Source: an optimization exercise on an open RTL-to-GDS flow (aim: small area). Production flows keep margins and buffers that such runs may drop.
RTL that was checked went through simulation tests only; none was proved equivalent to the original.
The series may have gaps, and a smaller design here may also do less where the tests do not look.
Function not checked in runs 7 and 8: the RTL went through the layout flow alone.

`design/flow/design.v`:
```
`timescale 1ns / 1ps
module pattern_rom(
    input clka,
    input rst,
    input ena,
    input wea,
    input [7:0] addra,
    input [27:0] dina,
    output reg [27:0] douta
    );
    reg [27:0] mem [0:255];
    initial $readmemh("pattern.hex", mem);
    always @ (posedge clka)
        if (rst)
            douta <= 28'd0;
        else if (ena)
            douta <= mem[addra];
endmodule
`timescale 1ns / 1ps
module masterCLK #(
    parameter [26:0] N0 = 27'd1408,       
    parameter [26:0] N1 = 27'd1200,       
    parameter [26:0] N2 = 27'd1000,       
    parameter [26:0] N3 = 27'd800,        
    parameter [26:0] N4 = 27'd602,        
    parameter [26:0] N5 = 27'd400,        
    parameter [26:0] N6 = 27'd200,        
    parameter [26:0] NSCROLL = 27'd500,   
    parameter [26:0] NFAST = 27'd3,       
    parameter [26:0] NBLINK = 27'd333,    
    parameter [26:0] NINIT = 27'd3        
    )(
    input clk, 
    input rst,
    output reg clock0,       
    output reg clock1,       
    output reg clock2,       
    output reg clock3,       
    output reg clock4,       
    output reg clock5,       
    output reg clock6,       
    output reg clockScroll,  
    output reg clockFast,    
    output reg clockBlink,   
    output reg clockInit,    
    output scrollRise,
    output fastRise,
    output initRise
    );
     reg [26:0] counter0;
     reg [26:0] counter1;
     reg [26:0] counter2;
     reg [26:0] counter3;
     reg [26:0] counter4;
     reg [26:0] counter5;
     reg [26:0] counter6;
     reg [26:0] counterScroll;
     reg [26:0] counterBlink;
	  reg [26:0] fastCounter;
     reg [26:0] counterInit;
    assign scrollRise = ~rst & (counterScroll == NSCROLL) & ~clockScroll;
    assign fastRise   = ~rst & (fastCounter == NFAST) & ~clockFast;
    assign initRise   = ~rst & (counterInit == NINIT) & ~clockInit;
    always @ (posedge clk) 
    begin
        if (rst)
            begin
                clock0 <= 0;       
                clock1 <= 0;       
                clock2 <= 0;       
                clock3 <= 0;       
                clock4 <= 0;       
                clock5 <= 0;       
                clock6 <= 0;       
                clockScroll <= 0;  
                clockFast <= 0;    
                clockBlink <= 0;   
                clockInit <= 0;
                counter0 <= 'd0;
                counter1 <= 'd0;
                counter2 <= 'd0;
                counter3 <= 'd0;
                counter4 <= 'd0;
                counter5 <= 'd0;
                counter6 <= 'd0;
                counterScroll <= 'd0;
                counterBlink <= 'd0;
				    fastCounter <= 'd0;
                counterInit <= 'd0;
            end
        else
            begin
                if (counter0 == N0)  
                begin
                    clock0 <= ~clock0;
                    counter0 <= 'd0;
                end
                else
					counter0 <= counter0 + 'd1;
                if (counter1 == N1)  
                begin
                    clock1 <= ~clock1;
                    counter1 <= 'd0;
                end
                else
					counter1 <= counter1 + 'd1; 
                if (counter2 == N2)  
                begin
                    clock2 <= ~clock2;
                    counter2 <= 'd0;
                end
                else
                    counter2 <= counter2 + 'd1;
                if (counter3 == N3)  
                begin
                    clock3 <= ~clock3;
                    counter3 <= 'd0;
                end
                else
                    counter3 <= counter3 + 'd1;
                if (counter4 == N4)  
                begin
                    clock4 <= ~clock4;
                    counter4 <= 'd0;
                end
                else
                    counter4 <= counter4 + 'd1;
                if (counter5 == N5)  
                begin
                    clock5 <= ~clock5;
                    counter5 <= 'd0;
                end
                else
                    counter5 <= counter5 + 'd1;
                if (counter6 == N6)  
                begin
                    clock6 <= ~clock6;
                    counter6 <= 'd0;
                end
                else
                    counter6 <= counter6 + 'd1;
                if (counterScroll == NSCROLL)
                begin
                    clockScroll <= ~clockScroll;
				    counterScroll <= 'd0;
                end
                else
					counterScroll <= counterScroll + 'd1;  
                if (fastCounter == NFAST)
                begin
                    clockFast <= ~clockFast;
				    fastCounter <= 'd0;
                end
                else
					fastCounter <= fastCounter + 'd1;
                if (counterBlink == NBLINK) 
                begin
                    clockBlink <= ~clockBlink;
                    counterBlink <= 'd0;
                end
                else
                    counterBlink <= counterBlink + 'd1;
                if (counterInit == NINIT)
                begin
                    clockInit <= ~clockInit;
				    counterInit <= 'd0;
                end
                else
					counterInit <= counterInit + 'd1;
            end      
    end              
endmodule
`timescale 1ns / 1ps
module levels(
    input clk, 
    input [7:0] sw,
    input clock0,       
    input clock1,       
    input clock2,       
    input clock3,       
    input clock4,       
    input clock5,       
    input clock6,       
    output reg validStart,
    output reg clkOut,
    output lvlRise           
    );
    reg clkNext;
    always @ (*)
    begin
                case(sw)
                    8'b00000001: clkNext = clock0;
                    8'b00000011: clkNext = clock1;
                    8'b00000111: clkNext = clock2;
                    8'b00001111: clkNext = clock3;
                    8'b00011111: clkNext = clock4;
                    8'b00111111: clkNext = clock5;
                    8'b01111111: clkNext = clock6;
                    default:     clkNext = clock0;
                endcase
    end
    assign lvlRise = clkNext & ~clkOut;
    always @ (posedge clk)
    begin
                case(sw)
                    8'b00000001: 
                            begin
                                clkOut <= clock0;
                                validStart <= 1;
                            end
                    8'b00000011: 
                            begin
                                clkOut <= clock1;
                                validStart <= 1;
                            end
                    8'b00000111: 
                            begin
                                clkOut <= clock2;
                                validStart <= 1;
                            end
                    8'b00001111: 
                            begin
                                clkOut <= clock3;
                                validStart <= 1;
                            end
                    8'b00011111: 
                            begin
                                clkOut <= clock4;
                                validStart <= 1;
                            end
                    8'b00111111: 
                            begin
                                clkOut <= clock5;
                                validStart <= 1;
                            end
                    8'b01111111:
                            begin
                                clkOut <= clock6;
                                validStart <= 1;
                            end
                    default: 
                            begin
                                clkOut <= clock0;
                                validStart <= 0;
                            end
                endcase
    end
endmodule
`timescale 1ns / 1ps
module mainMenu(
    input clk,
    input rst,
    input btnM,
    input btnR,
    input btnL,
    input validStart,
    input [1:0] prevState,
    input newGameFlag,
	 input gameOver,
    output reg [1:0] state
    );
    always @ (posedge clk)
    if (rst || newGameFlag)
    begin
        state <= 2'b00;
    end
    else
        begin
            case(prevState)
                    2'b00:  
                        begin
                            if (btnM == 1 && validStart == 1 && gameOver == 0)
                                state <= 2'b01;  
                            else if (btnR == 1)
                                state <= 2'b10;  
                            else
                                state <= prevState;
                        end
                    2'b01:  
                        begin
                           state <= prevState;
                        end
                    2'b10:  
                        begin
                            if (btnL == 1)
                                state <= 2'b00;  
                            else
                                state <= prevState;
                        end
                    default: 
                            begin
                                state <= 2'b00;  
                            end
            endcase
    end
endmodule
`timescale 1ns / 1ps
module gameplay(
    input clk,            
	 input rst,            
    input lvlEn,          
    input initEn,         
    input fastEn,         
    input scrollEn,       
    input [1:0] state,
    input [1:0] random,
	input btnR,
	input btnM,
	input btnL,
	input btnU,
	input btnD,
	input hint,
    output reg [3:0] an,
    output reg [6:0] out,
	 output reg newGameFlag,
	 output reg gameOverOut
    );
    reg [27:0] assigne [49:0];  
    integer index;
    reg [7:0] sel0;  
    reg [7:0] sel1;  
    reg [7:0] sel2;  
    reg [7:0] sel3;  
    wire [27:0] outa0;
	wire [27:0] outa1;
	wire [27:0] outa2;
	wire [27:0] outa3;
    pattern_rom bm0(
        .clka(clk), .rst(rst), .ena(lvlEn),
        .wea(1'b0),
        .addra(sel0),
        .dina(28'b0),
        .douta(outa0)
    );
	 pattern_rom bm1(
        .clka(clk), .rst(rst), .ena(lvlEn),
        .wea(1'b0),
        .addra(sel1),
        .dina(28'b0),
        .douta(outa1)
    );
	 pattern_rom bm2(
        .clka(clk), .rst(rst), .ena(lvlEn),
        .wea(1'b0),
        .addra(sel2),
        .dina(28'b0),
        .douta(outa2)
    );
	 pattern_rom bm3(
        .clka(clk), .rst(rst), .ena(lvlEn),
        .wea(1'b0),
        .addra(sel3),
        .dina(28'b0),
        .douta(outa3)
    );
	reg [6:0] nameText0;
	reg [6:0] nameText1;
	reg [6:0] nameText2;
	reg [6:0] nameText3; 
	wire [6:0] hsvalueText0 = 7'b1000000;
	wire [6:0] hsvalueText1 = 7'b1000000;
	reg [6:0] hsvalueText2;
	reg [6:0] hsvalueText3;
	reg [6:0] hsCount;
	reg [1:0] textSel;
	reg [6:0] newhsCount;
	reg [2:0] newhsTextSel;
	reg [5:0] oldhs;
	reg [5:0] score;
	reg [6:0] temphsvalueText2;  
	reg [6:0] temphsvalueText3;  
	reg [1:0] trackInitial;
	reg [4:0] letterSel;
	wire [6:0] alphabet0 = 7'b0100000;
	wire [6:0] alphabet1 = 7'b0000011;
	wire [6:0] alphabet2 = 7'b1000110;
	wire [6:0] alphabet3 = 7'b0100001;
	wire [6:0] alphabet4 = 7'b0000110;
	wire [6:0] alphabet5 = 7'b0001110;
	wire [6:0] alphabet6 = 7'b1000010;
	wire [6:0] alphabet7 = 7'b0001001;
	wire [6:0] alphabet8 = 7'b1001111;
	wire [6:0] alphabet9 = 7'b1100001;
	wire [6:0] alphabet10 = 7'b0001010;
	wire [6:0] alphabet11 = 7'b1000111;
	wire [6:0] alphabet12 = 7'b1101010;
	wire [6:0] alphabet13 = 7'b1001000;
	wire [6:0] alphabet14 = 7'b1000000;
	wire [6:0] alphabet15 = 7'b0001100;
	wire [6:0] alphabet16 = 7'b0011000;
	wire [6:0] alphabet17 = 7'b1001100;
	wire [6:0] alphabet18 = 7'b0010010;
	wire [6:0] alphabet19 = 7'b0000111;
	wire [6:0] alphabet20 = 7'b1000001;
	wire [6:0] alphabet21 = 7'b1010001;
	wire [6:0] alphabet22 = 7'b1010101;
	wire [6:0] alphabet23 = 7'b0001001;
	wire [6:0] alphabet24 = 7'b0010001;
	wire [6:0] alphabet25 = 7'b0110100;
	reg gameOver;
    always @ (posedge clk) if (rst) begin index <= 0; sel0 <= 8'd0; sel1 <= 8'd50; sel2 <= 8'd100; sel3 <= 8'd150; end
    else if (initEn) begin
		if (gameOver == 1)
		begin
			index <= 0;
		end
		else if (state == 'b01 && index < 50) 
		begin
        sel0 <= sel0 + 1; 
		  sel1 <= sel1 + 1;
		  sel2 <= sel2 + 1;
		  sel3 <= sel3 + 1;
		  index <= index + 1;
		  case(random)
				2'b00: assigne[index] <= outa0;
				2'b01: assigne[index] <= outa1;
				2'b10: assigne[index] <= outa2;
				2'b11: assigne[index] <= outa3;
		  endcase
		end
	 end
	reg display;
	reg on;
	reg [5:0] loop;
	reg [5:0] max; 
	reg [27:0] msg;	 
	integer timer;
	reg allCorrect;
	reg [2:0] quickPause;
	reg newRd;
	reg timeUp;
	reg mistake;
	reg prevHint;
   reg scoreSet;
	always @ (posedge clk) if (rst) begin scoreSet <= 0; temphsvalueText2 <= 7'b1000000; temphsvalueText3 <= 7'b1000000; gameOver <= 0; max <= 6'b001001; score <= 0; timer <= 3; quickPause <= 3'b111; newRd <= 0; display <= 1; on <= 0; loop <= 0; prevHint <= 0; timeUp <= 0; end
    else if (lvlEn) begin
    if (gameOver == 1 && score > 0 && scoreSet == 0)
    begin
	 scoreSet <= 1;
                                if (score >= 'b010100)  
                                begin
                                    temphsvalueText2 <= 'b0100100;  
                                    if ((score - 'b010100) == 'b001001)  
                                        temphsvalueText3 <= 'b0011000;
                                    else if ((score - 'b010100) == 'b001000)  
                                        temphsvalueText3 <= 'b0000000;
                                    else if ((score - 'b010100) == 'b000111)  
                                        temphsvalueText3 <= 'b1111000;
                                    else if ((score - 'b010100) == 'b000110)  
                                        temphsvalueText3 <= 'b0000010;
                                    else if ((score - 'b010100) == 'b000101)  
                                        temphsvalueText3 <= 'b0010010;
                                    else if ((score - 'b010100) == 'b000100)  
                                        temphsvalueText3 <= 'b0011001;
                                    else if ((score - 'b010100) == 'b000011)  
                                        temphsvalueText3 <= 'b0110000;
                                    else if ((score - 'b010100) == 'b000010)  
                                        temphsvalueText3 <= 'b0100100;
                                    else if ((score - 'b010100) == 'b000001)  
                                        temphsvalueText3 <= 'b1111001;
                                    else if ((score - 'b010100) == 'b000000)  
                                        temphsvalueText3 <= 'b1000000;
                                end
                                else if (score >= 'b001010)  
                                begin
                                    temphsvalueText2 <= 'b1111001;  
                                    if ((score - 'b001010) == 'b001001)  
                                        temphsvalueText3 <= 'b0011000;
                                    else if ((score - 'b001010) == 'b001000)  
                                        temphsvalueText3 <= 'b0000000;
                                    else if ((score - 'b001010) == 'b000111)  
                                        temphsvalueText3 <= 'b1111000;
                                    else if ((score - 'b001010) == 'b000110)  
                                        temphsvalueText3 <= 'b0000010;
                                    else if ((score - 'b001010) == 'b000101)  
                                        temphsvalueText3 <= 'b0010010;
                                    else if ((score - 'b001010) == 'b000100)  
                                        temphsvalueText3 <= 'b0011001;
                                    else if ((score - 'b001010) == 'b000011)  
                                        temphsvalueText3 <= 'b0110000;
                                    else if ((score - 'b001010) == 'b000010)  
                                        temphsvalueText3 <= 'b0100100;
                                    else if ((score - 'b001010) == 'b000001)  
                                        temphsvalueText3 <= 'b1111001;
                                    else if ((score - 'b001010) == 'b000000)  
                                        temphsvalueText3 <= 'b1000000;
                                end
                                else
                                begin
                                    if ((score) == 'b001001)  
                                        temphsvalueText3 <= 'b0011000;
                                    else if ((score) == 'b001000)  
                                        temphsvalueText3 <= 'b0000000;
                                    else if ((score) == 'b000111)  
                                        temphsvalueText3 <= 'b1111000;
                                    else if ((score) == 'b000110)  
                                        temphsvalueText3 <= 'b0000010;
                                    else if ((score) == 'b000101)  
                                        temphsvalueText3 <= 'b0010010;
                                    else if ((score ) == 'b000100)  
                                        temphsvalueText3 <= 'b0011001;
                                    else if ((score) == 'b000011)  
                                        temphsvalueText3 <= 'b0110000;
                                    else if ((score) == 'b000010)  
                                        temphsvalueText3 <= 'b0100100;
                                    else if ((score) == 'b000001)  
                                        temphsvalueText3 <= 'b1111001;
                                    else if ((score) == 'b000000)  
                                        temphsvalueText3 <= 'b1000000;
                                end
    end
    else if (gameOver == 1 && score < oldhs && newhsTextSel >= 'b011)
    begin
        gameOver <= 0;
        max <= 'b000001; 
        score <= 0;
		  scoreSet <= 0;
        temphsvalueText2 <= 'b1000000;
        temphsvalueText3 <= 'b1000000;
    end
    else if (gameOver == 1 && score >= oldhs && newGameFlag == 1)
    begin
        gameOver <= 0;
        max <= 'b000001; 
        score <= 0;
		  scoreSet <= 0;
        temphsvalueText2 <= 'b1000000;
        temphsvalueText3 <= 'b1000000;
    end
	 if (state == 'b01 && index >= 50 && gameOver == 0)  
			begin
				if (newRd == 1)
				begin
					timer <= 3;
					quickPause <= 'b111;
					newRd <= 0;
				end
			else
				begin
					if (display == 1)  
					begin
						if (on == 0)
						begin
							on <= 1;
					   end
						else
						begin
							if (loop < max - 1)  
								loop <= loop + 1;
							else
							begin
								loop <= 0;
								max <= max + 1;
								display <= 0;
							end
							on <= 0;
					   end
						timer <= timer + 3;
					end
					else  
					begin
					   if (hint == 1 && prevHint == 0)
						begin
							newRd <= 1;
							display <= 1;
							max <= max - 1;
							prevHint <= 1;
						end
						if (allCorrect == 1)
						begin
							quickPause <= quickPause - 1;
							if (quickPause == 0)
							begin
								newRd <= 1;
								display <= 1;
							end
						end
						else if (timer > 0)
							timer <= timer - 1;
						else if ((hint == 0 && prevHint == 1) || mistake == 1 || timer == 0)  
						begin
							timeUp <= 1;
							quickPause <= quickPause - 1;
							if (quickPause == 0)
							begin
								newRd <= 1;
								prevHint <= 0;
								display <= 1;
								gameOver <= 1;
								score <= max - 2;
							end
						end
					end
				end
			end
	 end
	 integer verify;
	 reg [5:0] numRight;
	 reg press;
	 reg correct;
	 always @ (posedge clk) if (rst) begin verify <= 0; numRight <= 0; press <= 0; correct <= 0; allCorrect <= 0; mistake <= 0; msg <= 28'hfffffff; end
    else if (initEn) begin
	   if (newRd == 1 || gameOver == 1)
		begin
			verify <= 0;
			numRight <= 'b000000;
			press <= 0;
			correct <= 0;
			allCorrect <= 0;
			mistake <= 0;
			msg <= 'b1111111111111111111111111111;  
		end
		else if (state == 'b01 && display == 0)
		begin
		   if (timeUp == 1)
			begin
				msg <= 'b1000111100000000100100000110;  
			end
			else if (numRight == max - 1)
			begin
				msg <= 'b1000010100000010000000100001;  
				allCorrect <= 1;
			end
			else if (btnR && assigne[verify] == 'b1001100111100100001110000110 && ~btnM && ~btnL && ~btnU && ~btnD)
			begin
				press <= 1;
				correct <= 1;
				msg <= 'b1001100111100100001110000110;
			end
			else if (btnM && assigne[verify] == 'b1101010111100110000001111111 && ~btnR && ~btnL && ~btnU && ~btnD)
			begin
				press <= 1;
				correct <= 1;
				msg <= 'b1101010111100110000001111111;
			end
			else if (btnL && assigne[verify] == 'b1000111000011000011100000111 && ~btnM && ~btnR && ~btnU && ~btnD)
			begin
				press <= 1;
				correct <= 1;
				msg <= 'b1000111000011000011100000111;
			end
			else if (btnU && assigne[verify] == 'b1000001000110011111111111111 && ~btnM && ~btnL && ~btnR && ~btnD)
			begin
				press <= 1;
				correct <= 1;
				msg <= 'b1000001000110011111111111111;
			end
			else if (btnD && assigne[verify] == 'b1000000100000010101011001000 && ~btnM && ~btnL && ~btnU && ~btnR)
			begin
				press <= 1;
				correct <= 1;
				msg <= 'b1000000100000010101011001000;
			end
			else if (~btnD && ~btnM && ~btnL && ~btnU && ~btnR)  
			begin
				press <= 0;
				msg <= 'b1111111111111111111111111111;  
			end
			else  
			begin
				press <= 1;
				mistake <= 1;
				msg <= 'b1000111100000000100100000110;  
			end
			if (press == 0)
			begin
				if (correct == 1)
				begin
					numRight <= numRight + 1;
					verify <= verify + 1;
					correct <= 0;
				end
			end
		end
	 end
    reg [6:0] r;
    reg [6:0] mr;
    reg [6:0] ml;
    reg [6:0] l;
    reg [4:0] inner;
    always @ (posedge clk)
    if (rst) begin r <= 7'h7f; mr <= 7'h7f; ml <= 7'h7f; l <= 7'h7f; inner <= 0; end
    else if (scrollEn) begin
		if (state == 'b00)
		begin
                    case(inner)
                        'b00000: r <= 7'b1010101;
                        'b00001: r <= 7'b0000110;
                        'b00010: r <= 7'b1000111;
                        'b00011: r <= 7'b1000110;
                        'b00100: r <= 7'b1000000;
                        'b00101: r <= 7'b1101010;
                        'b00110: r <= 7'b0000110;
                        'b00111: r <= 7'b1111111;  
                        'b01000: r <= 7'b0000111;
                        'b01001: r <= 7'b1000000;
                        'b01010: r <= 7'b1111111;  
                        'b01011: r <= 7'b0010010;
                        'b01100: r <= 7'b1001111;
                        'b01101: r <= 7'b1101010;
                        'b01110: r <= 7'b1000000;
                        'b01111: r <= 7'b1001000;
                        'b10000: r <= 7'b1111111;  
                        'b10001: r <= 7'b0010010;
                        'b10010: r <= 7'b0100000;
                        'b10011: r <= 7'b0010001;
                        'b10100: r <= 7'b0010010;
                        'b10101: r <= 7'b1111111;  
                        'b10110: r <= 7'b1111111;  
                        'b10111: r <= 7'b1111111;  
                        'b11000: r <= 7'b1111111;  
                        'b11001: r <= 7'b1111111;  
                        'b11010: r <= 7'b1111111;  
                        'b11011: r <= 7'b1111111;  
                        'b11100: r <= 7'b1111111;  
                        'b11101: r <= 7'b1111111;  
                        'b11110: r <= 7'b1111111;  
                        'b11111: r <= 7'b1111111;  
                    endcase
                    inner <= inner + 1;
                    mr <= r;
                    ml <= mr;
                    l <= ml;
			end
    end
	reg [1:0] cnt;
	reg [0:0] btnDPrev;
	reg [0:0] btnUPrev;
	reg [0:0] btnRPrev;
	reg [0:0] btnMPrev;
	reg [0:0] btnLPrev;
	always @ (posedge clk) 
	if (rst) begin newGameFlag <= 0; btnDPrev <= 0; btnUPrev <= 0; btnRPrev <= 0; btnMPrev <= 0; btnLPrev <= 0; letterSel <= 0; trackInitial <= 0; nameText0 <= 7'b0100000; nameText1 <= 7'b0100000; nameText2 <= 7'b0100000; nameText3 <= 7'h7f; end
    else if (fastEn) begin
		if (gameOver == 1 && score >= oldhs && newhsTextSel >= 'b101) begin
			case(trackInitial)
				'b00:
				begin
					case (letterSel)
						'b00000:
						begin
							if (btnD == 1 && btnDPrev == 0)
							begin
								letterSel <= letterSel + 1;
								nameText0 <= alphabet1;
								btnDPrev <= 'b1;
							end
							else if (btnR == 1 && btnRPrev == 0)
							begin
								trackInitial <= trackInitial + 1;
								letterSel <= 'b00000;
								btnRPrev <= 1;
							end
							else if (btnM == 1 && btnMPrev == 0)
							begin
								btnMPrev <= 1;
								newGameFlag <= 1;
							end
							if (btnR == 0)
							begin
								btnRPrev <= 0;
							end
							if (btnM == 0)
							begin
								newGameFlag <= 0;
								btnMPrev <= 'b0;
							end
							if (btnD == 0)
							begin
								btnDPrev <= 'b0;
							end
							if (btnU == 0)
							begin
								btnUPrev <= 'b0;
							end
							if (btnL == 0)
							begin
								btnLPrev <= 'b0;
							end
						end
						'b00001:
						begin
							if (btnD == 1 && btnDPrev == 0)
							begin
								letterSel <= letterSel + 1;
								nameText0 <= alphabet2;
								btnDPrev <= 'b1;
							end
							else if (btnU == 1 && btnUPrev == 0)
							begin
								letterSel <= letterSel - 1;
								nameText0 <= alphabet0;
								btnUPrev <= 'b1;
							end
							else if (btnM == 1 && btnMPrev == 0)
							begin
								btnMPrev <= 1;
								newGameFlag <= 1;
							end
							else if (btnR == 1 && btnRPrev == 0)
							begin
								btnRPrev <= 1;
								trackInitial <= trackInitial + 1;
								letterSel <= 'b00000;
							end
							if (btnR == 0)
							begin
								btnRPrev <= 0;
							end
							if (btnM == 0)
							begin
								newGameFlag <= 0;
								btnMPrev <= 'b0;
							end
							if (btnD == 0)
							begin
								btnDPrev <= 'b0;
							end
							if (btnU == 0)
							begin
								btnUPrev <= 'b0;								
							end
							if (btnL == 0)
							begin
								btnLPrev <= 'b0;
							end
						end
						'b00010:
						begin
							if (btnD == 1 && btnDPrev == 0)
							begin
								letterSel <= letterSel + 1;
								nameText0 <= alphabet3;
								btnDPrev <= 'b1;
							end
							else if (btnU == 1 && btnUPrev == 0)
							begin
								letterSel <= letterSel - 1;
								nameText0 <= alphabet1;
								btnUPrev <= 'b1;
							end
							else if (btnM == 1 && btnMPrev == 0)
							begin
								btnMPrev <= 1;
								newGameFlag <= 1;
							end
							else if (btnR == 1 && btnRPrev == 0)
							begin
								trackInitial <= trackInitial + 1;
								letterSel <= 'b00000;
								btnRPrev <= 1;
							end
							if (btnR == 0)
							begin
								btnRPrev <= 0;
							end
							if (btnM == 0)
							begin
								newGameFlag <= 0;
								btnMPrev <= 'b0;
							end
							if (btnD == 0)
							begin
								btnDPrev <= 'b0;
							end
							if (btnU == 0)
							begin
								btnUPrev <= 'b0;
							end
							if (btnL == 0)
							begin
								btnLPrev <= 'b0;
							end
						end
						'b00011:
						begin
							if (btnD == 1 && btnDPrev == 0)
							begin
								letterSel <= letterSel + 1;
								nameText0 <= alphabet4;
								btnDPrev <= 'b1;
							end
							else if (btnU == 1 && btnUPrev == 0)
							begin
								letterSel <= letterSel - 1;
								nameText0 <= alphabet2;
								btnUPrev <= 'b1;
							end
							else if (btnM == 1 && btnMPrev == 0)
							begin
								btnMPrev <= 1;
								newGameFlag <= 1;
							end
							else if (btnR == 1 && btnRPrev == 0)
							begin
								trackInitial <= trackInitial + 1;
								letterSel <= 'b00000;
								btnRPrev <= 1;
							end
							if (btnR == 0)
							begin
								btnRPrev <= 0;
							end
							if (btnM == 0)
							begin
								newGameFlag <= 0;
								btnMPrev <= 'b0;
							end
							if (btnD == 0)
							begin
								btnDPrev <= 'b0;
							end
							if (btnU == 0)
							begin
								btnUPrev <= 'b0;
							end
							if (btnL == 0)
							begin
								btnLPrev <= 'b0;
							end
						end
						'b00100:
						begin
							if (btnD == 1 && btnDPrev == 0)
							begin
								letterSel <= letterSel + 1;
								nameText0 <= alphabet5;
								btnDPrev <= 'b1;
							end
							else if (btnU == 1 && btnUPrev == 0)
							begin
								letterSel <= letterSel - 1;
								nameText0 <= alphabet3;
								btnUPrev <= 'b1;
							end
							else if (btnM == 1 && btnMPrev == 0)
							begin
								btnMPrev <= 1;
								newGameFlag <= 1;
							end
							else if (btnR == 1 && btnRPrev == 0)
							begin
								trackInitial <= trackInitial + 1;
								letterSel <= 'b00000;
								btnRPrev <= 1;
							end
							if (btnR == 0)
							begin
								btnRPrev <= 0;
							end
							if (btnM == 0)
							begin
								newGameFlag <= 0;
								btnMPrev <= 'b0;
							end
							if (btnD == 0)
							begin
								btnDPrev <= 'b0;
							end
							if (btnU == 0)
							begin
								btnUPrev <= 'b0;
							end
							if (btnL == 0)
							begin
								btnLPrev <= 'b0;
							end
						end
						'b00101:
						begin
							if (btnD == 1 && btnDPrev == 0)
							begin
								letterSel <= letterSel + 1;
								nameText0 <= alphabet6;
								btnDPrev <= 'b1;
							end
							else if (btnU == 1 && btnUPrev == 0)
							begin
								letterSel <= letterSel - 1;
								nameText0 <= alphabet4;
								btnUPrev <= 'b1;
							end
							else if (btnM == 1 && btnMPrev == 0)
							begin
								btnMPrev <= 1;
								newGameFlag <= 1;
							end
							else if (btnR == 1 && btnRPrev == 0)
							begin
								trackInitial <= trackInitial + 1;
								letterSel <= 'b00000;
								btnRPrev <= 1;
							end
							if (btnR == 0)
							begin
								btnRPrev <= 0;
							end
							if (btnM == 0)
							begin
								newGameFlag <= 0;
								btnMPrev <= 'b0;
							end
							if (btnD == 0)
							begin
								btnDPrev <= 'b0;
							end
							if (btnU == 0)
							begin
								btnUPrev <= 'b0;
							end
							if (btnL == 0)
							begin
								btnLPrev <= 'b0;
							end
						end
						'b00110:
						begin
							if (btnD == 1 && btnDPrev == 0)
							begin
								letterSel <= letterSel + 1;
								nameText0 <= alphabet7;
								btnDPrev <= 'b1;
							end
							else if (btnU == 1 && btnUPrev == 0)
							begin
								letterSel <= letterSel - 1;
								nameText0 <= alphabet5;
								btnUPrev <= 'b1;
							end
							else if (btnM == 1 && btnMPrev == 0)
							begin
								btnMPrev <= 1;
								newGameFlag <= 1;
							end
							else if (btnR == 1 && btnRPrev == 0)
							begin
								trackInitial <= trackInitial + 1;
								letterSel <= 'b00000;
								btnRPrev <= 1;
							end
							if (btnR == 0)
							begin
								btnRPrev <= 0;
							end
							if (btnM == 0)
							begin
								newGameFlag <= 0;
								btnMPrev <= 'b0;
							end
							if (btnD == 0)
							begin
								btnDPrev <= 'b0;
							end
							if (btnU == 0)
							begin
								btnUPrev <= 'b0;
							end
							if (btnL == 0)
							begin
								btnLPrev <= 'b0;
							end
						end
						'b00111:
						begin
							if (btnD == 1 && btnDPrev == 0)
							begin
								letterSel <= letterSel + 1;
								nameText0 <= alphabet8;
								btnDPrev <= 'b1;
							end
							else if (btnU == 1 && btnUPrev == 0)
							begin
								letterSel <= letterSel - 1;
								nameText0 <= alphabet6;
								btnUPrev <= 'b1;
							end
							else if (btnM == 1 && btnMPrev == 0)
							begin
								btnMPrev <= 1;
								newGameFlag <= 1;
							end
							else if (btnR == 1 && btnRPrev == 0)
							begin
								trackInitial <= trackInitial + 1;
								letterSel <= 'b00000;
								btnRPrev <= 1;
							end
							if (btnR == 0)
							begin
								btnRPrev <= 0;
							end
							if (btnM == 0)
							begin
								newGameFlag <= 0;
								btnMPrev <= 'b0;
							end
							if (btnD == 0)
							begin
								btnDPrev <= 'b0;
							end
							if (btnU == 0)
							begin
								btnUPrev <= 'b0;
							end
							if (btnL == 0)
							begin
								btnLPrev <= 'b0;
							end
						end
						'b01000:
						begin
							if (btnD == 1 && btnDPrev == 0)
							begin
								letterSel <= letterSel + 1;
								nameText0 <= alphabet9;
								btnDPrev <= 'b1;
							end
							else if (btnU == 1 && btnUPrev == 0)
							begin
								letterSel <= letterSel - 1;
								nameText0 <= alphabet7;
								btnUPrev <= 'b1;
							end
							else if (btnM == 1 && btnMPrev == 0)
							begin
								btnMPrev <= 1;
								newGameFlag <= 1;
							end
							else if (btnR == 1 && btnRPrev == 0)
							begin
								trackInitial <= trackInitial + 1;
								letterSel <= 'b00000;
								btnRPrev <= 1;
							end
							if (btnR == 0)
							begin
								btnRPrev <= 0;
							end
							if (btnM == 0)
							begin
								newGameFlag <= 0;
								btnMPrev <= 'b0;
							end
							if (btnD == 0)
							begin
								btnDPrev <= 'b0;
							end
							if (btnU == 0)
							begin
								btnUPrev <= 'b0;
							end
							if (btnL == 0)
							begin
								btnLPrev <= 'b0;
							end
						end
						'b01001:
						begin
							if (btnD == 1 && btnDPrev == 0)
							begin
								letterSel <= letterSel + 1;
								nameText0 <= alphabet10;
								btnDPrev <= 'b1;
							end
							else if (btnU == 1 && btnUPrev == 0)
							begin
								letterSel <= letterSel - 1;
								nameText0 <= alphabet8;
								btnUPrev <= 'b1;
							end
							else if (btnM == 1 && btnMPrev == 0)
							begin
								btnMPrev <= 1;
								newGameFlag <= 1;
							end
							else if (btnR == 1 && btnRPrev == 0)
							begin
								trackInitial <= trackInitial + 1;
								letterSel <= 'b00000;
								btnRPrev <= 1;
							end
							if (btnR == 0)
							begin
								btnRPrev <= 0;
							end
							if (btnM == 0)
							begin
								newGameFlag <= 0;
								btnMPrev <= 'b0;
							end
							if (btnD == 0)
							begin
								btnDPrev <= 'b0;
							end
							if (btnU == 0)
							begin
								btnUPrev <= 'b0;
							end
							if (btnL == 0)
							begin
								btnLPrev <= 'b0;
							end
						end
						'b01010:
						begin
							if (btnD == 1 && btnDPrev == 0)
							begin
								letterSel <= letterSel + 1;
								nameText0 <= alphabet11;
								btnDPrev <= 'b1;
							end
							else if (btnU == 1 && btnUPrev == 0)
							begin
								letterSel <= letterSel - 1;
								nameText0 <= alphabet9;
								btnUPrev <= 'b1;
							end
							else if (btnM == 1 && btnMPrev == 0)
							begin
								btnMPrev <= 1;
								newGameFlag <= 1;
							end
							else if (btnR == 1 && btnRPrev == 0)
							begin
								trackInitial <= trackInitial + 1;
								letterSel <= 'b00000;
								btnRPrev <= 1;
							end
							if (btnR == 0)
							begin
								btnRPrev <= 0;
							end
							if (btnM == 0)
							begin
								newGameFlag <= 0;
								btnMPrev <= 'b0;
							end
							if (btnD == 0)
							begin
								btnDPrev <= 'b0;
							end
							if (btnU == 0)
							begin
								btnUPrev <= 'b0;
							end
							if (btnL == 0)
							begin
								btnLPrev <= 'b0;
							end
						end
						'b01011:
						begin
							if (btnD == 1 && btnDPrev == 0)
							begin
								letterSel <= letterSel + 1;
								nameText0 <= alphabet12;
								btnDPrev <= 'b1;
							end
							else if (btnU == 1 && btnUPrev == 0)
							begin
								letterSel <= letterSel - 1;
								nameText0 <= alphabet10;
								btnUPrev <= 'b1;
							end
							else if (btnM == 1 && btnMPrev == 0)
							begin
								btnMPrev <= 1;
								newGameFlag <= 1;
							end
							else if (btnR == 1 && btnRPrev == 0)
							begin
								trackInitial <= trackInitial + 1;
								letterSel <= 'b00000;
								btnRPrev <= 1;
							end
							if (btnR == 0)
							begin
								btnRPrev <= 0;
							end
							if (btnM == 0)
							begin
								newGameFlag <= 0;
								btnMPrev <= 'b0;
							end
							if (btnD == 0)
							begin
								btnDPrev <= 'b0;
							end
							if (btnU == 0)
							begin
								btnUPrev <= 'b0;
							end
							if (btnL == 0)
							begin
								btnLPrev <= 'b0;
							end
						end
						'b01100:
						begin
							if (btnD == 1 && btnDPrev == 0)
							begin
								letterSel <= letterSel + 1;
								nameText0 <= alphabet13;
								btnDPrev <= 'b1;
							end
							else if (btnU == 1 && btnUPrev == 0)
							begin
								letterSel <= letterSel - 1;
								nameText0 <= alphabet11;
								btnUPrev <= 'b1;
							end
							else if (btnM == 1 && btnMPrev == 0)
							begin
								btnMPrev <= 1;
								newGameFlag <= 1;
							end
							else if (btnR == 1 && btnRPrev == 0)
							begin
								trackInitial <= trackInitial + 1;
								letterSel <= 'b00000;
								btnRPrev <= 1;
							end
							if (btnR == 0)
							begin
								btnRPrev <= 0;
							end
							if (btnM == 0)
							begin
								newGameFlag <= 0;
								btnMPrev <= 'b0;
							end
							if (btnD == 0)
							begin
								btnDPrev <= 'b0;
							end
							if (btnU == 0)
							begin
								btnUPrev <= 'b0;
							end
							if (btnL == 0)
							begin
								btnLPrev <= 'b0;
							end
						end
						'b01101:
						begin
							if (btnD == 1 && btnDPrev == 0)
							begin
								letterSel <= letterSel + 1;
								nameText0 <= alphabet14;
								btnDPrev <= 'b1;
							end
							else if (btnU == 1 && btnUPrev == 0)
							begin
								letterSel <= letterSel - 1;
								nameText0 <= alphabet12;
								btnUPrev <= 'b1;
							end
							else if (btnM == 1 && btnMPrev == 0)
							begin
								btnMPrev <= 1;
								newGameFlag <= 1;
							end
							else if (btnR == 1 && btnRPrev == 0)
							begin
								trackInitial <= trackInitial + 1;
								letterSel <= 'b00000;
								btnRPrev <= 1;
							end
							if (btnR == 0)
							begin
								btnRPrev <= 0;
							end
							if (btnM == 0)
							begin
								newGameFlag <= 0;
								btnMPrev <= 'b0;
							end
							if (btnD == 0)
							begin
								btnDPrev <= 'b0;
							end
							if (btnU == 0)
							begin
								btnUPrev <= 'b0;
							end
							if (btnL == 0)
							begin
								btnLPrev <= 'b0;
							end
						end
						'b01110:
						begin
							if (btnD == 1 && btnDPrev == 0)
							begin
								letterSel <= letterSel + 1;
								nameText0 <= alphabet15;
								btnDPrev <= 'b1;
							end
							else if (btnU == 1 && btnUPrev == 0)
							begin
								letterSel <= letterSel - 1;
								nameText0 <= alphabet13;
								btnUPrev <= 'b1;
							end
							else if (btnM == 1 && btnMPrev == 0)
							begin
								btnMPrev <= 1;
								newGameFlag <= 1;
							end
							else if (btnR == 1 && btnRPrev == 0)
							begin
								trackInitial <= trackInitial + 1;
								letterSel <= 'b00000;
								btnRPrev <= 1;
							end
							if (btnR == 0)
							begin
								btnRPrev <= 0;
							end
							if (btnM == 0)
							begin
								newGameFlag <= 0;
								btnMPrev <= 'b0;
							end
							if (btnD == 0)
							begin
								btnDPrev <= 'b0;
							end
							if (btnU == 0)
							begin
								btnUPrev <= 'b0;
							end
							if (btnL == 0)
							begin
								btnLPrev <= 'b0;
							end
						end
						'b01111:
						begin
							if (btnD == 1 && btnDPrev == 0)
							begin
								letterSel <= letterSel + 1;
								nameText0 <= alphabet16;
								btnDPrev <= 'b1;
							end
							else if (btnU == 1 && btnUPrev == 0)
							begin
								letterSel <= letterSel - 1;
								nameText0 <= alphabet14;
								btnUPrev <= 'b1;
							end
							else if (btnM == 1 && btnMPrev == 0)
							begin
								btnMPrev <= 1;
								newGameFlag <= 1;
							end
							else if (btnR == 1 && btnRPrev == 0)
							begin
								trackInitial <= trackInitial + 1;
								letterSel <= 'b00000;
								btnRPrev <= 1;
							end
							if (btnR == 0)
							begin
								btnRPrev <= 0;
							end
							if (btnM == 0)
							begin
								newGameFlag <= 0;
								btnMPrev <= 'b0;
							end
							if (btnD == 0)
							begin
								btnDPrev <= 'b0;
							end
							if (btnU == 0)
							begin
								btnUPrev <= 'b0;
							end
							if (btnL == 0)
							begin
								btnLPrev <= 'b0;
							end
						end
						'b10000:
						begin
							if (btnD == 1 && btnDPrev == 0)
							begin
								letterSel <= letterSel + 1;
								nameText0 <= alphabet17;
								btnDPrev <= 'b1;
							end
							else if (btnU == 1 && btnUPrev == 0)
							begin
								letterSel <= letterSel - 1;
								nameText0 <= alphabet15;
								btnUPrev <= 'b1;
							end
							else if (btnM == 1 && btnMPrev == 0)
							begin
								btnMPrev <= 1;
								newGameFlag <= 1;
							end
							else if (btnR == 1 && btnRPrev == 0)
							begin
								trackInitial <= trackInitial + 1;
								letterSel <= 'b00000;
								btnRPrev <= 1;
							end
							if (btnR == 0)
							begin
								btnRPrev <= 0;
							end
							if (btnM == 0)
							begin
								newGameFlag <= 0;
								btnMPrev <= 'b0;
							end
							if (btnD == 0)
							begin
								btnDPrev <= 'b0;
							end
							if (btnU == 0)
							begin
								btnUPrev <= 'b0;
							end
							if (btnL == 0)
							begin
								btnLPrev <= 'b0;
							end
						end
						'b10001:
						begin
							if (btnD == 1 && btnDPrev == 0)
							begin
								letterSel <= letterSel + 1;
								nameText0 <= alphabet18;
								btnDPrev <= 'b1;
							end
							else if (btnU == 1 && btnUPrev == 0)
							begin
								letterSel <= letterSel - 1;
								nameText0 <= alphabet16;
								btnUPrev <= 'b1;
							end
							else if (btnM == 1 && btnMPrev == 0)
							begin
								btnMPrev <= 1;
								newGameFlag <= 1;
							end
							else if (btnR == 1 && btnRPrev == 0)
							begin
								trackInitial <= trackInitial + 1;
								letterSel <= 'b00000;
								btnRPrev <= 1;
							end
							if (btnR == 0)
							begin
								btnRPrev <= 0;
							end
							if (btnM == 0)
							begin
								newGameFlag <= 0;
								btnMPrev <= 'b0;
							end
							if (btnD == 0)
							begin
								btnDPrev <= 'b0;
							end
							if (btnU == 0)
							begin
								btnUPrev <= 'b0;
							end
							if (btnL == 0)
							begin
								btnLPrev <= 'b0;
							end
						end
						'b10010:
						begin
							if (btnD == 1 && btnDPrev == 0)
							begin
								letterSel <= letterSel + 1;
								nameText0 <= alphabet19;
								btnDPrev <= 'b1;
							end
							else if (btnU == 1 && btnUPrev == 0)
							begin
								letterSel <= letterSel - 1;
								nameText0 <= alphabet17;
								btnUPrev <= 'b1;
							end
							else if (btnM == 1 && btnMPrev == 0)
							begin
								btnMPrev <= 1;
								newGameFlag <= 1;
							end
							else if (btnR == 1 && btnRPrev == 0)
							begin
								trackInitial <= trackInitial + 1;
								letterSel <= 'b00000;
								btnRPrev <= 1;
							end
							if (btnR == 0)
							begin
								btnRPrev <= 0;
							end
							if (btnM == 0)
							begin
								newGameFlag <= 0;
								btnMPrev <= 'b0;
							end
							if (btnD == 0)
							begin
								btnDPrev <= 'b0;
							end
							if (btnU == 0)
							begin
								btnUPrev <= 'b0;
							end
							if (btnL == 0)
							begin
								btnLPrev <= 'b0;
							end
						end
						'b10011:
						begin
							if (btnD == 1 && btnDPrev == 0)
							begin
								letterSel <= letterSel + 1;
								nameText0 <= alphabet20;
								btnDPrev <= 'b1;
							end
							else if (btnU == 1 && btnUPrev == 0)
							begin
								letterSel <= letterSel - 1;
								nameText0 <= alphabet18;
								btnUPrev <= 'b1;
							end
							else if (btnM == 1 && btnMPrev == 0)
							begin
								btnMPrev <= 1;
								newGameFlag <= 1;
							end
							else if (btnR == 1 && btnRPrev == 0)
							begin
								trackInitial <= trackInitial + 1;
								letterSel <= 'b00000;
								btnRPrev <= 1;
							end
							if (btnR == 0)
							begin
								btnRPrev <= 0;
							end
							if (btnM == 0)
							begin
								newGameFlag <= 0;
								btnMPrev <= 'b0;
							end
							if (btnD == 0)
							begin
								btnDPrev <= 'b0;
							end
							if (btnU == 0)
							begin
								btnUPrev <= 'b0;
							end
							if (btnL == 0)
							begin
								btnLPrev <= 'b0;
							end
						end
						'b10100:
						begin
							if (btnD == 1 && btnDPrev == 0)
							begin
								letterSel <= letterSel + 1;
								nameText0 <= alphabet21;
								btnDPrev <= 'b1;
							end
							else if (btnU == 1 && btnUPrev == 0)
							begin
								letterSel <= letterSel - 1;
								nameText0 <= alphabet19;
								btnUPrev <= 'b1;
							end
							else if (btnM == 1 && btnMPrev == 0)
							begin
								btnMPrev <= 1;
								newGameFlag <= 1;
							end
							else if (btnR == 1 && btnRPrev == 0)
							begin
								trackInitial <= trackInitial + 1;
								letterSel <= 'b00000;
								btnRPrev <= 1;
							end
							if (btnR == 0)
							begin
								btnRPrev <= 0;
							end
							if (btnM == 0)
							begin
								newGameFlag <= 0;
								btnMPrev <= 'b0;
							end
							if (btnD == 0)
							begin
								btnDPrev <= 'b0;
							end
							if (btnU == 0)
							begin
								btnUPrev <= 'b0;
							end
							if (btnL == 0)
							begin
								btnLPrev <= 'b0;
							end
						end
						'b10101:
						begin
							if (btnD == 1 && btnDPrev == 0)
							begin
								letterSel <= letterSel + 1;
								nameText0 <= alphabet22;
								btnDPrev <= 'b1;
							end
							else if (btnU == 1 && btnUPrev == 0)
							begin
								letterSel <= letterSel - 1;
								nameText0 <= alphabet20;
								btnUPrev <= 'b1;
							end
							else if (btnM == 1 && btnMPrev == 0)
							begin
								btnMPrev <= 1;
								newGameFlag <= 1;
							end
							else if (btnR == 1 && btnRPrev == 0)
							begin
								trackInitial <= trackInitial + 1;
								letterSel <= 'b00000;
								btnRPrev <= 1;
							end
							if (btnR == 0)
							begin
								btnRPrev <= 0;
							end
							if (btnM == 0)
							begin
								newGameFlag <= 0;
								btnMPrev <= 'b0;
							end
							if (btnD == 0)
							begin
								btnDPrev <= 'b0;
							end
							if (btnU == 0)
							begin
								btnUPrev <= 'b0;
							end
							if (btnL == 0)
							begin
								btnLPrev <= 'b0;
							end
						end
						'b10110:
						begin
							if (btnD == 1 && btnDPrev == 0)
							begin
								letterSel <= letterSel + 1;
								nameText0 <= alphabet23;
								btnDPrev <= 'b1;
							end
							else if (btnU == 1 && btnUPrev == 0)
							begin
								letterSel <= letterSel - 1;
								nameText0 <= alphabet21;
								btnUPrev <= 'b1;
							end
							else if (btnM == 1 && btnMPrev == 0)
							begin
								btnMPrev <= 1;
								newGameFlag <= 1;
							end
							else if (btnR == 1 && btnRPrev == 0)
							begin
								trackInitial <= trackInitial + 1;
								letterSel <= 'b00000;
								btnRPrev <= 1;
							end
							if (btnR == 0)
							begin
								btnRPrev <= 0;
							end
							if (btnM == 0)
							begin
								newGameFlag <= 0;
								btnMPrev <= 'b0;
							end
							if (btnD == 0)
							begin
								btnDPrev <= 'b0;
							end
							if (btnU == 0)
							begin
								btnUPrev <= 'b0;
							end
							if (btnL == 0)
							begin
								btnLPrev <= 'b0;
							end
						end
						'b10111:
						begin
							if (btnD == 1 && btnDPrev == 0)
							begin
								letterSel <= letterSel + 1;
								nameText0 <= alphabet24;
								btnDPrev <= 'b1;
							end
							else if (btnU == 1 && btnUPrev == 0)
							begin
								letterSel <= letterSel - 1;
								nameText0 <= alphabet22;
								btnUPrev <= 'b1;
							end
							else if (btnM == 1 && btnMPrev == 0)
							begin
								btnMPrev <= 1;
								newGameFlag <= 1;
							end
							else if (btnR == 1 && btnRPrev == 0)
							begin
								trackInitial <= trackInitial + 1;
								letterSel <= 'b00000;
								btnRPrev <= 1;
							end
							if (btnR == 0)
							begin
								btnRPrev <= 0;
							end
							if (btnM == 0)
							begin
								newGameFlag <= 0;
								btnMPrev <= 'b0;
							end
							if (btnD == 0)
							begin
								btnDPrev <= 'b0;
							end
							if (btnU == 0)
							begin
								btnUPrev <= 'b0;
							end
							if (btnL == 0)
							begin
								btnLPrev <= 'b0;
							end
						end
						'b11000:
						begin
							if (btnD == 1 && btnDPrev == 0)
							begin
								letterSel <= letterSel + 1;
								nameText0 <= alphabet25;
								btnDPrev <= 'b1;
							end
							else if (btnU == 1 && btnUPrev == 0)
							begin
								letterSel <= letterSel - 1;
								nameText0 <= alphabet23;
								btnUPrev <= 'b1;
							end
							else if (btnM == 1 && btnMPrev == 0)
							begin
								btnMPrev <= 1;
								newGameFlag <= 1;
							end
							else if (btnR == 1 && btnRPrev == 0)
							begin
								trackInitial <= trackInitial + 1;
								letterSel <= 'b00000;
								btnRPrev <= 1;
							end
							if (btnR == 0)
							begin
								btnRPrev <= 0;
							end
							if (btnM == 0)
							begin
								newGameFlag <= 0;
								btnMPrev <= 'b0;
							end
							if (btnD == 0)
							begin
								btnDPrev <= 'b0;
							end
							if (btnU == 0)
							begin
								btnUPrev <= 'b0;
							end
							if (btnL == 0)
							begin
								btnLPrev <= 'b0;
							end
						end
						'b11001:
						begin							
							if (btnU == 1 && btnUPrev == 0)
							begin
								letterSel <= letterSel - 1;
								nameText0 <= alphabet24;
								btnUPrev <= 'b1;
							end
							else if (btnM == 1 && btnMPrev == 0)
							begin
								btnMPrev <= 1;
								newGameFlag <= 1;
							end
							else if (btnR == 1 && btnRPrev == 0)
							begin
								trackInitial <= trackInitial + 1;
								letterSel <= 'b00000;
								btnRPrev <= 1;
							end
							if (btnR == 0)
							begin
								btnRPrev <= 0;
							end
							if (btnM == 0)
							begin
								newGameFlag <= 0;
								btnMPrev <= 'b0;
							end
							if (btnU == 0)
							begin
								btnUPrev <= 'b0;
							end
							if (btnD == 0)
							begin
								btnDPrev <= 'b0;
							end
							if (btnL == 0)
							begin
								btnLPrev <= 'b0;
							end
						end
					endcase
				end
				'b01:
				begin
					case (letterSel)
						'b00000:
						begin
							if (btnD == 1 && btnDPrev == 0)
							begin
								letterSel <= letterSel + 1;
								nameText1 <= alphabet1;
								btnDPrev <= 'b1;
							end
							else if (btnR == 1 && btnRPrev == 0)
							begin
								btnRPrev <= 1;
								trackInitial <= trackInitial + 1;
								letterSel <= 'b00000;
							end							
							else if (btnM == 1 && btnMPrev == 0)
							begin
								btnMPrev <= 1;
								newGameFlag <= 1;
							end
							else if (btnL == 1 && btnLPrev == 0)
							begin
								btnLPrev <= 1;
								trackInitial <= trackInitial - 1;
								letterSel <= 'b00000;
							end
							if (btnR == 0)
							begin
								btnRPrev <= 'b0;
							end
							if (btnL == 0)
							begin
								btnLPrev <= 'b0;						
							end
							if (btnM == 0)
							begin
								newGameFlag <= 0;
								btnMPrev <= 'b0;
							end
							if (btnD == 0)
							begin
								btnDPrev <= 'b0;
							end
							if (btnU == 0)
							begin
								btnUPrev <= 'b0;
							end
						end
						'b00001:
						begin
							if (btnD == 1 && btnDPrev == 0)
							begin
								letterSel <= letterSel + 1;
								nameText1 <= alphabet2;
								btnDPrev <= 'b1;
							end
							else if (btnU == 1 && btnUPrev == 0)
							begin
								letterSel <= letterSel - 1;
								nameText1 <= alphabet0;
								btnUPrev <= 'b1;
							end
							else if (btnM == 1 && btnMPrev == 0)
							begin
								btnMPrev <= 1;
								newGameFlag <= 1;
							end
							else if (btnL == 1 && btnLPrev == 0)
							begin
								btnLPrev <= 1;
								trackInitial <= trackInitial - 1;
								letterSel <= 'b00000;
							end
							else if (btnR == 1 && btnRPrev == 0)
							begin
								btnRPrev <= 1;
								trackInitial <= trackInitial + 1;
								letterSel <= 'b00000;
							end
							if (btnR == 0)
							begin
								btnRPrev <= 0;
							end
							if (btnL == 0)
							begin
								btnLPrev <= 'b0;						
							end
							if (btnM == 0)
							begin
								newGameFlag <= 0;
								btnMPrev <= 'b0;
							end
							if (btnD == 0)
							begin
								btnDPrev <= 'b0;
							end
							if (btnU == 0)
							begin
								btnUPrev <= 'b0;
							end
						end
						'b00010:
						begin
							if (btnD == 1 && btnDPrev == 0)
							begin
								letterSel <= letterSel + 1;
								nameText1 <= alphabet3;
								btnDPrev <= 'b1;
							end
							else if (btnU == 1 && btnUPrev == 0)
							begin
								letterSel <= letterSel - 1;
								nameText1 <= alphabet1;
								btnUPrev <= 'b1;
							end
							else if (btnM == 1 && btnMPrev == 0)
							begin
								btnMPrev <= 1;
								newGameFlag <= 1;
							end
							else if (btnL == 1 && btnLPrev == 0)
							begin
								btnLPrev <= 1;
								trackInitial <= trackInitial - 1;
								letterSel <= 'b00000;
							end
							else if (btnR == 1 && btnRPrev == 0)
							begin
								btnRPrev <= 1;
								trackInitial <= trackInitial + 1;
								letterSel <= 'b00000;
							end
							if (btnR == 0)
							begin
								btnRPrev <= 0;
							end
							if (btnL == 0)
							begin
								btnLPrev <= 'b0;						
							end
							if (btnM == 0)
							begin
								newGameFlag <= 0;
								btnMPrev <= 'b0;
							end
							if (btnD == 0)
							begin
								btnDPrev <= 'b0;
							end
							if (btnU == 0)
							begin
								btnUPrev <= 'b0;
							end
						end
						'b00011:
						begin
							if (btnD == 1 && btnDPrev == 0)
							begin
								letterSel <= letterSel + 1;
								nameText1 <= alphabet4;
								btnDPrev <= 'b1;
							end
							else if (btnU == 1 && btnUPrev == 0)
							begin
								letterSel <= letterSel - 1;
								nameText1 <= alphabet2;
								btnUPrev <= 'b1;
							end
							else if (btnM == 1 && btnMPrev == 0)
							begin
								btnMPrev <= 1;
								newGameFlag <= 1;
							end
							else if (btnL == 1 && btnLPrev == 0)
							begin
								btnLPrev <= 1;
								trackInitial <= trackInitial - 1;
								letterSel <= 'b00000;
							end
							else if (btnR == 1 && btnRPrev == 0)
							begin
								btnRPrev <= 1;
								trackInitial <= trackInitial + 1;
								letterSel <= 'b00000;
							end
							if (btnR == 0)
							begin
								btnRPrev <= 0;
							end
							if (btnL == 0)
							begin
								btnLPrev <= 'b0;						
							end
							if (btnM == 0)
							begin
								newGameFlag <= 0;
								btnMPrev <= 'b0;
							end
							if (btnD == 0)
							begin
								btnDPrev <= 'b0;
							end
							if (btnU == 0)
							begin
								btnUPrev <= 'b0;
							end
						end
						'b00100:
						begin
							if (btnD == 1 && btnDPrev == 0)
							begin
								letterSel <= letterSel + 1;
								nameText1 <= alphabet5;
								btnDPrev <= 'b1;
							end
							else if (btnU == 1 && btnUPrev == 0)
							begin
								letterSel <= letterSel - 1;
								nameText1 <= alphabet3;
								btnUPrev <= 'b1;
							end
							else if (btnM == 1 && btnMPrev == 0)
							begin
								btnMPrev <= 1;
								newGameFlag <= 1;
							end
							else if (btnL == 1 && btnLPrev == 0)
							begin
								btnLPrev <= 1;
								trackInitial <= trackInitial - 1;
								letterSel <= 'b00000;
							end
							else if (btnR == 1 && btnRPrev == 0)
							begin
								btnRPrev <= 1;
								trackInitial <= trackInitial + 1;
								letterSel <= 'b00000;
							end
							if (btnR == 0)
							begin
								btnRPrev <= 0;
							end
							if (btnL == 0)
							begin
								btnLPrev <= 'b0;						
							end
							if (btnM == 0)
							begin
								newGameFlag <= 0;
								btnMPrev <= 'b0;
							end
							if (btnD == 0)
							begin
								btnDPrev <= 'b0;
							end
							if (btnU == 0)
							begin
								btnUPrev <= 'b0;
							end
						end
						'b00101:
						begin
							if (btnD == 1 && btnDPrev == 0)
							begin
								letterSel <= letterSel + 1;
								nameText1 <= alphabet6;
								btnDPrev <= 'b1;
							end
							else if (btnU == 1 && btnUPrev == 0)
							begin
								letterSel <= letterSel - 1;
								nameText1 <= alphabet4;
								btnUPrev <= 'b1;
							end
							else if (btnM == 1 && btnMPrev == 0)
							begin
								btnMPrev <= 1;
								newGameFlag <= 1;
							end
							else if (btnL == 1 && btnLPrev == 0)
							begin
								btnLPrev <= 1;
								trackInitial <= trackInitial - 1;
								letterSel <= 'b00000;
							end
							else if (btnR == 1 && btnRPrev == 0)
							begin
								btnRPrev <= 1;
								trackInitial <= trackInitial + 1;
								letterSel <= 'b00000;
							end
							if (btnR == 0)
							begin
								btnRPrev <= 0;
							end
							if (btnL == 0)
							begin
								btnLPrev <= 'b0;						
							end
							if (btnM == 0)
							begin
								newGameFlag <= 0;
								btnMPrev <= 'b0;
							end
							if (btnD == 0)
							begin
								btnDPrev <= 'b0;
							end
							if (btnU == 0)
							begin
								btnUPrev <= 'b0;
							end
						end
						'b00110:
						begin
							if (btnD == 1 && btnDPrev == 0)
							begin
								letterSel <= letterSel + 1;
								nameText1 <= alphabet7;
								btnDPrev <= 'b1;
							end
							else if (btnU == 1 && btnUPrev == 0)
							begin
								letterSel <= letterSel - 1;
								nameText1 <= alphabet5;
								btnUPrev <= 'b1;
							end
							else if (btnM == 1 && btnMPrev == 0)
							begin
								btnMPrev <= 1;
								newGameFlag <= 1;
							end
							else if (btnL == 1 && btnLPrev == 0)
							begin
								btnLPrev <= 1;
								trackInitial <= trackInitial - 1;
								letterSel <= 'b00000;
							end
							else if (btnR == 1 && btnRPrev == 0)
							begin
								btnRPrev <= 1;
								trackInitial <= trackInitial + 1;
								letterSel <= 'b00000;
							end
							if (btnR == 0)
							begin
								btnRPrev <= 0;
							end
							if (btnL == 0)
							begin
								btnLPrev <= 'b0;						
							end
							if (btnM == 0)
							begin
								newGameFlag <= 0;
								btnMPrev <= 'b0;
							end
							if (btnD == 0)
							begin
								btnDPrev <= 'b0;
							end
							if (btnU == 0)
							begin
								btnUPrev <= 'b0;
							end
						end
						'b00111:
						begin
							if (btnD == 1 && btnDPrev == 0)
							begin
								letterSel <= letterSel + 1;
								nameText1 <= alphabet8;
								btnDPrev <= 'b1;
							end
							else if (btnU == 1 && btnUPrev == 0)
							begin
								letterSel <= letterSel - 1;
								nameText1 <= alphabet6;
								btnUPrev <= 'b1;
							end
							else if (btnM == 1 && btnMPrev == 0)
							begin
								btnMPrev <= 1;
								newGameFlag <= 1;
							end
							else if (btnL == 1 && btnLPrev == 0)
							begin
								btnLPrev <= 1;
								trackInitial <= trackInitial - 1;
								letterSel <= 'b00000;
							end
							else if (btnR == 1 && btnRPrev == 0)
							begin
								btnRPrev <= 1;
								trackInitial <= trackInitial + 1;
								letterSel <= 'b00000;
							end
							if (btnR == 0)
							begin
								btnRPrev <= 0;
							end
							if (btnL == 0)
							begin
								btnLPrev <= 'b0;						
							end
							if (btnM == 0)
							begin
								newGameFlag <= 0;
								btnMPrev <= 'b0;
							end
							if (btnD == 0)
							begin
								btnDPrev <= 'b0;
							end
							if (btnU == 0)
							begin
								btnUPrev <= 'b0;
							end
						end
						'b01000:
						begin
							if (btnD == 1 && btnDPrev == 0)
							begin
								letterSel <= letterSel + 1;
								nameText1 <= alphabet9;
								btnDPrev <= 'b1;
							end
							else if (btnU == 1 && btnUPrev == 0)
							begin
								letterSel <= letterSel - 1;
								nameText1 <= alphabet7;
								btnUPrev <= 'b1;
							end
							else if (btnM == 1 && btnMPrev == 0)
							begin
								btnMPrev <= 1;
								newGameFlag <= 1;
							end
							else if (btnL == 1 && btnLPrev == 0)
							begin
								btnLPrev <= 1;
								trackInitial <= trackInitial - 1;
								letterSel <= 'b00000;
							end
							else if (btnR == 1 && btnRPrev == 0)
							begin
								btnRPrev <= 1;
								trackInitial <= trackInitial + 1;
								letterSel <= 'b00000;
							end
							if (btnR == 0)
							begin
								btnRPrev <= 0;
							end
							if (btnL == 0)
							begin
								btnLPrev <= 'b0;						
							end
							if (btnM == 0)
							begin
								newGameFlag <= 0;
								btnMPrev <= 'b0;
							end
							if (btnD == 0)
							begin
								btnDPrev <= 'b0;
							end
							if (btnU == 0)
							begin
								btnUPrev <= 'b0;
							end
						end
						'b01001:
						begin
							if (btnD == 1 && btnDPrev == 0)
							begin
								letterSel <= letterSel + 1;
								nameText1 <= alphabet10;
								btnDPrev <= 'b1;
							end
							else if (btnU == 1 && btnUPrev == 0)
							begin
								letterSel <= letterSel - 1;
								nameText1 <= alphabet8;
								btnUPrev <= 'b1;
							end
							else if (btnM == 1 && btnMPrev == 0)
							begin
								btnMPrev <= 1;
								newGameFlag <= 1;
							end
							else if (btnL == 1 && btnLPrev == 0)
							begin
								btnLPrev <= 1;
								trackInitial <= trackInitial - 1;
								letterSel <= 'b00000;
							end
							else if (btnR == 1 && btnRPrev == 0)
							begin
								btnRPrev <= 1;
								trackInitial <= trackInitial + 1;
								letterSel <= 'b00000;
							end
							if (btnR == 0)
							begin
								btnRPrev <= 0;
							end
							if (btnL == 0)
							begin
								btnLPrev <= 'b0;						
							end
							if (btnM == 0)
							begin
								newGameFlag <= 0;
								btnMPrev <= 'b0;
							end
							if (btnD == 0)
							begin
								btnDPrev <= 'b0;
							end
							if (btnU == 0)
							begin
								btnUPrev <= 'b0;
							end
						end
						'b01010:
						begin
							if (btnD == 1 && btnDPrev == 0)
							begin
								letterSel <= letterSel + 1;
								nameText1 <= alphabet11;
								btnDPrev <= 'b1;
							end
							else if (btnU == 1 && btnUPrev == 0)
							begin
								letterSel <= letterSel - 1;
								nameText1 <= alphabet9;
								btnUPrev <= 'b1;
							end
							else if (btnM == 1 && btnMPrev == 0)
							begin
								btnMPrev <= 1;
								newGameFlag <= 1;
							end
							else if (btnL == 1 && btnLPrev == 0)
							begin
								btnLPrev <= 1;
								trackInitial <= trackInitial - 1;
								letterSel <= 'b00000;
							end
							else if (btnR == 1 && btnRPrev == 0)
							begin
								btnRPrev <= 1;
								trackInitial <= trackInitial + 1;
								letterSel <= 'b00000;
							end
							if (btnR == 0)
							begin
								btnRPrev <= 0;
							end
							if (btnL == 0)
							begin
								btnLPrev <= 'b0;						
							end
							if (btnM == 0)
							begin
								newGameFlag <= 0;
								btnMPrev <= 'b0;
							end
							if (btnD == 0)
							begin
								btnDPrev <= 'b0;
							end
							if (btnU == 0)
							begin
								btnUPrev <= 'b0;
							end
						end
						'b01011:
						begin
							if (btnD == 1 && btnDPrev == 0)
							begin
								letterSel <= letterSel + 1;
								nameText1 <= alphabet12;
								btnDPrev <= 'b1;
							end
							else if (btnU == 1 && btnUPrev == 0)
							begin
								letterSel <= letterSel - 1;
								nameText1 <= alphabet10;
								btnUPrev <= 'b1;
							end
							else if (btnM == 1 && btnMPrev == 0)
							begin
								btnMPrev <= 1;
								newGameFlag <= 1;
							end
							else if (btnL == 1 && btnLPrev == 0)
							begin
								btnLPrev <= 1;
								trackInitial <= trackInitial - 1;
								letterSel <= 'b00000;
							end
							else if (btnR == 1 && btnRPrev == 0)
							begin
								btnRPrev <= 1;
								trackInitial <= trackInitial + 1;
								letterSel <= 'b00000;
							end
							if (btnR == 0)
							begin
								btnRPrev <= 0;
							end
							if (btnL == 0)
							begin
								btnLPrev <= 'b0;						
							end
							if (btnM == 0)
							begin
								newGameFlag <= 0;
								btnMPrev <= 'b0;
							end
							if (btnD == 0)
							begin
								btnDPrev <= 'b0;
							end
							if (btnU == 0)
							begin
								btnUPrev <= 'b0;
							end
						end
						'b01100:
						begin
							if (btnD == 1 && btnDPrev == 0)
							begin
								letterSel <= letterSel + 1;
								nameText1 <= alphabet13;
								btnDPrev <= 'b1;
							end
							else if (btnU == 1 && btnUPrev == 0)
							begin
								letterSel <= letterSel - 1;
								nameText1 <= alphabet11;
								btnUPrev <= 'b1;
							end
							else if (btnM == 1 && btnMPrev == 0)
							begin
								btnMPrev <= 1;
								newGameFlag <= 1;
							end
							else if (btnL == 1 && btnLPrev == 0)
							begin
								btnLPrev <= 1;
								trackInitial <= trackInitial - 1;
								letterSel <= 'b00000;
							end
							else if (btnR == 1 && btnRPrev == 0)
							begin
								btnRPrev <= 1;
								trackInitial <= trackInitial + 1;
								letterSel <= 'b00000;
							end
							if (btnR == 0)
							begin
								btnRPrev <= 0;
							end
							if (btnL == 0)
							begin
								btnLPrev <= 'b0;						
							end
							if (btnM == 0)
							begin
								newGameFlag <= 0;
								btnMPrev <= 'b0;
							end
							if (btnD == 0)
							begin
								btnDPrev <= 'b0;
							end
							if (btnU == 0)
							begin
								btnUPrev <= 'b0;
							end
						end
						'b01101:
						begin
							if (btnD == 1 && btnDPrev == 0)
							begin
								letterSel <= letterSel + 1;
								nameText1 <= alphabet14;
								btnDPrev <= 'b1;
							end
							else if (btnU == 1 && btnUPrev == 0)
							begin
								letterSel <= letterSel - 1;
								nameText1 <= alphabet12;
								btnUPrev <= 'b1;
							end
							else if (btnM == 1 && btnMPrev == 0)
							begin
								btnMPrev <= 1;
								newGameFlag <= 1;
							end
							else if (btnL == 1 && btnLPrev == 0)
							begin
								btnLPrev <= 1;
								trackInitial <= trackInitial - 1;
								letterSel <= 'b00000;
							end
							else if (btnR == 1 && btnRPrev == 0)
							begin
								btnRPrev <= 1;
								trackInitial <= trackInitial + 1;
								letterSel <= 'b00000;
							end
							if (btnR == 0)
							begin
								btnRPrev <= 0;
							end
							if (btnL == 0)
							begin
								btnLPrev <= 'b0;						
							end
							if (btnM == 0)
							begin
								newGameFlag <= 0;
								btnMPrev <= 'b0;
							end
							if (btnD == 0)
							begin
								btnDPrev <= 'b0;
							end
							if (btnU == 0)
							begin
								btnUPrev <= 'b0;
							end
						end
						'b01110:
						begin
							if (btnD == 1 && btnDPrev == 0)
							begin
								letterSel <= letterSel + 1;
								nameText1 <= alphabet15;
								btnDPrev <= 'b1;
							end
							else if (btnU == 1 && btnUPrev == 0)
							begin
								letterSel <= letterSel - 1;
								nameText1 <= alphabet13;
								btnUPrev <= 'b1;
							end
							else if (btnM == 1 && btnMPrev == 0)
							begin
								btnMPrev <= 1;
								newGameFlag <= 1;
							end
							else if (btnL == 1 && btnLPrev == 0)
							begin
								btnLPrev <= 1;
								trackInitial <= trackInitial - 1;
								letterSel <= 'b00000;
							end
							else if (btnR == 1 && btnRPrev == 0)
							begin
								btnRPrev <= 1;
								trackInitial <= trackInitial + 1;
								letterSel <= 'b00000;
							end
							if (btnR == 0)
							begin
								btnRPrev <= 0;
							end
							if (btnL == 0)
							begin
								btnLPrev <= 'b0;						
							end
							if (btnM == 0)
							begin
								newGameFlag <= 0;
								btnMPrev <= 'b0;
							end
							if (btnD == 0)
							begin
								btnDPrev <= 'b0;
							end
							if (btnU == 0)
							begin
								btnUPrev <= 'b0;
							end
						end
						'b01111:
						begin
							if (btnD == 1 && btnDPrev == 0)
							begin
								letterSel <= letterSel + 1;
								nameText1 <= alphabet16;
								btnDPrev <= 'b1;
							end
							else if (btnU == 1 && btnUPrev == 0)
							begin
								letterSel <= letterSel - 1;
								nameText1 <= alphabet14;
								btnUPrev <= 'b1;
							end
							else if (btnM == 1 && btnMPrev == 0)
							begin
								btnMPrev <= 1;
								newGameFlag <= 1;
							end
							else if (btnL == 1 && btnLPrev == 0)
							begin
								btnLPrev <= 1;
								trackInitial <= trackInitial - 1;
								letterSel <= 'b00000;
							end
							else if (btnR == 1 && btnRPrev == 0)
							begin
								btnRPrev <= 1;
								trackInitial <= trackInitial + 1;
								letterSel <= 'b00000;
							end
							if (btnR == 0)
							begin
								btnRPrev <= 0;
							end
							if (btnL == 0)
							begin
								btnLPrev <= 'b0;						
							end
							if (btnM == 0)
							begin
								newGameFlag <= 0;
								btnMPrev <= 'b0;
							end
							if (btnD == 0)
							begin
								btnDPrev <= 'b0;
							end
							if (btnU == 0)
							begin
								btnUPrev <= 'b0;
							end
						end
						'b10000:
						begin
							if (btnD == 1 && btnDPrev == 0)
							begin
								letterSel <= letterSel + 1;
								nameText1 <= alphabet17;
								btnDPrev <= 'b1;
							end
							else if (btnU == 1 && btnUPrev == 0)
							begin
								letterSel <= letterSel - 1;
								nameText1 <= alphabet15;
								btnUPrev <= 'b1;
							end
							else if (btnM == 1 && btnMPrev == 0)
							begin
								btnMPrev <= 1;
								newGameFlag <= 1;
							end
							else if (btnL == 1 && btnLPrev == 0)
							begin
								btnLPrev <= 1;
								trackInitial <= trackInitial - 1;
								letterSel <= 'b00000;
							end
							else if (btnR == 1 && btnRPrev == 0)
							begin
								btnRPrev <= 1;
								trackInitial <= trackInitial + 1;
								letterSel <= 'b00000;
							end
							if (btnR == 0)
							begin
								btnRPrev <= 0;
							end
							if (btnL == 0)
							begin
								btnLPrev <= 'b0;						
							end
							if (btnM == 0)
							begin
								newGameFlag <= 0;
								btnMPrev <= 'b0;
							end
							if (btnD == 0)
							begin
								btnDPrev <= 'b0;
							end
							if (btnU == 0)
							begin
								btnUPrev <= 'b0;
							end
						end
						'b10001:
						begin
							if (btnD == 1 && btnDPrev == 0)
							begin
								letterSel <= letterSel + 1;
								nameText1 <= alphabet18;
								btnDPrev <= 'b1;
							end
							else if (btnU == 1 && btnUPrev == 0)
							begin
								letterSel <= letterSel - 1;
								nameText1 <= alphabet16;
								btnUPrev <= 'b1;
							end
							else if (btnM == 1 && btnMPrev == 0)
							begin
								btnMPrev <= 1;
								newGameFlag <= 1;
							end
							else if (btnL == 1 && btnLPrev == 0)
							begin
								btnLPrev <= 1;
								trackInitial <= trackInitial - 1;
								letterSel <= 'b00000;
							end
							else if (btnR == 1 && btnRPrev == 0)
							begin
								btnRPrev <= 1;
								trackInitial <= trackInitial + 1;
								letterSel <= 'b00000;
							end
							if (btnR == 0)
							begin
								btnRPrev <= 0;
							end
							if (btnL == 0)
							begin
								btnLPrev <= 'b0;						
							end
							if (btnM == 0)
							begin
								newGameFlag <= 0;
								btnMPrev <= 'b0;
							end
							if (btnD == 0)
							begin
								btnDPrev <= 'b0;
							end
							if (btnU == 0)
							begin
								btnUPrev <= 'b0;
							end
						end
						'b10010:
						begin
							if (btnD == 1 && btnDPrev == 0)
							begin
								letterSel <= letterSel + 1;
								nameText1 <= alphabet19;
								btnDPrev <= 'b1;
							end
							else if (btnU == 1 && btnUPrev == 0)
							begin
								letterSel <= letterSel - 1;
								nameText1 <= alphabet17;
								btnUPrev <= 'b1;
							end
							else if (btnM == 1 && btnMPrev == 0)
							begin
								btnMPrev <= 1;
								newGameFlag <= 1;
							end
							else if (btnL == 1 && btnLPrev == 0)
							begin
								btnLPrev <= 1;
								trackInitial <= trackInitial - 1;
								letterSel <= 'b00000;
							end
							else if (btnR == 1 && btnRPrev == 0)
							begin
								btnRPrev <= 1;
								trackInitial <= trackInitial + 1;
								letterSel <= 'b00000;
							end
							if (btnR == 0)
							begin
								btnRPrev <= 0;
							end
							if (btnL == 0)
							begin
								btnLPrev <= 'b0;						
							end
							if (btnM == 0)
							begin
								newGameFlag <= 0;
								btnMPrev <= 'b0;
							end
							if (btnD == 0)
							begin
								btnDPrev <= 'b0;
							end
							if (btnU == 0)
							begin
								btnUPrev <= 'b0;
							end
						end
						'b10011:
						begin
							if (btnD == 1 && btnDPrev == 0)
							begin
								letterSel <= letterSel + 1;
								nameText1 <= alphabet20;
								btnDPrev <= 'b1;
							end
							else if (btnU == 1 && btnUPrev == 0)
							begin
								letterSel <= letterSel - 1;
								nameText1 <= alphabet18;
								btnUPrev <= 'b1;
							end
							else if (btnM == 1 && btnMPrev == 0)
							begin
								btnMPrev <= 1;
								newGameFlag <= 1;
							end
							else if (btnL == 1 && btnLPrev == 0)
							begin
								btnLPrev <= 1;
								trackInitial <= trackInitial - 1;
								letterSel <= 'b00000;
							end
							else if (btnR == 1 && btnRPrev == 0)
							begin
								btnRPrev <= 1;
								trackInitial <= trackInitial + 1;
								letterSel <= 'b00000;
							end
							if (btnR == 0)
							begin
								btnRPrev <= 0;
							end
							if (btnL == 0)
							begin
								btnLPrev <= 'b0;						
							end
							if (btnM == 0)
							begin
								newGameFlag <= 0;
								btnMPrev <= 'b0;
							end
							if (btnD == 0)
							begin
								btnDPrev <= 'b0;
							end
							if (btnU == 0)
							begin
								btnUPrev <= 'b0;
							end
						end
						'b10100:
						begin
							if (btnD == 1 && btnDPrev == 0)
							begin
								letterSel <= letterSel + 1;
								nameText1 <= alphabet21;
								btnDPrev <= 'b1;
							end
							else if (btnU == 1 && btnUPrev == 0)
							begin
								letterSel <= letterSel - 1;
								nameText1 <= alphabet19;
								btnUPrev <= 'b1;
							end
							else if (btnM == 1 && btnMPrev == 0)
							begin
								btnMPrev <= 1;
								newGameFlag <= 1;
							end
							else if (btnL == 1 && btnLPrev == 0)
							begin
								btnLPrev <= 1;
								trackInitial <= trackInitial - 1;
								letterSel <= 'b00000;
							end
							else if (btnR == 1 && btnRPrev == 0)
							begin
								btnRPrev <= 1;
								trackInitial <= trackInitial + 1;
								letterSel <= 'b00000;
							end
							if (btnR == 0)
							begin
								btnRPrev <= 0;
							end
							if (btnL == 0)
							begin
								btnLPrev <= 'b0;						
							end
							if (btnM == 0)
							begin
								newGameFlag <= 0;
								btnMPrev <= 'b0;
							end
							if (btnD == 0)
							begin
								btnDPrev <= 'b0;
							end
							if (btnU == 0)
							begin
								btnUPrev <= 'b0;
							end
						end
						'b10101:
						begin
							if (btnD == 1 && btnDPrev == 0)
							begin
								letterSel <= letterSel + 1;
								nameText1 <= alphabet22;
								btnDPrev <= 'b1;
							end
							else if (btnU == 1 && btnUPrev == 0)
							begin
								letterSel <= letterSel - 1;
								nameText1 <= alphabet20;
								btnUPrev <= 'b1;
							end
							else if (btnM == 1 && btnMPrev == 0)
							begin
								btnMPrev <= 1;
								newGameFlag <= 1;
							end
							else if (btnL == 1 && btnLPrev == 0)
							begin
								btnLPrev <= 1;
								trackInitial <= trackInitial - 1;
								letterSel <= 'b00000;
							end
							else if (btnR == 1 && btnRPrev == 0)
							begin
								btnRPrev <= 1;
								trackInitial <= trackInitial + 1;
								letterSel <= 'b00000;
							end
							if (btnR == 0)
							begin
								btnRPrev <= 0;
							end
							if (btnL == 0)
							begin
								btnLPrev <= 'b0;						
							end
							if (btnM == 0)
							begin
								newGameFlag <= 0;
								btnMPrev <= 'b0;
							end
							if (btnD == 0)
							begin
								btnDPrev <= 'b0;
							end
							if (btnU == 0)
							begin
								btnUPrev <= 'b0;
							end
						end
						'b10110:
						begin
							if (btnD == 1 && btnDPrev == 0)
							begin
								letterSel <= letterSel + 1;
								nameText1 <= alphabet23;
								btnDPrev <= 'b1;
							end
							else if (btnU == 1 && btnUPrev == 0)
							begin
								letterSel <= letterSel - 1;
								nameText1 <= alphabet21;
								btnUPrev <= 'b1;
							end
							else if (btnM == 1 && btnMPrev == 0)
							begin
								btnMPrev <= 1;
								newGameFlag <= 1;
							end
							else if (btnL == 1 && btnLPrev == 0)
							begin
								btnLPrev <= 1;
								trackInitial <= trackInitial - 1;
								letterSel <= 'b00000;
							end
							else if (btnR == 1 && btnRPrev == 0)
							begin
								btnRPrev <= 1;
								trackInitial <= trackInitial + 1;
								letterSel <= 'b00000;
							end
							if (btnR == 0)
							begin
								btnRPrev <= 0;
							end
							if (btnL == 0)
							begin
								btnLPrev <= 'b0;						
							end
							if (btnM == 0)
							begin
								newGameFlag <= 0;
								btnMPrev <= 'b0;
							end
							if (btnD == 0)
							begin
								btnDPrev <= 'b0;
							end
							if (btnU == 0)
							begin
								btnUPrev <= 'b0;
							end
						end
						'b10111:
						begin
							if (btnD == 1 && btnDPrev == 0)
							begin
								letterSel <= letterSel + 1;
								nameText1 <= alphabet24;
								btnDPrev <= 'b1;
							end
							else if (btnU == 1 && btnUPrev == 0)
							begin
								letterSel <= letterSel - 1;
								nameText1 <= alphabet22;
								btnUPrev <= 'b1;
							end
							else if (btnM == 1 && btnMPrev == 0)
							begin
								btnMPrev <= 1;
								newGameFlag <= 1;
							end
							else if (btnL == 1 && btnLPrev == 0)
							begin
								btnLPrev <= 1;
								trackInitial <= trackInitial - 1;
								letterSel <= 'b00000;
							end
							else if (btnR == 1 && btnRPrev == 0)
							begin
								btnRPrev <= 1;
								trackInitial <= trackInitial + 1;
								letterSel <= 'b00000;
							end
							if (btnR == 0)
							begin
								btnRPrev <= 0;
							end
							if (btnL == 0)
							begin
								btnLPrev <= 'b0;						
							end
							if (btnM == 0)
							begin
								newGameFlag <= 0;
								btnMPrev <= 'b0;
							end
							if (btnD == 0)
							begin
								btnDPrev <= 'b0;
							end
							if (btnU == 0)
							begin
								btnUPrev <= 'b0;
							end
						end
						'b11000:
						begin
							if (btnD == 1 && btnDPrev == 0)
							begin
								letterSel <= letterSel + 1;
								nameText1 <= alphabet25;
								btnDPrev <= 'b1;
							end
							else if (btnU == 1 && btnUPrev == 0)
							begin
								letterSel <= letterSel - 1;
								nameText1 <= alphabet23;
								btnUPrev <= 'b1;
							end
							else if (btnM == 1 && btnMPrev == 0)
							begin
								btnMPrev <= 1;
								newGameFlag <= 1;
							end
							else if (btnL == 1 && btnLPrev == 0)
							begin
								btnLPrev <= 1;
								trackInitial <= trackInitial - 1;
								letterSel <= 'b00000;
							end
							else if (btnR == 1 && btnRPrev == 0)
							begin
								btnRPrev <= 1;
								trackInitial <= trackInitial + 1;
								letterSel <= 'b00000;
							end
							if (btnR == 0)
							begin
								btnRPrev <= 0;
							end
							if (btnL == 0)
							begin
								btnLPrev <= 'b0;						
							end
							if (btnM == 0)
							begin
								newGameFlag <= 0;
								btnMPrev <= 'b0;
							end
							if (btnD == 0)
							begin
								btnDPrev <= 'b0;
							end
							if (btnU == 0)
							begin
								btnUPrev <= 'b0;
							end
						end
						'b11001:
						begin
							if (btnU == 1 && btnUPrev == 0)
							begin
								letterSel <= letterSel - 1;
								nameText1 <= alphabet24;
								btnUPrev <= 'b1;
							end
							else if (btnM == 1 && btnMPrev == 0)
							begin
								btnMPrev <= 1;
								newGameFlag <= 1;
							end
							else if (btnL == 1 && btnLPrev == 0)
							begin
								btnLPrev <= 1;
								trackInitial <= trackInitial - 1;
								letterSel <= 'b00000;
							end
							else if (btnR == 1 && btnRPrev == 0)
							begin
								btnRPrev <= 1;
								trackInitial <= trackInitial + 1;
								letterSel <= 'b00000;
							end
							if (btnR == 0)
							begin
								btnRPrev <= 0;
							end
							if (btnL == 0)
							begin
								btnLPrev <= 'b0;						
							end
							if (btnM == 0)
							begin
								newGameFlag <= 0;
								btnMPrev <= 'b0;
							end
							if (btnU == 0)
							begin
								btnUPrev <= 'b0;
							end
							if (btnD == 0)
							begin
								btnDPrev <= 'b0;
							end
						end
					endcase
				end
				'b10:
				begin
					case (letterSel)
						'b00000:
						begin
							if (btnD == 1 && btnDPrev == 0)
							begin
								letterSel <= letterSel + 1;
								nameText2 <= alphabet1;
								btnDPrev <= 'b1;
							end
							else if (btnL == 1 && btnLPrev == 0)
							begin
								btnLPrev <= 1;
								trackInitial <= trackInitial - 1;
								letterSel <= 'b00000;
							end
							else if (btnM == 1 && btnMPrev == 0)
							begin
								btnMPrev <= 1;
								newGameFlag <= 1;
							end
							if (btnL == 0)
							begin
								btnLPrev <= 'b0;
							end
							if (btnM == 0)
							begin
								newGameFlag <= 0;
								btnMPrev <= 'b0;
							end
							if (btnD == 0)
							begin
								btnDPrev <= 'b0;
							end
							if (btnU == 0)
							begin
								btnUPrev <= 'b0;
							end
							if (btnR == 0)
							begin
								btnRPrev <= 'b0;
							end
						end
						'b00001:
						begin
							if (btnD == 1 && btnDPrev == 0)
							begin
								letterSel <= letterSel + 1;
								nameText2 <= alphabet2;
								btnDPrev <= 'b1;
							end
							else if (btnU == 1 && btnUPrev == 0)
							begin
								letterSel <= letterSel - 1;
								nameText2 <= alphabet0;
								btnUPrev <= 'b1;
							end
							else if (btnM == 1 && btnMPrev == 0)
							begin
								btnMPrev <= 1;
								newGameFlag <= 1;
							end
							else if (btnL == 1 && btnLPrev == 0)
							begin
								btnLPrev <= 1;
								trackInitial <= trackInitial -1;
								letterSel <= 'b00000;								
							end
							if (btnL == 0)
							begin
								btnLPrev <= 'b0;
							end
							if (btnM == 0)
							begin
								newGameFlag <= 0;
								btnMPrev <= 'b0;
							end
							if (btnD == 0)
							begin
								btnDPrev <= 'b0;
							end
							if (btnU == 0)
							begin
								btnUPrev <= 'b0;
							end
							if (btnR == 0)
							begin
								btnRPrev <= 'b0;
							end
						end
						'b00010:
						begin
							if (btnD == 1 && btnDPrev == 0)
							begin
								letterSel <= letterSel + 1;
								nameText2 <= alphabet3;
								btnDPrev <= 'b1;
							end
							else if (btnU == 1 && btnUPrev == 0)
							begin
								letterSel <= letterSel - 1;
								nameText2 <= alphabet1;
								btnUPrev <= 'b1;
							end
							else if (btnM == 1 && btnMPrev == 0)
							begin
								btnMPrev <= 1;
								newGameFlag <= 1;
							end
							else if (btnL == 1 && btnLPrev == 0)
							begin
								btnLPrev <= 1;
								trackInitial <= trackInitial -1;
								letterSel <= 'b00000;								
							end
							if (btnL == 0)
							begin
								btnLPrev <= 'b0;
							end
							if (btnR == 0)
							begin
								btnRPrev <= 'b0;
							end
							if (btnM == 0)
							begin
								newGameFlag <= 0;
								btnMPrev <= 'b0;
							end
							if (btnD == 0)
							begin
								btnDPrev <= 'b0;
							end
							if (btnU == 0)
							begin
								btnUPrev <= 'b0;
							end
						end
						'b00011:
						begin
							if (btnD == 1 && btnDPrev == 0)
							begin
								letterSel <= letterSel + 1;
								nameText2 <= alphabet4;
								btnDPrev <= 'b1;
							end
							else if (btnU == 1 && btnUPrev == 0)
							begin
								letterSel <= letterSel - 1;
								nameText2 <= alphabet2;
								btnUPrev <= 'b1;
							end
							else if (btnM == 1 && btnMPrev == 0)
							begin
								btnMPrev <= 1;
								newGameFlag <= 1;
							end
							else if (btnL == 1 && btnLPrev == 0)
							begin
								btnLPrev <= 1;
								trackInitial <= trackInitial -1;
								letterSel <= 'b00000;								
							end
							if (btnL == 0)
							begin
								btnLPrev <= 'b0;
							end
							if (btnR == 0)
							begin
								btnRPrev <= 'b0;
							end
							if (btnM == 0)
							begin
								newGameFlag <= 0;
								btnMPrev <= 'b0;
							end
							if (btnD == 0)
							begin
								btnDPrev <= 'b0;
							end
							if (btnU == 0)
							begin
								btnUPrev <= 'b0;
							end
						end
						'b00100:
						begin
							if (btnD == 1 && btnDPrev == 0)
							begin
								letterSel <= letterSel + 1;
								nameText2 <= alphabet5;
								btnDPrev <= 'b1;
							end
							else if (btnU == 1 && btnUPrev == 0)
							begin
								letterSel <= letterSel - 1;
								nameText2 <= alphabet3;
								btnUPrev <= 'b1;
							end
							else if (btnM == 1 && btnMPrev == 0)
							begin
								btnMPrev <= 1;
								newGameFlag <= 1;
							end
							else if (btnL == 1 && btnLPrev == 0)
							begin
								btnLPrev <= 1;
								trackInitial <= trackInitial -1;								
								letterSel <= 'b00000;
							end
							if (btnL == 0)
							begin
								btnLPrev <= 'b0;
							end
							if (btnR == 0)
							begin
								btnRPrev <= 'b0;
							end
							if (btnM == 0)
							begin
								newGameFlag <= 0;
								btnMPrev <= 'b0;
							end
							if (btnD == 0)
							begin
								btnDPrev <= 'b0;
							end
							if (btnU == 0)
							begin
								btnUPrev <= 'b0;
							end
						end
						'b00101:
						begin
							if (btnD == 1 && btnDPrev == 0)
							begin
								letterSel <= letterSel + 1;
								nameText2 <= alphabet6;
								btnDPrev <= 'b1;
							end
							else if (btnU == 1 && btnUPrev == 0)
							begin
								letterSel <= letterSel - 1;
								nameText2 <= alphabet4;
								btnUPrev <= 'b1;
							end
							else if (btnM == 1 && btnMPrev == 0)
							begin
								btnMPrev <= 1;
								newGameFlag <= 1;
							end
							else if (btnL == 1 && btnLPrev == 0)
							begin
								btnLPrev <= 1;
								trackInitial <= trackInitial -1;
								letterSel <= 'b00000;								
							end
							if (btnL == 0)
							begin
								btnLPrev <= 'b0;
							end
							if (btnR == 0)
							begin
								btnRPrev <= 'b0;
							end
							if (btnM == 0)
							begin
								newGameFlag <= 0;
								btnMPrev <= 'b0;
							end
							if (btnD == 0)
							begin
								btnDPrev <= 'b0;
							end
							if (btnU == 0)
							begin
								btnUPrev <= 'b0;
							end
						end
						'b00110:
						begin
							if (btnD == 1 && btnDPrev == 0)
							begin
								letterSel <= letterSel + 1;
								nameText2 <= alphabet7;
								btnDPrev <= 'b1;
							end
							else if (btnU == 1 && btnUPrev == 0)
							begin
								letterSel <= letterSel - 1;
								nameText2 <= alphabet5;
								btnUPrev <= 'b1;
							end
							else if (btnM == 1 && btnMPrev == 0)
							begin
								btnMPrev <= 1;
								newGameFlag <= 1;
							end
							else if (btnL == 1 && btnLPrev == 0)
							begin
								btnLPrev <= 1;
								trackInitial <= trackInitial -1;
								letterSel <= 'b00000;								
							end
							if (btnL == 0)
							begin
								btnLPrev <= 'b0;
							end
							if (btnR == 0)
							begin
								btnRPrev <= 'b0;
							end
							if (btnM == 0)
							begin
								newGameFlag <= 0;
								btnMPrev <= 'b0;
							end
							if (btnD == 0)
							begin
								btnDPrev <= 'b0;
							end
							if (btnU == 0)
							begin
								btnUPrev <= 'b0;
							end
						end
						'b00111:
						begin
							if (btnD == 1 && btnDPrev == 0)
							begin
								letterSel <= letterSel + 1;
								nameText2 <= alphabet8;
								btnDPrev <= 'b1;
							end
							else if (btnU == 1 && btnUPrev == 0)
							begin
								letterSel <= letterSel - 1;
								nameText2 <= alphabet6;
								btnUPrev <= 'b1;
							end
							else if (btnM == 1 && btnMPrev == 0)
							begin
								btnMPrev <= 1;
								newGameFlag <= 1;
							end
							else if (btnL == 1 && btnLPrev == 0)
							begin
								btnLPrev <= 1;
								trackInitial <= trackInitial -1;
								letterSel <= 'b00000;								
							end
							if (btnL == 0)
							begin
								btnLPrev <= 'b0;
							end
							if (btnR == 0)
							begin
								btnRPrev <= 'b0;
							end
							if (btnM == 0)
							begin
								newGameFlag <= 0;
								btnMPrev <= 'b0;
							end
							if (btnD == 0)
							begin
								btnDPrev <= 'b0;
							end
							if (btnU == 0)
							begin
								btnUPrev <= 'b0;
							end
						end
						'b01000:
						begin
							if (btnD == 1 && btnDPrev == 0)
							begin
								letterSel <= letterSel + 1;
								nameText2 <= alphabet9;
								btnDPrev <= 'b1;
							end
							else if (btnU == 1 && btnUPrev == 0)
							begin
								letterSel <= letterSel - 1;
								nameText2 <= alphabet7;
								btnUPrev <= 'b1;
							end
							else if (btnM == 1 && btnMPrev == 0)
							begin
								btnMPrev <= 1;
								newGameFlag <= 1;
							end
							else if (btnL == 1 && btnLPrev == 0)
							begin
								btnLPrev <= 1;
								trackInitial <= trackInitial -1;
								letterSel <= 'b00000;								
							end
							if (btnL == 0)
							begin
								btnLPrev <= 'b0;
							end
							if (btnR == 0)
							begin
								btnRPrev <= 'b0;
							end
							if (btnM == 0)
							begin
								newGameFlag <= 0;
								btnMPrev <= 'b0;
							end
							if (btnD == 0)
							begin
								btnDPrev <= 'b0;
							end
							if (btnU == 0)
							begin
								btnUPrev <= 'b0;
							end
						end
						'b01001:
						begin
							if (btnD == 1 && btnDPrev == 0)
							begin
								letterSel <= letterSel + 1;
								nameText2 <= alphabet10;
								btnDPrev <= 'b1;
							end
							else if (btnU == 1 && btnUPrev == 0)
							begin
								letterSel <= letterSel - 1;
								nameText2 <= alphabet8;
								btnUPrev <= 'b1;
							end
							else if (btnM == 1 && btnMPrev == 0)
							begin
								btnMPrev <= 1;
								newGameFlag <= 1;
							end
							else if (btnL == 1 && btnLPrev == 0)
							begin
								btnLPrev <= 1;
								trackInitial <= trackInitial -1;
								letterSel <= 'b00000;								
							end
							if (btnL == 0)
							begin
								btnLPrev <= 'b0;
							end
							if (btnR == 0)
							begin
								btnRPrev <= 'b0;
							end
							if (btnM == 0)
							begin
								newGameFlag <= 0;
								btnMPrev <= 'b0;
							end
							if (btnD == 0)
							begin
								btnDPrev <= 'b0;
							end
							if (btnU == 0)
							begin
								btnUPrev <= 'b0;
							end
						end
						'b01010:
						begin
							if (btnD == 1 && btnDPrev == 0)
							begin
								letterSel <= letterSel + 1;
								nameText2 <= alphabet11;
								btnDPrev <= 'b1;
							end
							else if (btnU == 1 && btnUPrev == 0)
							begin
								letterSel <= letterSel - 1;
								nameText2 <= alphabet9;
								btnUPrev <= 'b1;
							end
							else if (btnM == 1 && btnMPrev == 0)
							begin
								btnMPrev <= 1;
								newGameFlag <= 1;
							end
							else if (btnL == 1 && btnLPrev == 0)
							begin
								btnLPrev <= 1;
								trackInitial <= trackInitial -1;								
								letterSel <= 'b00000;
							end
							if (btnL == 0)
							begin
								btnLPrev <= 'b0;
							end
							if (btnR == 0)
							begin
								btnRPrev <= 'b0;
							end
							if (btnM == 0)
							begin
								newGameFlag <= 0;
								btnMPrev <= 'b0;
							end
							if (btnD == 0)
							begin
								btnDPrev <= 'b0;
							end
							if (btnU == 0)
							begin
								btnUPrev <= 'b0;
							end
						end
						'b01011:
						begin
							if (btnD == 1 && btnDPrev == 0)
							begin
								letterSel <= letterSel + 1;
								nameText2 <= alphabet12;
								btnDPrev <= 'b1;
							end
							else if (btnU == 1 && btnUPrev == 0)
							begin
								letterSel <= letterSel - 1;
								nameText2 <= alphabet10;
								btnUPrev <= 'b1;
							end
							else if (btnM == 1 && btnMPrev == 0)
							begin
								btnMPrev <= 1;
								newGameFlag <= 1;
							end
							else if (btnL == 1 && btnLPrev == 0)
							begin
								btnLPrev <= 1;
								trackInitial <= trackInitial -1;
								letterSel <= 'b00000;								
							end
							if (btnL == 0)
							begin
								btnLPrev <= 'b0;
							end
							if (btnR == 0)
							begin
								btnRPrev <= 'b0;
							end
							if (btnM == 0)
							begin
								newGameFlag <= 0;
								btnMPrev <= 'b0;
							end
							if (btnD == 0)
							begin
								btnDPrev <= 'b0;
							end
							if (btnU == 0)
							begin
								btnUPrev <= 'b0;
							end
						end
						'b01100:
						begin
							if (btnD == 1 && btnDPrev == 0)
							begin
								letterSel <= letterSel + 1;
								nameText2 <= alphabet13;
								btnDPrev <= 'b1;
							end
							else if (btnU == 1 && btnUPrev == 0)
							begin
								letterSel <= letterSel - 1;
								nameText2 <= alphabet11;
								btnUPrev <= 'b1;
							end
							else if (btnM == 1 && btnMPrev == 0)
							begin
								btnMPrev <= 1;
								newGameFlag <= 1;
							end
							else if (btnL == 1 && btnLPrev == 0)
							begin
								btnLPrev <= 1;
								trackInitial <= trackInitial -1;								
								letterSel <= 'b00000;
							end
							if (btnL == 0)
							begin
								btnLPrev <= 'b0;
							end
							if (btnR == 0)
							begin
								btnRPrev <= 'b0;
							end
							if (btnM == 0)
							begin
								newGameFlag <= 0;
								btnMPrev <= 'b0;
							end
							if (btnD == 0)
							begin
								btnDPrev <= 'b0;
							end
							if (btnU == 0)
							begin
								btnUPrev <= 'b0;
							end
						end
						'b01101:
						begin
							if (btnD == 1 && btnDPrev == 0)
							begin
								letterSel <= letterSel + 1;
								nameText2 <= alphabet14;
								btnDPrev <= 'b1;
							end
							else if (btnU == 1 && btnUPrev == 0)
							begin
								letterSel <= letterSel - 1;
								nameText2 <= alphabet12;
								btnUPrev <= 'b1;
							end
							else if (btnM == 1 && btnMPrev == 0)
							begin
								btnMPrev <= 1;
								newGameFlag <= 1;
							end
							else if (btnL == 1 && btnLPrev == 0)
							begin
								btnLPrev <= 1;
								trackInitial <= trackInitial -1;	
								letterSel <= 'b00000;							
							end
							if (btnL == 0)
							begin
								btnLPrev <= 'b0;
							end
							if (btnR == 0)
							begin
								btnRPrev <= 'b0;
							end
							if (btnM == 0)
							begin
								newGameFlag <= 0;
								btnMPrev <= 'b0;
							end
							if (btnD == 0)
							begin
								btnDPrev <= 'b0;
							end
							if (btnU == 0)
							begin
								btnUPrev <= 'b0;
							end
						end
						'b01110:
						begin
							if (btnD == 1 && btnDPrev == 0)
							begin
								letterSel <= letterSel + 1;
								nameText2 <= alphabet15;
								btnDPrev <= 'b1;
							end
							else if (btnU == 1 && btnUPrev == 0)
							begin
								letterSel <= letterSel - 1;
								nameText2 <= alphabet13;
								btnUPrev <= 'b1;
							end
							else if (btnM == 1 && btnMPrev == 0)
							begin
								btnMPrev <= 1;
								newGameFlag <= 1;
							end
							else if (btnL == 1 && btnLPrev == 0)
							begin
								btnLPrev <= 1;
								trackInitial <= trackInitial -1;	
								letterSel <= 'b00000;							
							end
							if (btnL == 0)
							begin
								btnLPrev <= 'b0;
							end
							if (btnR == 0)
							begin
								btnRPrev <= 'b0;
							end
							if (btnM == 0)
							begin
								newGameFlag <= 0;
								btnMPrev <= 'b0;
							end
							if (btnD == 0)
							begin
								btnDPrev <= 'b0;
							end
							if (btnU == 0)
							begin
								btnUPrev <= 'b0;
							end
						end
						'b01111:
						begin
							if (btnD == 1 && btnDPrev == 0)
							begin
								letterSel <= letterSel + 1;
								nameText2 <= alphabet16;
								btnDPrev <= 'b1;
							end
							else if (btnU == 1 && btnUPrev == 0)
							begin
								letterSel <= letterSel - 1;
								nameText2 <= alphabet14;
								btnUPrev <= 'b1;
							end
							else if (btnM == 1 && btnMPrev == 0)
							begin
								btnMPrev <= 1;
								newGameFlag <= 1;
							end
							else if (btnL == 1 && btnLPrev == 0)
							begin
								btnLPrev <= 1;
								trackInitial <= trackInitial -1;								
								letterSel <= 'b00000;
							end
							if (btnL == 0)
							begin
								btnLPrev <= 'b0;
							end
							if (btnR == 0)
							begin
								btnRPrev <= 'b0;
							end
							if (btnM == 0)
							begin
								newGameFlag <= 0;
								btnMPrev <= 'b0;
							end
							if (btnD == 0)
							begin
								btnDPrev <= 'b0;
							end
							if (btnU == 0)
							begin
								btnUPrev <= 'b0;
							end
						end
						'b10000:
						begin
							if (btnD == 1 && btnDPrev == 0)
							begin
								letterSel <= letterSel + 1;
								nameText2 <= alphabet17;
								btnDPrev <= 'b1;
							end
							else if (btnU == 1 && btnUPrev == 0)
							begin
								letterSel <= letterSel - 1;
								nameText2 <= alphabet15;
								btnUPrev <= 'b1;
							end
							else if (btnM == 1 && btnMPrev == 0)
							begin
								btnMPrev <= 1;
								newGameFlag <= 1;
							end
							else if (btnL == 1 && btnLPrev == 0)
							begin
								btnLPrev <= 1;
								trackInitial <= trackInitial -1;	
								letterSel <= 'b00000;							
							end
							if (btnL == 0)
							begin
								btnLPrev <= 'b0;
							end
							if (btnR == 0)
							begin
								btnRPrev <= 'b0;
							end
							if (btnM == 0)
							begin
								newGameFlag <= 0;
								btnMPrev <= 'b0;
							end
							if (btnD == 0)
							begin
								btnDPrev <= 'b0;
							end
							if (btnU == 0)
							begin
								btnUPrev <= 'b0;
							end
						end
						'b10001:
						begin
							if (btnD == 1 && btnDPrev == 0)
							begin
								letterSel <= letterSel + 1;
								nameText2 <= alphabet18;
								btnDPrev <= 'b1;
							end
							else if (btnU == 1 && btnUPrev == 0)
							begin
								letterSel <= letterSel - 1;
								nameText2 <= alphabet16;
								btnUPrev <= 'b1;
							end
							else if (btnM == 1 && btnMPrev == 0)
							begin
								btnMPrev <= 1;
								newGameFlag <= 1;
							end
							else if (btnL == 1 && btnLPrev == 0)
							begin
								btnLPrev <= 1;
								trackInitial <= trackInitial -1;	
								letterSel <= 'b00000;							
							end
							if (btnL == 0)
							begin
								btnLPrev <= 'b0;
							end
							if (btnR == 0)
							begin
								btnRPrev <= 'b0;
							end
							if (btnM == 0)
							begin
								newGameFlag <= 0;
								btnMPrev <= 'b0;
							end
							if (btnD == 0)
							begin
								btnDPrev <= 'b0;
							end
							if (btnU == 0)
							begin
								btnUPrev <= 'b0;
							end
						end
						'b10010:
						begin
							if (btnD == 1 && btnDPrev == 0)
							begin
								letterSel <= letterSel + 1;
								nameText2 <= alphabet19;
								btnDPrev <= 'b1;
							end
							else if (btnU == 1 && btnUPrev == 0)
							begin
								letterSel <= letterSel - 1;
								nameText2 <= alphabet17;
								btnUPrev <= 'b1;
							end
							else if (btnM == 1 && btnMPrev == 0)
							begin
								btnMPrev <= 1;
								newGameFlag <= 1;
							end
							else if (btnL == 1 && btnLPrev == 0)
							begin
								btnLPrev <= 1;
								trackInitial <= trackInitial -1;	
								letterSel <= 'b00000;							
							end
							if (btnL == 0)
							begin
								btnLPrev <= 'b0;
							end
							if (btnR == 0)
							begin
								btnRPrev <= 'b0;
							end
							if (btnM == 0)
							begin
								newGameFlag <= 0;
								btnMPrev <= 'b0;
							end
							if (btnD == 0)
							begin
								btnDPrev <= 'b0;
							end
							if (btnU == 0)
							begin
								btnUPrev <= 'b0;
							end
						end
						'b10011:
						begin
							if (btnD == 1 && btnDPrev == 0)
							begin
								letterSel <= letterSel + 1;
								nameText2 <= alphabet20;
								btnDPrev <= 'b1;
							end
							else if (btnU == 1 && btnUPrev == 0)
							begin
								letterSel <= letterSel - 1;
								nameText2 <= alphabet18;
								btnUPrev <= 'b1;
							end
							else if (btnM == 1 && btnMPrev == 0)
							begin
								btnMPrev <= 1;
								newGameFlag <= 1;
							end
							else if (btnL == 1 && btnLPrev == 0)
							begin
								btnLPrev <= 1;
								trackInitial <= trackInitial -1;
								letterSel <= 'b00000;								
							end
							if (btnL == 0)
							begin
								btnLPrev <= 'b0;
							end
							if (btnR == 0)
							begin
								btnRPrev <= 'b0;
							end
							if (btnM == 0)
							begin
								newGameFlag <= 0;
								btnMPrev <= 'b0;
							end
							if (btnD == 0)
							begin
								btnDPrev <= 'b0;
							end
							if (btnU == 0)
							begin
								btnUPrev <= 'b0;
							end
						end
						'b10100:
						begin
							if (btnD == 1 && btnDPrev == 0)
							begin
								letterSel <= letterSel + 1;
								nameText2 <= alphabet21;
								btnDPrev <= 'b1;
							end
							else if (btnU == 1 && btnUPrev == 0)
							begin
								letterSel <= letterSel - 1;
								nameText2 <= alphabet19;
								btnUPrev <= 'b1;
							end
							else if (btnM == 1 && btnMPrev == 0)
							begin
								btnMPrev <= 1;
								newGameFlag <= 1;
							end
							else if (btnL == 1 && btnLPrev == 0)
							begin
								btnLPrev <= 1;
								trackInitial <= trackInitial -1;	
								letterSel <= 'b00000;							
							end
							if (btnL == 0)
							begin
								btnLPrev <= 'b0;
							end
							if (btnR == 0)
							begin
								btnRPrev <= 'b0;
							end
							if (btnM == 0)
							begin
								newGameFlag <= 0;
								btnMPrev <= 'b0;
							end
							if (btnD == 0)
							begin
								btnDPrev <= 'b0;
							end
							if (btnU == 0)
							begin
								btnUPrev <= 'b0;
							end
						end
						'b10101:
						begin
							if (btnD == 1 && btnDPrev == 0)
							begin
								letterSel <= letterSel + 1;
								nameText2 <= alphabet22;
								btnDPrev <= 'b1;
							end
							else if (btnU == 1 && btnUPrev == 0)
							begin
								letterSel <= letterSel - 1;
								nameText2 <= alphabet20;
								btnUPrev <= 'b1;
							end
							else if (btnM == 1 && btnMPrev == 0)
							begin
								btnMPrev <= 1;
								newGameFlag <= 1;
							end
							else if (btnL == 1 && btnLPrev == 0)
							begin
								btnLPrev <= 1;
								trackInitial <= trackInitial -1;
								letterSel <= 'b00000;								
							end
							if (btnL == 0)
							begin
								btnLPrev <= 'b0;
							end
							if (btnR == 0)
							begin
								btnRPrev <= 'b0;
							end
							if (btnM == 0)
							begin
								newGameFlag <= 0;
								btnMPrev <= 'b0;
							end
							if (btnD == 0)
							begin
								btnDPrev <= 'b0;
							end
							if (btnU == 0)
							begin
								btnUPrev <= 'b0;
							end
						end
						'b10110:
						begin
							if (btnD == 1 && btnDPrev == 0)
							begin
								letterSel <= letterSel + 1;
								nameText2 <= alphabet23;
								btnDPrev <= 'b1;
							end
							else if (btnU == 1 && btnUPrev == 0)
							begin
								letterSel <= letterSel - 1;
								nameText2 <= alphabet21;
								btnUPrev <= 'b1;
							end
							else if (btnM == 1 && btnMPrev == 0)
							begin
								btnMPrev <= 1;
								newGameFlag <= 1;
							end
							else if (btnL == 1 && btnLPrev == 0)
							begin
								btnLPrev <= 1;
								trackInitial <= trackInitial -1;	
								letterSel <= 'b00000;							
							end
							if (btnL == 0)
							begin
								btnLPrev <= 'b0;
							end
							if (btnR == 0)
							begin
								btnRPrev <= 'b0;
							end
							if (btnM == 0)
							begin
								newGameFlag <= 0;
								btnMPrev <= 'b0;
							end
							if (btnD == 0)
							begin
								btnDPrev <= 'b0;
							end
							if (btnU == 0)
							begin
								btnUPrev <= 'b0;
							end
						end
						'b10111:
						begin
							if (btnD == 1 && btnDPrev == 0)
							begin
								letterSel <= letterSel + 1;
								nameText2 <= alphabet24;
								btnDPrev <= 'b1;
							end
							else if (btnU == 1 && btnUPrev == 0)
							begin
								letterSel <= letterSel - 1;
								nameText2 <= alphabet22;
								btnUPrev <= 'b1;
							end
							else if (btnM == 1 && btnMPrev == 0)
							begin
								btnMPrev <= 1;
								newGameFlag <= 1;
							end
							else if (btnL == 1 && btnLPrev == 0)
							begin
								btnLPrev <= 1;
								trackInitial <= trackInitial -1;	
								letterSel <= 'b00000;							
							end
							if (btnL == 0)
							begin
								btnLPrev <= 'b0;
							end
							if (btnR == 0)
							begin
								btnRPrev <= 'b0;
							end
							if (btnM == 0)
							begin
								newGameFlag <= 0;
								btnMPrev <= 'b0;
							end
							if (btnD == 0)
							begin
								btnDPrev <= 'b0;
							end
							if (btnU == 0)
							begin
								btnUPrev <= 'b0;
							end
						end
						'b11000:
						begin
							if (btnD == 1 && btnDPrev == 0)
							begin
								letterSel <= letterSel + 1;
								nameText2 <= alphabet25;
								btnDPrev <= 'b1;
							end
							else if (btnU == 1 && btnUPrev == 0)
							begin
								letterSel <= letterSel - 1;
								nameText2 <= alphabet23;
								btnUPrev <= 'b1;
							end
							else if (btnM == 1 && btnMPrev == 0)
							begin
								btnMPrev <= 1;
								newGameFlag <= 1;
							end
							else if (btnL == 1 && btnLPrev == 0)
							begin
								btnLPrev <= 1;
								trackInitial <= trackInitial -1;	
								letterSel <= 'b00000;							
							end
							if (btnL == 0)
							begin
								btnLPrev <= 'b0;
							end
							if (btnR == 0)
							begin
								btnRPrev <= 'b0;
							end
							if (btnM == 0)
							begin
								newGameFlag <= 0;
								btnMPrev <= 'b0;
							end
							if (btnD == 0)
							begin
								btnDPrev <= 'b0;
							end
							if (btnU == 0)
							begin
								btnUPrev <= 'b0;
							end
						end
						'b11001:
						begin							
							if (btnU == 1 && btnUPrev == 0)
							begin
								letterSel <= letterSel - 1;
								nameText2 <= alphabet24;
								btnUPrev <= 'b1;
							end
							else if (btnM == 1 && btnMPrev == 0)
							begin
								btnMPrev <= 1;
								newGameFlag <= 1;
							end
							else if (btnL == 1 && btnLPrev == 0)
							begin
								btnLPrev <= 1;
								trackInitial <= trackInitial -1;	
								letterSel <= 'b00000;							
							end
							if (btnL == 0)
							begin
								btnLPrev <= 'b0;
							end
							if (btnR == 0)
							begin
								btnRPrev <= 'b0;
							end
							if (btnM == 0)
							begin
								newGameFlag <= 0;
								btnMPrev <= 'b0;
							end
							if (btnU == 0)
							begin
								btnUPrev <= 'b0;
							end
							if (btnD == 0)
							begin
								btnDPrev <= 'b0;
							end
						end
					endcase
				end
			endcase
		end 
        else if (gameOver == 1 && score < oldhs)
        begin
            if (newhsTextSel == 'b011)
            begin
                newGameFlag <= 1;
            end
		  end
		  else if (gameOver == 0 && btnM == 0)
		  begin
				newGameFlag <= 0;
				btnMPrev <= 0;
				letterSel <= 'b00000;
				trackInitial <= 2'b00;
				nameText0 <= 7'b0100000;
				nameText1 <= 7'b0100000;
				nameText2 <= 7'b0100000;
				nameText3 <= 7'b1111111; 
		  end
	end
	always @ (posedge clk) if (rst) begin gameOverOut <= 0; out <= 7'h7f; an <= 4'hf; cnt <= 0; newhsTextSel <= 0; newhsCount <= 0; hsCount <= 0; textSel <= 0; oldhs <= 0; hsvalueText2 <= 7'b1000000; hsvalueText3 <= 7'b1000000; end
    else if (fastEn) begin
		gameOverOut <= gameOver;
		if (state == 'b00)
		begin
                newhsTextSel <= 'b000;
                newhsCount <= 5'b00000;
                hsCount <= 5'b00000;
                textSel <= 'b00;
	        case(cnt)        
	        	'b00: begin
	                out <= r;
	                an <= 4'b1110;
	      	        cnt <= cnt + 1;
				end
	        	'b01: begin
	                out <= mr;
	                an <= 4'b1101;
	                cnt <= cnt + 1;
				end
	        	'b10: begin
	                out <= ml;
	                an <= 4'b1011;
	                cnt <= cnt + 1;
	            end
	        	'b11: begin
	                out <= l;
	                an <= 4'b0111;
	                cnt <= cnt + 1;
	            end             
	        endcase
		end
		else if (state == 'b10)
		begin
		    case(textSel)
		    	'b00:
		    	begin
				    case(cnt)        
			        	'b00: begin
			                out <= 'b0001001;  
			                an <= 4'b1110;
			      	       	cnt <= cnt + 1;
						end
			        	'b01: begin
			                out <= 'b1000010;  
			                an <= 4'b1101;
			                cnt <= cnt + 1;
						end
			        	'b10: begin
			                out <= 'b1001111;  
			                an <= 4'b1011;
			                cnt <= cnt + 1;
			            end
			        	'b11: begin
			                out <= 'b0001001;  
			                an <= 4'b0111;
			                cnt <= cnt + 1;
			            end             
			        endcase
			    end
			    'b01:
		    	begin
				    case(cnt)        
			        	'b00: begin
			                out <= 'b1001100;  
			                an <= 4'b1110;
			      	        cnt <= cnt + 1;
						end
			        	'b01: begin
			                out <= 'b1000000;  
			                an <= 4'b1101;
			                cnt <= cnt + 1;
						end
			        	'b10: begin
			                out <= 'b1000110;  
			                an <= 4'b1011;
			                cnt <= cnt + 1;
			            end
			        	'b11: begin
			                out <= 'b0010010;  
			                an <= 4'b0111;
			                cnt <= cnt + 1;
			            end             
			        endcase
			    end
			    'b10:
		    	begin
				    case(cnt)        
			        	'b00: begin
			                out <= nameText3;
			                an <= 4'b1110;
			      	        cnt <= cnt + 1;
						end
			        	'b01: begin
			                out <= nameText2;
			                an <= 4'b1101;
			                cnt <= cnt + 1;
						end
			        	'b10: begin
			                out <= nameText1;
			                an <= 4'b1011;
			                cnt <= cnt + 1;
			            end
			        	'b11: begin
			                out <= nameText0;
			                an <= 4'b0111;
			                cnt <= cnt + 1;
			            end             
			        endcase
			    end
			    'b11:
		    	begin
				    case(cnt)        
			        	'b00: begin
			                out <= hsvalueText3;
			                an <= 4'b1110;
			      	        cnt <= cnt + 1;
						end
			        	'b01: begin
			                out <= hsvalueText2;
			                an <= 4'b1101;
			                cnt <= cnt + 1;
						end
			        	'b10: begin
			                out <= hsvalueText1;
			                an <= 4'b1011;
			                cnt <= cnt + 1;
			            end
			        	'b11: begin
			                out <= hsvalueText0;
			                an <= 4'b0111;
			                cnt <= cnt + 1;
			            end             
			        endcase
			    end
	        endcase
	        if (hsCount != 5'b11111)
	        begin
	        	hsCount <= hsCount + 1;
	        end
	        else
	        begin
	        	hsCount <= 5'b00000;
	        	textSel <= textSel + 1;
	        end
		end
		else if (gameOver == 1)
		begin
			if (score >= oldhs)
			begin
				oldhs <= score;
				hsvalueText2 <= temphsvalueText2;
				hsvalueText3 <= temphsvalueText3;
				case(newhsTextSel)
			    	'b000:
			    	begin
					    case(cnt)        
				        	'b00: begin
				                out <= 'b1111111;  
				                an <= 4'b1110;
				      	       	cnt <= cnt + 1;
							end
				        	'b01: begin
				                out <= 'b1010101;  
				                an <= 4'b1101;
				                cnt <= cnt + 1;
							end
				        	'b10: begin
				                out <= 'b0000110;  
				                an <= 4'b1011;
				                cnt <= cnt + 1;
				            end
				        	'b11: begin
				                out <= 'b1001000;  
				                an <= 4'b0111;
				                cnt <= cnt + 1;
				            end             
				        endcase
				    end
				    'b001:
			    	begin
					    case(cnt)        
				        	'b00: begin
				                out <= 'b0001001;  
				                an <= 4'b1110;
				      	       	cnt <= cnt + 1;
							end
				        	'b01: begin
				                out <= 'b1000010;  
				                an <= 4'b1101;
				                cnt <= cnt + 1;
							end
				        	'b10: begin
				                out <= 'b1001111;  
				                an <= 4'b1011;
				                cnt <= cnt + 1;
				            end
				        	'b11: begin
				                out <= 'b0001001;  
				                an <= 4'b0111;
				                cnt <= cnt + 1;
				            end             
				        endcase
				    end
				    'b010:
			    	begin
					    case(cnt)        
				        	'b00: begin
				                out <= 'b1001100;  
				                an <= 4'b1110;
				      	        cnt <= cnt + 1;
							end
				        	'b01: begin
				                out <= 'b1000000;  
				                an <= 4'b1101;
				                cnt <= cnt + 1;
							end
				        	'b10: begin
				                out <= 'b1000110;  
				                an <= 4'b1011;
				                cnt <= cnt + 1;
				            end
				        	'b11: begin
				                out <= 'b0010010;  
				                an <= 4'b0111;
				                cnt <= cnt + 1;
				            end             
				        endcase
				    end
				    'b011:
				    begin
				    	case(cnt)        
				        	'b00: begin
				                out <= temphsvalueText3;  
				                an <= 4'b1110;
				      	        cnt <= cnt + 1;
							end
				        	'b01: begin
				                out <= temphsvalueText2;  
				                an <= 4'b1101;
				                cnt <= cnt + 1;
							end
				        	'b10: begin				        	
				                out <= 'b1000000;  
				                an <= 4'b1011;
				                cnt <= cnt + 1;
				            end
				        	'b11: begin
				                out <= 'b1000000;  
				                an <= 4'b0111;
				                cnt <= cnt + 1;
				            end             
				        endcase
				    end
				    'b100:
				    begin
				    	case(cnt)        
				        	'b00: begin
				                out <= 'b1001100;  
				                an <= 4'b1110;
				      	        cnt <= cnt + 1;
							end
				        	'b01: begin
				                out <= 'b0000111;  
				                an <= 4'b1101;
				                cnt <= cnt + 1;
							end
				        	'b10: begin				        	
				                out <= 'b1001000;  
				                an <= 4'b1011;
				                cnt <= cnt + 1;
				            end
				        	'b11: begin
				                out <= 'b0000110;  
				                an <= 4'b0111;
				                cnt <= cnt + 1;
				            end             
				        endcase
				    end
				    'b101:
				    begin
				    	case(cnt)        
				        	'b00: begin
				                out <= 'b0000110;  
				                an <= 4'b1110;
				      	        cnt <= cnt + 1;
							end
				        	'b01: begin
				                out <= 'b1101010;  
				                an <= 4'b1101;
				                cnt <= cnt + 1;
							end
				        	'b10: begin				        	
				                out <= 'b0100000;  
				                an <= 4'b1011;
				                cnt <= cnt + 1;
				            end
				        	'b11: begin
				                out <= 'b1001000;  
				                an <= 4'b0111;
				                cnt <= cnt + 1;
				            end             
				        endcase
				    end
				    'b110:				 				     
				    begin
				    	case(cnt)        
				        	'b00: begin
				                out <= 'b1111111;  
				                an <= 4'b1110;
				      	        cnt <= cnt + 1;
							end
				        	'b01: begin
				                out <= nameText2; 
				                an <= 4'b1101;
				                cnt <= cnt + 1;
							end
				        	'b10: begin				        	
				                out <= nameText1; 
				                an <= 4'b1011;
				                cnt <= cnt + 1;
				            end
				        	'b11: begin
				                out <= nameText0; 
				                an <= 4'b0111;
				                cnt <= cnt + 1;
				            end             
				        endcase
				    end
				endcase
			end
			else
			begin
				case (newhsTextSel)
					'b000:
					begin
						case(cnt)        
				        	'b00: begin
				                out <= 'b1001100;  
				                an <= 4'b1110;
				      	        cnt <= cnt + 1;
							end
				        	'b01: begin
				                out <= 'b1000001;  
				                an <= 4'b1101;
				                cnt <= cnt + 1;
							end
				        	'b10: begin				        	
				                out <= 'b1000000;  
				                an <= 4'b1011;
				                cnt <= cnt + 1;
				            end
				        	'b11: begin
				                out <= 'b0010001;  
				                an <= 4'b0111;
				                cnt <= cnt + 1;
				            end             
				        endcase
						 end
					'b001:
					begin
						case(cnt)        
				        	'b00: begin
				                out <= 'b1001100;  
				                an <= 4'b1110;
				      	        cnt <= cnt + 1;
							end
				        	'b01: begin
				                out <= 'b1000000;  
				                an <= 4'b1101;
				                cnt <= cnt + 1;
							end
				        	'b10: begin
				                out <= 'b1000110;  
				                an <= 4'b1011;
				                cnt <= cnt + 1;
				            end
				        	'b11: begin
				                out <= 'b0010010;  
				                an <= 4'b0111;
				                cnt <= cnt + 1;
				            end             
				        endcase
					end
					'b010:
					begin
						case(cnt)        
				        	'b00: begin
				                out <= temphsvalueText3;  
				                an <= 4'b1110;
				      	        cnt <= cnt + 1;
							end
				        	'b01: begin
				                out <= temphsvalueText2;  
				                an <= 4'b1101;
				                cnt <= cnt + 1;
							end
				        	'b10: begin				        	
				                out <= 'b1000000;  
				                an <= 4'b1011;
				                cnt <= cnt + 1;
				            end
				        	'b11: begin
				                out <= 'b1000000;  
				                an <= 4'b0111;
				                cnt <= cnt + 1;
				            end             
				        endcase
					end
				endcase
			end
			if (newhsCount != 5'b11111)
	        begin
	        	newhsCount <= newhsCount + 1;
	        end
	        else if (newhsTextSel < 'b110)
	        begin
	        	newhsCount <= 5'b00000;
	        	newhsTextSel <= newhsTextSel + 1;
	        end
		end
		else if (on == 0)
		begin
			if (display == 1)		 
			begin
				out <= 7'b1111111;	 
				an <= 4'b1111;
			end
			else						 
			begin
				case(cnt)
					'b00: begin
						out <= msg[6:0];
						an <= 4'b1110;
						cnt <= cnt + 1;
					end
					'b01: begin
						out <= msg[13:7];
						an <= 4'b1101;
						cnt <= cnt + 1;
					end
					'b10: begin
						out <= msg[20:14];
						an <= 4'b1011;
						cnt <= cnt + 1;
					end
					'b11: begin
						out <= msg[27:21];
						an <= 4'b0111;
						cnt <= cnt + 1;
					end
				endcase
			end
		end
		else	 
		begin
			case(cnt)
				'b00: begin
					out <= assigne[loop][6:0];
					an <= 4'b1110;
					cnt <= cnt + 1;
				end
				'b01: begin
					out <= assigne[loop][13:7];
					an <= 4'b1101;
					cnt <= cnt + 1;
				end
				'b10: begin
					out <= assigne[loop][20:14];
					an <= 4'b1011;
					cnt <= cnt + 1;
				end
				'b11: begin
					out <= assigne[loop][27:21];
					an <= 4'b0111;
					cnt <= cnt + 1;
				end
			endcase
		end
	end
endmodule
`timescale 1ns / 1ps
module master #(
    parameter DIV_W = 3
    )(
    input clk,
    input rst,
	 input btnM, input btnL, input btnR, input btnU, input btnD,
	 input [7:0] sw,
	 output [7:0] led,
    output [6:0] out,
    output [3:0] an
    );
	 reg [1:0] random;
    wire clock0;       
    wire clock1;       
    wire clock2;       
    wire clock3;       
    wire clock4;       
    wire clock5;       
    wire clock6;       
    wire clockScroll;
    wire clockFast;
    wire clockBlink;
    wire clockInit;
    wire scrollRise, fastRise, initRise, lvlRise;
    wire validStart;
	 wire [1:0] state;
	 wire gameOver;
	 wire clkOut;
    wire newGameFlag;
   wire [DIV_W:0] clk_dv_inc;
   reg [DIV_W-1:0]  clk_dv;
   reg         clk_en;
   reg         clk_en_d;
   reg [7:0]   inst_wd;
   reg         inst_vldR;
	reg         inst_vldM;
	reg         inst_vldL;
	reg         inst_vldU;
	reg         inst_vldD;
   reg [2:0]   step_dR;
	reg [2:0]   step_dM;
	reg [2:0]   step_dL;
	reg [2:0]   step_dU;
	reg [2:0]   step_dD;
	reg rOut;
	reg mOut;
	reg lOut;
	reg uOut;
	reg dOut;
   assign clk_dv_inc = clk_dv + 1;
   always @ (posedge clk)
     if (rst)
       begin
          clk_dv   <= 0;
          clk_en   <= 1'b0;
          clk_en_d <= 1'b0;
       end
     else
       begin
          clk_dv   <= clk_dv_inc[DIV_W-1:0];
          clk_en   <= clk_dv_inc[DIV_W];
          clk_en_d <= clk_en;
       end
   always @ (posedge clk)
     if (rst)
       begin
          step_dR[2:0]  <= 0;
			 step_dM[2:0]  <= 0;
			 step_dL[2:0]  <= 0;
			 step_dU[2:0]  <= 0;
			 step_dD[2:0]  <= 0;
       end
     else if (clk_en)
       begin
          step_dR[2:0]  <= {btnR, step_dR[2:1]};
			 step_dM[2:0]  <= {btnM, step_dM[2:1]};
			 step_dL[2:0]  <= {btnL, step_dL[2:1]};
			 step_dU[2:0]  <= {btnU, step_dU[2:1]};
			 step_dD[2:0]  <= {btnD, step_dD[2:1]};
       end
   always @ (posedge clk)
     if (rst)
	  begin
       inst_vldR <= 1'b0;
		 inst_vldM <= 1'b0;
		 inst_vldL <= 1'b0;
		 inst_vldU <= 1'b0;
		 inst_vldD <= 1'b0;
	  end
     else
	  begin
       inst_vldR <= ~step_dR[0] & step_dR[1] & clk_en_d;
		 inst_vldM <= ~step_dM[0] & step_dM[1] & clk_en_d;
		 inst_vldL <= ~step_dL[0] & step_dL[1] & clk_en_d;
		 inst_vldU <= ~step_dU[0] & step_dU[1] & clk_en_d;
		 inst_vldD <= ~step_dD[0] & step_dD[1] & clk_en_d;
	  end
   always @ (posedge clk)
    if (rst)
    begin
        rOut <= 0; mOut <= 0; lOut <= 0; uOut <= 0; dOut <= 0;
    end
    else
    begin
        if (inst_vldR)
				rOut <= 1;
		  else
				rOut <= 0;
		  if (inst_vldM)
				mOut <= 1;
		  else
				mOut <= 0;
		  if (inst_vldL)
				lOut <= 1;
		  else
				lOut <= 0;
		  if (inst_vldU)
				uOut <= 1;
		  else
				uOut <= 0;
		  if (inst_vldD)
				dOut <= 1;
		  else
				dOut <= 0;
    end   
	 always @ (posedge clk)
	 if (rst)
		random <= 2'b00;
	 else
	 begin
		if (btnR || btnL || btnM || btnU || btnD)
			random <= random + 1;
	 end
    assign led = sw;
    masterCLK myCLK (
          .clk (clk),
		    .rst (rst),
          .clock0 (clock0),       
          .clock1 (clock1),       
          .clock2 (clock2),       
          .clock3 (clock3),       
          .clock4 (clock4),       
          .clock5 (clock5),       
          .clock6 (clock6),       
          .clockScroll(clockScroll),  
          .clockFast(clockFast),      
          .clockBlink(clockBlink),    
          .clockInit(clockInit),      
          .scrollRise(scrollRise),
          .fastRise(fastRise),
          .initRise(initRise)
        );
    levels theLevels(
        .clk(clk), 
        .sw (sw),
        .clock0(clock0),       
        .clock1(clock1),       
        .clock2(clock2),       
        .clock3(clock3),       
        .clock4(clock4),       
        .clock5(clock5),       
        .clock6(clock6),       
        .validStart(validStart),
        .clkOut(clkOut),
        .lvlRise(lvlRise)
    );
    mainMenu mm(
        .clk (clk),
        .rst (rst),
        .btnM (mOut),
        .btnR(rOut),
        .btnL(lOut),
        .validStart(validStart),
        .prevState (state),
		  .newGameFlag(newGameFlag),
		  .gameOver(gameOver),
        .state(state)
    );
	gameplay gp(
    .clk(clk),
    .rst(rst),
    .lvlEn(lvlRise),
    .initEn(initRise),
    .fastEn(fastRise),
    .scrollEn(scrollRise),
    .state(state),
	 .random(random),
	 .btnR(rOut),
	 .btnM(mOut),
	 .btnL(lOut),
	 .btnU(uOut),
	 .btnD(dOut),
	 .hint(sw[7]),
    .an(an),
    .out(out),
	 .newGameFlag(newGameFlag),
	 .gameOverOut(gameOver)
    );			
endmodule
```
`design/flow/pattern.hex`:
```
8e18707
8233fff
8102ac8
8102ac8
d5e607f
8e18707
8233fff
8102ac8
8102ac8
8233fff
d5e607f
d5e607f
8e18707
8e18707
8e18707
8102ac8
8e18707
8233fff
d5e607f
8e18707
8102ac8
8233fff
8233fff
8e18707
d5e607f
8102ac8
8233fff
8102ac8
99e4386
d5e607f
8e18707
99e4386
8e18707
8e18707
d5e607f
8102ac8
8233fff
8233fff
8233fff
99e4386
8e18707
8e18707
8102ac8
99e4386
d5e607f
d5e607f
8102ac8
99e4386
8233fff
8e18707
99e4386
8102ac8
8102ac8
8233fff
8102ac8
d5e607f
8233fff
99e4386
d5e607f
8102ac8
8e18707
99e4386
8233fff
8233fff
99e4386
8102ac8
8e18707
8102ac8
8102ac8
8102ac8
8102ac8
99e4386
d5e607f
8102ac8
d5e607f
8233fff
8102ac8
99e4386
d5e607f
8233fff
d5e607f
8233fff
8233fff
99e4386
8e18707
d5e607f
d5e607f
8233fff
99e4386
8102ac8
8102ac8
8102ac8
d5e607f
8e18707
8e18707
99e4386
99e4386
8e18707
8102ac8
8233fff
99e4386
8e18707
99e4386
8102ac8
8e18707
8102ac8
8e18707
8e18707
8233fff
8233fff
8233fff
99e4386
d5e607f
d5e607f
d5e607f
8102ac8
8e18707
8233fff
8102ac8
8e18707
d5e607f
8e18707
8233fff
8102ac8
d5e607f
8102ac8
8102ac8
d5e607f
99e4386
8e18707
8e18707
d5e607f
8e18707
8e18707
8e18707
99e4386
d5e607f
8e18707
99e4386
99e4386
d5e607f
99e4386
8102ac8
8e18707
99e4386
d5e607f
d5e607f
8233fff
d5e607f
99e4386
8e18707
8102ac8
d5e607f
8233fff
8233fff
8102ac8
8233fff
d5e607f
d5e607f
99e4386
8102ac8
99e4386
8102ac8
d5e607f
8102ac8
8233fff
d5e607f
8233fff
99e4386
8233fff
99e4386
8233fff
8102ac8
8102ac8
8233fff
d5e607f
d5e607f
8233fff
8102ac8
8e18707
d5e607f
8e18707
8e18707
8233fff
8e18707
d5e607f
99e4386
d5e607f
8102ac8
d5e607f
8233fff
8102ac8
d5e607f
d5e607f
d5e607f
8233fff
8e18707
99e4386
8233fff
8e18707
0000000
0000000
0000000
0000000
0000000
0000000
0000000
0000000
0000000
0000000
0000000
0000000
0000000
0000000
0000000
0000000
0000000
0000000
0000000
0000000
0000000
0000000
0000000
0000000
0000000
0000000
0000000
0000000
0000000
0000000
0000000
0000000
0000000
0000000
0000000
0000000
0000000
0000000
0000000
0000000
0000000
0000000
0000000
0000000
0000000
0000000
0000000
0000000
0000000
0000000
0000000
0000000
0000000
0000000
0000000
0000000
```
`design/flow/run.sh`:
```
#!/bin/bash
# synth_recipe.tcl (not shown) runs the flow's synth.tcl, then flattens the netlist and writes it again
# the make line also repeats each setting of config.mk as NAME=value (left out here)
make -C /OpenROAD-flow-scripts/flow DESIGN_CONFIG=/design/flow/config.mk WORK_HOME=/design/flow/orfs CLKGATE_MAP_FILE= SYNTH_SCRIPT=/design/flow/synth_recipe.tcl finish
```
`design/flow/config.mk`:
```
export PLATFORM = sky130hd
export DESIGN_NAME = master
export DESIGN_NICKNAME = master
export VERILOG_FILES = /design/flow/design.v
export SDC_FILE = /design/flow/constraint.sdc
export NUM_CORES = 4
export LEC_CHECK = 0
export CAP_MARGIN = 20
export CORE_MARGIN = 2
export CORE_UTILIZATION = 40
export SLEW_MARGIN = 20
export SYNTH_MEMORY_MAX_BITS = 16384
```
`design/flow/constraint.sdc`:
```
create_clock -name core_clock -period 10.0 [get_ports {clk}]
set_input_delay 2.0000 -clock core_clock [delete_from_list [all_inputs] [get_ports {clk}]]
set_output_delay 2.0000 -clock core_clock [all_outputs]
set_load 0.01 [all_outputs]
```
==> flow_summary.toml, run 1 <==
[status]
status = "complete, no violations"

[clock_tree]
insertion_delay_ns = 0.85
holdBufCountCts = 0
htree_num_levels = 4
clockBufferDepth = 3
cts_buffers = 169
numClockSinks = 1589
cts_tree = "yes"
clk_pin_slew_ns = 0.06
postCtsResizedCells = 0
postCtsSetupRepairBufs = 0

[layout]
multi_input_area_share = 0.4792
area_growth_pct = 9.449
utilization = 0.4413
stdcell_count = 12270
seq_area_um2 = 40880
inverters = 161
largest_register_ffs = 900
max_flop_register = "gp.assigne"
final_common_cell = "nand2_1"
drive_gt1_frac = 0.1246
antennaDiodeCount = 1
seq_share = 0.4018
nMultiInputCombCells = 6931
stdcell_area_um2 = 101800
fin_nets = 9296
largest_class = "multi-input combinational cells"
top_regs = "gp.assigne: 900 flops, gp.index: 32 flops, gp.timer: 32 flops"
clock_area_frac = 0.05539

[floorplanning]
initial_utilization = 0.4032
die_x_um = 486.1
core_um2 = 230600
die_h_um = 486.1
die-area_um2 = 236300
ioPinCount = 34
rows = 176

[worst_setup_path]
critPathKind = "reg -> reg"
cp_top_family = "compound AO/OA/AOI/OAI gates"
slowest_stage = "buf_4"
r2r_cells = 11
cp-end-kind = "flop"
r2r-end = "gp.mistake$_SDFFE_PP0P_"
regToRegSetupSlack_ns = 4.32
cp-start-kind = "flop"
path_common_cell = "buf_4"
cp_max_fo = 53
required_ns = 10.70
cp.arrival_ns = 6.38
critPathCapture = "gp.mistake$_SDFFE_PP0P_"
path_cells = "buf_4 -> buf_4 -> mux4_2 -> a22o_1 -> a221oi_1 -> o211ai_1 -> or4b_4 -> nor4_4 -> o21bai_1 -> or4_1 -> a21oi_1"
crit_cells = 11

[place]
place_area_um2 = 95970
placedCellCount = 11951
gp_congestion = 1.012
dp_hpwl_mm = 220.2
post-place-ws_ns = 3.886
port_buffers = 33

[sta]
finalSetupTns_ns = 0
hold_viol_final = 0
setup_violations = 0
fin_crit_ns = 5.678
slew_viol_final = 0
min_period_over_period = 0.5678
hold_slack_ns = 0.4208
grt_setup_unrepaired = "false"
max_freq_mhz = 176.1
worst_slack_ns = 4.322
tightest_slew_ns = 1.113
maxSlewHeadroom = 0.2512

[hold_path]
holdPathStages = 1
holdPathEnd = "inst_vldM$_SDFF_PP0_"
hp-start = "step_dM[0]$_SDFFE_PP0P_"
hold_class = "reg -> reg"

[grt]
antenna_found_initial = 5
grt_pass1_wl_mm = 492.0
track_usage = 0.2699
grt_pass1_vias = 75618
met1_usage = 0.3764
gr-max-usage-layer = "met2"
grt_max_degree = 137

[logic_synthesis]
syn_area_um2 = 92970
synth_top_family_by_area = "compound AO/OA/AOI/OAI gates"
synth_edf_count = 900
synth_xor_area_frac = 0.03269
synth-adder-area-share = 0.02436
synth_area_per_cell_um2 = 9.862
syn_inst = 9427
synthTopCellsByArea = "edfxtp_1 29%, dfxtp_1 15%, mux4_2 11%, nor2_1 4.2%, nand2_1 4.1%"
syn-num-nets = 9623
yosysUniqueCellTypes = 98
ys_async_sr_fraction = 0
synth_flop_cell = "edfxtp_1"
yosys_warnings = 6
synth_top_area_share = 0.2907
yosys.area_share.simple = 0.1608
ys_top_cells_by_count = "1047 x nor2_1, 1027 x nand2_1, 900 x edfxtp_1"
muxShareOfSynthArea = 0.1354
ys_ff_latch = 1589
synth_area_leader_cell = "edfxtp_1"
synth_most_common_cell = "nor2_1"

[drt]
route.layer.met1.wl_mm = 134.1
route.met3.wl_mm = 35.97
wl_met2_mm = 145.0
wl_per_cell_um = 26.87
drc = 0
top_layer = "met5"
first_pass_iters = 9
ant_nets = 0
drt_iter0_markers = 11853
### M1 wires, run 1

Scale bar: 100 µm. Cells faint in the background.
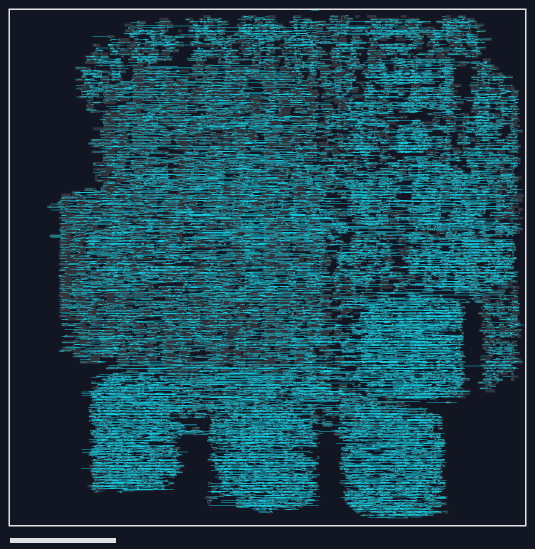
main direction = horizontal
wire length on this layer = 134 mm
share of all routed wire = 41%

### M2 wires, run 1

Scale bar: 100 µm.
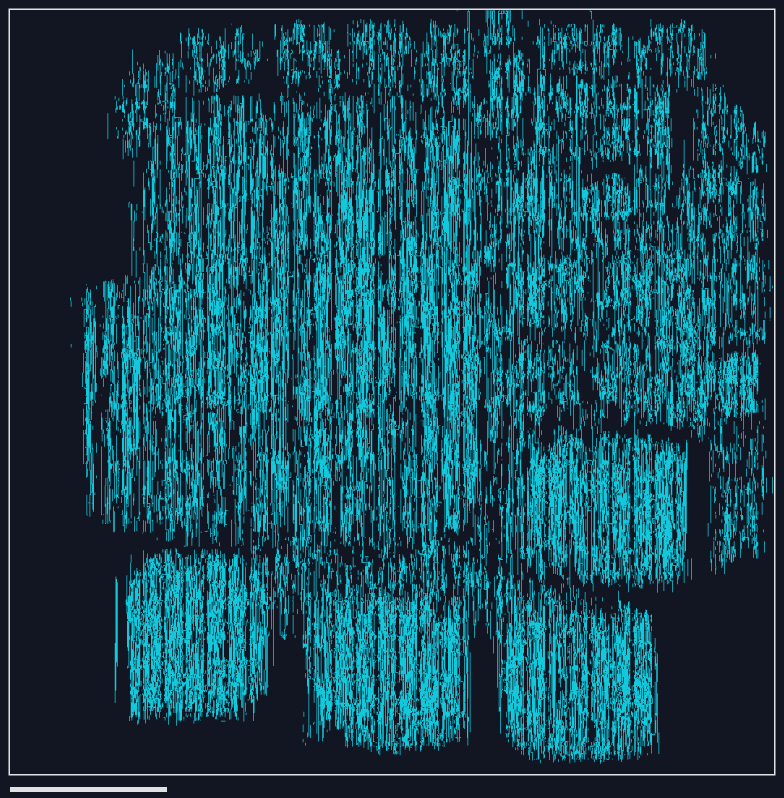
share of all routed wire = 44%
nets with wire on the layer = 7754
M2 GR Usage: 0.4070
Routed Wire Length: 329.7 mm
total number of vias: 79.75k

### Metal 3, run 1

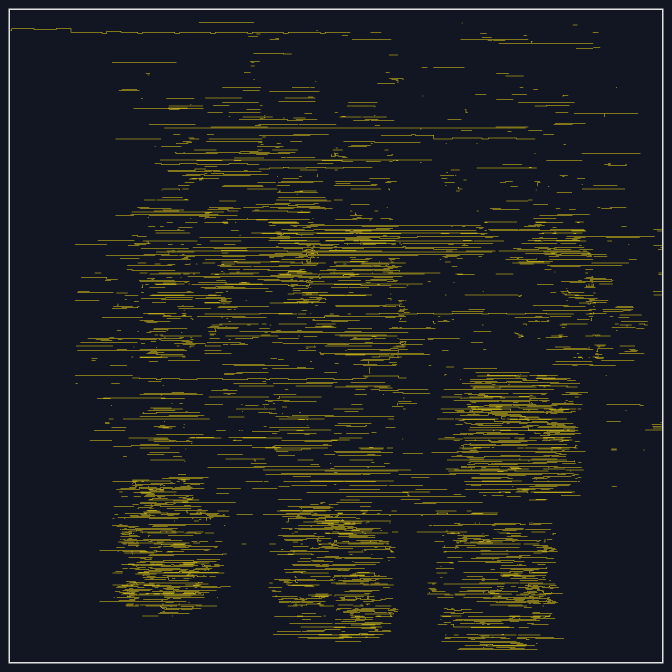
nets with wire on the layer = 1245
wire length on this layer = 36.0 mm
share of all routed wire = 11%
main direction = horizontal
met3 Usage GRT: 0.05874

### Met4 routing, run 1

Scale bar: 100 µm. Cells faint in the background.
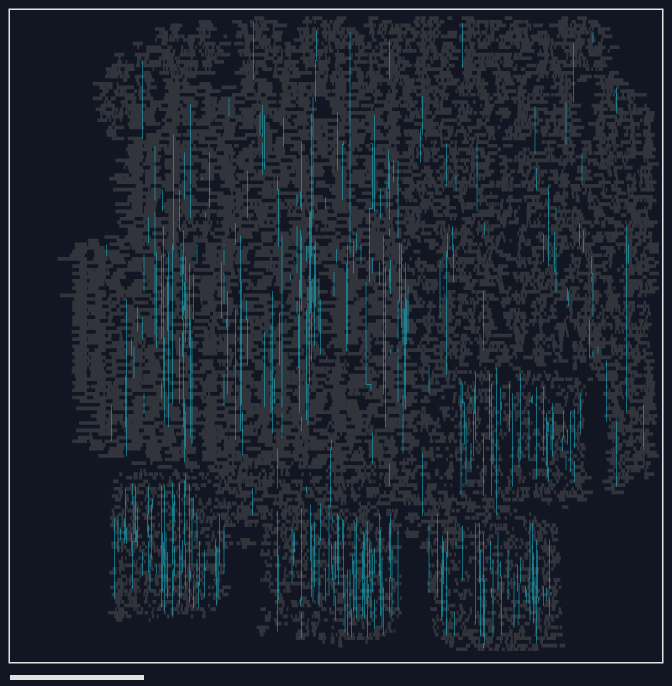
main direction = vertical
share of all routed wire = 4.4%
wire length on this layer = 14600 µm

## Run 2: files that changed since run 1, shown whole
==> design/flow/design.v <==
`timescale 1ns / 1ps
module pattern_rom(
    input  [7:0] addr,
    output [2:0] code
    );
    reg [27:0] mem [0:255];
    initial $readmemh("pattern.hex", mem);
    wire [27:0] w = mem[addr];
    assign code = {w[7], w[3], w[0]};
endmodule
`timescale 1ns / 1ps
module divider #(parameter W = 11, parameter [W-1:0] N = 1408) (
    input clk,
    input rst,
    output reg clock,
    output wrap
    );
    reg [W-1:0] counter;
    assign wrap = (counter & N) == N;
    always @ (posedge clk)
        if (rst) begin
            counter <= 0;
            clock <= 1'b0;
        end else if (wrap) begin
            counter <= 0;
            clock <= ~clock;
        end else
            counter <= counter + 1'b1;
endmodule
module masterCLK(
    input clk,
    input rst,
    output clock0, output clock1, output clock2, output clock3,
    output clock4, output clock5, output clock6,
    output scrollRise
    );
    wire w0, w1, w2, w3, w4, w5, w6, ws;
    wire clockScroll;
    divider #(11, 11'd1408) d0 (clk, rst, clock0, w0);
    divider #(11, 11'd1200) d1 (clk, rst, clock1, w1);
    divider #(10, 10'd1000) d2 (clk, rst, clock2, w2);
    divider #(10, 10'd800)  d3 (clk, rst, clock3, w3);
    divider #(10, 10'd602)  d4 (clk, rst, clock4, w4);
    divider #(9,  9'd400)   d5 (clk, rst, clock5, w5);
    divider #(8,  8'd200)   d6 (clk, rst, clock6, w6);
    divider #(9,  9'd500)   ds (clk, rst, clockScroll, ws);
    assign scrollRise = ws & ~clockScroll;
endmodule
`timescale 1ns / 1ps
module levels(
    input clk,
    input [7:0] sw,
    input clock0, input clock1, input clock2, input clock3,
    input clock4, input clock5, input clock6,
    output reg validStart,
    output lvlRise           
    );
    reg clkOut;
    reg clkNext;
    reg valid;
    always @ (*)
        case (sw)
            8'b00000001: begin clkNext = clock0; valid = 1'b1; end
            8'b00000011: begin clkNext = clock1; valid = 1'b1; end
            8'b00000111: begin clkNext = clock2; valid = 1'b1; end
            8'b00001111: begin clkNext = clock3; valid = 1'b1; end
            8'b00011111: begin clkNext = clock4; valid = 1'b1; end
            8'b00111111: begin clkNext = clock5; valid = 1'b1; end
            8'b01111111: begin clkNext = clock6; valid = 1'b1; end
            default:     begin clkNext = clock0; valid = 1'b0; end
        endcase
    assign lvlRise = clkNext & ~clkOut;
    always @ (posedge clk) begin
        clkOut <= clkNext;
        validStart <= valid;
    end
endmodule
`timescale 1ns / 1ps
module mainMenu(
    input clk,
    input rst,
    input btnM,
    input btnR,
    input btnL,
    input validStart,
    input newGameFlag,
    input gameOver,
    output reg [1:0] state
    );
    always @ (posedge clk)
        if (rst || newGameFlag)
            state <= 2'b00;
        else
            case (state)
                2'b00: if (btnM && validStart && !gameOver) state <= 2'b01;
                       else if (btnR) state <= 2'b10;
                2'b01: ;
                2'b10: if (btnL) state <= 2'b00;
                default: state <= 2'b00;
            endcase
endmodule
`timescale 1ns / 1ps
module gameplay(
    input clk,
    input rst,
    input lvlEn,
    input fastEn,         
    input scrollEn,
    input [1:0] state,
    input [1:0] random,
    input btnR,
    input btnM,
    input btnL,
    input btnU,
    input btnD,
    input hint,
    output [3:0] an,
    output reg [6:0] out,
    output reg newGameFlag,
    output reg gameOverOut
    );
    localparam [2:0] C_UP = 3'b111, C_DOWN = 3'b110, C_LEFT = 3'b001,
                     C_RITE = 3'b100, C_MID = 3'b011, C_ZERO = 3'b000;
    localparam [2:0] M_BLANK = 3'b000, M_LOSE = 3'b010, M_GOOD = 3'b101;
    reg [2:0] assigne [0:49];
    reg [5:0] index;
    reg [7:0] sel;
    reg [7:0] snap;
    reg       snapV;
    reg gameOver;
    reg display, on, newRd, timeUp, prevHint, scoreSet, allCorrect;
    reg [5:0] loop, max, score, oldhs;
    reg [8:0] timer;
    reg [2:0] quickPause;
    reg [2:0] newhsTextSel;
    always @ (posedge clk)
        if (rst)
            snapV <= 1'b0;
        else if (lvlEn) begin
            snapV <= 1'b1;
            snap <= sel;
        end
    reg [7:0] offs;
    always @ (*)
        case (random)
            2'b00: offs = 8'd0;
            2'b01: offs = 8'd50;
            2'b10: offs = 8'd100;
            2'b11: offs = 8'd150;
        endcase
    wire [2:0] romCode;
    pattern_rom rom (.addr(snap + offs), .code(romCode));
    wire [2:0] newCode = snapV ? romCode : C_ZERO;
    always @ (posedge clk)
        if (rst) begin
            index <= 6'd0;
            sel <= 8'd0;
        end else if (fastEn) begin
            if (gameOver)
                index <= 6'd0;
            else if (state == 2'b01 && index < 6'd50) begin
                sel <= sel + 8'd1;
                index <= index + 6'd1;
                assigne[index] <= newCode;
            end
        end
    reg [5:0] numRight;
    wire [2:0] rd = assigne[on ? loop : numRight];
    always @ (posedge clk)
        if (rst) begin
            scoreSet <= 1'b0; gameOver <= 1'b0; max <= 6'd9; score <= 6'd0;
            timer <= 9'd3; quickPause <= 3'b111; newRd <= 1'b0; display <= 1'b1;
            on <= 1'b0; loop <= 6'd0; prevHint <= 1'b0; timeUp <= 1'b0;
        end else if (lvlEn) begin
            if (gameOver && score > 0 && !scoreSet)
                scoreSet <= 1'b1;
            else if ((gameOver && score < oldhs && newhsTextSel >= 3'b011) ||
                     (gameOver && score >= oldhs && newGameFlag)) begin
                gameOver <= 1'b0;
                max <= 6'd1;
                score <= 6'd0;
                scoreSet <= 1'b0;
            end
            if (state == 2'b01 && index >= 6'd50 && !gameOver) begin
                if (newRd) begin
                    timer <= 9'd3;
                    quickPause <= 3'b111;
                    newRd <= 1'b0;
                end else if (display) begin
                    if (!on)
                        on <= 1'b1;
                    else begin
                        if (loop < max - 1)
                            loop <= loop + 6'd1;
                        else begin
                            loop <= 6'd0;
                            max <= max + 6'd1;
                            display <= 1'b0;
                        end
                        on <= 1'b0;
                    end
                    timer <= timer + 9'd3;
                end else begin
                    if (hint && !prevHint) begin
                        newRd <= 1'b1;
                        display <= 1'b1;
                        max <= max - 6'd1;
                        prevHint <= 1'b1;
                    end
                    if (allCorrect) begin
                        quickPause <= quickPause - 3'd1;
                        if (quickPause == 3'd0) begin
                            newRd <= 1'b1;
                            display <= 1'b1;
                        end
                    end else if (timer != 9'd0)
                        timer <= timer - 9'd1;
                    else begin
                        timeUp <= 1'b1;
                        quickPause <= quickPause - 3'd1;
                        if (quickPause == 3'd0) begin
                            newRd <= 1'b1;
                            prevHint <= 1'b0;
                            display <= 1'b1;
                            gameOver <= 1'b1;
                            score <= max - 6'd2;
                        end
                    end
                end
            end
        end
    reg press, correct;
    reg [2:0] msg;
    wire oneBtn = ({btnR, btnM, btnL, btnU, btnD} == 5'b10000) ||
                  ({btnR, btnM, btnL, btnU, btnD} == 5'b01000) ||
                  ({btnR, btnM, btnL, btnU, btnD} == 5'b00100) ||
                  ({btnR, btnM, btnL, btnU, btnD} == 5'b00010) ||
                  ({btnR, btnM, btnL, btnU, btnD} == 5'b00001);
    wire [2:0] btnCode = btnR ? C_RITE : btnM ? C_MID : btnL ? C_LEFT :
                         btnU ? C_UP : C_DOWN;
    wire noBtn = ~(btnR | btnM | btnL | btnU | btnD);
    always @ (posedge clk)
        if (rst) begin
            numRight <= 6'd0; press <= 1'b0; correct <= 1'b0;
            allCorrect <= 1'b0; msg <= M_BLANK;
        end else if (fastEn) begin
            if (newRd || gameOver) begin
                numRight <= 6'd0; press <= 1'b0; correct <= 1'b0;
                allCorrect <= 1'b0; msg <= M_BLANK;
            end else if (state == 2'b01 && !display) begin
                if (timeUp)
                    msg <= M_LOSE;
                else if (numRight == max - 1) begin
                    msg <= M_GOOD;
                    allCorrect <= 1'b1;
                end else if (oneBtn && rd == btnCode) begin
                    press <= 1'b1;
                    correct <= 1'b1;
                    msg <= btnCode;
                end else if (noBtn) begin
                    press <= 1'b0;
                    msg <= M_BLANK;
                end else begin
                    press <= 1'b1;
                    msg <= M_LOSE;
                end
                if (!press && correct) begin
                    numRight <= numRight + 6'd1;
                    correct <= 1'b0;
                end
            end
        end
    reg [4:0] inner;
    always @ (posedge clk)
        if (rst)
            inner <= 5'd0;
        else if (scrollEn && state == 2'b00)
            inner <= inner + 5'd1;
    function [6:0] welcome;
        input [4:0] i;
        case (i)
            5'd0:  welcome = 7'b1010101;  
            5'd1:  welcome = 7'b0000110;  
            5'd2:  welcome = 7'b1000111;  
            5'd3:  welcome = 7'b1000110;  
            5'd4:  welcome = 7'b1000000;  
            5'd5:  welcome = 7'b1101010;  
            5'd6:  welcome = 7'b0000110;  
            5'd8:  welcome = 7'b0000111;  
            5'd9:  welcome = 7'b1000000;  
            5'd11: welcome = 7'b0010010;  
            5'd12: welcome = 7'b1001111;  
            5'd13: welcome = 7'b1101010;  
            5'd14: welcome = 7'b1000000;  
            5'd15: welcome = 7'b1001000;  
            5'd17: welcome = 7'b0010010;  
            5'd18: welcome = 7'b0100000;  
            5'd19: welcome = 7'b0010001;  
            5'd20: welcome = 7'b0010010;  
            default: welcome = 7'b1111111;
        endcase
    endfunction
    reg btnDPrev, btnUPrev, btnRPrev, btnMPrev, btnLPrev;
    reg [4:0] letterSel;
    reg [1:0] trackInitial;
    reg [4:0] name0, name1, name2;    
    wire nameEdit = gameOver && score >= oldhs && newhsTextSel >= 3'b101;
    wire dEv = btnD && !btnDPrev && letterSel != 5'd25;
    wire uEv = btnU && !btnUPrev && letterSel != 5'd0;
    wire mEv = btnM && !btnMPrev;
    wire rEv = btnR && !btnRPrev && trackInitial != 2'd2;
    wire lEv = btnL && !btnLPrev && trackInitial != 2'd0;
    wire ls0 = letterSel == 5'd0;
    reg [4:0] newLetter;
    always @ (*)
        newLetter = dEv ? letterSel + 5'd1 : letterSel - 5'd1;
    always @ (posedge clk)
        if (rst) begin
            newGameFlag <= 1'b0;
            btnDPrev <= 1'b0; btnUPrev <= 1'b0; btnRPrev <= 1'b0;
            btnMPrev <= 1'b0; btnLPrev <= 1'b0;
            letterSel <= 5'd0; trackInitial <= 2'd0;
            name0 <= 5'd0; name1 <= 5'd0; name2 <= 5'd0;
        end else if (fastEn) begin
            if (nameEdit) begin
                if (trackInitial != 2'd3 && letterSel <= 5'd25) begin
                    if (dEv || uEv) begin
                        letterSel <= newLetter;
                        case (trackInitial)
                            2'd0: name0 <= newLetter;
                            2'd1: name1 <= newLetter;
                            default: name2 <= newLetter;
                        endcase
                        if (dEv) btnDPrev <= 1'b1;
                        else btnUPrev <= 1'b1;
                    end else if (ls0 && rEv) begin
                        trackInitial <= trackInitial + 2'd1;
                        letterSel <= 5'd0;
                        btnRPrev <= 1'b1;
                    end else if (ls0 && trackInitial == 2'd2 && lEv) begin
                        trackInitial <= trackInitial - 2'd1;
                        letterSel <= 5'd0;
                        btnLPrev <= 1'b1;
                    end else if (mEv) begin
                        btnMPrev <= 1'b1;
                        newGameFlag <= 1'b1;
                    end else if (lEv) begin
                        trackInitial <= trackInitial - 2'd1;
                        letterSel <= 5'd0;
                        btnLPrev <= 1'b1;
                    end else if (!ls0 && rEv) begin
                        trackInitial <= trackInitial + 2'd1;
                        letterSel <= 5'd0;
                        btnRPrev <= 1'b1;
                    end
                    if (!btnR) btnRPrev <= 1'b0;
                    if (!btnM) begin newGameFlag <= 1'b0; btnMPrev <= 1'b0; end
                    if (!btnD) btnDPrev <= 1'b0;
                    if (!btnU) btnUPrev <= 1'b0;
                    if (!btnL) btnLPrev <= 1'b0;
                end
            end else if (gameOver && score < oldhs) begin
                if (newhsTextSel == 3'b011)
                    newGameFlag <= 1'b1;
            end else if (!gameOver && !btnM) begin
                newGameFlag <= 1'b0;
                btnMPrev <= 1'b0;
                letterSel <= 5'd0;
                trackInitial <= 2'd0;
                name0 <= 5'd0; name1 <= 5'd0; name2 <= 5'd0;
            end
        end
    function [6:0] alphabet;
        input [4:0] i;
        case (i)
            5'd0:  alphabet = 7'b0100000;
            5'd1:  alphabet = 7'b0000011;
            5'd2:  alphabet = 7'b1000110;
            5'd3:  alphabet = 7'b0100001;
            5'd4:  alphabet = 7'b0000110;
            5'd5:  alphabet = 7'b0001110;
            5'd6:  alphabet = 7'b1000010;
            5'd7:  alphabet = 7'b0001001;
            5'd8:  alphabet = 7'b1001111;
            5'd9:  alphabet = 7'b1100001;
            5'd10: alphabet = 7'b0001010;
            5'd11: alphabet = 7'b1000111;
            5'd12: alphabet = 7'b1101010;
            5'd13: alphabet = 7'b1001000;
            5'd14: alphabet = 7'b1000000;
            5'd15: alphabet = 7'b0001100;
            5'd16: alphabet = 7'b0011000;
            5'd17: alphabet = 7'b1001100;
            5'd18: alphabet = 7'b0010010;
            5'd19: alphabet = 7'b0000111;
            5'd20: alphabet = 7'b1000001;
            5'd21: alphabet = 7'b1010001;
            5'd22: alphabet = 7'b1010101;
            5'd23: alphabet = 7'b0001001;
            5'd24: alphabet = 7'b0010001;
            5'd25: alphabet = 7'b0110100;
            default: alphabet = 7'bxxxxxxx;
        endcase
    endfunction
    function [6:0] digit;
        input [3:0] d;
        case (d)
            4'd0: digit = 7'b1000000;
            4'd1: digit = 7'b1111001;
            4'd2: digit = 7'b0100100;
            4'd3: digit = 7'b0110000;
            4'd4: digit = 7'b0011001;
            4'd5: digit = 7'b0010010;
            4'd6: digit = 7'b0000010;
            4'd7: digit = 7'b1111000;
            4'd8: digit = 7'b0000000;
            4'd9: digit = 7'b0011000;
            default: digit = 7'bxxxxxxx;
        endcase
    endfunction
    function [27:0] word;
        input isMsg;
        input [2:0] c;
        case ({isMsg, c})
            {1'b0, C_UP}, {1'b1, C_UP}:     word = 28'h8233fff;
            {1'b0, C_DOWN}, {1'b1, C_DOWN}: word = 28'h8102ac8;
            {1'b0, C_LEFT}, {1'b1, C_LEFT}: word = 28'h8e18707;
            {1'b0, C_RITE}, {1'b1, C_RITE}: word = 28'h99e4386;
            {1'b0, C_MID}, {1'b1, C_MID}:   word = 28'hd5e607f;
            {1'b0, C_ZERO}:                 word = 28'h0000000;
            {1'b1, M_BLANK}:                word = 28'hfffffff;
            {1'b1, M_LOSE}:                 word = 28'h8f00906;
            {1'b1, M_GOOD}:                 word = 28'h8502021;
            default:                        word = 28'hxxxxxxx;
        endcase
    endfunction
    reg [1:0] cnt;
    reg blank;                     
    reg [6:0] hsCount;             
    reg [4:0] newhsCount;
    reg hsSet;                     
    assign an = blank ? 4'b1111 : ~(4'b0001 << (cnt - 2'd1));
    wire [5:0] num = (state == 2'b10) ? (hsSet ? oldhs : 6'd0)
                                      : (scoreSet ? score : 6'd0);
    wire [6:0] tens = num >= 6'd20 ? 7'b0100100 :
                      num >= 6'd10 ? 7'b1111001 : 7'b1000000;
    wire [3:0] onesVal = num >= 6'd20 ? num - 6'd20 :
                         num >= 6'd10 ? num - 6'd10 : num;
    wire [6:0] ones = num >= 6'd30 ? 7'b1000000 : digit(onesVal);
    localparam [6:0] SP = 7'b1111111, cH = 7'b0001001, cG = 7'b1000010,
        cI = 7'b1001111, cR = 7'b1001100, cO = 7'b1000000, cC = 7'b1000110,
        cS = 7'b0010010, cW = 7'b1010101, cE = 7'b0000110, cN = 7'b1001000,
        cT = 7'b0000111, cM = 7'b1101010, cA = 7'b0100000, cU = 7'b1000001,
        cY = 7'b0010001, c0 = 7'b1000000;
    function [6:0] screen;
        input [2:0] s;
        input [1:0] c;
        input [6:0] n2, n1, n0, o, t;
        case ({s, c})
            {3'd0, 2'd0}: screen = cH; {3'd0, 2'd1}: screen = cG;
            {3'd0, 2'd2}: screen = cI; {3'd0, 2'd3}: screen = cH;
            {3'd1, 2'd0}: screen = cR; {3'd1, 2'd1}: screen = cO;
            {3'd1, 2'd2}: screen = cC; {3'd1, 2'd3}: screen = cS;
            {3'd2, 2'd0}: screen = SP; {3'd2, 2'd1}: screen = n2;
            {3'd2, 2'd2}: screen = n1; {3'd2, 2'd3}: screen = n0;
            {3'd3, 2'd0}: screen = o;  {3'd3, 2'd1}: screen = t;
            {3'd3, 2'd2}: screen = c0; {3'd3, 2'd3}: screen = c0;
            {3'd4, 2'd0}: screen = SP; {3'd4, 2'd1}: screen = cW;
            {3'd4, 2'd2}: screen = cE; {3'd4, 2'd3}: screen = cN;
            {3'd5, 2'd0}: screen = cR; {3'd5, 2'd1}: screen = cT;
            {3'd5, 2'd2}: screen = cN; {3'd5, 2'd3}: screen = cE;
            {3'd6, 2'd0}: screen = cE; {3'd6, 2'd1}: screen = cM;
            {3'd6, 2'd2}: screen = cA; {3'd6, 2'd3}: screen = cN;
            {3'd7, 2'd0}: screen = cR; {3'd7, 2'd1}: screen = cU;
            {3'd7, 2'd2}: screen = cO; {3'd7, 2'd3}: screen = cY;
        endcase
    endfunction
    reg [2:0] scr;
    reg useScr, upd;
    reg [6:0] val;
    wire [27:0] wd = word(!on, on ? rd : msg);
    wire highScore = score >= oldhs;
    always @ (*) begin
        scr = 3'd0; useScr = 1'b0; upd = 1'b0;
        val = SP;
        if (state == 2'b00) begin
            upd = 1'b1;
            val = welcome(inner - 5'd1 - {3'd0, cnt});
        end else if (state == 2'b10) begin
            upd = 1'b1; useScr = 1'b1;
            scr = {1'b0, hsCount[6:5]};
        end else if (gameOver) begin
            useScr = 1'b1;
            if (highScore) begin
                upd = newhsTextSel != 3'd7;
                case (newhsTextSel)
                    3'd0: scr = 3'd4;
                    3'd1: scr = 3'd0;
                    3'd2: scr = 3'd1;
                    3'd3: scr = 3'd3;
                    3'd4: scr = 3'd5;
                    3'd5: scr = 3'd6;
                    default: scr = 3'd2;
                endcase
            end else begin
                upd = newhsTextSel < 3'd3;
                case (newhsTextSel)
                    3'd0: scr = 3'd7;
                    3'd1: scr = 3'd1;
                    default: scr = 3'd3;
                endcase
            end
        end else if (!on && display) begin
            upd = 1'b0;
        end else begin
            upd = 1'b1;
            val = wd[7*cnt +: 7];
        end
        if (useScr)
            val = screen(scr, cnt, alphabet(name2), alphabet(name1),
                         alphabet(name0), ones, tens);
    end
    always @ (posedge clk)
        if (rst) begin
            gameOverOut <= 1'b0; out <= 7'h7f; blank <= 1'b1; cnt <= 2'd0;
            newhsTextSel <= 3'd0; newhsCount <= 5'd0; hsCount <= 7'd0;
            oldhs <= 6'd0; hsSet <= 1'b0;
        end else if (fastEn) begin
            gameOverOut <= gameOver;
            if (state == 2'b00) begin
                newhsTextSel <= 3'd0;
                newhsCount <= 5'd0;
                hsCount <= 7'd0;
            end else if (state == 2'b10)
                hsCount <= hsCount + 7'd1;
            else if (gameOver) begin
                if (highScore) begin
                    oldhs <= score;
                    hsSet <= scoreSet;
                end
                if (newhsCount != 5'b11111)
                    newhsCount <= newhsCount + 5'd1;
                else if (newhsTextSel < 3'b110) begin
                    newhsCount <= 5'd0;
                    newhsTextSel <= newhsTextSel + 3'd1;
                end
            end else if (!on && display) begin
                out <= 7'b1111111;
                blank <= 1'b1;
            end
            if (upd) begin
                out <= val;
                blank <= 1'b0;
                cnt <= cnt + 2'd1;
            end
        end
endmodule
`timescale 1ns / 1ps
module master(
    input clk,
    input rst,
    input btnM, input btnL, input btnR, input btnU, input btnD,
    input [7:0] sw,
    output [7:0] led,
    output [6:0] out,
    output [3:0] an
    );
    reg [2:0] clk_dv;
    reg       clk_en;
    reg [2:0] step_dR, step_dM, step_dL, step_dU, step_dD;
    reg [1:0] random;
    always @ (posedge clk)
        if (rst) begin
            clk_dv <= 3'd0;
            clk_en <= 1'b0;
        end else begin
            clk_dv <= clk_dv + 3'd1;
            clk_en <= (clk_dv == 3'd7);
        end
    always @ (posedge clk)
        if (rst) begin
            step_dR <= 0; step_dM <= 0; step_dL <= 0; step_dU <= 0; step_dD <= 0;
        end else if (clk_en) begin
            step_dR <= {btnR, step_dR[2:1]};
            step_dM <= {btnM, step_dM[2:1]};
            step_dL <= {btnL, step_dL[2:1]};
            step_dU <= {btnU, step_dU[2:1]};
            step_dD <= {btnD, step_dD[2:1]};
        end
    wire fastEn = (clk_dv == 3'd3);
    wire rOut = fastEn & ~step_dR[0] & step_dR[1];
    wire mOut = fastEn & ~step_dM[0] & step_dM[1];
    wire lOut = fastEn & ~step_dL[0] & step_dL[1];
    wire uOut = fastEn & ~step_dU[0] & step_dU[1];
    wire dOut = fastEn & ~step_dD[0] & step_dD[1];
    always @ (posedge clk)
        if (rst)
            random <= 2'b00;
        else if (btnR || btnL || btnM || btnU || btnD)
            random <= random + 2'd1;
    assign led = sw;
    wire clock0, clock1, clock2, clock3, clock4, clock5, clock6;
    wire scrollRise, lvlRise, validStart;
    wire [1:0] state;
    wire gameOver, newGameFlag;
    masterCLK myCLK (
        .clk(clk), .rst(rst),
        .clock0(clock0), .clock1(clock1), .clock2(clock2), .clock3(clock3),
        .clock4(clock4), .clock5(clock5), .clock6(clock6),
        .scrollRise(scrollRise)
    );
    levels theLevels (
        .clk(clk), .sw(sw),
        .clock0(clock0), .clock1(clock1), .clock2(clock2), .clock3(clock3),
        .clock4(clock4), .clock5(clock5), .clock6(clock6),
        .validStart(validStart), .lvlRise(lvlRise)
    );
    mainMenu mm (
        .clk(clk), .rst(rst),
        .btnM(mOut), .btnR(rOut), .btnL(lOut),
        .validStart(validStart),
        .newGameFlag(newGameFlag), .gameOver(gameOver),
        .state(state)
    );
    gameplay gp (
        .clk(clk), .rst(rst),
        .lvlEn(lvlRise), .fastEn(fastEn), .scrollEn(scrollRise),
        .state(state), .random(random),
        .btnR(rOut), .btnM(mOut), .btnL(lOut), .btnU(uOut), .btnD(dOut),
        .hint(sw[7]),
        .an(an), .out(out),
        .newGameFlag(newGameFlag), .gameOverOut(gameOver)
    );
endmodule
### Metal 3, run 2

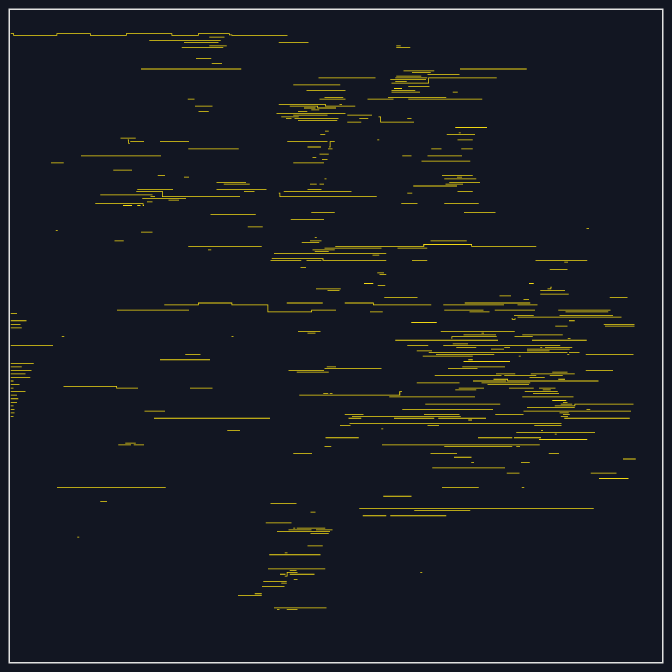
wire length on this layer = 4200 µm
longest straight run = 89.7 µm

==> run 2 against run 1 <==
Via count decreased by 74%. Hold slack improved by 0.0016 ns. Clock-buffer cell count decreased by 166. Critical endpoint is now an[3]. Highest routed layer is now met4.
==> flow_summary.toml, run 2 <==
[logic_synthesis]
synth_area_per_cell_um2 = 8.819
ys_top_cells_by_count = "374 x nor2_1, 281 x nand2_1, 262 x dfxtp_1"
synth_top_family_by_area = "simple AND/OR/NAND/NOR gates"
yosysUniqueCellTypes = 95
synth_edf_count = 158
synthTopCellsByArea = "dfxtp_1 22%, edfxtp_1 20%, ha_1 6.2%, nor2_1 5.8%, nand2_1 4.4%"
syn_inst = 2747
synth_area_leader_cell = "dfxtp_1"
synth-adder-area-share = 0.06446
ys_ff_latch = 420
synth_top_area_share = 0.2165
synth_most_common_cell = "nor2_1"
yosys_warnings = 13
muxShareOfSynthArea = 0.05413
yosys.area_share.simple = 0.1986
synth_xor_area_frac = 0.04685
synth_flop_cell = "dfxtp_1"
ys_async_sr_fraction = 0
syn_area_um2 = 24220
syn-num-nets = 2885

[sta]
slew_viol_final = 0
finClkSkew_ns = 0.01951
maxSlewHeadroom = 0.2226
max_freq_mhz = 184.0
tightest_slew_ns = 1.154
hold_viol_final = 0
worst_slack_ns = 4.566
fin_crit_ns = 5.434
grt_setup_unrepaired = "false"
min_period_over_period = 0.5434
finalSetupTns_ns = 0
hold_slack_ns = 0.4223
setup_violations = 0

[layout]
stdcell_area_um2 = 26680
seq_share = 0.3745
top_regs = "gp.assigne: 150 flops, myCLK.d0.counter: 11 flops, myCLK.d1.counter: 11 flops"
final_cell_mix = "374 x nor2_1, 281 x nand2_1, 261 x dfxtp_1, 158 x edfxtp_1, 154 x a21oi_1"
final_common_cell = "nor2_1"
multi_input_area_um2 = 13210
largest_register_ffs = 150
multi_input_area_share = 0.4952
inverters = 101
drive_gt1_frac = 0.07049
area_growth_pct = 10.14
antennaDiodeCount = 0
fin_nets = 2838
clock_area_frac = 0.05942
max_flop_register = "gp.assigne"
stdcell_count = 3520
largest_class = "multi-input combinational cells"
nMultiInputCombCells = 2070
seq_area_um2 = 9991
utilization = 0.4437

[hold_path]
holdPathStages = 1
holdPathEnd = "clk_dv[0]$_SDFF_PP0_"
hp-start = "clk_dv[0]$_SDFF_PP0_"
hold_class = "reg -> reg"

[floorplanning]
rows = 90
core_um2 = 60130
die_x_um = 250.1
initial_utilization = 0.4029
die_h_um = 250.1
n_tap_cell = 782
die-area_um2 = 62550
ioPinCount = 34

[clock_tree]
insertion_delay_ns = 0.58
numClockSinks = 420
cts_buffers = 47
postCtsSetupRepairBufs = 0
cts_tree = "yes"
clk_pin_slew_ns = 0.06
clockBufferDepth = 3
holdBufCountCts = 0
postCtsResizedCells = 0

[place]
post-place-ws_ns = 4.649
place_area_um2 = 25080
gp_congestion = 0.9013
port_buffers = 33
dp_hpwl_mm = 44.51
placedCellCount = 3433

[drt]
route.layer.met1.wl_mm = 28.88
route.met3.wl_mm = 4.200
vias = 20524
wirelength_mm = 64.43
wl_per_cell_um = 18.30
drt_iter0_markers = 1771
ant_nets = 0
wl_met2_mm = 29.95
top_layer = "met4"
first_pass_iters = 7
drc = 0

[grt]
grtUsageMet3 = 0.03128
antenna_found_initial = 0
grt_use_met2 = 0.3299
gr-max-usage-layer = "met2"
grt_pass1_vias = 19415
grt_max_degree = 59
grt_pass1_wl_mm = 103.8
track_usage = 0.2009
met1_usage = 0.2728

[worst_setup_path]
crit_cells = 4
required_ns = 8.00
critPathKind = "reg -> out"
regToRegSetupSlack_ns = 4.59
r2r_cells = 20
critPathCapture = "an[3]"
cp.arrival_ns = 3.43
r2r_start = "gp.loop[0]$_SDFFE_PP0P_"
cp_max_fo = 28
crit_start = "gp.cnt[0]$_SDFFE_PP0P_"
path_cells = "clkinv_1 -> ha_1 -> nand2b_1 -> clkdlybuf4s50_1"
cp_top_family = "buffers and inverters"
cp-start-kind = "flop"
cp-end-kind = "primary output"
slowest_stage = "dfxtp_1"
r2r-end = "gp.out[4]$_SDFFE_PP1P_"
max_stage_delay_ns = 0.93

[status]
status = "complete, no violations"
### Clock tree branches, run 2

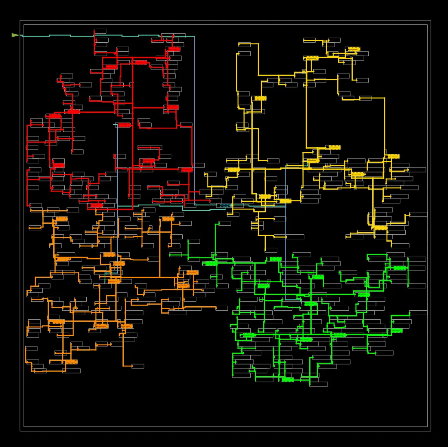
sequential cell count: 420
H-tree depth: 2

==> run 3: a larger rewrite; changed files in full <==
==> design/flow/design.v <==
`timescale 1ns / 1ps
module pattern_rom(
    input  [7:0] addr,
    output [2:0] code
    );
    reg [27:0] mem [0:255];
    initial $readmemh("pattern.hex", mem);
    wire [27:0] w = mem[addr];
    assign code = {w[7], w[3], w[0]};
endmodule
`timescale 1ns / 1ps
module masterCLK(
    input clk,
    input rst,
    output reg clock0, output reg clock1, output reg clock2, output reg clock3,
    output reg clock4, output reg clock5, output reg clock6,
    output scrollRise
    );
    reg clockScroll;
    reg [1:0] c3, c9;
    wire c3last = c3[1];
    wire c9last = c9[1];
    always @ (posedge clk)
        if (rst) begin
            c3 <= 2'b00;
            c9 <= 2'b00;
        end else begin
            c3 <= {c3[0], ~(c3[1] | c3[0])};
            if (c3last)
                c9 <= {c9[0], ~(c9[1] | c9[0])};
        end
    reg [10:0] c1409;
    wire c1409last = c1409[0] & ~c1409[1] & ~c1409[4] & c1409[5] & c1409[7] & ~c1409[8] & ~c1409[9] & c1409[10];
    always @ (posedge clk)
        if (rst || c1409last)
            c1409 <= 11'h18;
        else
            c1409 <= {c1409[9:0], ~(c1409[10] ^ c1409[8])};
    reg [10:0] c1201;
    wire c1201last = ~c1201[0] & c1201[1] & c1201[3] & c1201[4] & ~c1201[5] & ~c1201[6] & ~c1201[8] & ~c1201[10];
    always @ (posedge clk)
        if (rst || c1201last)
            c1201 <= 11'h0;
        else
            c1201 <= {c1201[9:0], ~(c1201[10] ^ c1201[8])};
    reg [9:0] c1001;
    wire c1001last = c1001[0] & c1001[1] & c1001[2] & c1001[4] & c1001[5] & ~c1001[6] & c1001[7] & c1001[8];
    always @ (posedge clk)
        if (rst || c1001last)
            c1001 <= 10'h1bb;
        else
            c1001 <= {c1001[8:0], ~(c1001[9] ^ c1001[6])};
    reg [8:0] c401;
    wire c401last = c401[0] & c401[1] & c401[2] & c401[4] & c401[5] & c401[6] & c401[8];
    always @ (posedge clk)
        if (rst || c401last)
            c401 <= 9'h6;
        else
            c401 <= {c401[7:0], ~(c401[8] ^ c401[4])};
    reg [6:0] c67;
    wire c67last = ~c67[1] & c67[2] & ~c67[4] & c67[5];
    always @ (posedge clk)
        if (rst || c67last)
            c67 <= 7'hc;
        else
            c67 <= {c67[5:0], ~(c67[6] ^ c67[5])};
    reg [6:0] c89;
    wire c89last = ~c89[2] & ~c89[3] & ~c89[4] & c89[5] & ~c89[6];
    always @ (posedge clk)
        if (rst || c89last)
            c89 <= 7'h0;
        else
            c89 <= {c89[5:0], ~(c89[6] ^ c89[5])};
    reg [7:0] c167;
    wire c167last = c167[2] & c167[4] & c167[5] & c167[6] & c167[7];
    always @ (posedge clk)
        if (rst || c167last)
            c167 <= 8'h49;
        else
            c167 <= {c167[6:0], ~(c167[7] ^ c167[5] ^ c167[4] ^ c167[3])};
    wire w0 = c1409last;
    wire w1 = c1201last;
    wire w2 = c1001last;
    wire w3 = c9last & c3last & c89last;
    wire w4 = c9last & c3last & c67last;
    wire w5 = c401last;
    wire w6 = c3last & c67last;
    wire ws = c3last & c167last;
    always @ (posedge clk)
        if (rst) begin
            clock0 <= 1'b0; clock1 <= 1'b0; clock2 <= 1'b0; clock3 <= 1'b0;
            clock4 <= 1'b0; clock5 <= 1'b0; clock6 <= 1'b0; clockScroll <= 1'b0;
        end else begin
            clock0 <= clock0 ^ w0;
            clock1 <= clock1 ^ w1;
            clock2 <= clock2 ^ w2;
            clock3 <= clock3 ^ w3;
            clock4 <= clock4 ^ w4;
            clock5 <= clock5 ^ w5;
            clock6 <= clock6 ^ w6;
            clockScroll <= clockScroll ^ ws;
        end
    assign scrollRise = ws & ~clockScroll;
endmodule
`timescale 1ns / 1ps
module levels(
    input clk,
    input [7:0] sw,
    input clock0, input clock1, input clock2, input clock3,
    input clock4, input clock5, input clock6,
    output reg validStart,
    output lvlRise           
    );
    reg clkOut;
    reg clkNext;
    reg valid;
    always @ (*)
        case (sw)
            8'b00000001: begin clkNext = clock0; valid = 1'b1; end
            8'b00000011: begin clkNext = clock1; valid = 1'b1; end
            8'b00000111: begin clkNext = clock2; valid = 1'b1; end
            8'b00001111: begin clkNext = clock3; valid = 1'b1; end
            8'b00011111: begin clkNext = clock4; valid = 1'b1; end
            8'b00111111: begin clkNext = clock5; valid = 1'b1; end
            8'b01111111: begin clkNext = clock6; valid = 1'b1; end
            default:     begin clkNext = clock0; valid = 1'b0; end
        endcase
    assign lvlRise = clkNext & ~clkOut;
    always @ (posedge clk) begin
        clkOut <= clkNext;
        validStart <= valid;
    end
endmodule
`timescale 1ns / 1ps
module mainMenu(
    input clk,
    input rst,
    input btnM,
    input btnR,
    input btnL,
    input validStart,
    input newGameFlag,
    input gameOver,
    output reg [1:0] state
    );
    always @ (posedge clk)
        if (rst || newGameFlag)
            state <= 2'b00;
        else
            case (state)
                2'b00: if (btnM && validStart && !gameOver) state <= 2'b01;
                       else if (btnR) state <= 2'b10;
                2'b01: ;
                2'b10: if (btnL) state <= 2'b00;
                default: state <= 2'b00;
            endcase
endmodule
`timescale 1ns / 1ps
module gameplay(
    input clk,
    input rst,
    input lvlEn,
    input fastEn,         
    input scrollEn,
    input [1:0] state,
    input [1:0] random,
    input btnR,
    input btnM,
    input btnL,
    input btnU,
    input btnD,
    input hint,
    output [3:0] an,
    output reg [6:0] out,   
    output reg newGameFlag,
    output reg gameOverOut
    );
    localparam [2:0] C_UP = 3'b111, C_DOWN = 3'b110, C_LEFT = 3'b001,
                     C_RITE = 3'b100, C_MID = 3'b011, C_ZERO = 3'b000;
    localparam [2:0] M_BLANK = 3'b000, M_LOSE = 3'b010, M_GOOD = 3'b101;
    reg [2:0] assigne [0:49];
    reg [5:0] index;
    reg [7:0] sel;
    reg [7:0] snap;
    reg       snapV;
    reg gameOver;
    reg display, on, newRd, timeUp, prevHint, scoreSet, allCorrect;
    reg [5:0] loop, max, score, oldhs;
    reg [8:0] timer;
    reg [2:0] quickPause;
    reg [2:0] newhsTextSel;
    always @ (posedge clk)
        if (rst)
            snapV <= 1'b0;
        else if (lvlEn) begin
            snapV <= 1'b1;
            snap <= sel;
        end
    reg [7:0] offs;
    always @ (*)
        case (random)
            2'b00: offs = 8'd0;
            2'b01: offs = 8'd50;
            2'b10: offs = 8'd100;
            2'b11: offs = 8'd150;
        endcase
    wire [2:0] romCode;
    pattern_rom rom (.addr(snap + offs), .code(romCode));
    wire [2:0] newCode = snapV ? romCode : C_ZERO;
    always @ (posedge clk)
        if (rst) begin
            index <= 6'd0;
            sel <= 8'd0;
        end else if (fastEn) begin
            if (gameOver)
                index <= 6'd0;
            else if (state == 2'b01 && index < 6'd50) begin
                sel <= sel + 8'd1;
                index <= index + 6'd1;
                assigne[index] <= newCode;
            end
        end
    reg [5:0] numRight;
    wire [2:0] rd = assigne[on ? loop : numRight];
    always @ (posedge clk)
        if (rst) begin
            scoreSet <= 1'b0; gameOver <= 1'b0; max <= 6'd9; score <= 6'd0;
            timer <= 9'd3; quickPause <= 3'b111; newRd <= 1'b0; display <= 1'b1;
            on <= 1'b0; loop <= 6'd0; prevHint <= 1'b0; timeUp <= 1'b0;
        end else if (lvlEn) begin
            if (gameOver && score > 0 && !scoreSet)
                scoreSet <= 1'b1;
            else if ((gameOver && score < oldhs && newhsTextSel >= 3'b011) ||
                     (gameOver && score >= oldhs && newGameFlag)) begin
                gameOver <= 1'b0;
                max <= 6'd1;
                score <= 6'd0;
                scoreSet <= 1'b0;
            end
            if (state == 2'b01 && index >= 6'd50 && !gameOver) begin
                if (newRd) begin
                    timer <= 9'd3;
                    quickPause <= 3'b111;
                    newRd <= 1'b0;
                end else if (display) begin
                    if (!on)
                        on <= 1'b1;
                    else begin
                        if (loop < max - 1)
                            loop <= loop + 6'd1;
                        else begin
                            loop <= 6'd0;
                            max <= max + 6'd1;
                            display <= 1'b0;
                        end
                        on <= 1'b0;
                    end
                    timer <= timer + 9'd3;
                end else begin
                    if (hint && !prevHint) begin
                        newRd <= 1'b1;
                        display <= 1'b1;
                        max <= max - 6'd1;
                        prevHint <= 1'b1;
                    end
                    if (allCorrect) begin
                        quickPause <= quickPause - 3'd1;
                        if (quickPause == 3'd0) begin
                            newRd <= 1'b1;
                            display <= 1'b1;
                        end
                    end else if (timer != 9'd0)
                        timer <= timer - 9'd1;
                    else begin
                        timeUp <= 1'b1;
                        quickPause <= quickPause - 3'd1;
                        if (quickPause == 3'd0) begin
                            newRd <= 1'b1;
                            prevHint <= 1'b0;
                            display <= 1'b1;
                            gameOver <= 1'b1;
                            score <= max - 6'd2;
                        end
                    end
                end
            end
        end
    reg press, correct;
    reg [2:0] msg;
    wire oneBtn = ({btnR, btnM, btnL, btnU, btnD} == 5'b10000) ||
                  ({btnR, btnM, btnL, btnU, btnD} == 5'b01000) ||
                  ({btnR, btnM, btnL, btnU, btnD} == 5'b00100) ||
                  ({btnR, btnM, btnL, btnU, btnD} == 5'b00010) ||
                  ({btnR, btnM, btnL, btnU, btnD} == 5'b00001);
    wire [2:0] btnCode = btnR ? C_RITE : btnM ? C_MID : btnL ? C_LEFT :
                         btnU ? C_UP : C_DOWN;
    wire noBtn = ~(btnR | btnM | btnL | btnU | btnD);
    always @ (posedge clk)
        if (rst) begin
            numRight <= 6'd0; press <= 1'b0; correct <= 1'b0;
            allCorrect <= 1'b0; msg <= M_BLANK;
        end else if (fastEn) begin
            if (newRd || gameOver) begin
                numRight <= 6'd0; press <= 1'b0; correct <= 1'b0;
                allCorrect <= 1'b0; msg <= M_BLANK;
            end else if (state == 2'b01 && !display) begin
                if (timeUp)
                    msg <= M_LOSE;
                else if (numRight == max - 1) begin
                    msg <= M_GOOD;
                    allCorrect <= 1'b1;
                end else if (oneBtn && rd == btnCode) begin
                    press <= 1'b1;
                    correct <= 1'b1;
                    msg <= btnCode;
                end else if (noBtn) begin
                    press <= 1'b0;
                    msg <= M_BLANK;
                end else begin
                    press <= 1'b1;
                    msg <= M_LOSE;
                end
                if (!press && correct) begin
                    numRight <= numRight + 6'd1;
                    correct <= 1'b0;
                end
            end
        end
    reg [4:0] inner;
    always @ (posedge clk)
        if (rst)
            inner <= 5'd0;
        else if (scrollEn && state == 2'b00)
            inner <= inner + 5'd1;
    reg btnDPrev, btnUPrev, btnRPrev, btnMPrev, btnLPrev;
    reg [4:0] letterSel;
    reg [1:0] trackInitial;
    reg [4:0] name0, name1, name2;    
    wire nameEdit = gameOver && score >= oldhs && newhsTextSel >= 3'b101;
    wire dEv = btnD && !btnDPrev && letterSel != 5'd25;
    wire uEv = btnU && !btnUPrev && letterSel != 5'd0;
    wire mEv = btnM && !btnMPrev;
    wire rEv = btnR && !btnRPrev && trackInitial != 2'd2;
    wire lEv = btnL && !btnLPrev && trackInitial != 2'd0;
    wire ls0 = letterSel == 5'd0;
    reg [4:0] newLetter;
    always @ (*)
        newLetter = dEv ? letterSel + 5'd1 : letterSel - 5'd1;
    always @ (posedge clk)
        if (rst) begin
            newGameFlag <= 1'b0;
            btnDPrev <= 1'b0; btnUPrev <= 1'b0; btnRPrev <= 1'b0;
            btnMPrev <= 1'b0; btnLPrev <= 1'b0;
            letterSel <= 5'd0; trackInitial <= 2'd0;
            name0 <= 5'd0; name1 <= 5'd0; name2 <= 5'd0;
        end else if (fastEn) begin
            if (nameEdit) begin
                if (trackInitial != 2'd3 && letterSel <= 5'd25) begin
                    if (dEv || uEv) begin
                        letterSel <= newLetter;
                        case (trackInitial)
                            2'd0: name0 <= newLetter;
                            2'd1: name1 <= newLetter;
                            default: name2 <= newLetter;
                        endcase
                        if (dEv) btnDPrev <= 1'b1;
                        else btnUPrev <= 1'b1;
                    end else if (ls0 && rEv) begin
                        trackInitial <= trackInitial + 2'd1;
                        letterSel <= 5'd0;
                        btnRPrev <= 1'b1;
                    end else if (ls0 && trackInitial == 2'd2 && lEv) begin
                        trackInitial <= trackInitial - 2'd1;
                        letterSel <= 5'd0;
                        btnLPrev <= 1'b1;
                    end else if (mEv) begin
                        btnMPrev <= 1'b1;
                        newGameFlag <= 1'b1;
                    end else if (lEv) begin
                        trackInitial <= trackInitial - 2'd1;
                        letterSel <= 5'd0;
                        btnLPrev <= 1'b1;
                    end else if (!ls0 && rEv) begin
                        trackInitial <= trackInitial + 2'd1;
                        letterSel <= 5'd0;
                        btnRPrev <= 1'b1;
                    end
                    if (!btnR) btnRPrev <= 1'b0;
                    if (!btnM) begin newGameFlag <= 1'b0; btnMPrev <= 1'b0; end
                    if (!btnD) btnDPrev <= 1'b0;
                    if (!btnU) btnUPrev <= 1'b0;
                    if (!btnL) btnLPrev <= 1'b0;
                end
            end else if (gameOver && score < oldhs) begin
                if (newhsTextSel == 3'b011)
                    newGameFlag <= 1'b1;
            end else if (!gameOver && !btnM) begin
                newGameFlag <= 1'b0;
                btnMPrev <= 1'b0;
                letterSel <= 5'd0;
                trackInitial <= 2'd0;
                name0 <= 5'd0; name1 <= 5'd0; name2 <= 5'd0;
            end
        end
    localparam [5:0] kA = 6'd0, kC = 6'd2, kD = 6'd3, kE = 6'd4, kF = 6'd5,
        kG = 6'd6, kH = 6'd7, kI = 6'd8, kL = 6'd11, kM = 6'd12, kN = 6'd13,
        kO = 6'd14, kP = 6'd15, kR = 6'd17, kS = 6'd18, kT = 6'd19, kU = 6'd20,
        kW = 6'd22, kY = 6'd24,
        kSP = 6'd32, k1 = 6'd33, k2 = 6'd34, k3 = 6'd35, k4 = 6'd36,
        k6 = 6'd38, k7 = 6'd39, k8 = 6'd40, k9 = 6'd41;
    function [6:0] glyph;
        input [5:0] k;
        case (k)
            6'd0:  glyph = 7'b0100000;
            6'd1:  glyph = 7'b0000011;
            6'd2:  glyph = 7'b1000110;
            6'd3:  glyph = 7'b0100001;
            6'd4:  glyph = 7'b0000110;
            6'd5:  glyph = 7'b0001110;
            6'd6:  glyph = 7'b1000010;
            6'd7:  glyph = 7'b0001001;
            6'd8:  glyph = 7'b1001111;
            6'd9:  glyph = 7'b1100001;
            6'd10: glyph = 7'b0001010;
            6'd11: glyph = 7'b1000111;
            6'd12: glyph = 7'b1101010;
            6'd13: glyph = 7'b1001000;
            6'd14: glyph = 7'b1000000;
            6'd15: glyph = 7'b0001100;
            6'd16: glyph = 7'b0011000;
            6'd17: glyph = 7'b1001100;
            6'd18: glyph = 7'b0010010;
            6'd19: glyph = 7'b0000111;
            6'd20: glyph = 7'b1000001;
            6'd21: glyph = 7'b1010001;
            6'd22: glyph = 7'b1010101;
            6'd23: glyph = 7'b0001001;
            6'd24: glyph = 7'b0010001;
            6'd25: glyph = 7'b0110100;
            6'd32: glyph = 7'b1111111;
            6'd33: glyph = 7'b1111001;
            6'd34: glyph = 7'b0100100;
            6'd35: glyph = 7'b0110000;
            6'd36: glyph = 7'b0011001;
            6'd38: glyph = 7'b0000010;
            6'd39: glyph = 7'b1111000;
            6'd40: glyph = 7'b0000000;
            6'd41: glyph = 7'b0011000;
            default: glyph = 7'bxxxxxxx;
        endcase
    endfunction
    function [5:0] welcome;
        input [4:0] i;
        case (i)
            5'd0:  welcome = kW;
            5'd1:  welcome = kE;
            5'd2:  welcome = kL;
            5'd3:  welcome = kC;
            5'd4:  welcome = kO;
            5'd5:  welcome = kM;
            5'd6:  welcome = kE;
            5'd8:  welcome = kT;
            5'd9:  welcome = kO;
            5'd11: welcome = kS;
            5'd12: welcome = kI;
            5'd13: welcome = kM;
            5'd14: welcome = kO;
            5'd15: welcome = kN;
            5'd17: welcome = kS;
            5'd18: welcome = kA;
            5'd19: welcome = kY;
            5'd20: welcome = kS;
            default: welcome = kSP;
        endcase
    endfunction
    function [5:0] digit;
        input [3:0] d;
        case (d)
            4'd0: digit = kO;
            4'd1: digit = k1;
            4'd2: digit = k2;
            4'd3: digit = k3;
            4'd4: digit = k4;
            4'd5: digit = kS;
            4'd6: digit = k6;
            4'd7: digit = k7;
            4'd8: digit = k8;
            4'd9: digit = k9;
            default: digit = 6'bxxxxxx;
        endcase
    endfunction
    function [5:0] wordChar;
        input isMsg;
        input [2:0] c;
        input [1:0] p;
        case ({isMsg, c})
            {1'b0, C_UP}, {1'b1, C_UP}:     wordChar = p == 2'd3 ? kU : p == 2'd2 ? kP : kSP;
            {1'b0, C_DOWN}, {1'b1, C_DOWN}: wordChar = p == 2'd3 ? kO : p == 2'd2 ? kO : p == 2'd1 ? kW : kN;
            {1'b0, C_LEFT}, {1'b1, C_LEFT}: wordChar = p == 2'd3 ? kL : p == 2'd2 ? kE : p == 2'd1 ? kF : kT;
            {1'b0, C_RITE}, {1'b1, C_RITE}: wordChar = p == 2'd3 ? kR : p == 2'd2 ? k1 : p == 2'd1 ? kT : kE;
            {1'b0, C_MID}, {1'b1, C_MID}:   wordChar = p == 2'd3 ? kM : p == 2'd2 ? k1 : p == 2'd1 ? kO : kSP;
            {1'b0, C_ZERO}:                 wordChar = k8;
            {1'b1, M_BLANK}:                wordChar = kSP;
            {1'b1, M_LOSE}:                 wordChar = p == 2'd3 ? kL : p == 2'd2 ? kO : p == 2'd1 ? kS : kE;
            {1'b1, M_GOOD}:                 wordChar = p == 2'd3 ? kG : p == 2'd2 ? kO : p == 2'd1 ? kO : kD;
            default:                        wordChar = 6'bxxxxxx;
        endcase
    endfunction
    reg [1:0] cnt;
    reg blank;                     
    reg [5:0] outChar;
    reg [6:0] hsCount;             
    reg [4:0] newhsCount;
    reg hsSet;                     
    assign an = blank ? 4'b1111 : ~(4'b0001 << (cnt - 2'd1));
    always @ (*) out = glyph(outChar);
    wire [5:0] num = (state == 2'b10) ? (hsSet ? oldhs : 6'd0)
                                      : (scoreSet ? score : 6'd0);
    reg [1:0] tensVal;
    reg [3:0] onesVal;
    always @ (*) begin
        if (num >= 6'd30) begin tensVal = 2'd2; onesVal = 4'd0; end
        else if (num >= 6'd20) begin tensVal = 2'd2; onesVal = num - 6'd20; end
        else if (num >= 6'd10) begin tensVal = 2'd1; onesVal = num - 6'd10; end
        else begin tensVal = 2'd0; onesVal = num[3:0]; end
    end
    function [5:0] fixedChar;
        input [2:0] s;
        input [1:0] c;
        case ({s, c})
            {3'd0, 2'd0}: fixedChar = kH; {3'd0, 2'd1}: fixedChar = kG;
            {3'd0, 2'd2}: fixedChar = kI; {3'd0, 2'd3}: fixedChar = kH;
            {3'd1, 2'd0}: fixedChar = kR; {3'd1, 2'd1}: fixedChar = kO;
            {3'd1, 2'd2}: fixedChar = kC; {3'd1, 2'd3}: fixedChar = kS;
            {3'd2, 2'd0}: fixedChar = kSP;
            {3'd4, 2'd0}: fixedChar = kSP; {3'd4, 2'd1}: fixedChar = kW;
            {3'd4, 2'd2}: fixedChar = kE; {3'd4, 2'd3}: fixedChar = kN;
            {3'd5, 2'd0}: fixedChar = kR; {3'd5, 2'd1}: fixedChar = kT;
            {3'd5, 2'd2}: fixedChar = kN; {3'd5, 2'd3}: fixedChar = kE;
            {3'd6, 2'd0}: fixedChar = kE; {3'd6, 2'd1}: fixedChar = kM;
            {3'd6, 2'd2}: fixedChar = kA; {3'd6, 2'd3}: fixedChar = kN;
            {3'd7, 2'd0}: fixedChar = kR; {3'd7, 2'd1}: fixedChar = kU;
            {3'd7, 2'd2}: fixedChar = kO; {3'd7, 2'd3}: fixedChar = kY;
            default: fixedChar = 6'bxxxxxx;
        endcase
    endfunction
    reg [2:0] scr;
    reg useScr, upd;
    reg [5:0] val;
    wire highScore = score >= oldhs;
    wire [4:0] nameSel = cnt == 2'd1 ? name2 : cnt == 2'd2 ? name1 : name0;
    wire [3:0] digSel = cnt == 2'd0 ? onesVal : cnt == 2'd1 ? {2'd0, tensVal} : 4'd0;
    always @ (*) begin
        scr = 3'd0; useScr = 1'b0; upd = 1'b0;
        val = kSP;
        if (state == 2'b00) begin
            upd = 1'b1;
            val = welcome(inner - 5'd1 - {3'd0, cnt});
        end else if (state == 2'b10) begin
            upd = 1'b1; useScr = 1'b1;
            scr = {1'b0, hsCount[6:5]};
        end else if (gameOver) begin
            useScr = 1'b1;
            if (highScore) begin
                upd = newhsTextSel != 3'd7;
                case (newhsTextSel)
                    3'd0: scr = 3'd4;
                    3'd1: scr = 3'd0;
                    3'd2: scr = 3'd1;
                    3'd3: scr = 3'd3;
                    3'd4: scr = 3'd5;
                    3'd5: scr = 3'd6;
                    default: scr = 3'd2;
                endcase
            end else begin
                upd = newhsTextSel < 3'd3;
                case (newhsTextSel)
                    3'd0: scr = 3'd7;
                    3'd1: scr = 3'd1;
                    default: scr = 3'd3;
                endcase
            end
        end else if (!on && display) begin
            upd = 1'b0;
        end else begin
            upd = 1'b1;
            val = wordChar(!on, on ? rd : msg, cnt);
        end
        if (useScr)
            val = (scr == 3'd2 && cnt != 2'd0) ? {1'b0, nameSel} :
                  (scr == 3'd3) ? digit(digSel) : fixedChar(scr, cnt);
    end
    always @ (posedge clk)
        if (rst) begin
            gameOverOut <= 1'b0; outChar <= kSP; blank <= 1'b1; cnt <= 2'd0;
            newhsTextSel <= 3'd0; newhsCount <= 5'd0; hsCount <= 7'd0;
            oldhs <= 6'd0; hsSet <= 1'b0;
        end else if (fastEn) begin
            gameOverOut <= gameOver;
            if (state == 2'b00) begin
                newhsTextSel <= 3'd0;
                newhsCount <= 5'd0;
                hsCount <= 7'd0;
            end else if (state == 2'b10)
                hsCount <= hsCount + 7'd1;
            else if (gameOver) begin
                if (highScore) begin
                    oldhs <= score;
                    hsSet <= scoreSet;
                end
                if (newhsCount != 5'b11111)
                    newhsCount <= newhsCount + 5'd1;
                else if (newhsTextSel < 3'b110) begin
                    newhsCount <= 5'd0;
                    newhsTextSel <= newhsTextSel + 3'd1;
                end
            end else if (!on && display) begin
                outChar <= kSP;
                blank <= 1'b1;
            end
            if (upd) begin
                outChar <= val;
                blank <= 1'b0;
                cnt <= cnt + 2'd1;
            end
        end
endmodule
`timescale 1ns / 1ps
module master(
    input clk,
    input rst,
    input btnM, input btnL, input btnR, input btnU, input btnD,
    input [7:0] sw,
    output [7:0] led,
    output [6:0] out,
    output [3:0] an
    );
    reg [2:0] clk_dv;
    reg       clk_en;
    reg [2:0] step_dR, step_dM, step_dL, step_dU, step_dD;
    reg [1:0] random;
    always @ (posedge clk)
        if (rst) begin
            clk_dv <= 3'd0;
            clk_en <= 1'b0;
        end else begin
            clk_dv <= clk_dv + 3'd1;
            clk_en <= (clk_dv == 3'd7);
        end
    always @ (posedge clk)
        if (rst) begin
            step_dR <= 0; step_dM <= 0; step_dL <= 0; step_dU <= 0; step_dD <= 0;
        end else if (clk_en) begin
            step_dR <= {btnR, step_dR[2:1]};
            step_dM <= {btnM, step_dM[2:1]};
            step_dL <= {btnL, step_dL[2:1]};
            step_dU <= {btnU, step_dU[2:1]};
            step_dD <= {btnD, step_dD[2:1]};
        end
    wire fastEn = (clk_dv == 3'd3);
    wire rOut = fastEn & ~step_dR[0] & step_dR[1];
    wire mOut = fastEn & ~step_dM[0] & step_dM[1];
    wire lOut = fastEn & ~step_dL[0] & step_dL[1];
    wire uOut = fastEn & ~step_dU[0] & step_dU[1];
    wire dOut = fastEn & ~step_dD[0] & step_dD[1];
    always @ (posedge clk)
        if (rst)
            random <= 2'b00;
        else if (btnR || btnL || btnM || btnU || btnD)
            random <= random + 2'd1;
    assign led = sw;
    wire clock0, clock1, clock2, clock3, clock4, clock5, clock6;
    wire scrollRise, lvlRise, validStart;
    wire [1:0] state;
    wire gameOver, newGameFlag;
    masterCLK myCLK (
        .clk(clk), .rst(rst),
        .clock0(clock0), .clock1(clock1), .clock2(clock2), .clock3(clock3),
        .clock4(clock4), .clock5(clock5), .clock6(clock6),
        .scrollRise(scrollRise)
    );
    levels theLevels (
        .clk(clk), .sw(sw),
        .clock0(clock0), .clock1(clock1), .clock2(clock2), .clock3(clock3),
        .clock4(clock4), .clock5(clock5), .clock6(clock6),
        .validStart(validStart), .lvlRise(lvlRise)
    );
    mainMenu mm (
        .clk(clk), .rst(rst),
        .btnM(mOut), .btnR(rOut), .btnL(lOut),
        .validStart(validStart),
        .newGameFlag(newGameFlag), .gameOver(gameOver),
        .state(state)
    );
    gameplay gp (
        .clk(clk), .rst(rst),
        .lvlEn(lvlRise), .fastEn(fastEn), .scrollEn(scrollRise),
        .state(state), .random(random),
        .btnR(rOut), .btnM(mOut), .btnL(lOut), .btnU(uOut), .btnD(dOut),
        .hint(sw[7]),
        .an(an), .out(out),
        .newGameFlag(newGameFlag), .gameOverOut(gameOver)
    );
endmodule
==> design/flow/config.mk <==
export PLATFORM = sky130hd
export DESIGN_NAME = master
export DESIGN_NICKNAME = master
export VERILOG_FILES = /design/flow/design.v
export SDC_FILE = /design/flow/constraint.sdc
export NUM_CORES = 4
export LEC_CHECK = 0
export ABC_AREA = 1
export CAP_MARGIN = 20
export CORE_MARGIN = 2
export CORE_UTILIZATION = 40
export SLEW_MARGIN = 20
export SYNTH_MEMORY_MAX_BITS = 16384
### Met4 routing, run 3

Scale bar: 50 µm. Cells faint in the background.
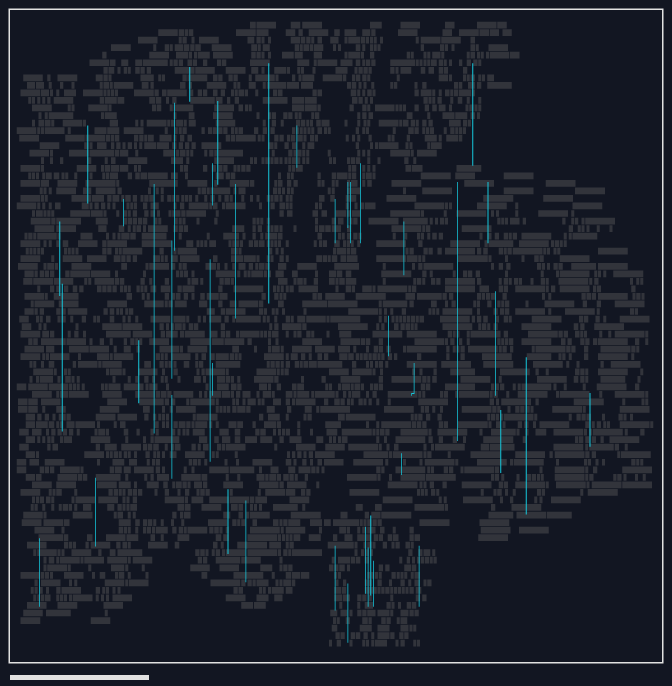
nets with wire on the layer = 28
main direction = vertical
wire length on this layer = 1330 µm
share of all routed wire = 2.5%
longest straight run = 93.2 µm

==> run 3 against run 2 <==
Still clean. Clock-buffer cell count grew 3. Synthesized cell count grew 1.5%. Worst setup slack improved by 0.25 ns. Sequential share of layout area increased by 2.5 points. Area after synthesis is 12% lower. Wire length down 15%. Design area down 11%. Hold slack got worse by 0.018 ns.
==> flow_summary.toml, run 3 <==
[status]
status = "complete, no violations"

[hold_path]
hold_class = "reg -> reg"
holdPathEnd = "myCLK.c1201[3]$_SDFF_PP0_"
hp-start = "myCLK.c1201[2]$_SDFF_PP0_"
holdPathStages = 2

[logic_synthesis]
ys_async_sr_fraction = 0
synth_most_common_cell = "nand2_1"
synth_top_family_by_area = "simple AND/OR/NAND/NOR gates"
syn_inst = 2788
yosysUniqueCellTypes = 63
muxShareOfSynthArea = 0
ys_ff_latch = 394
syn-num-nets = 2901
yosys_warnings = 6

[worst_setup_path]
critPathCapture = "led[7]"
cp_top_family = "buffers and inverters"
slowest_stage = "clkdlybuf4s50_1"
crit_cells = 2
cp-end-kind = "primary output"
cp.arrival_ns = 3.18
crit_start = "sw[7]"
cp_max_fo = 6

[drt]
ant_nets = 0
wl_per_cell_um = 15.50
top_layer = "met4"
route.layer.met1.wl_mm = 24.65
route.met3.wl_mm = 3.166

[layout]
max_flop_register = "gp.assigne"
stdcell_area_um2 = 23730
top_regs = "gp.assigne: 150 flops, myCLK.c1201: 11 flops, myCLK.c1409: 11 flops"
final_common_cell = "nand2_1"
seq_share = 0.3990
largest_register_ffs = 150
multi_input_area_um2 = 9988
multi_input_area_share = 0.4208
area_growth_pct = 10.93
final_cell_mix = "541 x nand2_1, 386 x inv_1, 312 x nor2_1, 274 x nand3_1, 236 x dfxtp_1"
nMultiInputCombCells = 1903
inverters = 401
utilization = 0.4498

[sta]
finalSetupTns_ns = 0
fin_crit_ns = 5.183
worst_slack_ns = 4.817
max_freq_mhz = 192.9
slew_viol_final = 0
min_period_over_period = 0.5183
hold_slack_ns = 0.4048
maxSlewHeadroom = 0.3425
setup_violations = 0
grt_setup_unrepaired = "false"
tightest_slew_ns = 0.9828
hold_viol_final = 0

[clock_tree]
holdBufCountCts = 0
insertion_delay_ns = 0.59
htree_num_levels = 2
postCtsResizedCells = 0
cts_tree = "yes"
clk_pin_slew_ns = 0.06
cts_buffers = 45

[place]
gp_congestion = 0.8882
post-place-ws_ns = 4.475
place_area_um2 = 22240
dp_hpwl_mm = 37.18

[grt]
grt_use_met2 = 0.3296
grt_pass1_wl_mm = 89.64
gr-max-usage-layer = "met2"
grtUsageMet3 = 0.02814
grt_pass1_vias = 17824
met1_usage = 0.2572

[floorplanning]
rows = 84
die-area_um2 = 55350
ioPinCount = 34
initial_utilization = 0.4055
### Clock tree branches, run 3

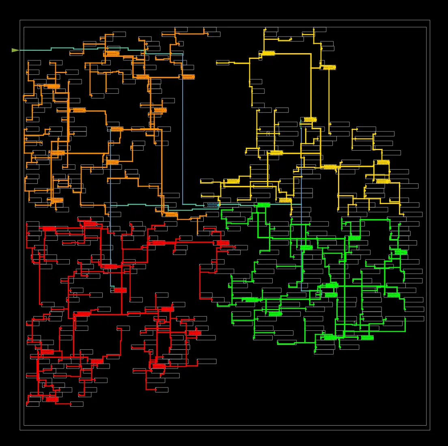
clock sinks: 394
sequential cell count: 394

==> run 4: changes to the inputs <==
--- a/design/flow/config.mk
+++ b/design/flow/config.mk
@@ -8,6 +8,6 @@
 export ABC_AREA = 1
 export CAP_MARGIN = 20
 export CORE_MARGIN = 2
-export CORE_UTILIZATION = 40
+export CORE_UTILIZATION = 70
 export SLEW_MARGIN = 20
 export SYNTH_MEMORY_MAX_BITS = 16384
### Clock tree branches, run 4

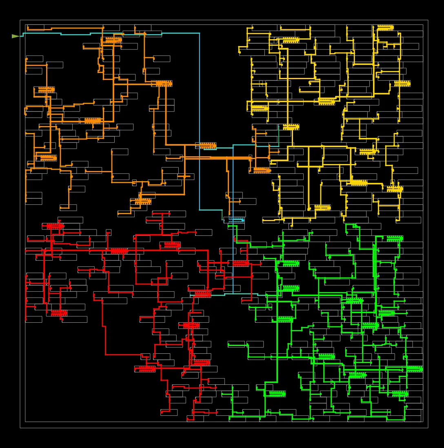
CTS Buf Count: 40
CTS root buffer: clkbuf_16

==> run 4 against run 3 <==
Sequential share of layout area is 0.98 points higher. Design area is 2.4% lower. Maximum frequency is 8.2% lower. Critical path depth is 29 higher.
==> flow_summary.toml, run 4 <==
[status]
status = "complete, no violations"

[logic_synthesis]
synth_top_family_by_area = "simple AND/OR/NAND/NOR gates"
ys_async_sr_fraction = 0
yosysUniqueCellTypes = 63
syn-num-nets = 2901

[hold_path]
hold_class = "reg -> reg"
holdPathStages = 2

[sta]
slew_viol_final = 0
max_freq_mhz = 177.1
grt_setup_unrepaired = "false"
min_period_over_period = 0.5648
hold_slack_ns = 0.4088
worst_slack_ns = 4.352
tightest_slew_ns = 1.090
hold_viol_final = 0
fin_crit_ns = 5.648
finalSetupTns_ns = 0

[clock_tree]
htree_num_levels = 2
insertion_delay_ns = 0.55
postCtsResizedCells = 0
clk_pin_slew_ns = 0.07

[layout]
largest_register_ffs = 150
stdcell_area_um2 = 23160
final_common_cell = "nand2_1"
utilization = 0.7632
final_cell_mix = "541 x nand2_1, 386 x inv_1, 312 x nor2_1, 274 x nand3_1, 236 x dfxtp_1"
design.seq.count = 394
multi_input_area_um2 = 9983
max_flop_register = "gp.assigne"
inverters = 401
top_regs = "gp.assigne: 150 flops, myCLK.c1201: 11 flops, myCLK.c1409: 11 flops"
nMultiInputCombCells = 1903
area_growth_pct = 8.257
multi_input_area_share = 0.4310

[drt]
route.met3.wl_mm = 4.517
ant_nets = 0
route.layer.met1.wl_mm = 22.04

[grt]
grt_pass1_wl_mm = 89.11
grtUsageMet3 = 0.05068
met1_usage = 0.4347

[place]
place_area_um2 = 21860
dp_hpwl_mm = 37.63
gp_congestion = 0.9476

[worst_setup_path]
critPathCapture = "out[1]$_DFF_P_"
crit_start = "gp.on$_SDFFE_PP0P_"
cp_max_fo = 72
slowest_stage = "dfxtp_1"
crit_cells = 31
cp.arrival_ns = 6.10
cp-end-kind = "flop"

[floorplanning]
ioPinCount = 34
die-area_um2 = 31980
### M1 wires, run 4

Scale bar: 50 µm. Cells faint in the background.
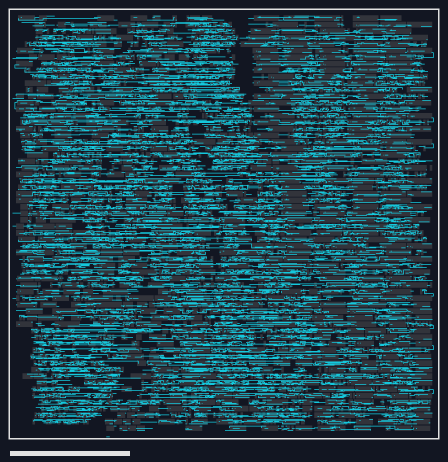
share of all routed wire = 40%
nets with wire on the layer = 2745
main direction = horizontal
longest straight run = 42.5 µm

==> run 5: changes to the inputs <==
==> design/flow/flow/run.sh (new file) <==
#!/bin/bash
# Own layout flow: the standard synthesis, then the combinational logic
# of its netlist is mapped again by ABC for area (flip-flops, their names and
# cell types are kept as the standard synthesis made them), then the standard flow's
# standard layout from floorplan to finish on that netlist.
set -euo pipefail
W=$PWD
R=$W/orfs/results/${FLOW_PLATFORM:-sky130hd}/master/base
L=$W/orfs/logs/${FLOW_PLATFORM:-sky130hd}/master/base
YOSYS=$(command -v yosys || echo /OpenROAD-flow-scripts/tools/install/yosys/bin/yosys)

bash standard.sh synth > $W/standard_synth.log 2>&1

# the don't-use cells that ORFS gave ABC
grep -o -- '-dont_use [A-Za-z0-9_]*' $L/1_2_yosys.log | sort -u | tr '\n' ' ' > $W/dont_use.txt || true

cp $R/1_2_yosys.v $W/1_2_yosys_standard.v
REABC_IN=$W/1_2_yosys_standard.v REABC_OUT=$R/1_2_yosys.v \
REABC_LIB=$FLOW_HOME/platforms/sky130hd/lib/sky130_fd_sc_hd__tt_025C_1v80.lib \
REABC_DONTUSE=$W/dont_use.txt REABC_SCRIPT=$W/flow/area.abc \
  $YOSYS -c $W/flow/reabc.tcl > $W/reabc.log 2>&1

# lay out the new netlist
rm -f $R/1_synth.odb $R/1_synth.sdc
touch $R/1_2_yosys.v
bash standard.sh finish > $W/standard_finish.log 2>&1
==> design/flow/flow/area.abc (new file) <==
strash
&get -n
&dch -f
&nf -R 1000
&put
==> design/flow/flow/reabc.tcl (new file) <==
# Map the combinational logic of the standard synthesis netlist again with
# ABC, for area. Flip-flop cells are black boxes here, so they keep their
# instance names and cell types; nothing merges or removes them.
set lib $::env(REABC_LIB)
yosys read_liberty -ignore_miss_func $lib
yosys setattr -mod -set blackbox 1 sky130_fd_sc_hd__df* sky130_fd_sc_hd__edf* sky130_fd_sc_hd__sdf* sky130_fd_sc_hd__sedf* sky130_fd_sc_hd__dl*
yosys read_verilog $::env(REABC_IN)
yosys hierarchy -top master
yosys tee -o $::env(REABC_OUT).before.stat stat -liberty $lib
yosys flatten
yosys hierarchy -top master
yosys opt_clean -purge
yosys abc -script $::env(REABC_SCRIPT) -liberty $lib {*}[exec cat $::env(REABC_DONTUSE)]
yosys opt_clean -purge
# cell definitions again (black boxes), for the tie cells, buffers and check
yosys read_liberty -lib -overwrite $lib
yosys hilomap -singleton -hicell sky130_fd_sc_hd__conb_1 HI -locell sky130_fd_sc_hd__conb_1 LO
yosys insbuf -buf sky130_fd_sc_hd__buf_4 A X
yosys splitnets
yosys opt_clean -purge
yosys tee -o $::env(REABC_OUT).after.stat stat -liberty $lib
yosys check -assert
yosys write_verilog -noattr -nohex -nodec $::env(REABC_OUT)
==> design/flow/standard.sh (new file) <==
#!/bin/bash
# synth_recipe.tcl (not shown) runs the flow's synth.tcl, then flattens the netlist and writes it again
# the make line also repeats each setting of config.mk as NAME=value (left out here)
make -C /OpenROAD-flow-scripts/flow DESIGN_CONFIG=/design/flow/config.mk WORK_HOME=/design/flow/orfs CLKGATE_MAP_FILE= SYNTH_SCRIPT=/design/flow/synth_recipe.tcl "${@:-finish}"
--- a/design/flow/config.mk
+++ b/design/flow/config.mk
@@ -8,6 +8,6 @@
 export ABC_AREA = 1
 export CAP_MARGIN = 20
 export CORE_MARGIN = 2
-export CORE_UTILIZATION = 70
+export CORE_UTILIZATION = 40
 export SLEW_MARGIN = 20
 export SYNTH_MEMORY_MAX_BITS = 16384
removed: design/flow/run.sh
### M1 wires, run 5

Scale bar: 50 µm. Cells faint in the background.
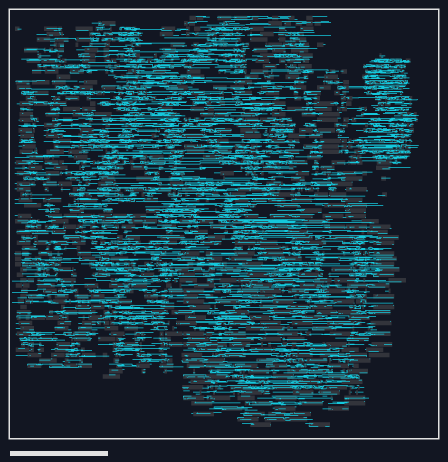
wire length on this layer = 22.1 mm
main direction = horizontal
Routed Wire Length: 48.05 mm
met1 Use GR: 0.2758
total number of vias: 15.45k

==> run 5 against run 4 <==
Via count down 20%. Design area down 9.8%. Clock-buffer cell count unchanged. Cell count down 16%. Hold slack better by 0.0013 ns. Global-route usage down 14 points. Utilization down 30 points. Wire length down 13%. Die area up 48%. Critical path type unchanged. Critical endpoint is now out[3]$_DFF_P_. Highest routed layer unchanged.
==> flow_summary.toml, run 5 <==
[clock_tree]
clockBufferDepth = 3
holdBufCountCts = 0
cts_buffers = 44
ctsRootBufferMaster = "clkbuf_16"
htree_num_levels = 2
insertion_delay_ns = 0.58
numClockSinks = 394
postCtsResizedCells = 0
cts_tree = "yes"
postCtsSetupRepairBufs = 0
clk_pin_slew_ns = 0.06

[layout]
num-fill-cells = 4275
top_regs = "gp.assigne: 150 flops, myCLK.c1201: 11 flops, myCLK.c1409: 11 flops"
multi_input_area_um2 = 8671
final_common_cell = "nor2_1"
inverters = 26
nMultiInputCombCells = 1529
design.seq.count = 394
stdcell_area_um2 = 20900
area_growth_pct = 14.50
signal_buffers = 56
clock_area_frac = 0.06736
drive_gt1_frac = 0.04517
nonClkBufAreaFrac = 0.02395
max_flop_register = "gp.assigne"
clockBufferCount = 56
antennaDiodeCount = 0
utilization = 0.4625
largest_register_ffs = 150
seq_area_um2 = 9469
seq_share = 0.4531
multi_input_area_share = 0.4149
fin_nets = 2066
final_cell_mix = "280 x nor2_1, 236 x dfxtp_1, 200 x nand2_1, 184 x a21oi_1, 158 x edfxtp_1"
largest_class = "sequential cells"
stdcell_count = 2681

[sta]
setup_violations = 0
max_freq_mhz = 131.4
min_period_over_period = 0.7610
hold_slack_ns = 0.4101
maxSlewHeadroom = 0.2623
slew_viol_final = 0
worst_slack_ns = 2.390
finalSetupTns_ns = 0
fin_crit_ns = 7.610
hold_viol_final = 0
tightest_slew_ns = 1.099
grt_setup_unrepaired = "false"
finClkSkew_ns = 0.01767

[floorplanning]
initial_utilization = 0.4039
die_h_um = 217.6
die_x_um = 217.6
n_tap_cell = 600
core_um2 = 45190
die-area_um2 = 47350
rows = 78
ioPinCount = 34

[grt]
track_usage = 0.2036
grt_max_degree = 75
grt_pass1_wl_mm = 78.74
antenna_found_initial = 0
grt_pass1_vias = 14959
overflow = 0
grt_use_met2 = 0.3331
gr-max-usage-layer = "met2"

[drt]
route.met3.wl_mm = 2.429
drt_iter0_markers = 1487
drc = 0
ant_nets = 0
first_pass_iters = 6
top_layer = "met4"
viasPerCell = 5.762
wl_per_cell_um = 17.92
wl_met2_mm = 22.19
route.layer.met1.wl_mm = 22.10

[logic_synthesis]
synth_area_per_cell_um2 = 9.325
syn_area_um2 = 18250
syn_inst = 1957
syn-num-nets = 1972
yosys_warnings = 6

[worst_setup_path]
required_ns = 10.45
r2r_cells = 20
cp_max_fo = 44
r2r-end = "out[3]$_DFF_P_"
critPathCapture = "out[3]$_DFF_P_"
cp-end-kind = "flop"
cp-start-kind = "flop"
cp.arrival_ns = 8.06
regToRegSetupSlack_ns = 2.39
crit_start = "gp.on$_SDFFE_PP0P_"
crit_cells = 20
slowest_stage = "dfxtp_1"
path_cells = "mux2_2 -> buf_4 -> a21oi_1 -> a221oi_1 -> a21oi_1 -> a221oi_1 -> a21oi_1 -> a21oi_1 -> mux2i_1 -> and3_1 -> or2_0 -> or4_1 -> o21a_1 -> a221oi_1 -> o31ai_1 -> and2_0 -> nor3_1 -> o21ai_0 -> a221oi_1 -> o22ai_1"
r2r_start = "gp.on$_SDFFE_PP0P_"
path_buf_inv = 1
cp_top_family = "compound AO/OA/AOI/OAI gates"
max_stage_delay_ns = 1.00
critPathKind = "reg -> reg"

[place]
place_area_um2 = 19490
port_buffers = 33
dp_hpwl_mm = 31.67
gp_congestion = 0.9014
post-place-ws_ns = 2.527
placedCellCount = 2605

[status]
status = "complete, no violations"

[flow_run]
drv_cap = 0

[hold_path]
hp-start = "myCLK.c3[0]$_SDFF_PP0_"
holdPathEnd = "myCLK.c3[0]$_SDFF_PP0_"
holdPathStages = 1
hold_class = "reg -> reg"
### Metal 3, run 5

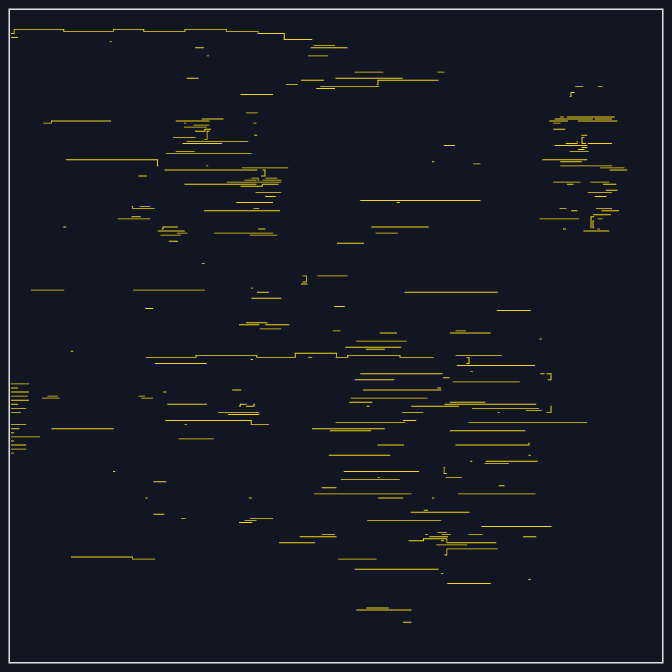
main direction = horizontal
wire length on this layer = 2430 µm
nets with wire on the layer = 162
share of all routed wire = 5.1%
met3 Usage GRT: 0.02455

==> run 6: changes to the inputs <==
--- a/design/flow/config.mk
+++ b/design/flow/config.mk
@@ -8,6 +8,6 @@
 export ABC_AREA = 1
 export CAP_MARGIN = 20
 export CORE_MARGIN = 2
-export CORE_UTILIZATION = 40
+export CORE_UTILIZATION = 70
 export SLEW_MARGIN = 20
 export SYNTH_MEMORY_MAX_BITS = 16384
### M2 wires, run 6

Scale bar: 50 µm.
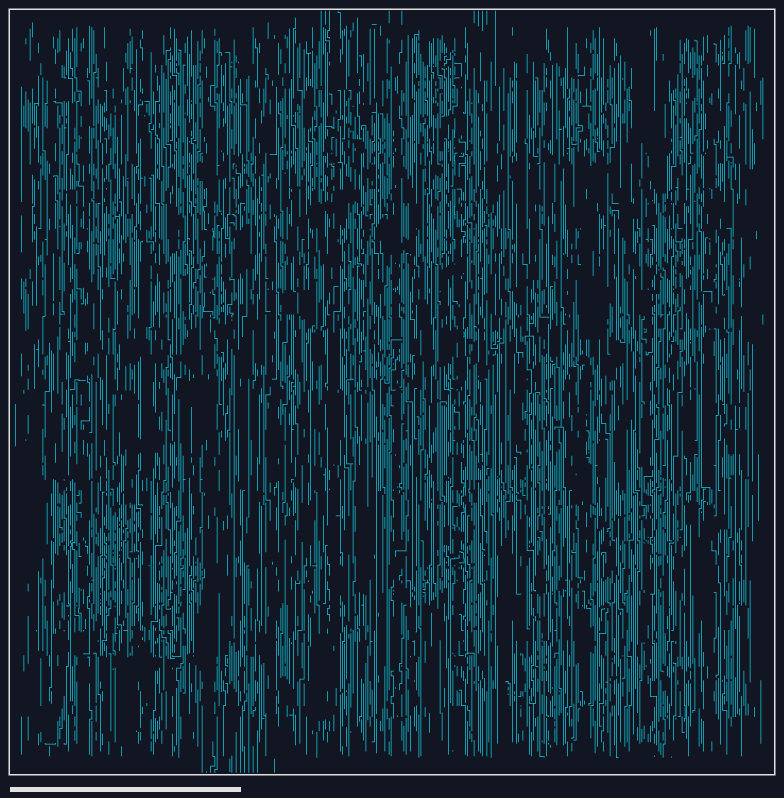
longest straight run = 64.3 µm
main direction = vertical
nets with wire on the layer = 1791
total number of vias: 16.16k
M2 GR Usage: 0.5575
Routed Wire Length: 48.30 mm

==> run 6 against run 5 <==
Via count grew 4.6%. Clock-buffer cell count grew 8. Maximum frequency fell by 0.36%. Area after synthesis unchanged. Largest cell class unchanged. Still clean. Critical endpoint is now out[1]$_DFF_P_.
==> flow_summary.toml, run 6 <==
[layout]
nonClkBufAreaFrac = 0.02409
largest_register_ffs = 150
seq_area_um2 = 9469
largest_class = "sequential cells"
stdcell_area_um2 = 20460
top_regs = "gp.assigne: 150 flops, myCLK.c1201: 11 flops, myCLK.c1409: 11 flops"
final_cell_mix = "280 x nor2_1, 236 x dfxtp_1, 200 x nand2_1, 184 x a21oi_1, 158 x edfxtp_1"
nMultiInputCombCells = 1529
drive_gt1_frac = 0.04048
fin_nets = 2061
num-fill-cells = 1667
max_flop_register = "gp.assigne"
utilization = 0.7920
stdcell_count = 2410
antennaDiodeCount = 0
area_growth_pct = 12.12
final_common_cell = "nor2_1"

[drt]
route.layer.met1.wl_mm = 19.20
top_layer = "met4"
ant_nets = 0
first_pass_iters = 6

[clock_tree]
cts_buffers = 40
cts_tree = "yes"
htree_num_levels = 2
insertion_delay_ns = 0.54
clockBufferDepth = 3
clk_pin_slew_ns = 0.06
postCtsSetupRepairBufs = 0

[sta]
grt_setup_unrepaired = "false"
hold_slack_ns = 0.4119
finClkSkew_ns = 0.02668
setup_violations = 0
max_freq_mhz = 130.9
hold_viol_final = 0
finalSetupTns_ns = 0
min_period_over_period = 0.7637
tightest_slew_ns = 1.004

[floorplanning]
initial_utilization = 0.7063
core_um2 = 25840
die_h_um = 165.5

[grt]
overflow = 0
grtUsageMet3 = 0.07043
grt_pass1_vias = 14915
gr-max-usage-layer = "met2"
antenna_found_initial = 0
track_usage = 0.3482

[flow_run]
drv_cap = 0

[place]
dp_hpwl_mm = 31.58
gp_congestion = 1.007
placedCellCount = 2339
post-place-ws_ns = 2.611
place_area_um2 = 19150
port_buffers = 33

[worst_setup_path]
required_ns = 10.44
path_buf_inv = 1
r2r_cells = 22
regToRegSetupSlack_ns = 2.36
crit_cells = 22
r2r-end = "out[1]$_DFF_P_"
critPathKind = "reg -> reg"
cp.arrival_ns = 8.08
max_stage_delay_ns = 0.98
crit_start = "gp.on$_SDFFE_PP0P_"

[logic_synthesis]
syn-num-nets = 1972
yosys_warnings = 6

[hold_path]
hp-start = "myCLK.c3[0]$_SDFF_PP0_"

[status]
status = "complete, no violations"
### Metal 3, run 6

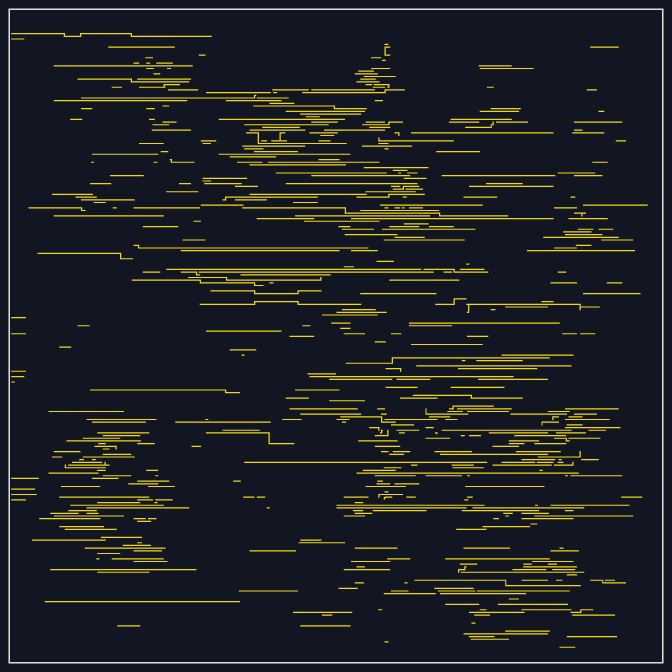
share of all routed wire = 11%
nets with wire on the layer = 303

==> run 7: changes to the inputs <==
--- a/design/flow/design.v
+++ b/design/flow/design.v
@@ -178,7 +178,6 @@
     localparam [2:0] C_UP = 3'b111, C_DOWN = 3'b110, C_LEFT = 3'b001,
                      C_RITE = 3'b100, C_MID = 3'b011, C_ZERO = 3'b000;
     localparam [2:0] M_BLANK = 3'b000, M_LOSE = 3'b010, M_GOOD = 3'b101;
-    reg [2:0] assigne [0:49];
     reg [5:0] index;
     reg [7:0] sel;
     reg [7:0] snap;
@@ -207,6 +206,7 @@
     wire [2:0] romCode;
     pattern_rom rom (.addr(snap + offs), .code(romCode));
     wire [2:0] newCode = snapV ? romCode : C_ZERO;
+    wire store = fastEn && !gameOver && state == 2'b01 && index < 6'd50;
     always @ (posedge clk)
         if (rst) begin
             index <= 6'd0;
@@ -217,11 +217,29 @@
             else if (state == 2'b01 && index < 6'd50) begin
                 sel <= sel + 8'd1;
                 index <= index + 6'd1;
-                assigne[index] <= newCode;
             end
         end
+    reg [152:0] ring;
+    reg [5:0] u;
+    always @ (posedge clk) begin
+        ring <= {ring[149:0], store ? newCode : ring[152:150]};
+        if (store && index == 6'd0)
+            u <= 6'd0;
+        else
+            u <= (u >= 6'd19) ? u - 6'd19 : u + 6'd32;
+    end
     reg [5:0] numRight;
-    wire [2:0] rd = assigne[on ? loop : numRight];
+    wire [5:0] rdp = on ? loop : numRight;
+    wire [6:0] rdiff = {1'b0, u} - {1'b0, rdp};
+    wire [5:0] rj = rdiff[6] ? rdiff[5:0] + 6'd51 : rdiff[5:0];
+    wire [2:0] slot8 [0:50];
+    genvar gk;
+    generate
+        for (gk = 0; gk < 51; gk = gk + 1) begin : g_slot
+            assign slot8[gk] = ring[3 * ((8 * gk) % 51) +: 3];
+        end
+    endgenerate
+    wire [2:0] rd = slot8[rj];
     always @ (posedge clk)
         if (rst) begin
             scoreSet <= 1'b0; gameOver <= 1'b0; max <= 6'd9; score <= 6'd0;
@@ -408,47 +426,72 @@
         kW = 6'd22, kY = 6'd24,
         kSP = 6'd32, k1 = 6'd33, k2 = 6'd34, k3 = 6'd35, k4 = 6'd36,
         k6 = 6'd38, k7 = 6'd39, k8 = 6'd40, k9 = 6'd41;
-    function [6:0] glyph;
-        input [5:0] k;
-        case (k)
-            6'd0:  glyph = 7'b0100000;
-            6'd1:  glyph = 7'b0000011;
-            6'd2:  glyph = 7'b1000110;
-            6'd3:  glyph = 7'b0100001;
-            6'd4:  glyph = 7'b0000110;
-            6'd5:  glyph = 7'b0001110;
-            6'd6:  glyph = 7'b1000010;
-            6'd7:  glyph = 7'b0001001;
-            6'd8:  glyph = 7'b1001111;
-            6'd9:  glyph = 7'b1100001;
-            6'd10: glyph = 7'b0001010;
-            6'd11: glyph = 7'b1000111;
-            6'd12: glyph = 7'b1101010;
-            6'd13: glyph = 7'b1001000;
-            6'd14: glyph = 7'b1000000;
-            6'd15: glyph = 7'b0001100;
-            6'd16: glyph = 7'b0011000;
-            6'd17: glyph = 7'b1001100;
-            6'd18: glyph = 7'b0010010;
-            6'd19: glyph = 7'b0000111;
-            6'd20: glyph = 7'b1000001;
-            6'd21: glyph = 7'b1010001;
-            6'd22: glyph = 7'b1010101;
-            6'd23: glyph = 7'b0001001;
-            6'd24: glyph = 7'b0010001;
-            6'd25: glyph = 7'b0110100;
-            6'd32: glyph = 7'b1111111;
-            6'd33: glyph = 7'b1111001;
-            6'd34: glyph = 7'b0100100;
-            6'd35: glyph = 7'b0110000;
-            6'd36: glyph = 7'b0011001;
-            6'd38: glyph = 7'b0000010;
-            6'd39: glyph = 7'b1111000;
-            6'd40: glyph = 7'b0000000;
-            6'd41: glyph = 7'b0011000;
-            default: glyph = 7'bxxxxxxx;
-        endcase
-    endfunction
+    localparam [447:0] GLYPHS = {
+        7'b1111111,  
+        7'b1111111,  
+        7'b1111111,  
+        7'b1111111,  
+        7'b1111111,  
+        7'b1111111,  
+        7'b1111111,  
+        7'b1111111,  
+        7'b1111111,  
+        7'b1111111,  
+        7'b1111111,  
+        7'b1111111,  
+        7'b1111111,  
+        7'b1111111,  
+        7'b1111111,  
+        7'b1111111,  
+        7'b1111111,  
+        7'b1111111,  
+        7'b1111111,  
+        7'b1111111,  
+        7'b1111111,  
+        7'b1111111,  
+        7'b0011000,  
+        7'b0000000,  
+        7'b1111000,  
+        7'b0000010,  
+        7'b1111111,  
+        7'b0011001,  
+        7'b0110000,  
+        7'b0100100,  
+        7'b1111001,  
+        7'b1111111,  
+        7'b1111111,  
+        7'b1111111,  
+        7'b1111111,  
+        7'b1111111,  
+        7'b1111111,  
+        7'b1111111,  
+        7'b0110100,  
+        7'b0010001,  
+        7'b0001001,  
+        7'b1010101,  
+        7'b1010001,  
+        7'b1000001,  
+        7'b0000111,  
+        7'b0010010,  
+        7'b1001100,  
+        7'b0011000,  
+        7'b0001100,  
+        7'b1000000,  
+        7'b1001000,  
+        7'b1101010,  
+        7'b1000111,  
+        7'b0001010,  
+        7'b1100001,  
+        7'b1001111,  
+        7'b0001001,  
+        7'b1000010,  
+        7'b0001110,  
+        7'b0000110,  
+        7'b0100001,  
+        7'b1000110,  
+        7'b0000011,  
+        7'b0100000   
+    };
     function [5:0] welcome;
         input [4:0] i;
         case (i)
@@ -513,7 +556,7 @@
     reg [4:0] newhsCount;
     reg hsSet;                     
     assign an = blank ? 4'b1111 : ~(4'b0001 << (cnt - 2'd1));
-    always @ (*) out = glyph(outChar);
+    always @ (*) out = GLYPHS[7 * outChar +: 7];
     wire [5:0] num = (state == 2'b10) ? (hsSet ? oldhs : 6'd0)
                                       : (scoreSet ? score : 6'd0);
     reg [1:0] tensVal;
--- a/design/flow/config.mk
+++ b/design/flow/config.mk
@@ -9,5 +9,6 @@
 export CAP_MARGIN = 20
 export CORE_MARGIN = 2
 export CORE_UTILIZATION = 70
+export CTS_BUF_LIST = sky130_fd_sc_hd__clkbuf_8
 export SLEW_MARGIN = 20
 export SYNTH_MEMORY_MAX_BITS = 16384
### M1 wires, run 7

Scale bar: 50 µm. Cells faint in the background.
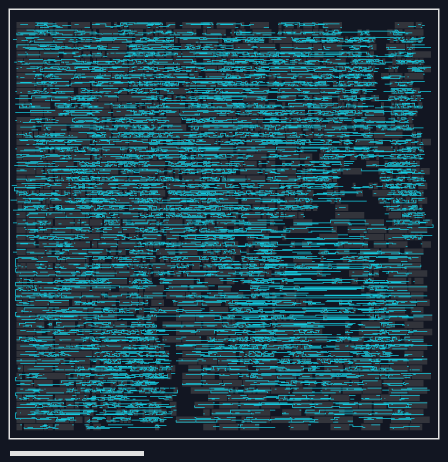
Routed Wire Length: 51.61 mm
met1 Use GR: 0.4976
total number of vias: 16.51k

==> run 7 against run 6 <==
Still clean. Sequential cell count rose by 2. Non-clock buffer count shrank 15. Maximum frequency increased by 11%. Worst setup slack improved by 0.76 ns. Register-to-register slack better by 0.76 ns. Global-route usage rose by 3.9 points. Design area is 7.4% lower. Critical path type unchanged. Highest routed layer unchanged.
==> flow_summary.toml, run 7 <==
[worst_setup_path]
cp.arrival_ns = 7.34
crit_start = "gp.on$_SDFFE_PP0P_"
max_stage_delay_ns = 0.80
critPathCapture = "gp.outChar[1]$_SDFFE_PP0P_"
r2r_cells = 24
cp_top_family = "simple AND/OR/NAND/NOR gates"
path_cells = "mux2i_1 -> nor2_1 -> o21ai_0 -> nand3_1 -> a31oi_1 -> a31o_1 -> o21ai_0 -> and2_0 -> nand2_1 -> nor3_1 -> nor4_1 -> o211ai_1 -> nor2_1 -> o2111ai_1 -> nor2_1 -> mux2_1 -> nand2b_1 -> nor2b_1 -> and2_0 -> or3_1 -> o21ai_0 -> o21ai_0 -> nand4_1 -> a21oi_1"
critPathKind = "reg -> reg"
crit_cells = 24
cp_max_fo = 20
slowest_stage = "dfxtp_1"
regToRegSetupSlack_ns = 3.12
path_common_cell = "o21ai_0"
path_buf_inv = 0
r2r-end = "gp.outChar[1]$_SDFFE_PP0P_"
required_ns = 10.46

[drt]
first_pass_iters = 10
drt_iter0_markers = 2953
route.layer.met1.wl_mm = 19.74
route.met3.wl_mm = 5.429
ant_nets = 0
viasPerCell = 6.826
top_layer = "met4"
wl_per_cell_um = 21.33
drc = 0

[sta]
finClkSkew_ns = 0.04574
hold_viol_final = 0
slew_viol_final = 0
tightest_slew_ns = 1.196
max_freq_mhz = 145.4
worst_slack_ns = 3.124
grt_setup_unrepaired = "false"
setup_violations = 0
min_period_over_period = 0.6876
fin_crit_ns = 6.876
maxSlewHeadroom = 0.1978
finalSetupTns_ns = 0
hold_slack_ns = 0.3454

[layout]
stdcell_area_um2 = 18950
largest_class = "multi-input combinational cells"
drive_gt1_frac = 0.04810
fin_nets = 2066
num-fill-cells = 1425
clockBufferCount = 72
signal_buffers = 40
antennaDiodeCount = 0
stdcell_count = 2419
final_common_cell = "dfxtp_1"
inverters = 26
max_flop_register = "gp.ring"
clock_area_frac = 0.06992
largest_register_ffs = 153
seq_area_um2 = 8008
seq_share = 0.4226
area_growth_pct = 12.19
multi_input_area_um2 = 8741
multi_input_area_share = 0.4612
utilization = 0.8026
top_regs = "gp.ring: 153 flops, myCLK.c1201: 11 flops, myCLK.c1409: 11 flops"
final_cell_mix = "388 x dfxtp_1, 264 x nor2_1, 194 x nand2_1, 138 x a21oi_1, 131 x o21ai_0"
nonClkBufAreaFrac = 0.02007
nMultiInputCombCells = 1528

[clock_tree]
postCtsResizedCells = 0
cts_tree = "yes"
insertion_delay_ns = 0.63
ctsRootBufferMaster = "clkbuf_8"
holdBufCountCts = 0
numClockSinks = 396
htree_num_levels = 2
cts_buffers = 59
clockBufferDepth = 3
postCtsSetupRepairBufs = 0
clk_pin_slew_ns = 0.07

[place]
port_buffers = 33
place_area_um2 = 17610
dp_hpwl_mm = 33.17
post-place-ws_ns = 3.381
gp_congestion = 0.9633
placedCellCount = 2309

[floorplanning]
ioPinCount = 34
die_x_um = 159.3
core_um2 = 23610
die-area_um2 = 25390
rows = 56
initial_utilization = 0.7153
n_tap_cell = 319
die_h_um = 159.3

[logic_synthesis]
syn_area_um2 = 16890
synth_area_per_cell_um2 = 8.627
yosys_warnings = 6
syn_inst = 1958
syn-num-nets = 1973

[grt]
gr-max-usage-layer = "met2"
grt_max_degree = 84
grt_pass1_vias = 15525
overflow = 0
grtUsageMet3 = 0.06694
track_usage = 0.3870
antenna_found_initial = 0

[hold_path]
hp-start = "gp.ring[78]$_DFF_P_"
holdPathEnd = "gp.ring[81]$_DFF_P_"
holdPathStages = 0

[flow_run]
drv_cap = 0

[status]
status = "complete, no violations"
### M2 wires, run 7

Scale bar: 50 µm.
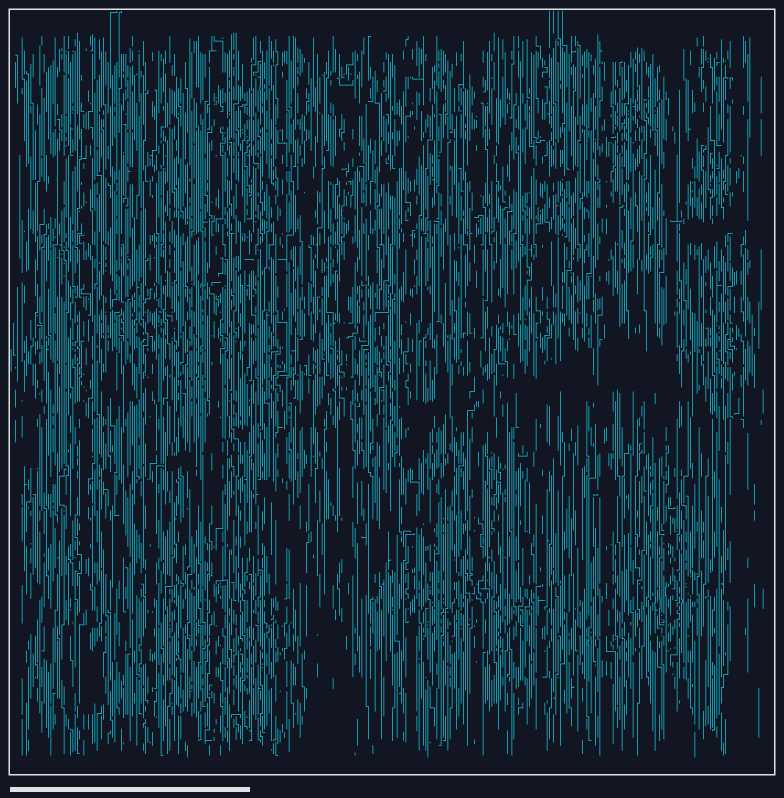
M2 GR Usage: 0.6334

==> run 8: changes to the inputs <==
--- a/design/flow/config.mk
+++ b/design/flow/config.mk
@@ -9,6 +9,6 @@
 export CAP_MARGIN = 20
 export CORE_MARGIN = 2
 export CORE_UTILIZATION = 70
-export CTS_BUF_LIST = sky130_fd_sc_hd__clkbuf_8
+export CTS_BUF_LIST = sky130_fd_sc_hd__clkbuf_4
 export SLEW_MARGIN = 20
 export SYNTH_MEMORY_MAX_BITS = 16384
### Metal 3, run 8

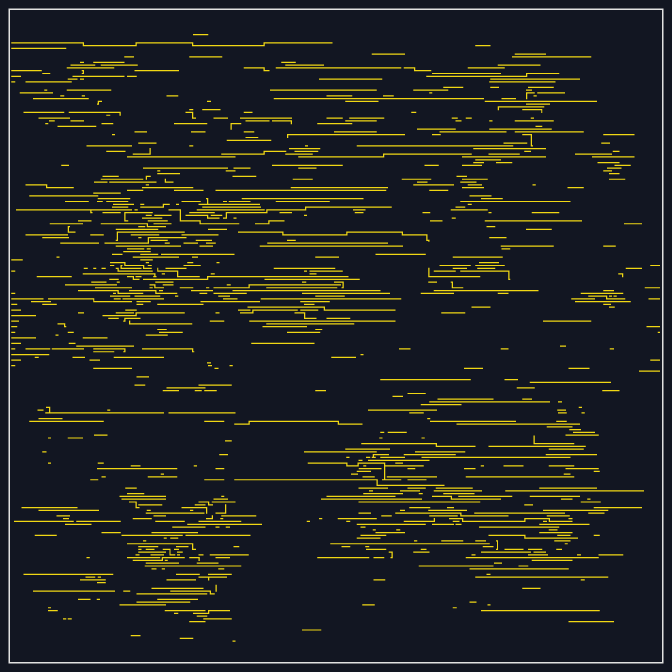
share of all routed wire = 10%
nets with wire on the layer = 450

==> run 8 against run 7 <==
Still clean on timing, DRC and antenna. Global-route usage up 1.1 points. Hold slack worse by 0.028 ns. Synthesized cell count unchanged. Wire length up 1.7%. Die area unchanged. Non-clock buffer count unchanged. Register-to-register slack worse by 0.06 ns. Utilization down 0.68 points. Cell count up 2.0%. Critical path type unchanged. Critical endpoint is now gp.outChar[2]$_SDFFE_PP0P_. Largest cell class unchanged.
==> flow_summary.toml, run 8 <==
[worst_setup_path]
critPathCapture = "gp.outChar[2]$_SDFFE_PP0P_"
cp_top_family = "simple AND/OR/NAND/NOR gates"
cp.arrival_ns = 7.57
cp_max_fo = 20
crit_start = "gp.on$_SDFFE_PP0P_"
required_ns = 10.64
slowest_stage = "dfxtp_1"
r2r_cells = 24
path_common_cell = "nor2_1"
path_cells = "mux2i_1 -> nor2_1 -> o21ai_0 -> nand3_1 -> a31oi_1 -> a31o_1 -> nor2_1 -> mux2_1 -> or2_0 -> nor2_1 -> nor2_1 -> nand3_1 -> nor3_1 -> o22ai_1 -> nor2_1 -> mux2_1 -> nand2b_1 -> nor2b_1 -> nor3_1 -> a221oi_1 -> a41o_1 -> a211oi_1 -> a21oi_1 -> nor2_1"
crit_cells = 24
r2r-end = "gp.outChar[2]$_SDFFE_PP0P_"
regToRegSetupSlack_ns = 3.07
path_buf_inv = 0

[grt]
grt_pass1_vias = 16108
track_usage = 0.3984
grt_max_degree = 84
gr-max-usage-layer = "met2"
overflow = 0
met1_usage = 0.5018
grt_use_met2 = 0.6455

[logic_synthesis]
syn-num-nets = 1973
yosys_warnings = 6
syn_area_um2 = 16890
synth_area_per_cell_um2 = 8.627

[layout]
stdcell_count = 2468
multi_input_area_share = 0.4652
drive_gt1_frac = 0.07123
num-fill-cells = 1480
nMultiInputCombCells = 1528
fin_nets = 2100
largest_register_ffs = 153
nonClkBufAreaFrac = 0.02024
max_flop_register = "gp.ring"
multi_input_area_um2 = 8741
clockBufferCount = 128
top_regs = "gp.ring: 153 flops, myCLK.c1201: 11 flops, myCLK.c1409: 11 flops"
seq_share = 0.4262
inverters = 26
utilization = 0.7958
antennaDiodeCount = 1
area_growth_pct = 11.24
stdcell_area_um2 = 18790

[sta]
fin_crit_ns = 6.935
hold_slack_ns = 0.3174
hold_viol_final = 0
setup_violations = 0
maxSlewHeadroom = 0.1875
worst_slack_ns = 3.065
max_freq_mhz = 144.2
finClkSkew_ns = 0.07932
tightest_slew_ns = 1.214

[floorplanning]
ioPinCount = 34
n_tap_cell = 319
rows = 56
die_x_um = 159.3
initial_utilization = 0.7153
die_h_um = 159.3

[clock_tree]
postCtsSetupRepairBufs = 0
cts_buffers = 93
clk_pin_slew_ns = 0.07
holdBufCountCts = 0
clockBufferDepth = 3

[drt]
wirelength_mm = 52.46
first_pass_iters = 9
route.met3.wl_mm = 5.451
drc = 0
route.layer.met1.wl_mm = 20.12
wl_per_cell_um = 21.26
viasPerCell = 6.807
ant_nets = 0
vias = 16800
top_layer = "met4"
drt_iter0_markers = 2931

[hold_path]
holdPathEnd = "gp.ring[106]$_DFF_P_"
hp-start = "gp.ring[103]$_DFF_P_"

[flow_run]
drv_cap = 0

[place]
dp_hpwl_mm = 33.17
gp_congestion = 0.9633
place_area_um2 = 17610
placedCellCount = 2309

[status]
status = "complete, no violations"
### Clock tree branches, run 8

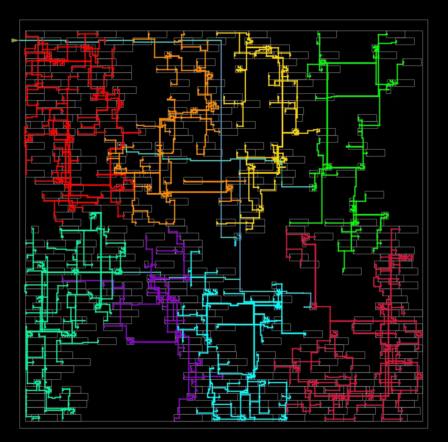
H-tree depth: 3
sequential cell count: 396
CTS root buffer: clkbuf_4
clock sinks: 396

==> run 9: changes to the inputs <==
--- a/design/flow/design.v
+++ b/design/flow/design.v
@@ -184,7 +184,9 @@
     reg       snapV;
     reg gameOver;
     reg display, on, newRd, timeUp, prevHint, scoreSet, allCorrect;
-    reg [5:0] loop, max, score, oldhs;
+    reg [5:0] loop, max, oldhs;
+    reg scoreAdj;
+    wire [5:0] score = gameOver ? max - 6'd2 + {5'd0, scoreAdj} : 6'd0;
     reg [8:0] timer;
     reg [2:0] quickPause;
     reg [2:0] newhsTextSel;
@@ -242,7 +244,7 @@
     wire [2:0] rd = slot8[rj];
     always @ (posedge clk)
         if (rst) begin
-            scoreSet <= 1'b0; gameOver <= 1'b0; max <= 6'd9; score <= 6'd0;
+            scoreSet <= 1'b0; gameOver <= 1'b0; max <= 6'd9; scoreAdj <= 1'b0;
             timer <= 9'd3; quickPause <= 3'b111; newRd <= 1'b0; display <= 1'b1;
             on <= 1'b0; loop <= 6'd0; prevHint <= 1'b0; timeUp <= 1'b0;
         end else if (lvlEn) begin
@@ -252,7 +254,6 @@
                      (gameOver && score >= oldhs && newGameFlag)) begin
                 gameOver <= 1'b0;
                 max <= 6'd1;
-                score <= 6'd0;
                 scoreSet <= 1'b0;
             end
             if (state == 2'b01 && index >= 6'd50 && !gameOver) begin
@@ -297,7 +298,7 @@
                             prevHint <= 1'b0;
                             display <= 1'b1;
                             gameOver <= 1'b1;
-                            score <= max - 6'd2;
+                            scoreAdj <= hint && !prevHint;
                         end
                     end
                 end
--- a/design/flow/config.mk
+++ b/design/flow/config.mk
@@ -9,6 +9,8 @@
 export CAP_MARGIN = 20
 export CORE_MARGIN = 2
 export CORE_UTILIZATION = 70
-export CTS_BUF_LIST = sky130_fd_sc_hd__clkbuf_4
+export CTS_BUF_LIST = sky130_fd_sc_hd__clkbuf_8
+export CTS_CLUSTER_DIAMETER = 60
+export CTS_CLUSTER_SIZE = 16
 export SLEW_MARGIN = 20
 export SYNTH_MEMORY_MAX_BITS = 16384
### Met4 routing, run 9

Scale bar: 50 µm. Cells faint in the background.
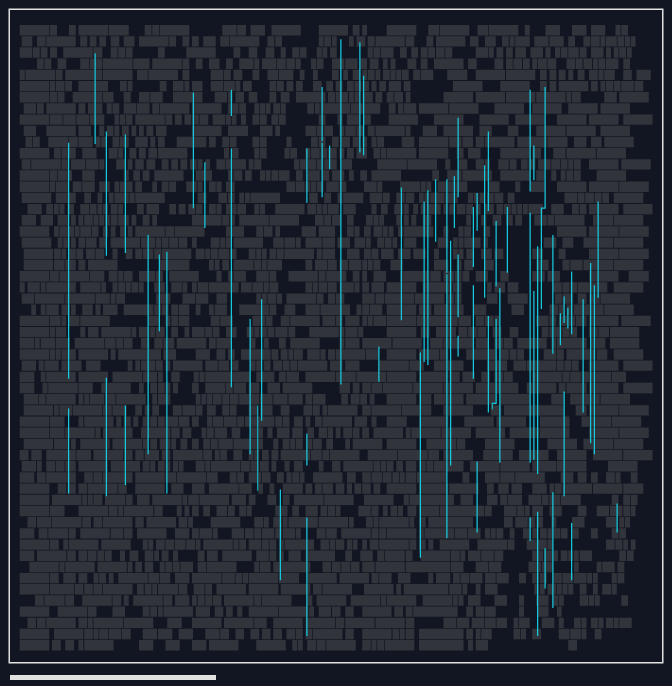
share of all routed wire = 4.4%
main direction = vertical

==> run 9 against run 8 <==
Still clean. Via count is 8.6% lower. Worst setup slack worse by 0.32 ns. Sequential cell count is 5 lower. Utilization is 2.7 points lower. Wire length is 16% lower. Hold slack better by 0.025 ns. Synthesized cell count is 1.4% lower. Register-to-register slack worse by 0.32 ns. Critical path type unchanged.
==> flow_summary.toml, run 9 <==
[status]
status = "complete, no violations"

[drt]
wl_per_cell_um = 18.87
ant_nets = 0
wl_met2_mm = 20.40
route.layer.met1.wl_mm = 18.28
route.met3.wl_mm = 3.399
viasPerCell = 6.585
drc = 0
top_layer = "met4"
drt_iter0_markers = 1541
first_pass_iters = 6

[worst_setup_path]
path_common_cell = "nand3_1"
regToRegSetupSlack_ns = 2.74
slowest_stage = "dfxtp_1"
crit_cells = 25
crit_start = "gp.on$_SDFFE_PP0P_"
path_buf_inv = 3
r2r-end = "gp.outChar[3]$_SDFFE_PP0P_"
r2r_cells = 25
critPathCapture = "gp.outChar[3]$_SDFFE_PP0P_"

[place]
dp_hpwl_mm = 31.05
gp_congestion = 0.9854
place_area_um2 = 17510
placedCellCount = 2289

[layout]
stdcell_count = 2331
antennaDiodeCount = 0
largest_register_ffs = 153
inverters = 14
nonClkBufAreaFrac = 0.02440
utilization = 0.7691
stdcell_area_um2 = 18050
max_flop_register = "gp.ring"
design.seq.count = 391
drive_gt1_frac = 0.02783
nMultiInputCombCells = 1517
fin_nets = 2018
multi_input_area_um2 = 8708
top_regs = "gp.ring: 153 flops, myCLK.c1201: 11 flops, myCLK.c1409: 11 flops"
multi_input_area_share = 0.4824
seq_share = 0.4380
area_growth_pct = 7.921
num-fill-cells = 1688
clockBufferCount = 31

[logic_synthesis]
syn-num-nets = 1945
synth_area_per_cell_um2 = 8.668
syn_area_um2 = 16730
yosys_warnings = 6

[grt]
overflow = 0
met1_usage = 0.4625
grt_use_met2 = 0.5749
track_usage = 0.3493
gr-max-usage-layer = "met2"
grt_max_degree = 93
grt_pass1_vias = 14216

[sta]
hold_slack_ns = 0.3422
hold_viol_final = 0
fin_crit_ns = 7.259
tightest_slew_ns = 1.041
worst_slack_ns = 2.741
maxSlewHeadroom = 0.3051
finClkSkew_ns = 0.01995
setup_violations = 0

[hold_path]
hp-start = "gp.ring[85]$_DFF_P_"
holdPathEnd = "gp.ring[88]$_DFF_P_"

[floorplanning]
ioPinCount = 34
initial_utilization = 0.7127
die_x_um = 158.6
n_tap_cell = 319
rows = 56
die_h_um = 158.6

[clock_tree]
postCtsSetupRepairBufs = 0
numClockSinks = 391
clk_pin_slew_ns = 0.10
clockBufferDepth = 3
holdBufCountCts = 0
htree_num_levels = 1
ctsRootBufferMaster = "clkbuf_8"
### Metal 3, run 9

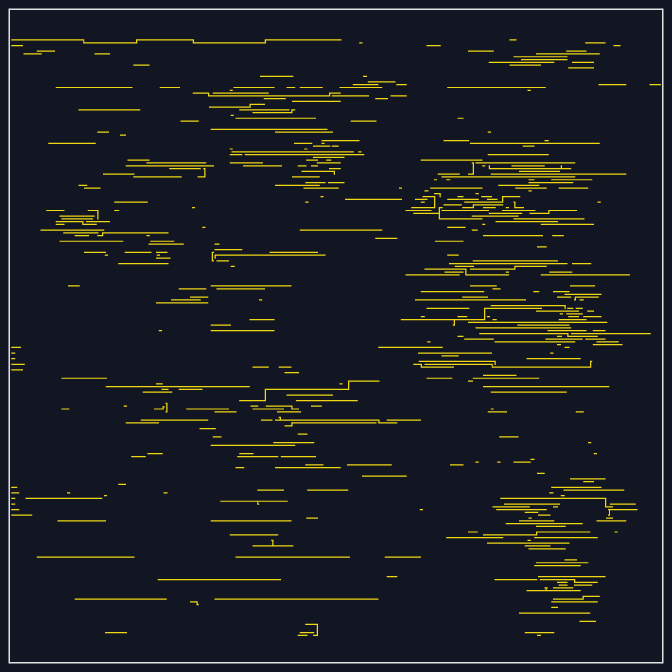
total number of vias: 15.35k
met3 Usage GRT: 0.04518
Routed Wire Length: 44.00 mm

==> run 10: changes to the inputs <==
==> design/flow/flow/area.abc (replaced) <==
strash
&get -n
&deepsyn -J 50 -T 240
&put
&get -n
&deepsyn -J 50 -T 240
&put
&get -n
&dch -f
&nf -R 1000
&put
### M1 wires, run 10

Scale bar: 50 µm. Cells faint in the background.
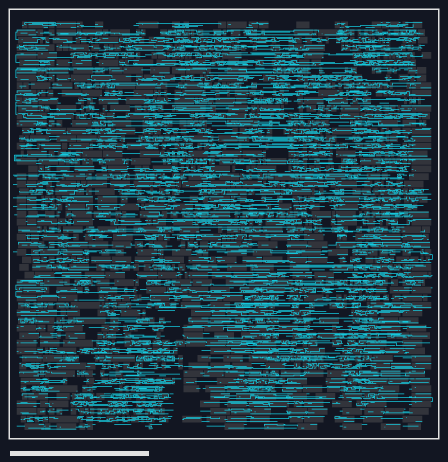
share of all routed wire = 45%
nets with wire on the layer = 1758
wire length on this layer = 16900 µm
total number of vias: 13.40k
met1 Use GR: 0.4408
Routed Wire Length: 37.91 mm

==> run 10 against run 9 <==
Register-to-register slack worse by 0.76 ns. Non-clock buffer count decreased by 11. Sequential cell count is the same. Via count fell by 13%. Design area decreased by 6.6%. Clock-buffer cell count grew 1. Critical path depth rose by 5. Critical path type unchanged. Largest cell class is now sequential cells.
==> flow_summary.toml, run 10 <==
[sta]
setup_violations = 0
tightest_slew_ns = 1.069
maxSlewHeadroom = 0.2798
worst_slack_ns = 1.983
hold_slack_ns = 0.3268
finClkSkew_ns = 0.04370
fin_crit_ns = 8.018

[grt]
overflow = 0
grt_use_met2 = 0.5020
grt_pass1_vias = 12580
gr-max-usage-layer = "met2"

[layout]
nMultiInputCombCells = 1319
largest_register_ffs = 153
top_regs = "gp.ring: 153 flops, myCLK.c1201: 11 flops, myCLK.c1409: 11 flops"
utilization = 0.7699
inverters = 27
clockBufferCount = 32
max_flop_register = "gp.ring"
antennaDiodeCount = 0
area_growth_pct = 7.579
multi_input_area_share = 0.4508
design.seq.count = 391
multi_input_area_um2 = 7599
stdcell_count = 2094
fin_nets = 1822
stdcell_area_um2 = 16850
drive_gt1_frac = 0.02426
nonClkBufAreaFrac = 0.02123
num-fill-cells = 1543

[drt]
ant_nets = 0
route.layer.met1.wl_mm = 16.87
wl_met2_mm = 16.99
drt_iter0_markers = 1700
drc = 0
route.met3.wl_mm = 3.139
wl_per_cell_um = 18.10
top_layer = "met4"

[logic_synthesis]
yosys_warnings = 6
syn_area_um2 = 15670
syn-num-nets = 1760
synth_area_per_cell_um2 = 8.979

[floorplanning]
initial_utilization = 0.7157
rows = 54
die_h_um = 153.6
n_tap_cell = 280

[clock_tree]
holdBufCountCts = 0
clockBufferDepth = 3
htree_num_levels = 1
postCtsSetupRepairBufs = 0
clk_pin_slew_ns = 0.09
ctsRootBufferMaster = "clkbuf_8"
numClockSinks = 391

[worst_setup_path]
slowest_stage = "nor2_1"
crit_cells = 30
path_common_cell = "a21oi_1"
crit_start = "gp.on$_SDFFE_PP0P_"
critPathCapture = "gp.outChar[4]$_SDFFE_PP0P_"
path_buf_inv = 0
r2r-end = "gp.outChar[4]$_SDFFE_PP0P_"

[status]
status = "complete, no violations"

[hold_path]
holdPathEnd = "gp.ring[128]$_DFF_P_"

[place]
dp_hpwl_mm = 27.46
placedCellCount = 2054
gp_congestion = 0.9742
### Metal 3, run 10

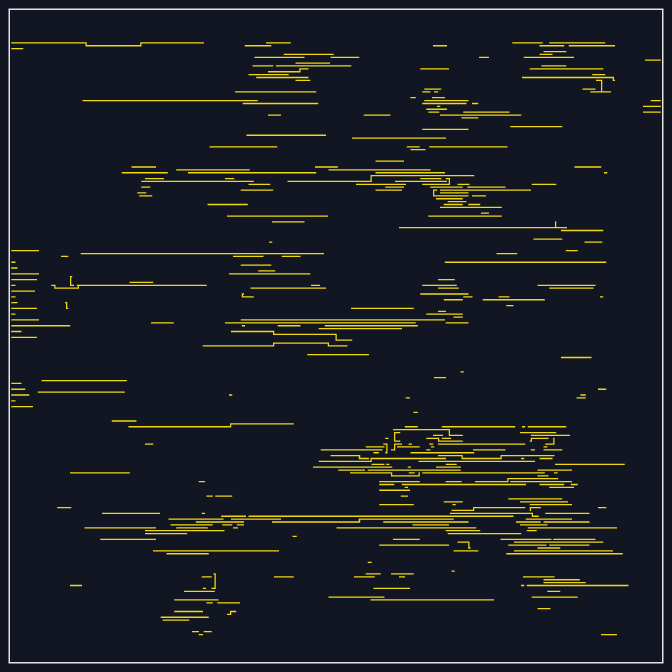
nets with wire on the layer = 248
wire length on this layer = 3140 µm
share of all routed wire = 8.3%
longest straight run = 62.1 µm
main direction = horizontal
met3 Usage GRT: 0.05073

==> run 11: changes to the inputs <==
--- a/design/flow/flow/run.sh
+++ b/design/flow/flow/run.sh
@@ -23,4 +23,4 @@
 # lay out the new netlist
 rm -f $R/1_synth.odb $R/1_synth.sdc
 touch $R/1_2_yosys.v
-bash standard.sh finish > $W/standard_finish.log 2>&1
+bash standard.sh finish "BUFFER_PORTS_ARGS=-buffer_cell sky130_fd_sc_hd__buf_1" > $W/standard_finish.log 2>&1
### Clock tree branches, run 11

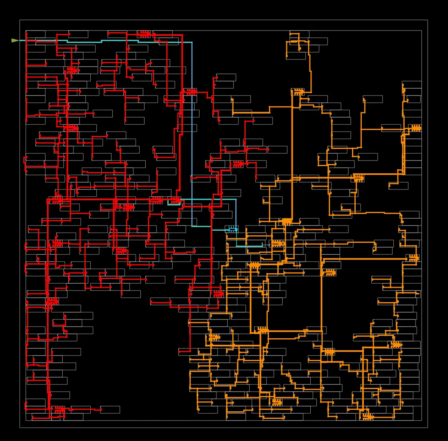
sequential cell count: 391
H-tree depth: 1
clock sinks: 391

==> run 11 against run 10 <==
Utilization shrank 1.2 points. Die area is the same. Clock skew shrank 0.024 ns. Non-clock buffer count grew 1. Wire length shrank 2.0%. Maximum frequency grew 1.1%.
==> flow_summary.toml, run 11 <==
[place]
place_area_um2 = 16120
dp_hpwl_mm = 27.17
port_buffers = 33
gp_congestion = 0.9735
placedCellCount = 2055
post-place-ws_ns = 2.309

[grt]
overflow = 0
track_usage = 0.3106
grt_pass1_vias = 12531
grt_use_met2 = 0.4878
antenna_found_initial = 0
grtUsageMet3 = 0.05355
grt_pass1_wl_mm = 61.49
grt_max_degree = 79
gr-max-usage-layer = "met2"

[hold_path]
holdPathEnd = "gp.ring[30]$_DFF_P_"
hp-start = "gp.ring[27]$_DFF_P_"
holdPathStages = 0
hold_class = "reg -> reg"

[worst_setup_path]
r2r_cells = 30
critPathCapture = "gp.outChar[4]$_SDFFE_PP0P_"
slowest_stage = "nor2_1"
critPathKind = "reg -> reg"
cp_max_fo = 16
path_common_cell = "a21oi_1"
regToRegSetupSlack_ns = 2.07
cp_top_family = "compound AO/OA/AOI/OAI gates"
required_ns = 10.48
cp.arrival_ns = 8.41
r2r-end = "gp.outChar[4]$_SDFFE_PP0P_"
crit_start = "gp.on$_SDFFE_PP0P_"
crit_cells = 30
cp-end-kind = "flop"
max_stage_delay_ns = 0.80
r2r_start = "gp.on$_SDFFE_PP0P_"
cp-start-kind = "flop"
path_buf_inv = 0

[sta]
finalSetupTns_ns = 0
hold_viol_final = 0
finClkSkew_ns = 0.02020
slew_viol_final = 0
hold_slack_ns = 0.3457
setup_violations = 0
tightest_slew_ns = 1.116
maxSlewHeadroom = 0.2506
worst_slack_ns = 2.072
min_period_over_period = 0.7928
max_freq_mhz = 126.1
grt_setup_unrepaired = "false"
fin_crit_ns = 7.928

[layout]
nMultiInputCombCells = 1319
utilization = 0.7576
stdcell_count = 2091
multi_input_area_share = 0.4582
seq_share = 0.4768
antennaDiodeCount = 0
largest_class = "sequential cells"
clock_area_frac = 0.02784
final_cell_mix = "383 x dfxtp_1, 217 x nor2_1, 174 x nand2_1, 142 x a21oi_1, 95 x o21ai_0"
max_flop_register = "gp.ring"
multi_input_area_um2 = 7599
inverters = 27
largest_register_ffs = 153
final_common_cell = "dfxtp_1"
stdcell_area_um2 = 16580
signal_buffers = 38
fin_nets = 1821
nonClkBufAreaFrac = 0.009958
num-fill-cells = 1592
drive_gt1_frac = 0.02264
top_regs = "gp.ring: 153 flops, myCLK.c1201: 11 flops, myCLK.c1409: 11 flops"
area_growth_pct = 5.854
clockBufferCount = 31
seq_area_um2 = 7908

[drt]
ant_nets = 0
vias = 13288
wl_met2_mm = 16.46
viasPerCell = 6.355
route.layer.met1.wl_mm = 16.38
route.met3.wl_mm = 3.182
drc = 0
drt_iter0_markers = 1632
top_layer = "met4"
first_pass_iters = 10
wl_per_cell_um = 17.76

[logic_synthesis]
syn_area_um2 = 15670
syn_inst = 1745
yosys_warnings = 6
syn-num-nets = 1760
synth_area_per_cell_um2 = 8.979

[floorplanning]
core_um2 = 21890
initial_utilization = 0.7157
die_h_um = 153.6
die_x_um = 153.6
n_tap_cell = 280
die-area_um2 = 23590
rows = 54
ioPinCount = 34

[clock_tree]
ctsRootBufferMaster = "clkbuf_8"
holdBufCountCts = 0
insertion_delay_ns = 0.60
clk_pin_slew_ns = 0.09
cts_tree = "yes"
postCtsResizedCells = 0
clockBufferDepth = 3
postCtsSetupRepairBufs = 0
cts_buffers = 29

[status]
status = "complete, no violations"

[flow_run]
drv_cap = 0
### M1 wires, run 11

Scale bar: 50 µm. Cells faint in the background.
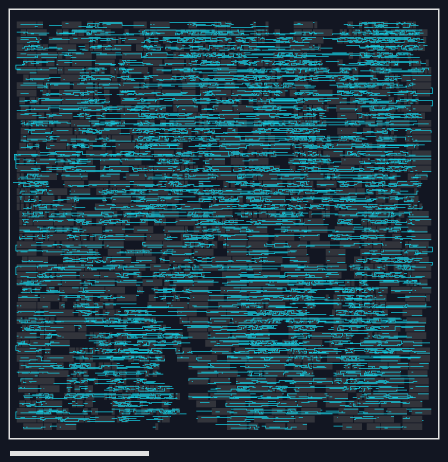
Routed Wire Length: 37.14 mm
met1 Use GR: 0.4414

==> run 12: changes to the inputs <==
--- a/design/flow/flow/run.sh
+++ b/design/flow/flow/run.sh
@@ -23,4 +23,4 @@
 # lay out the new netlist
 rm -f $R/1_synth.odb $R/1_synth.sdc
 touch $R/1_2_yosys.v
-bash standard.sh finish "BUFFER_PORTS_ARGS=-buffer_cell sky130_fd_sc_hd__buf_1" > $W/standard_finish.log 2>&1
+bash standard.sh finish > $W/standard_finish.log 2>&1
==> design/flow/flow/area.abc (replaced) <==
strash
&get -n
&dch -f
&nf -R 1000
&put
--- a/design/flow/config.mk
+++ b/design/flow/config.mk
@@ -9,8 +9,8 @@
 export CAP_MARGIN = 20
 export CORE_MARGIN = 2
 export CORE_UTILIZATION = 70
-export CTS_BUF_LIST = sky130_fd_sc_hd__clkbuf_8
-export CTS_CLUSTER_DIAMETER = 60
-export CTS_CLUSTER_SIZE = 16
+export CTS_BUF_LIST = sky130_fd_sc_hd__clkbuf_16
+export CTS_CLUSTER_DIAMETER = 80
+export CTS_CLUSTER_SIZE = 30
 export SLEW_MARGIN = 20
 export SYNTH_MEMORY_MAX_BITS = 16384
### Clock tree branches, run 12

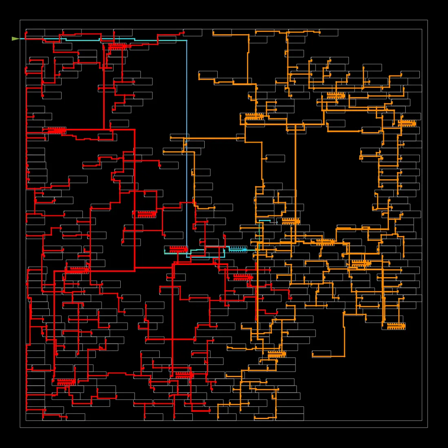
CTS root buffer: clkbuf_16
CTS Buf Count: 17

==> run 12 against run 11 <==
Still clean on timing, DRC and antenna. Worst setup slack improved by 0.70 ns. Hold slack better by 0.0075 ns. Largest cell class is now multi-input combinational cells. Area after synthesis up 6.8%. Die area is 6.6% higher. First-iteration DRC count grew 2.6%. Register-to-register slack gained 0.70 ns. Cell count increased by 11%. Sequential share of layout area down 3.7 points.
==> flow_summary.toml, run 12 <==
[drt]
ant_nets = 0
wl_met2_mm = 20.46
drt_iter0_markers = 1674
wl_per_cell_um = 18.95
route.layer.met1.wl_mm = 18.37
drc = 0

[worst_setup_path]
crit_start = "gp.on$_SDFFE_PP0P_"
slowest_stage = "dfxtp_1"
r2r_cells = 25
cp_max_fo = 26
crit_cells = 25
cp-end-kind = "flop"
path_buf_inv = 3
critPathKind = "reg -> reg"

[status]
status = "complete, no violations"

[place]
port_buffers = 33
place_area_um2 = 17510
placedCellCount = 2289
dp_hpwl_mm = 31.05

[layout]
utilization = 0.7668
fin_nets = 2004
drive_gt1_frac = 0.01856
clockBufferCount = 17
max_flop_register = "gp.ring"
seq_area_um2 = 7908
seq_share = 0.4393
largest_register_ffs = 153

[hold_path]
hp-start = "gp.ring[30]$_DFF_P_"
holdPathStages = 0

[floorplanning]
ioPinCount = 34
core_um2 = 23470
die_h_um = 158.6
initial_utilization = 0.7127

[sta]
grt_setup_unrepaired = "false"
finalSetupTns_ns = 0
maxSlewHeadroom = 0.2523
slew_viol_final = 0
finClkSkew_ns = 0.03152
worst_slack_ns = 2.769
tightest_slew_ns = 1.110
min_period_over_period = 0.7231
fin_crit_ns = 7.231

[grt]
grt_pass1_vias = 14051
grt_pass1_wl_mm = 70.50
gr-max-usage-layer = "met2"
track_usage = 0.3455
grtUsageMet3 = 0.03756
grt_use_met2 = 0.5714
overflow = 0

[logic_synthesis]
synth_area_per_cell_um2 = 8.668
syn_area_um2 = 16730

[clock_tree]
htree_num_levels = 1
numClockSinks = 391
clk_pin_slew_ns = 0.11
clockBufferDepth = 3
### M1 wires, run 12

Scale bar: 50 µm. Cells faint in the background.
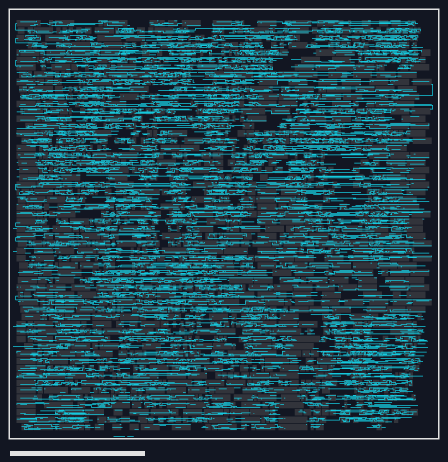
nets with wire on the layer = 1913
wire length on this layer = 18400 µm
main direction = horizontal
share of all routed wire = 42%
Routed Wire Length: 43.81 mm
total number of vias: 15.32k
met1 Use GR: 0.4616


==> notes/layouts.md <==
Pictures saved along the way, in no particular order.

Met4 routing.
Plate I
Scale bar: 50 µm. Cells faint in the background.
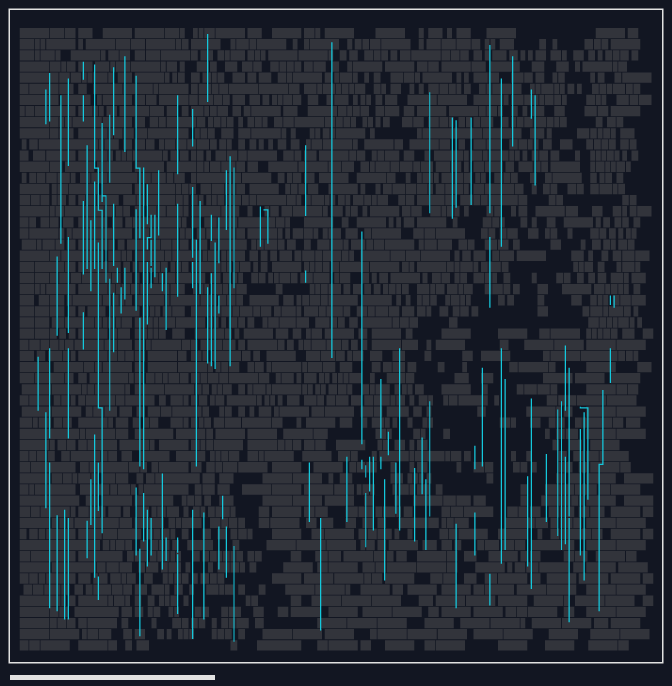
Plate II
Scale bar: 50 µm. Cells faint in the background.
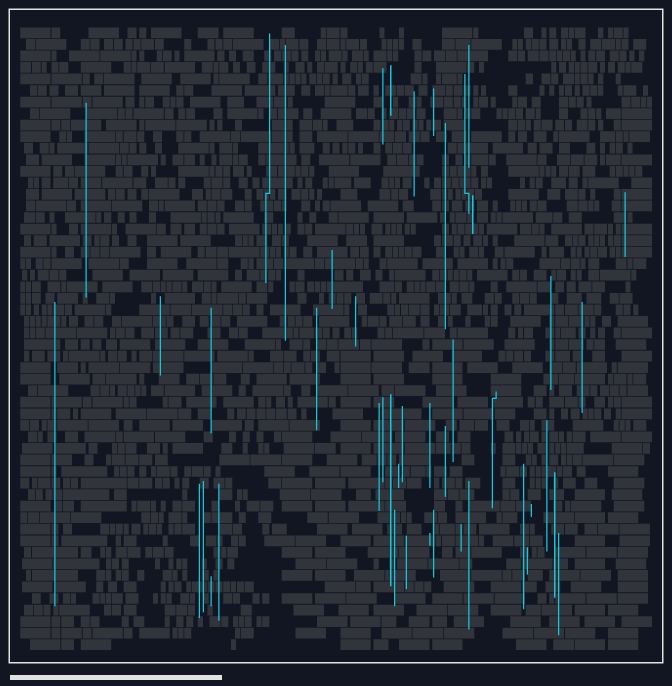
Plate III
Scale bar: 50 µm. Cells faint in the background.
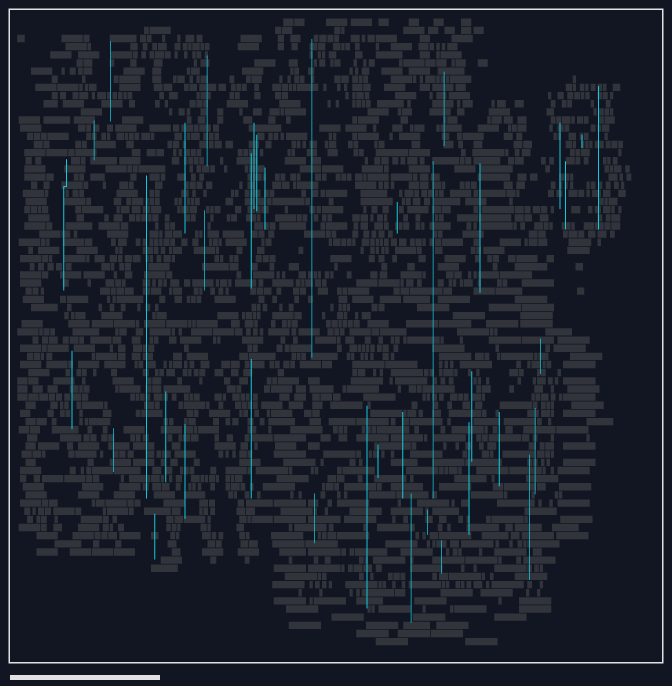
Plate IV
Scale bar: 50 µm. Cells faint in the background.
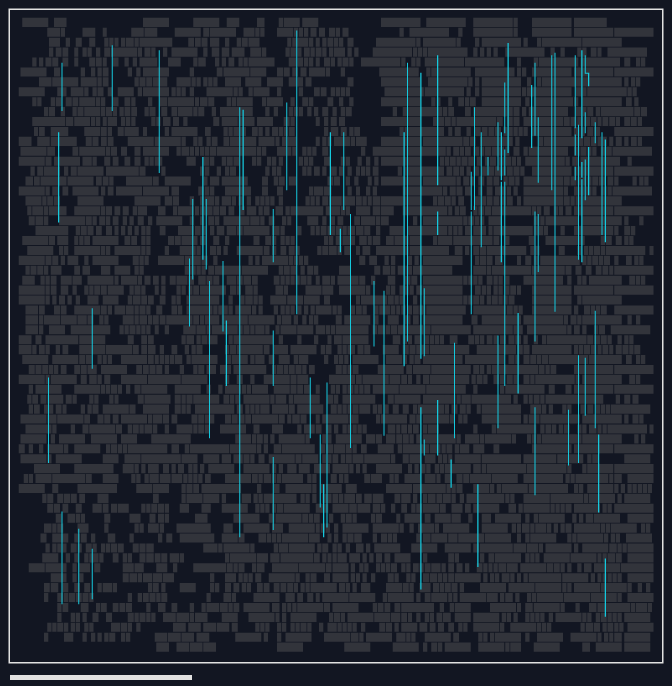
Plate V
Scale bar: 100 µm. Cells faint in the background.
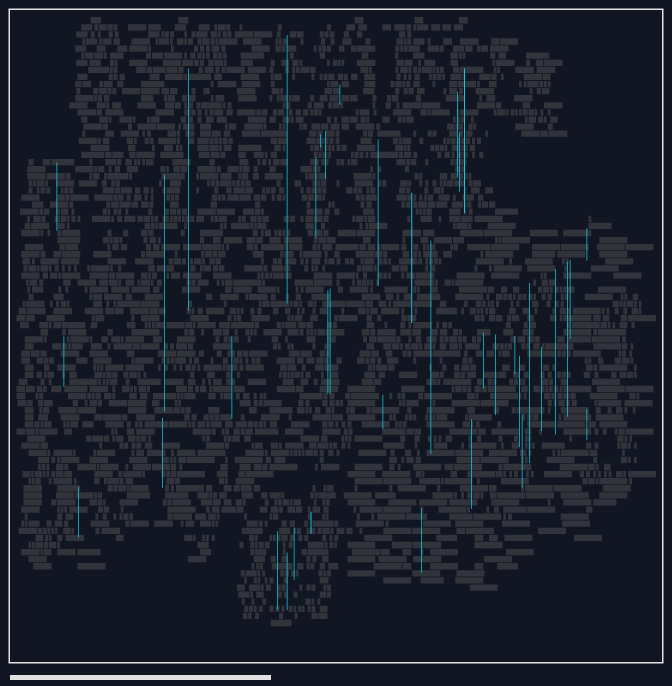
Plate VI
Scale bar: 50 µm. Cells faint in the background.
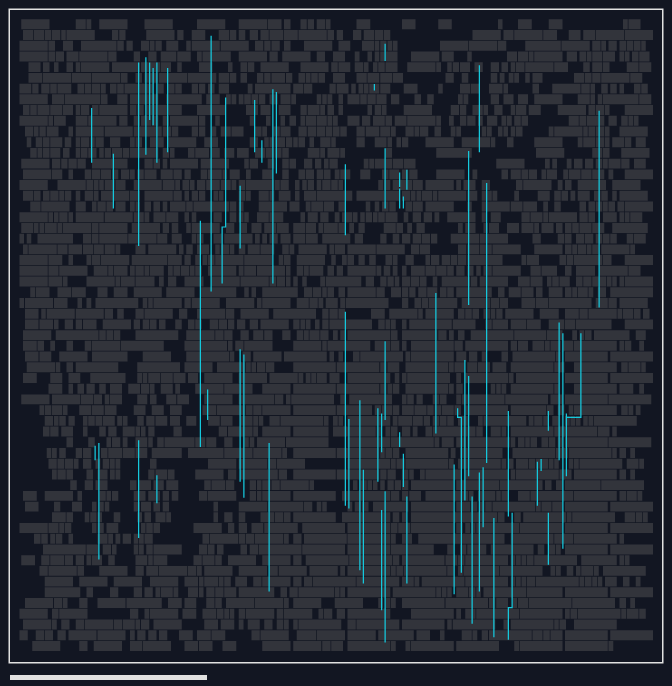
Plate V: run 2
Plate IV: run 4
Plate III: run 5
Plate I: run 8
Plate II: run 11
Plate VI: run 6
Of these, largest die: Plate V

Key to Plate III:
nets with wire on the layer = 26
share of all routed wire = 2.8%


## Gallery

Clock tree branches.
(a)
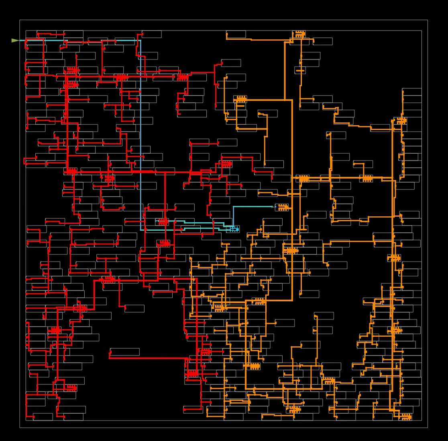
(b)
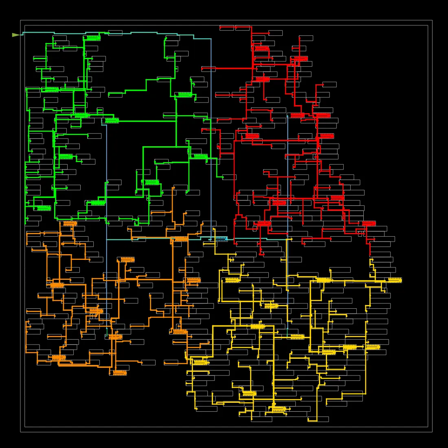
(c)
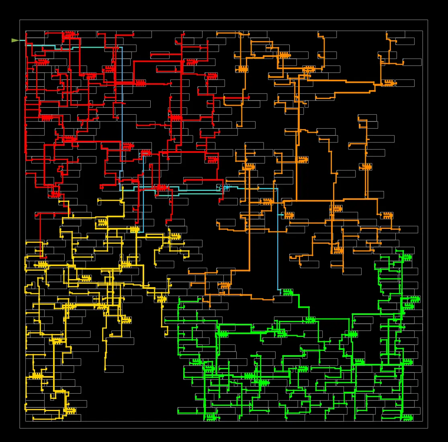
(d)
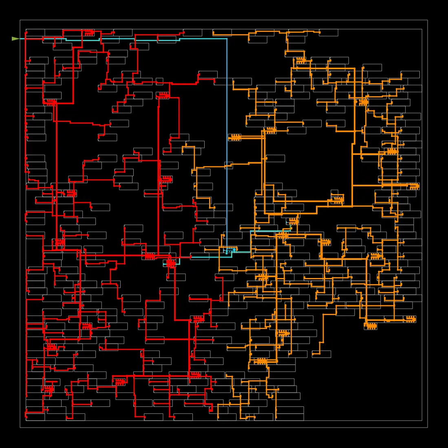
(e)
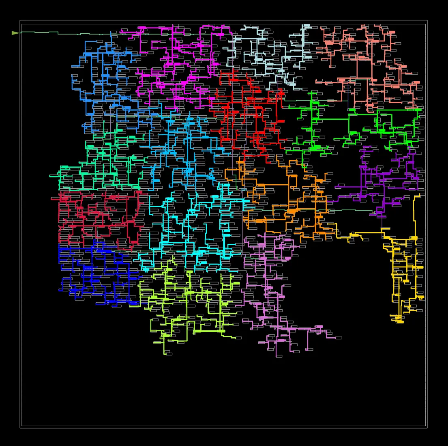
(f)
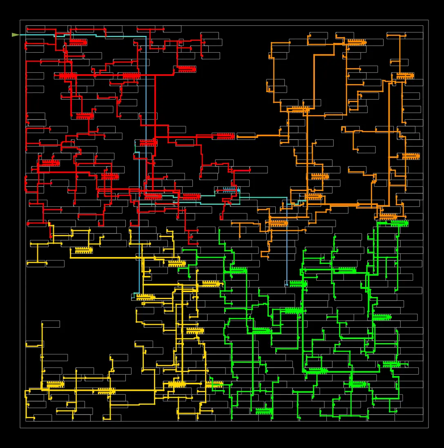
run 10: (a)
run 6: (f)
run 5: (b)
run 9: (d)
run 1: (e)
run 7: (c)

[port drivers added, routing unchanged]
The flow's constraints put no driver on any port. The routed layouts listed below were extracted and timed again, unchanged, in two steps. Step 1 (the two cells are an assumption about what drives the block):
set clk [get_ports {clk}]
set_driving_cell -lib_cell sky130_fd_sc_hd__clkbuf_16 $clk
set_driving_cell -lib_cell sky130_fd_sc_hd__buf_2 [delete_from_list [all_inputs] $clk]
Step 2, shift: input delay + t, output delay - t, t = (earliest + latest rising clock arrival at the registers) / 2. This alone moves slack from input paths to output paths. a / b / c = ideal ports / drivers / drivers and shift; a / b = the first two.
| run | t, ns | setup WS [ns] | hold slack, ns | pins driven straight from the clock port |
|---|---|---|---|---|
| run 1 | 0.912 | 4.322 / 4.322 / 3.992 | 0.421 / 0.421 / 0.421 | 1 |
| run 2 | 0.636 | 4.566 / 4.505 / 4.590 | 0.422 / 0.422 / 0.422 | 1 |
| run 3 | 0.632 | 4.817 / 4.793 / 4.426 | 0.405 / 0.405 / 0.405 | 1 |
| run 4 | 0.595 | 4.352 / 4.352 / 4.258 | 0.409 / 0.409 / 0.409 | 1 |
| run 5 | 0.628 | 2.390 / 2.390 / 2.390 | 0.410 / 0.410 / 0.410 | 1 |
| run 6 | 0.581 | 2.363 / 2.363 / 2.363 | 0.412 / 0.412 / 0.412 | 1 |
| run 7 | 0.657 | 3.124 / 3.124 / 3.124 | 0.345 / 0.345 / 0.345 | 1 |
| run 8 | 0.769 | 3.065 / 3.065 / 3.065 | 0.317 / 0.317 / 0.317 | 1 |
| run 9 | 0.661 | 2.741 / 2.741 / 2.741 | 0.342 / 0.342 / 0.342 | 1 |
| run 10 | 0.644 | 1.983 / 1.983 / 1.983 | 0.327 / 0.327 / 0.327 | 1 |
| run 11 | 0.633 | 2.072 / 2.072 / 2.072 | 0.346 / 0.346 / 0.346 | 1 |
| run 12 | 0.577 | 2.769 / 2.769 / 2.769 | 0.353 / 0.353 / 0.353 | 1 |
After both steps setup and hold are still met in every run listed. The setup slack of run 3, which loses most, moves by -0.024 ns with the drivers and by -0.391 ns with both steps.
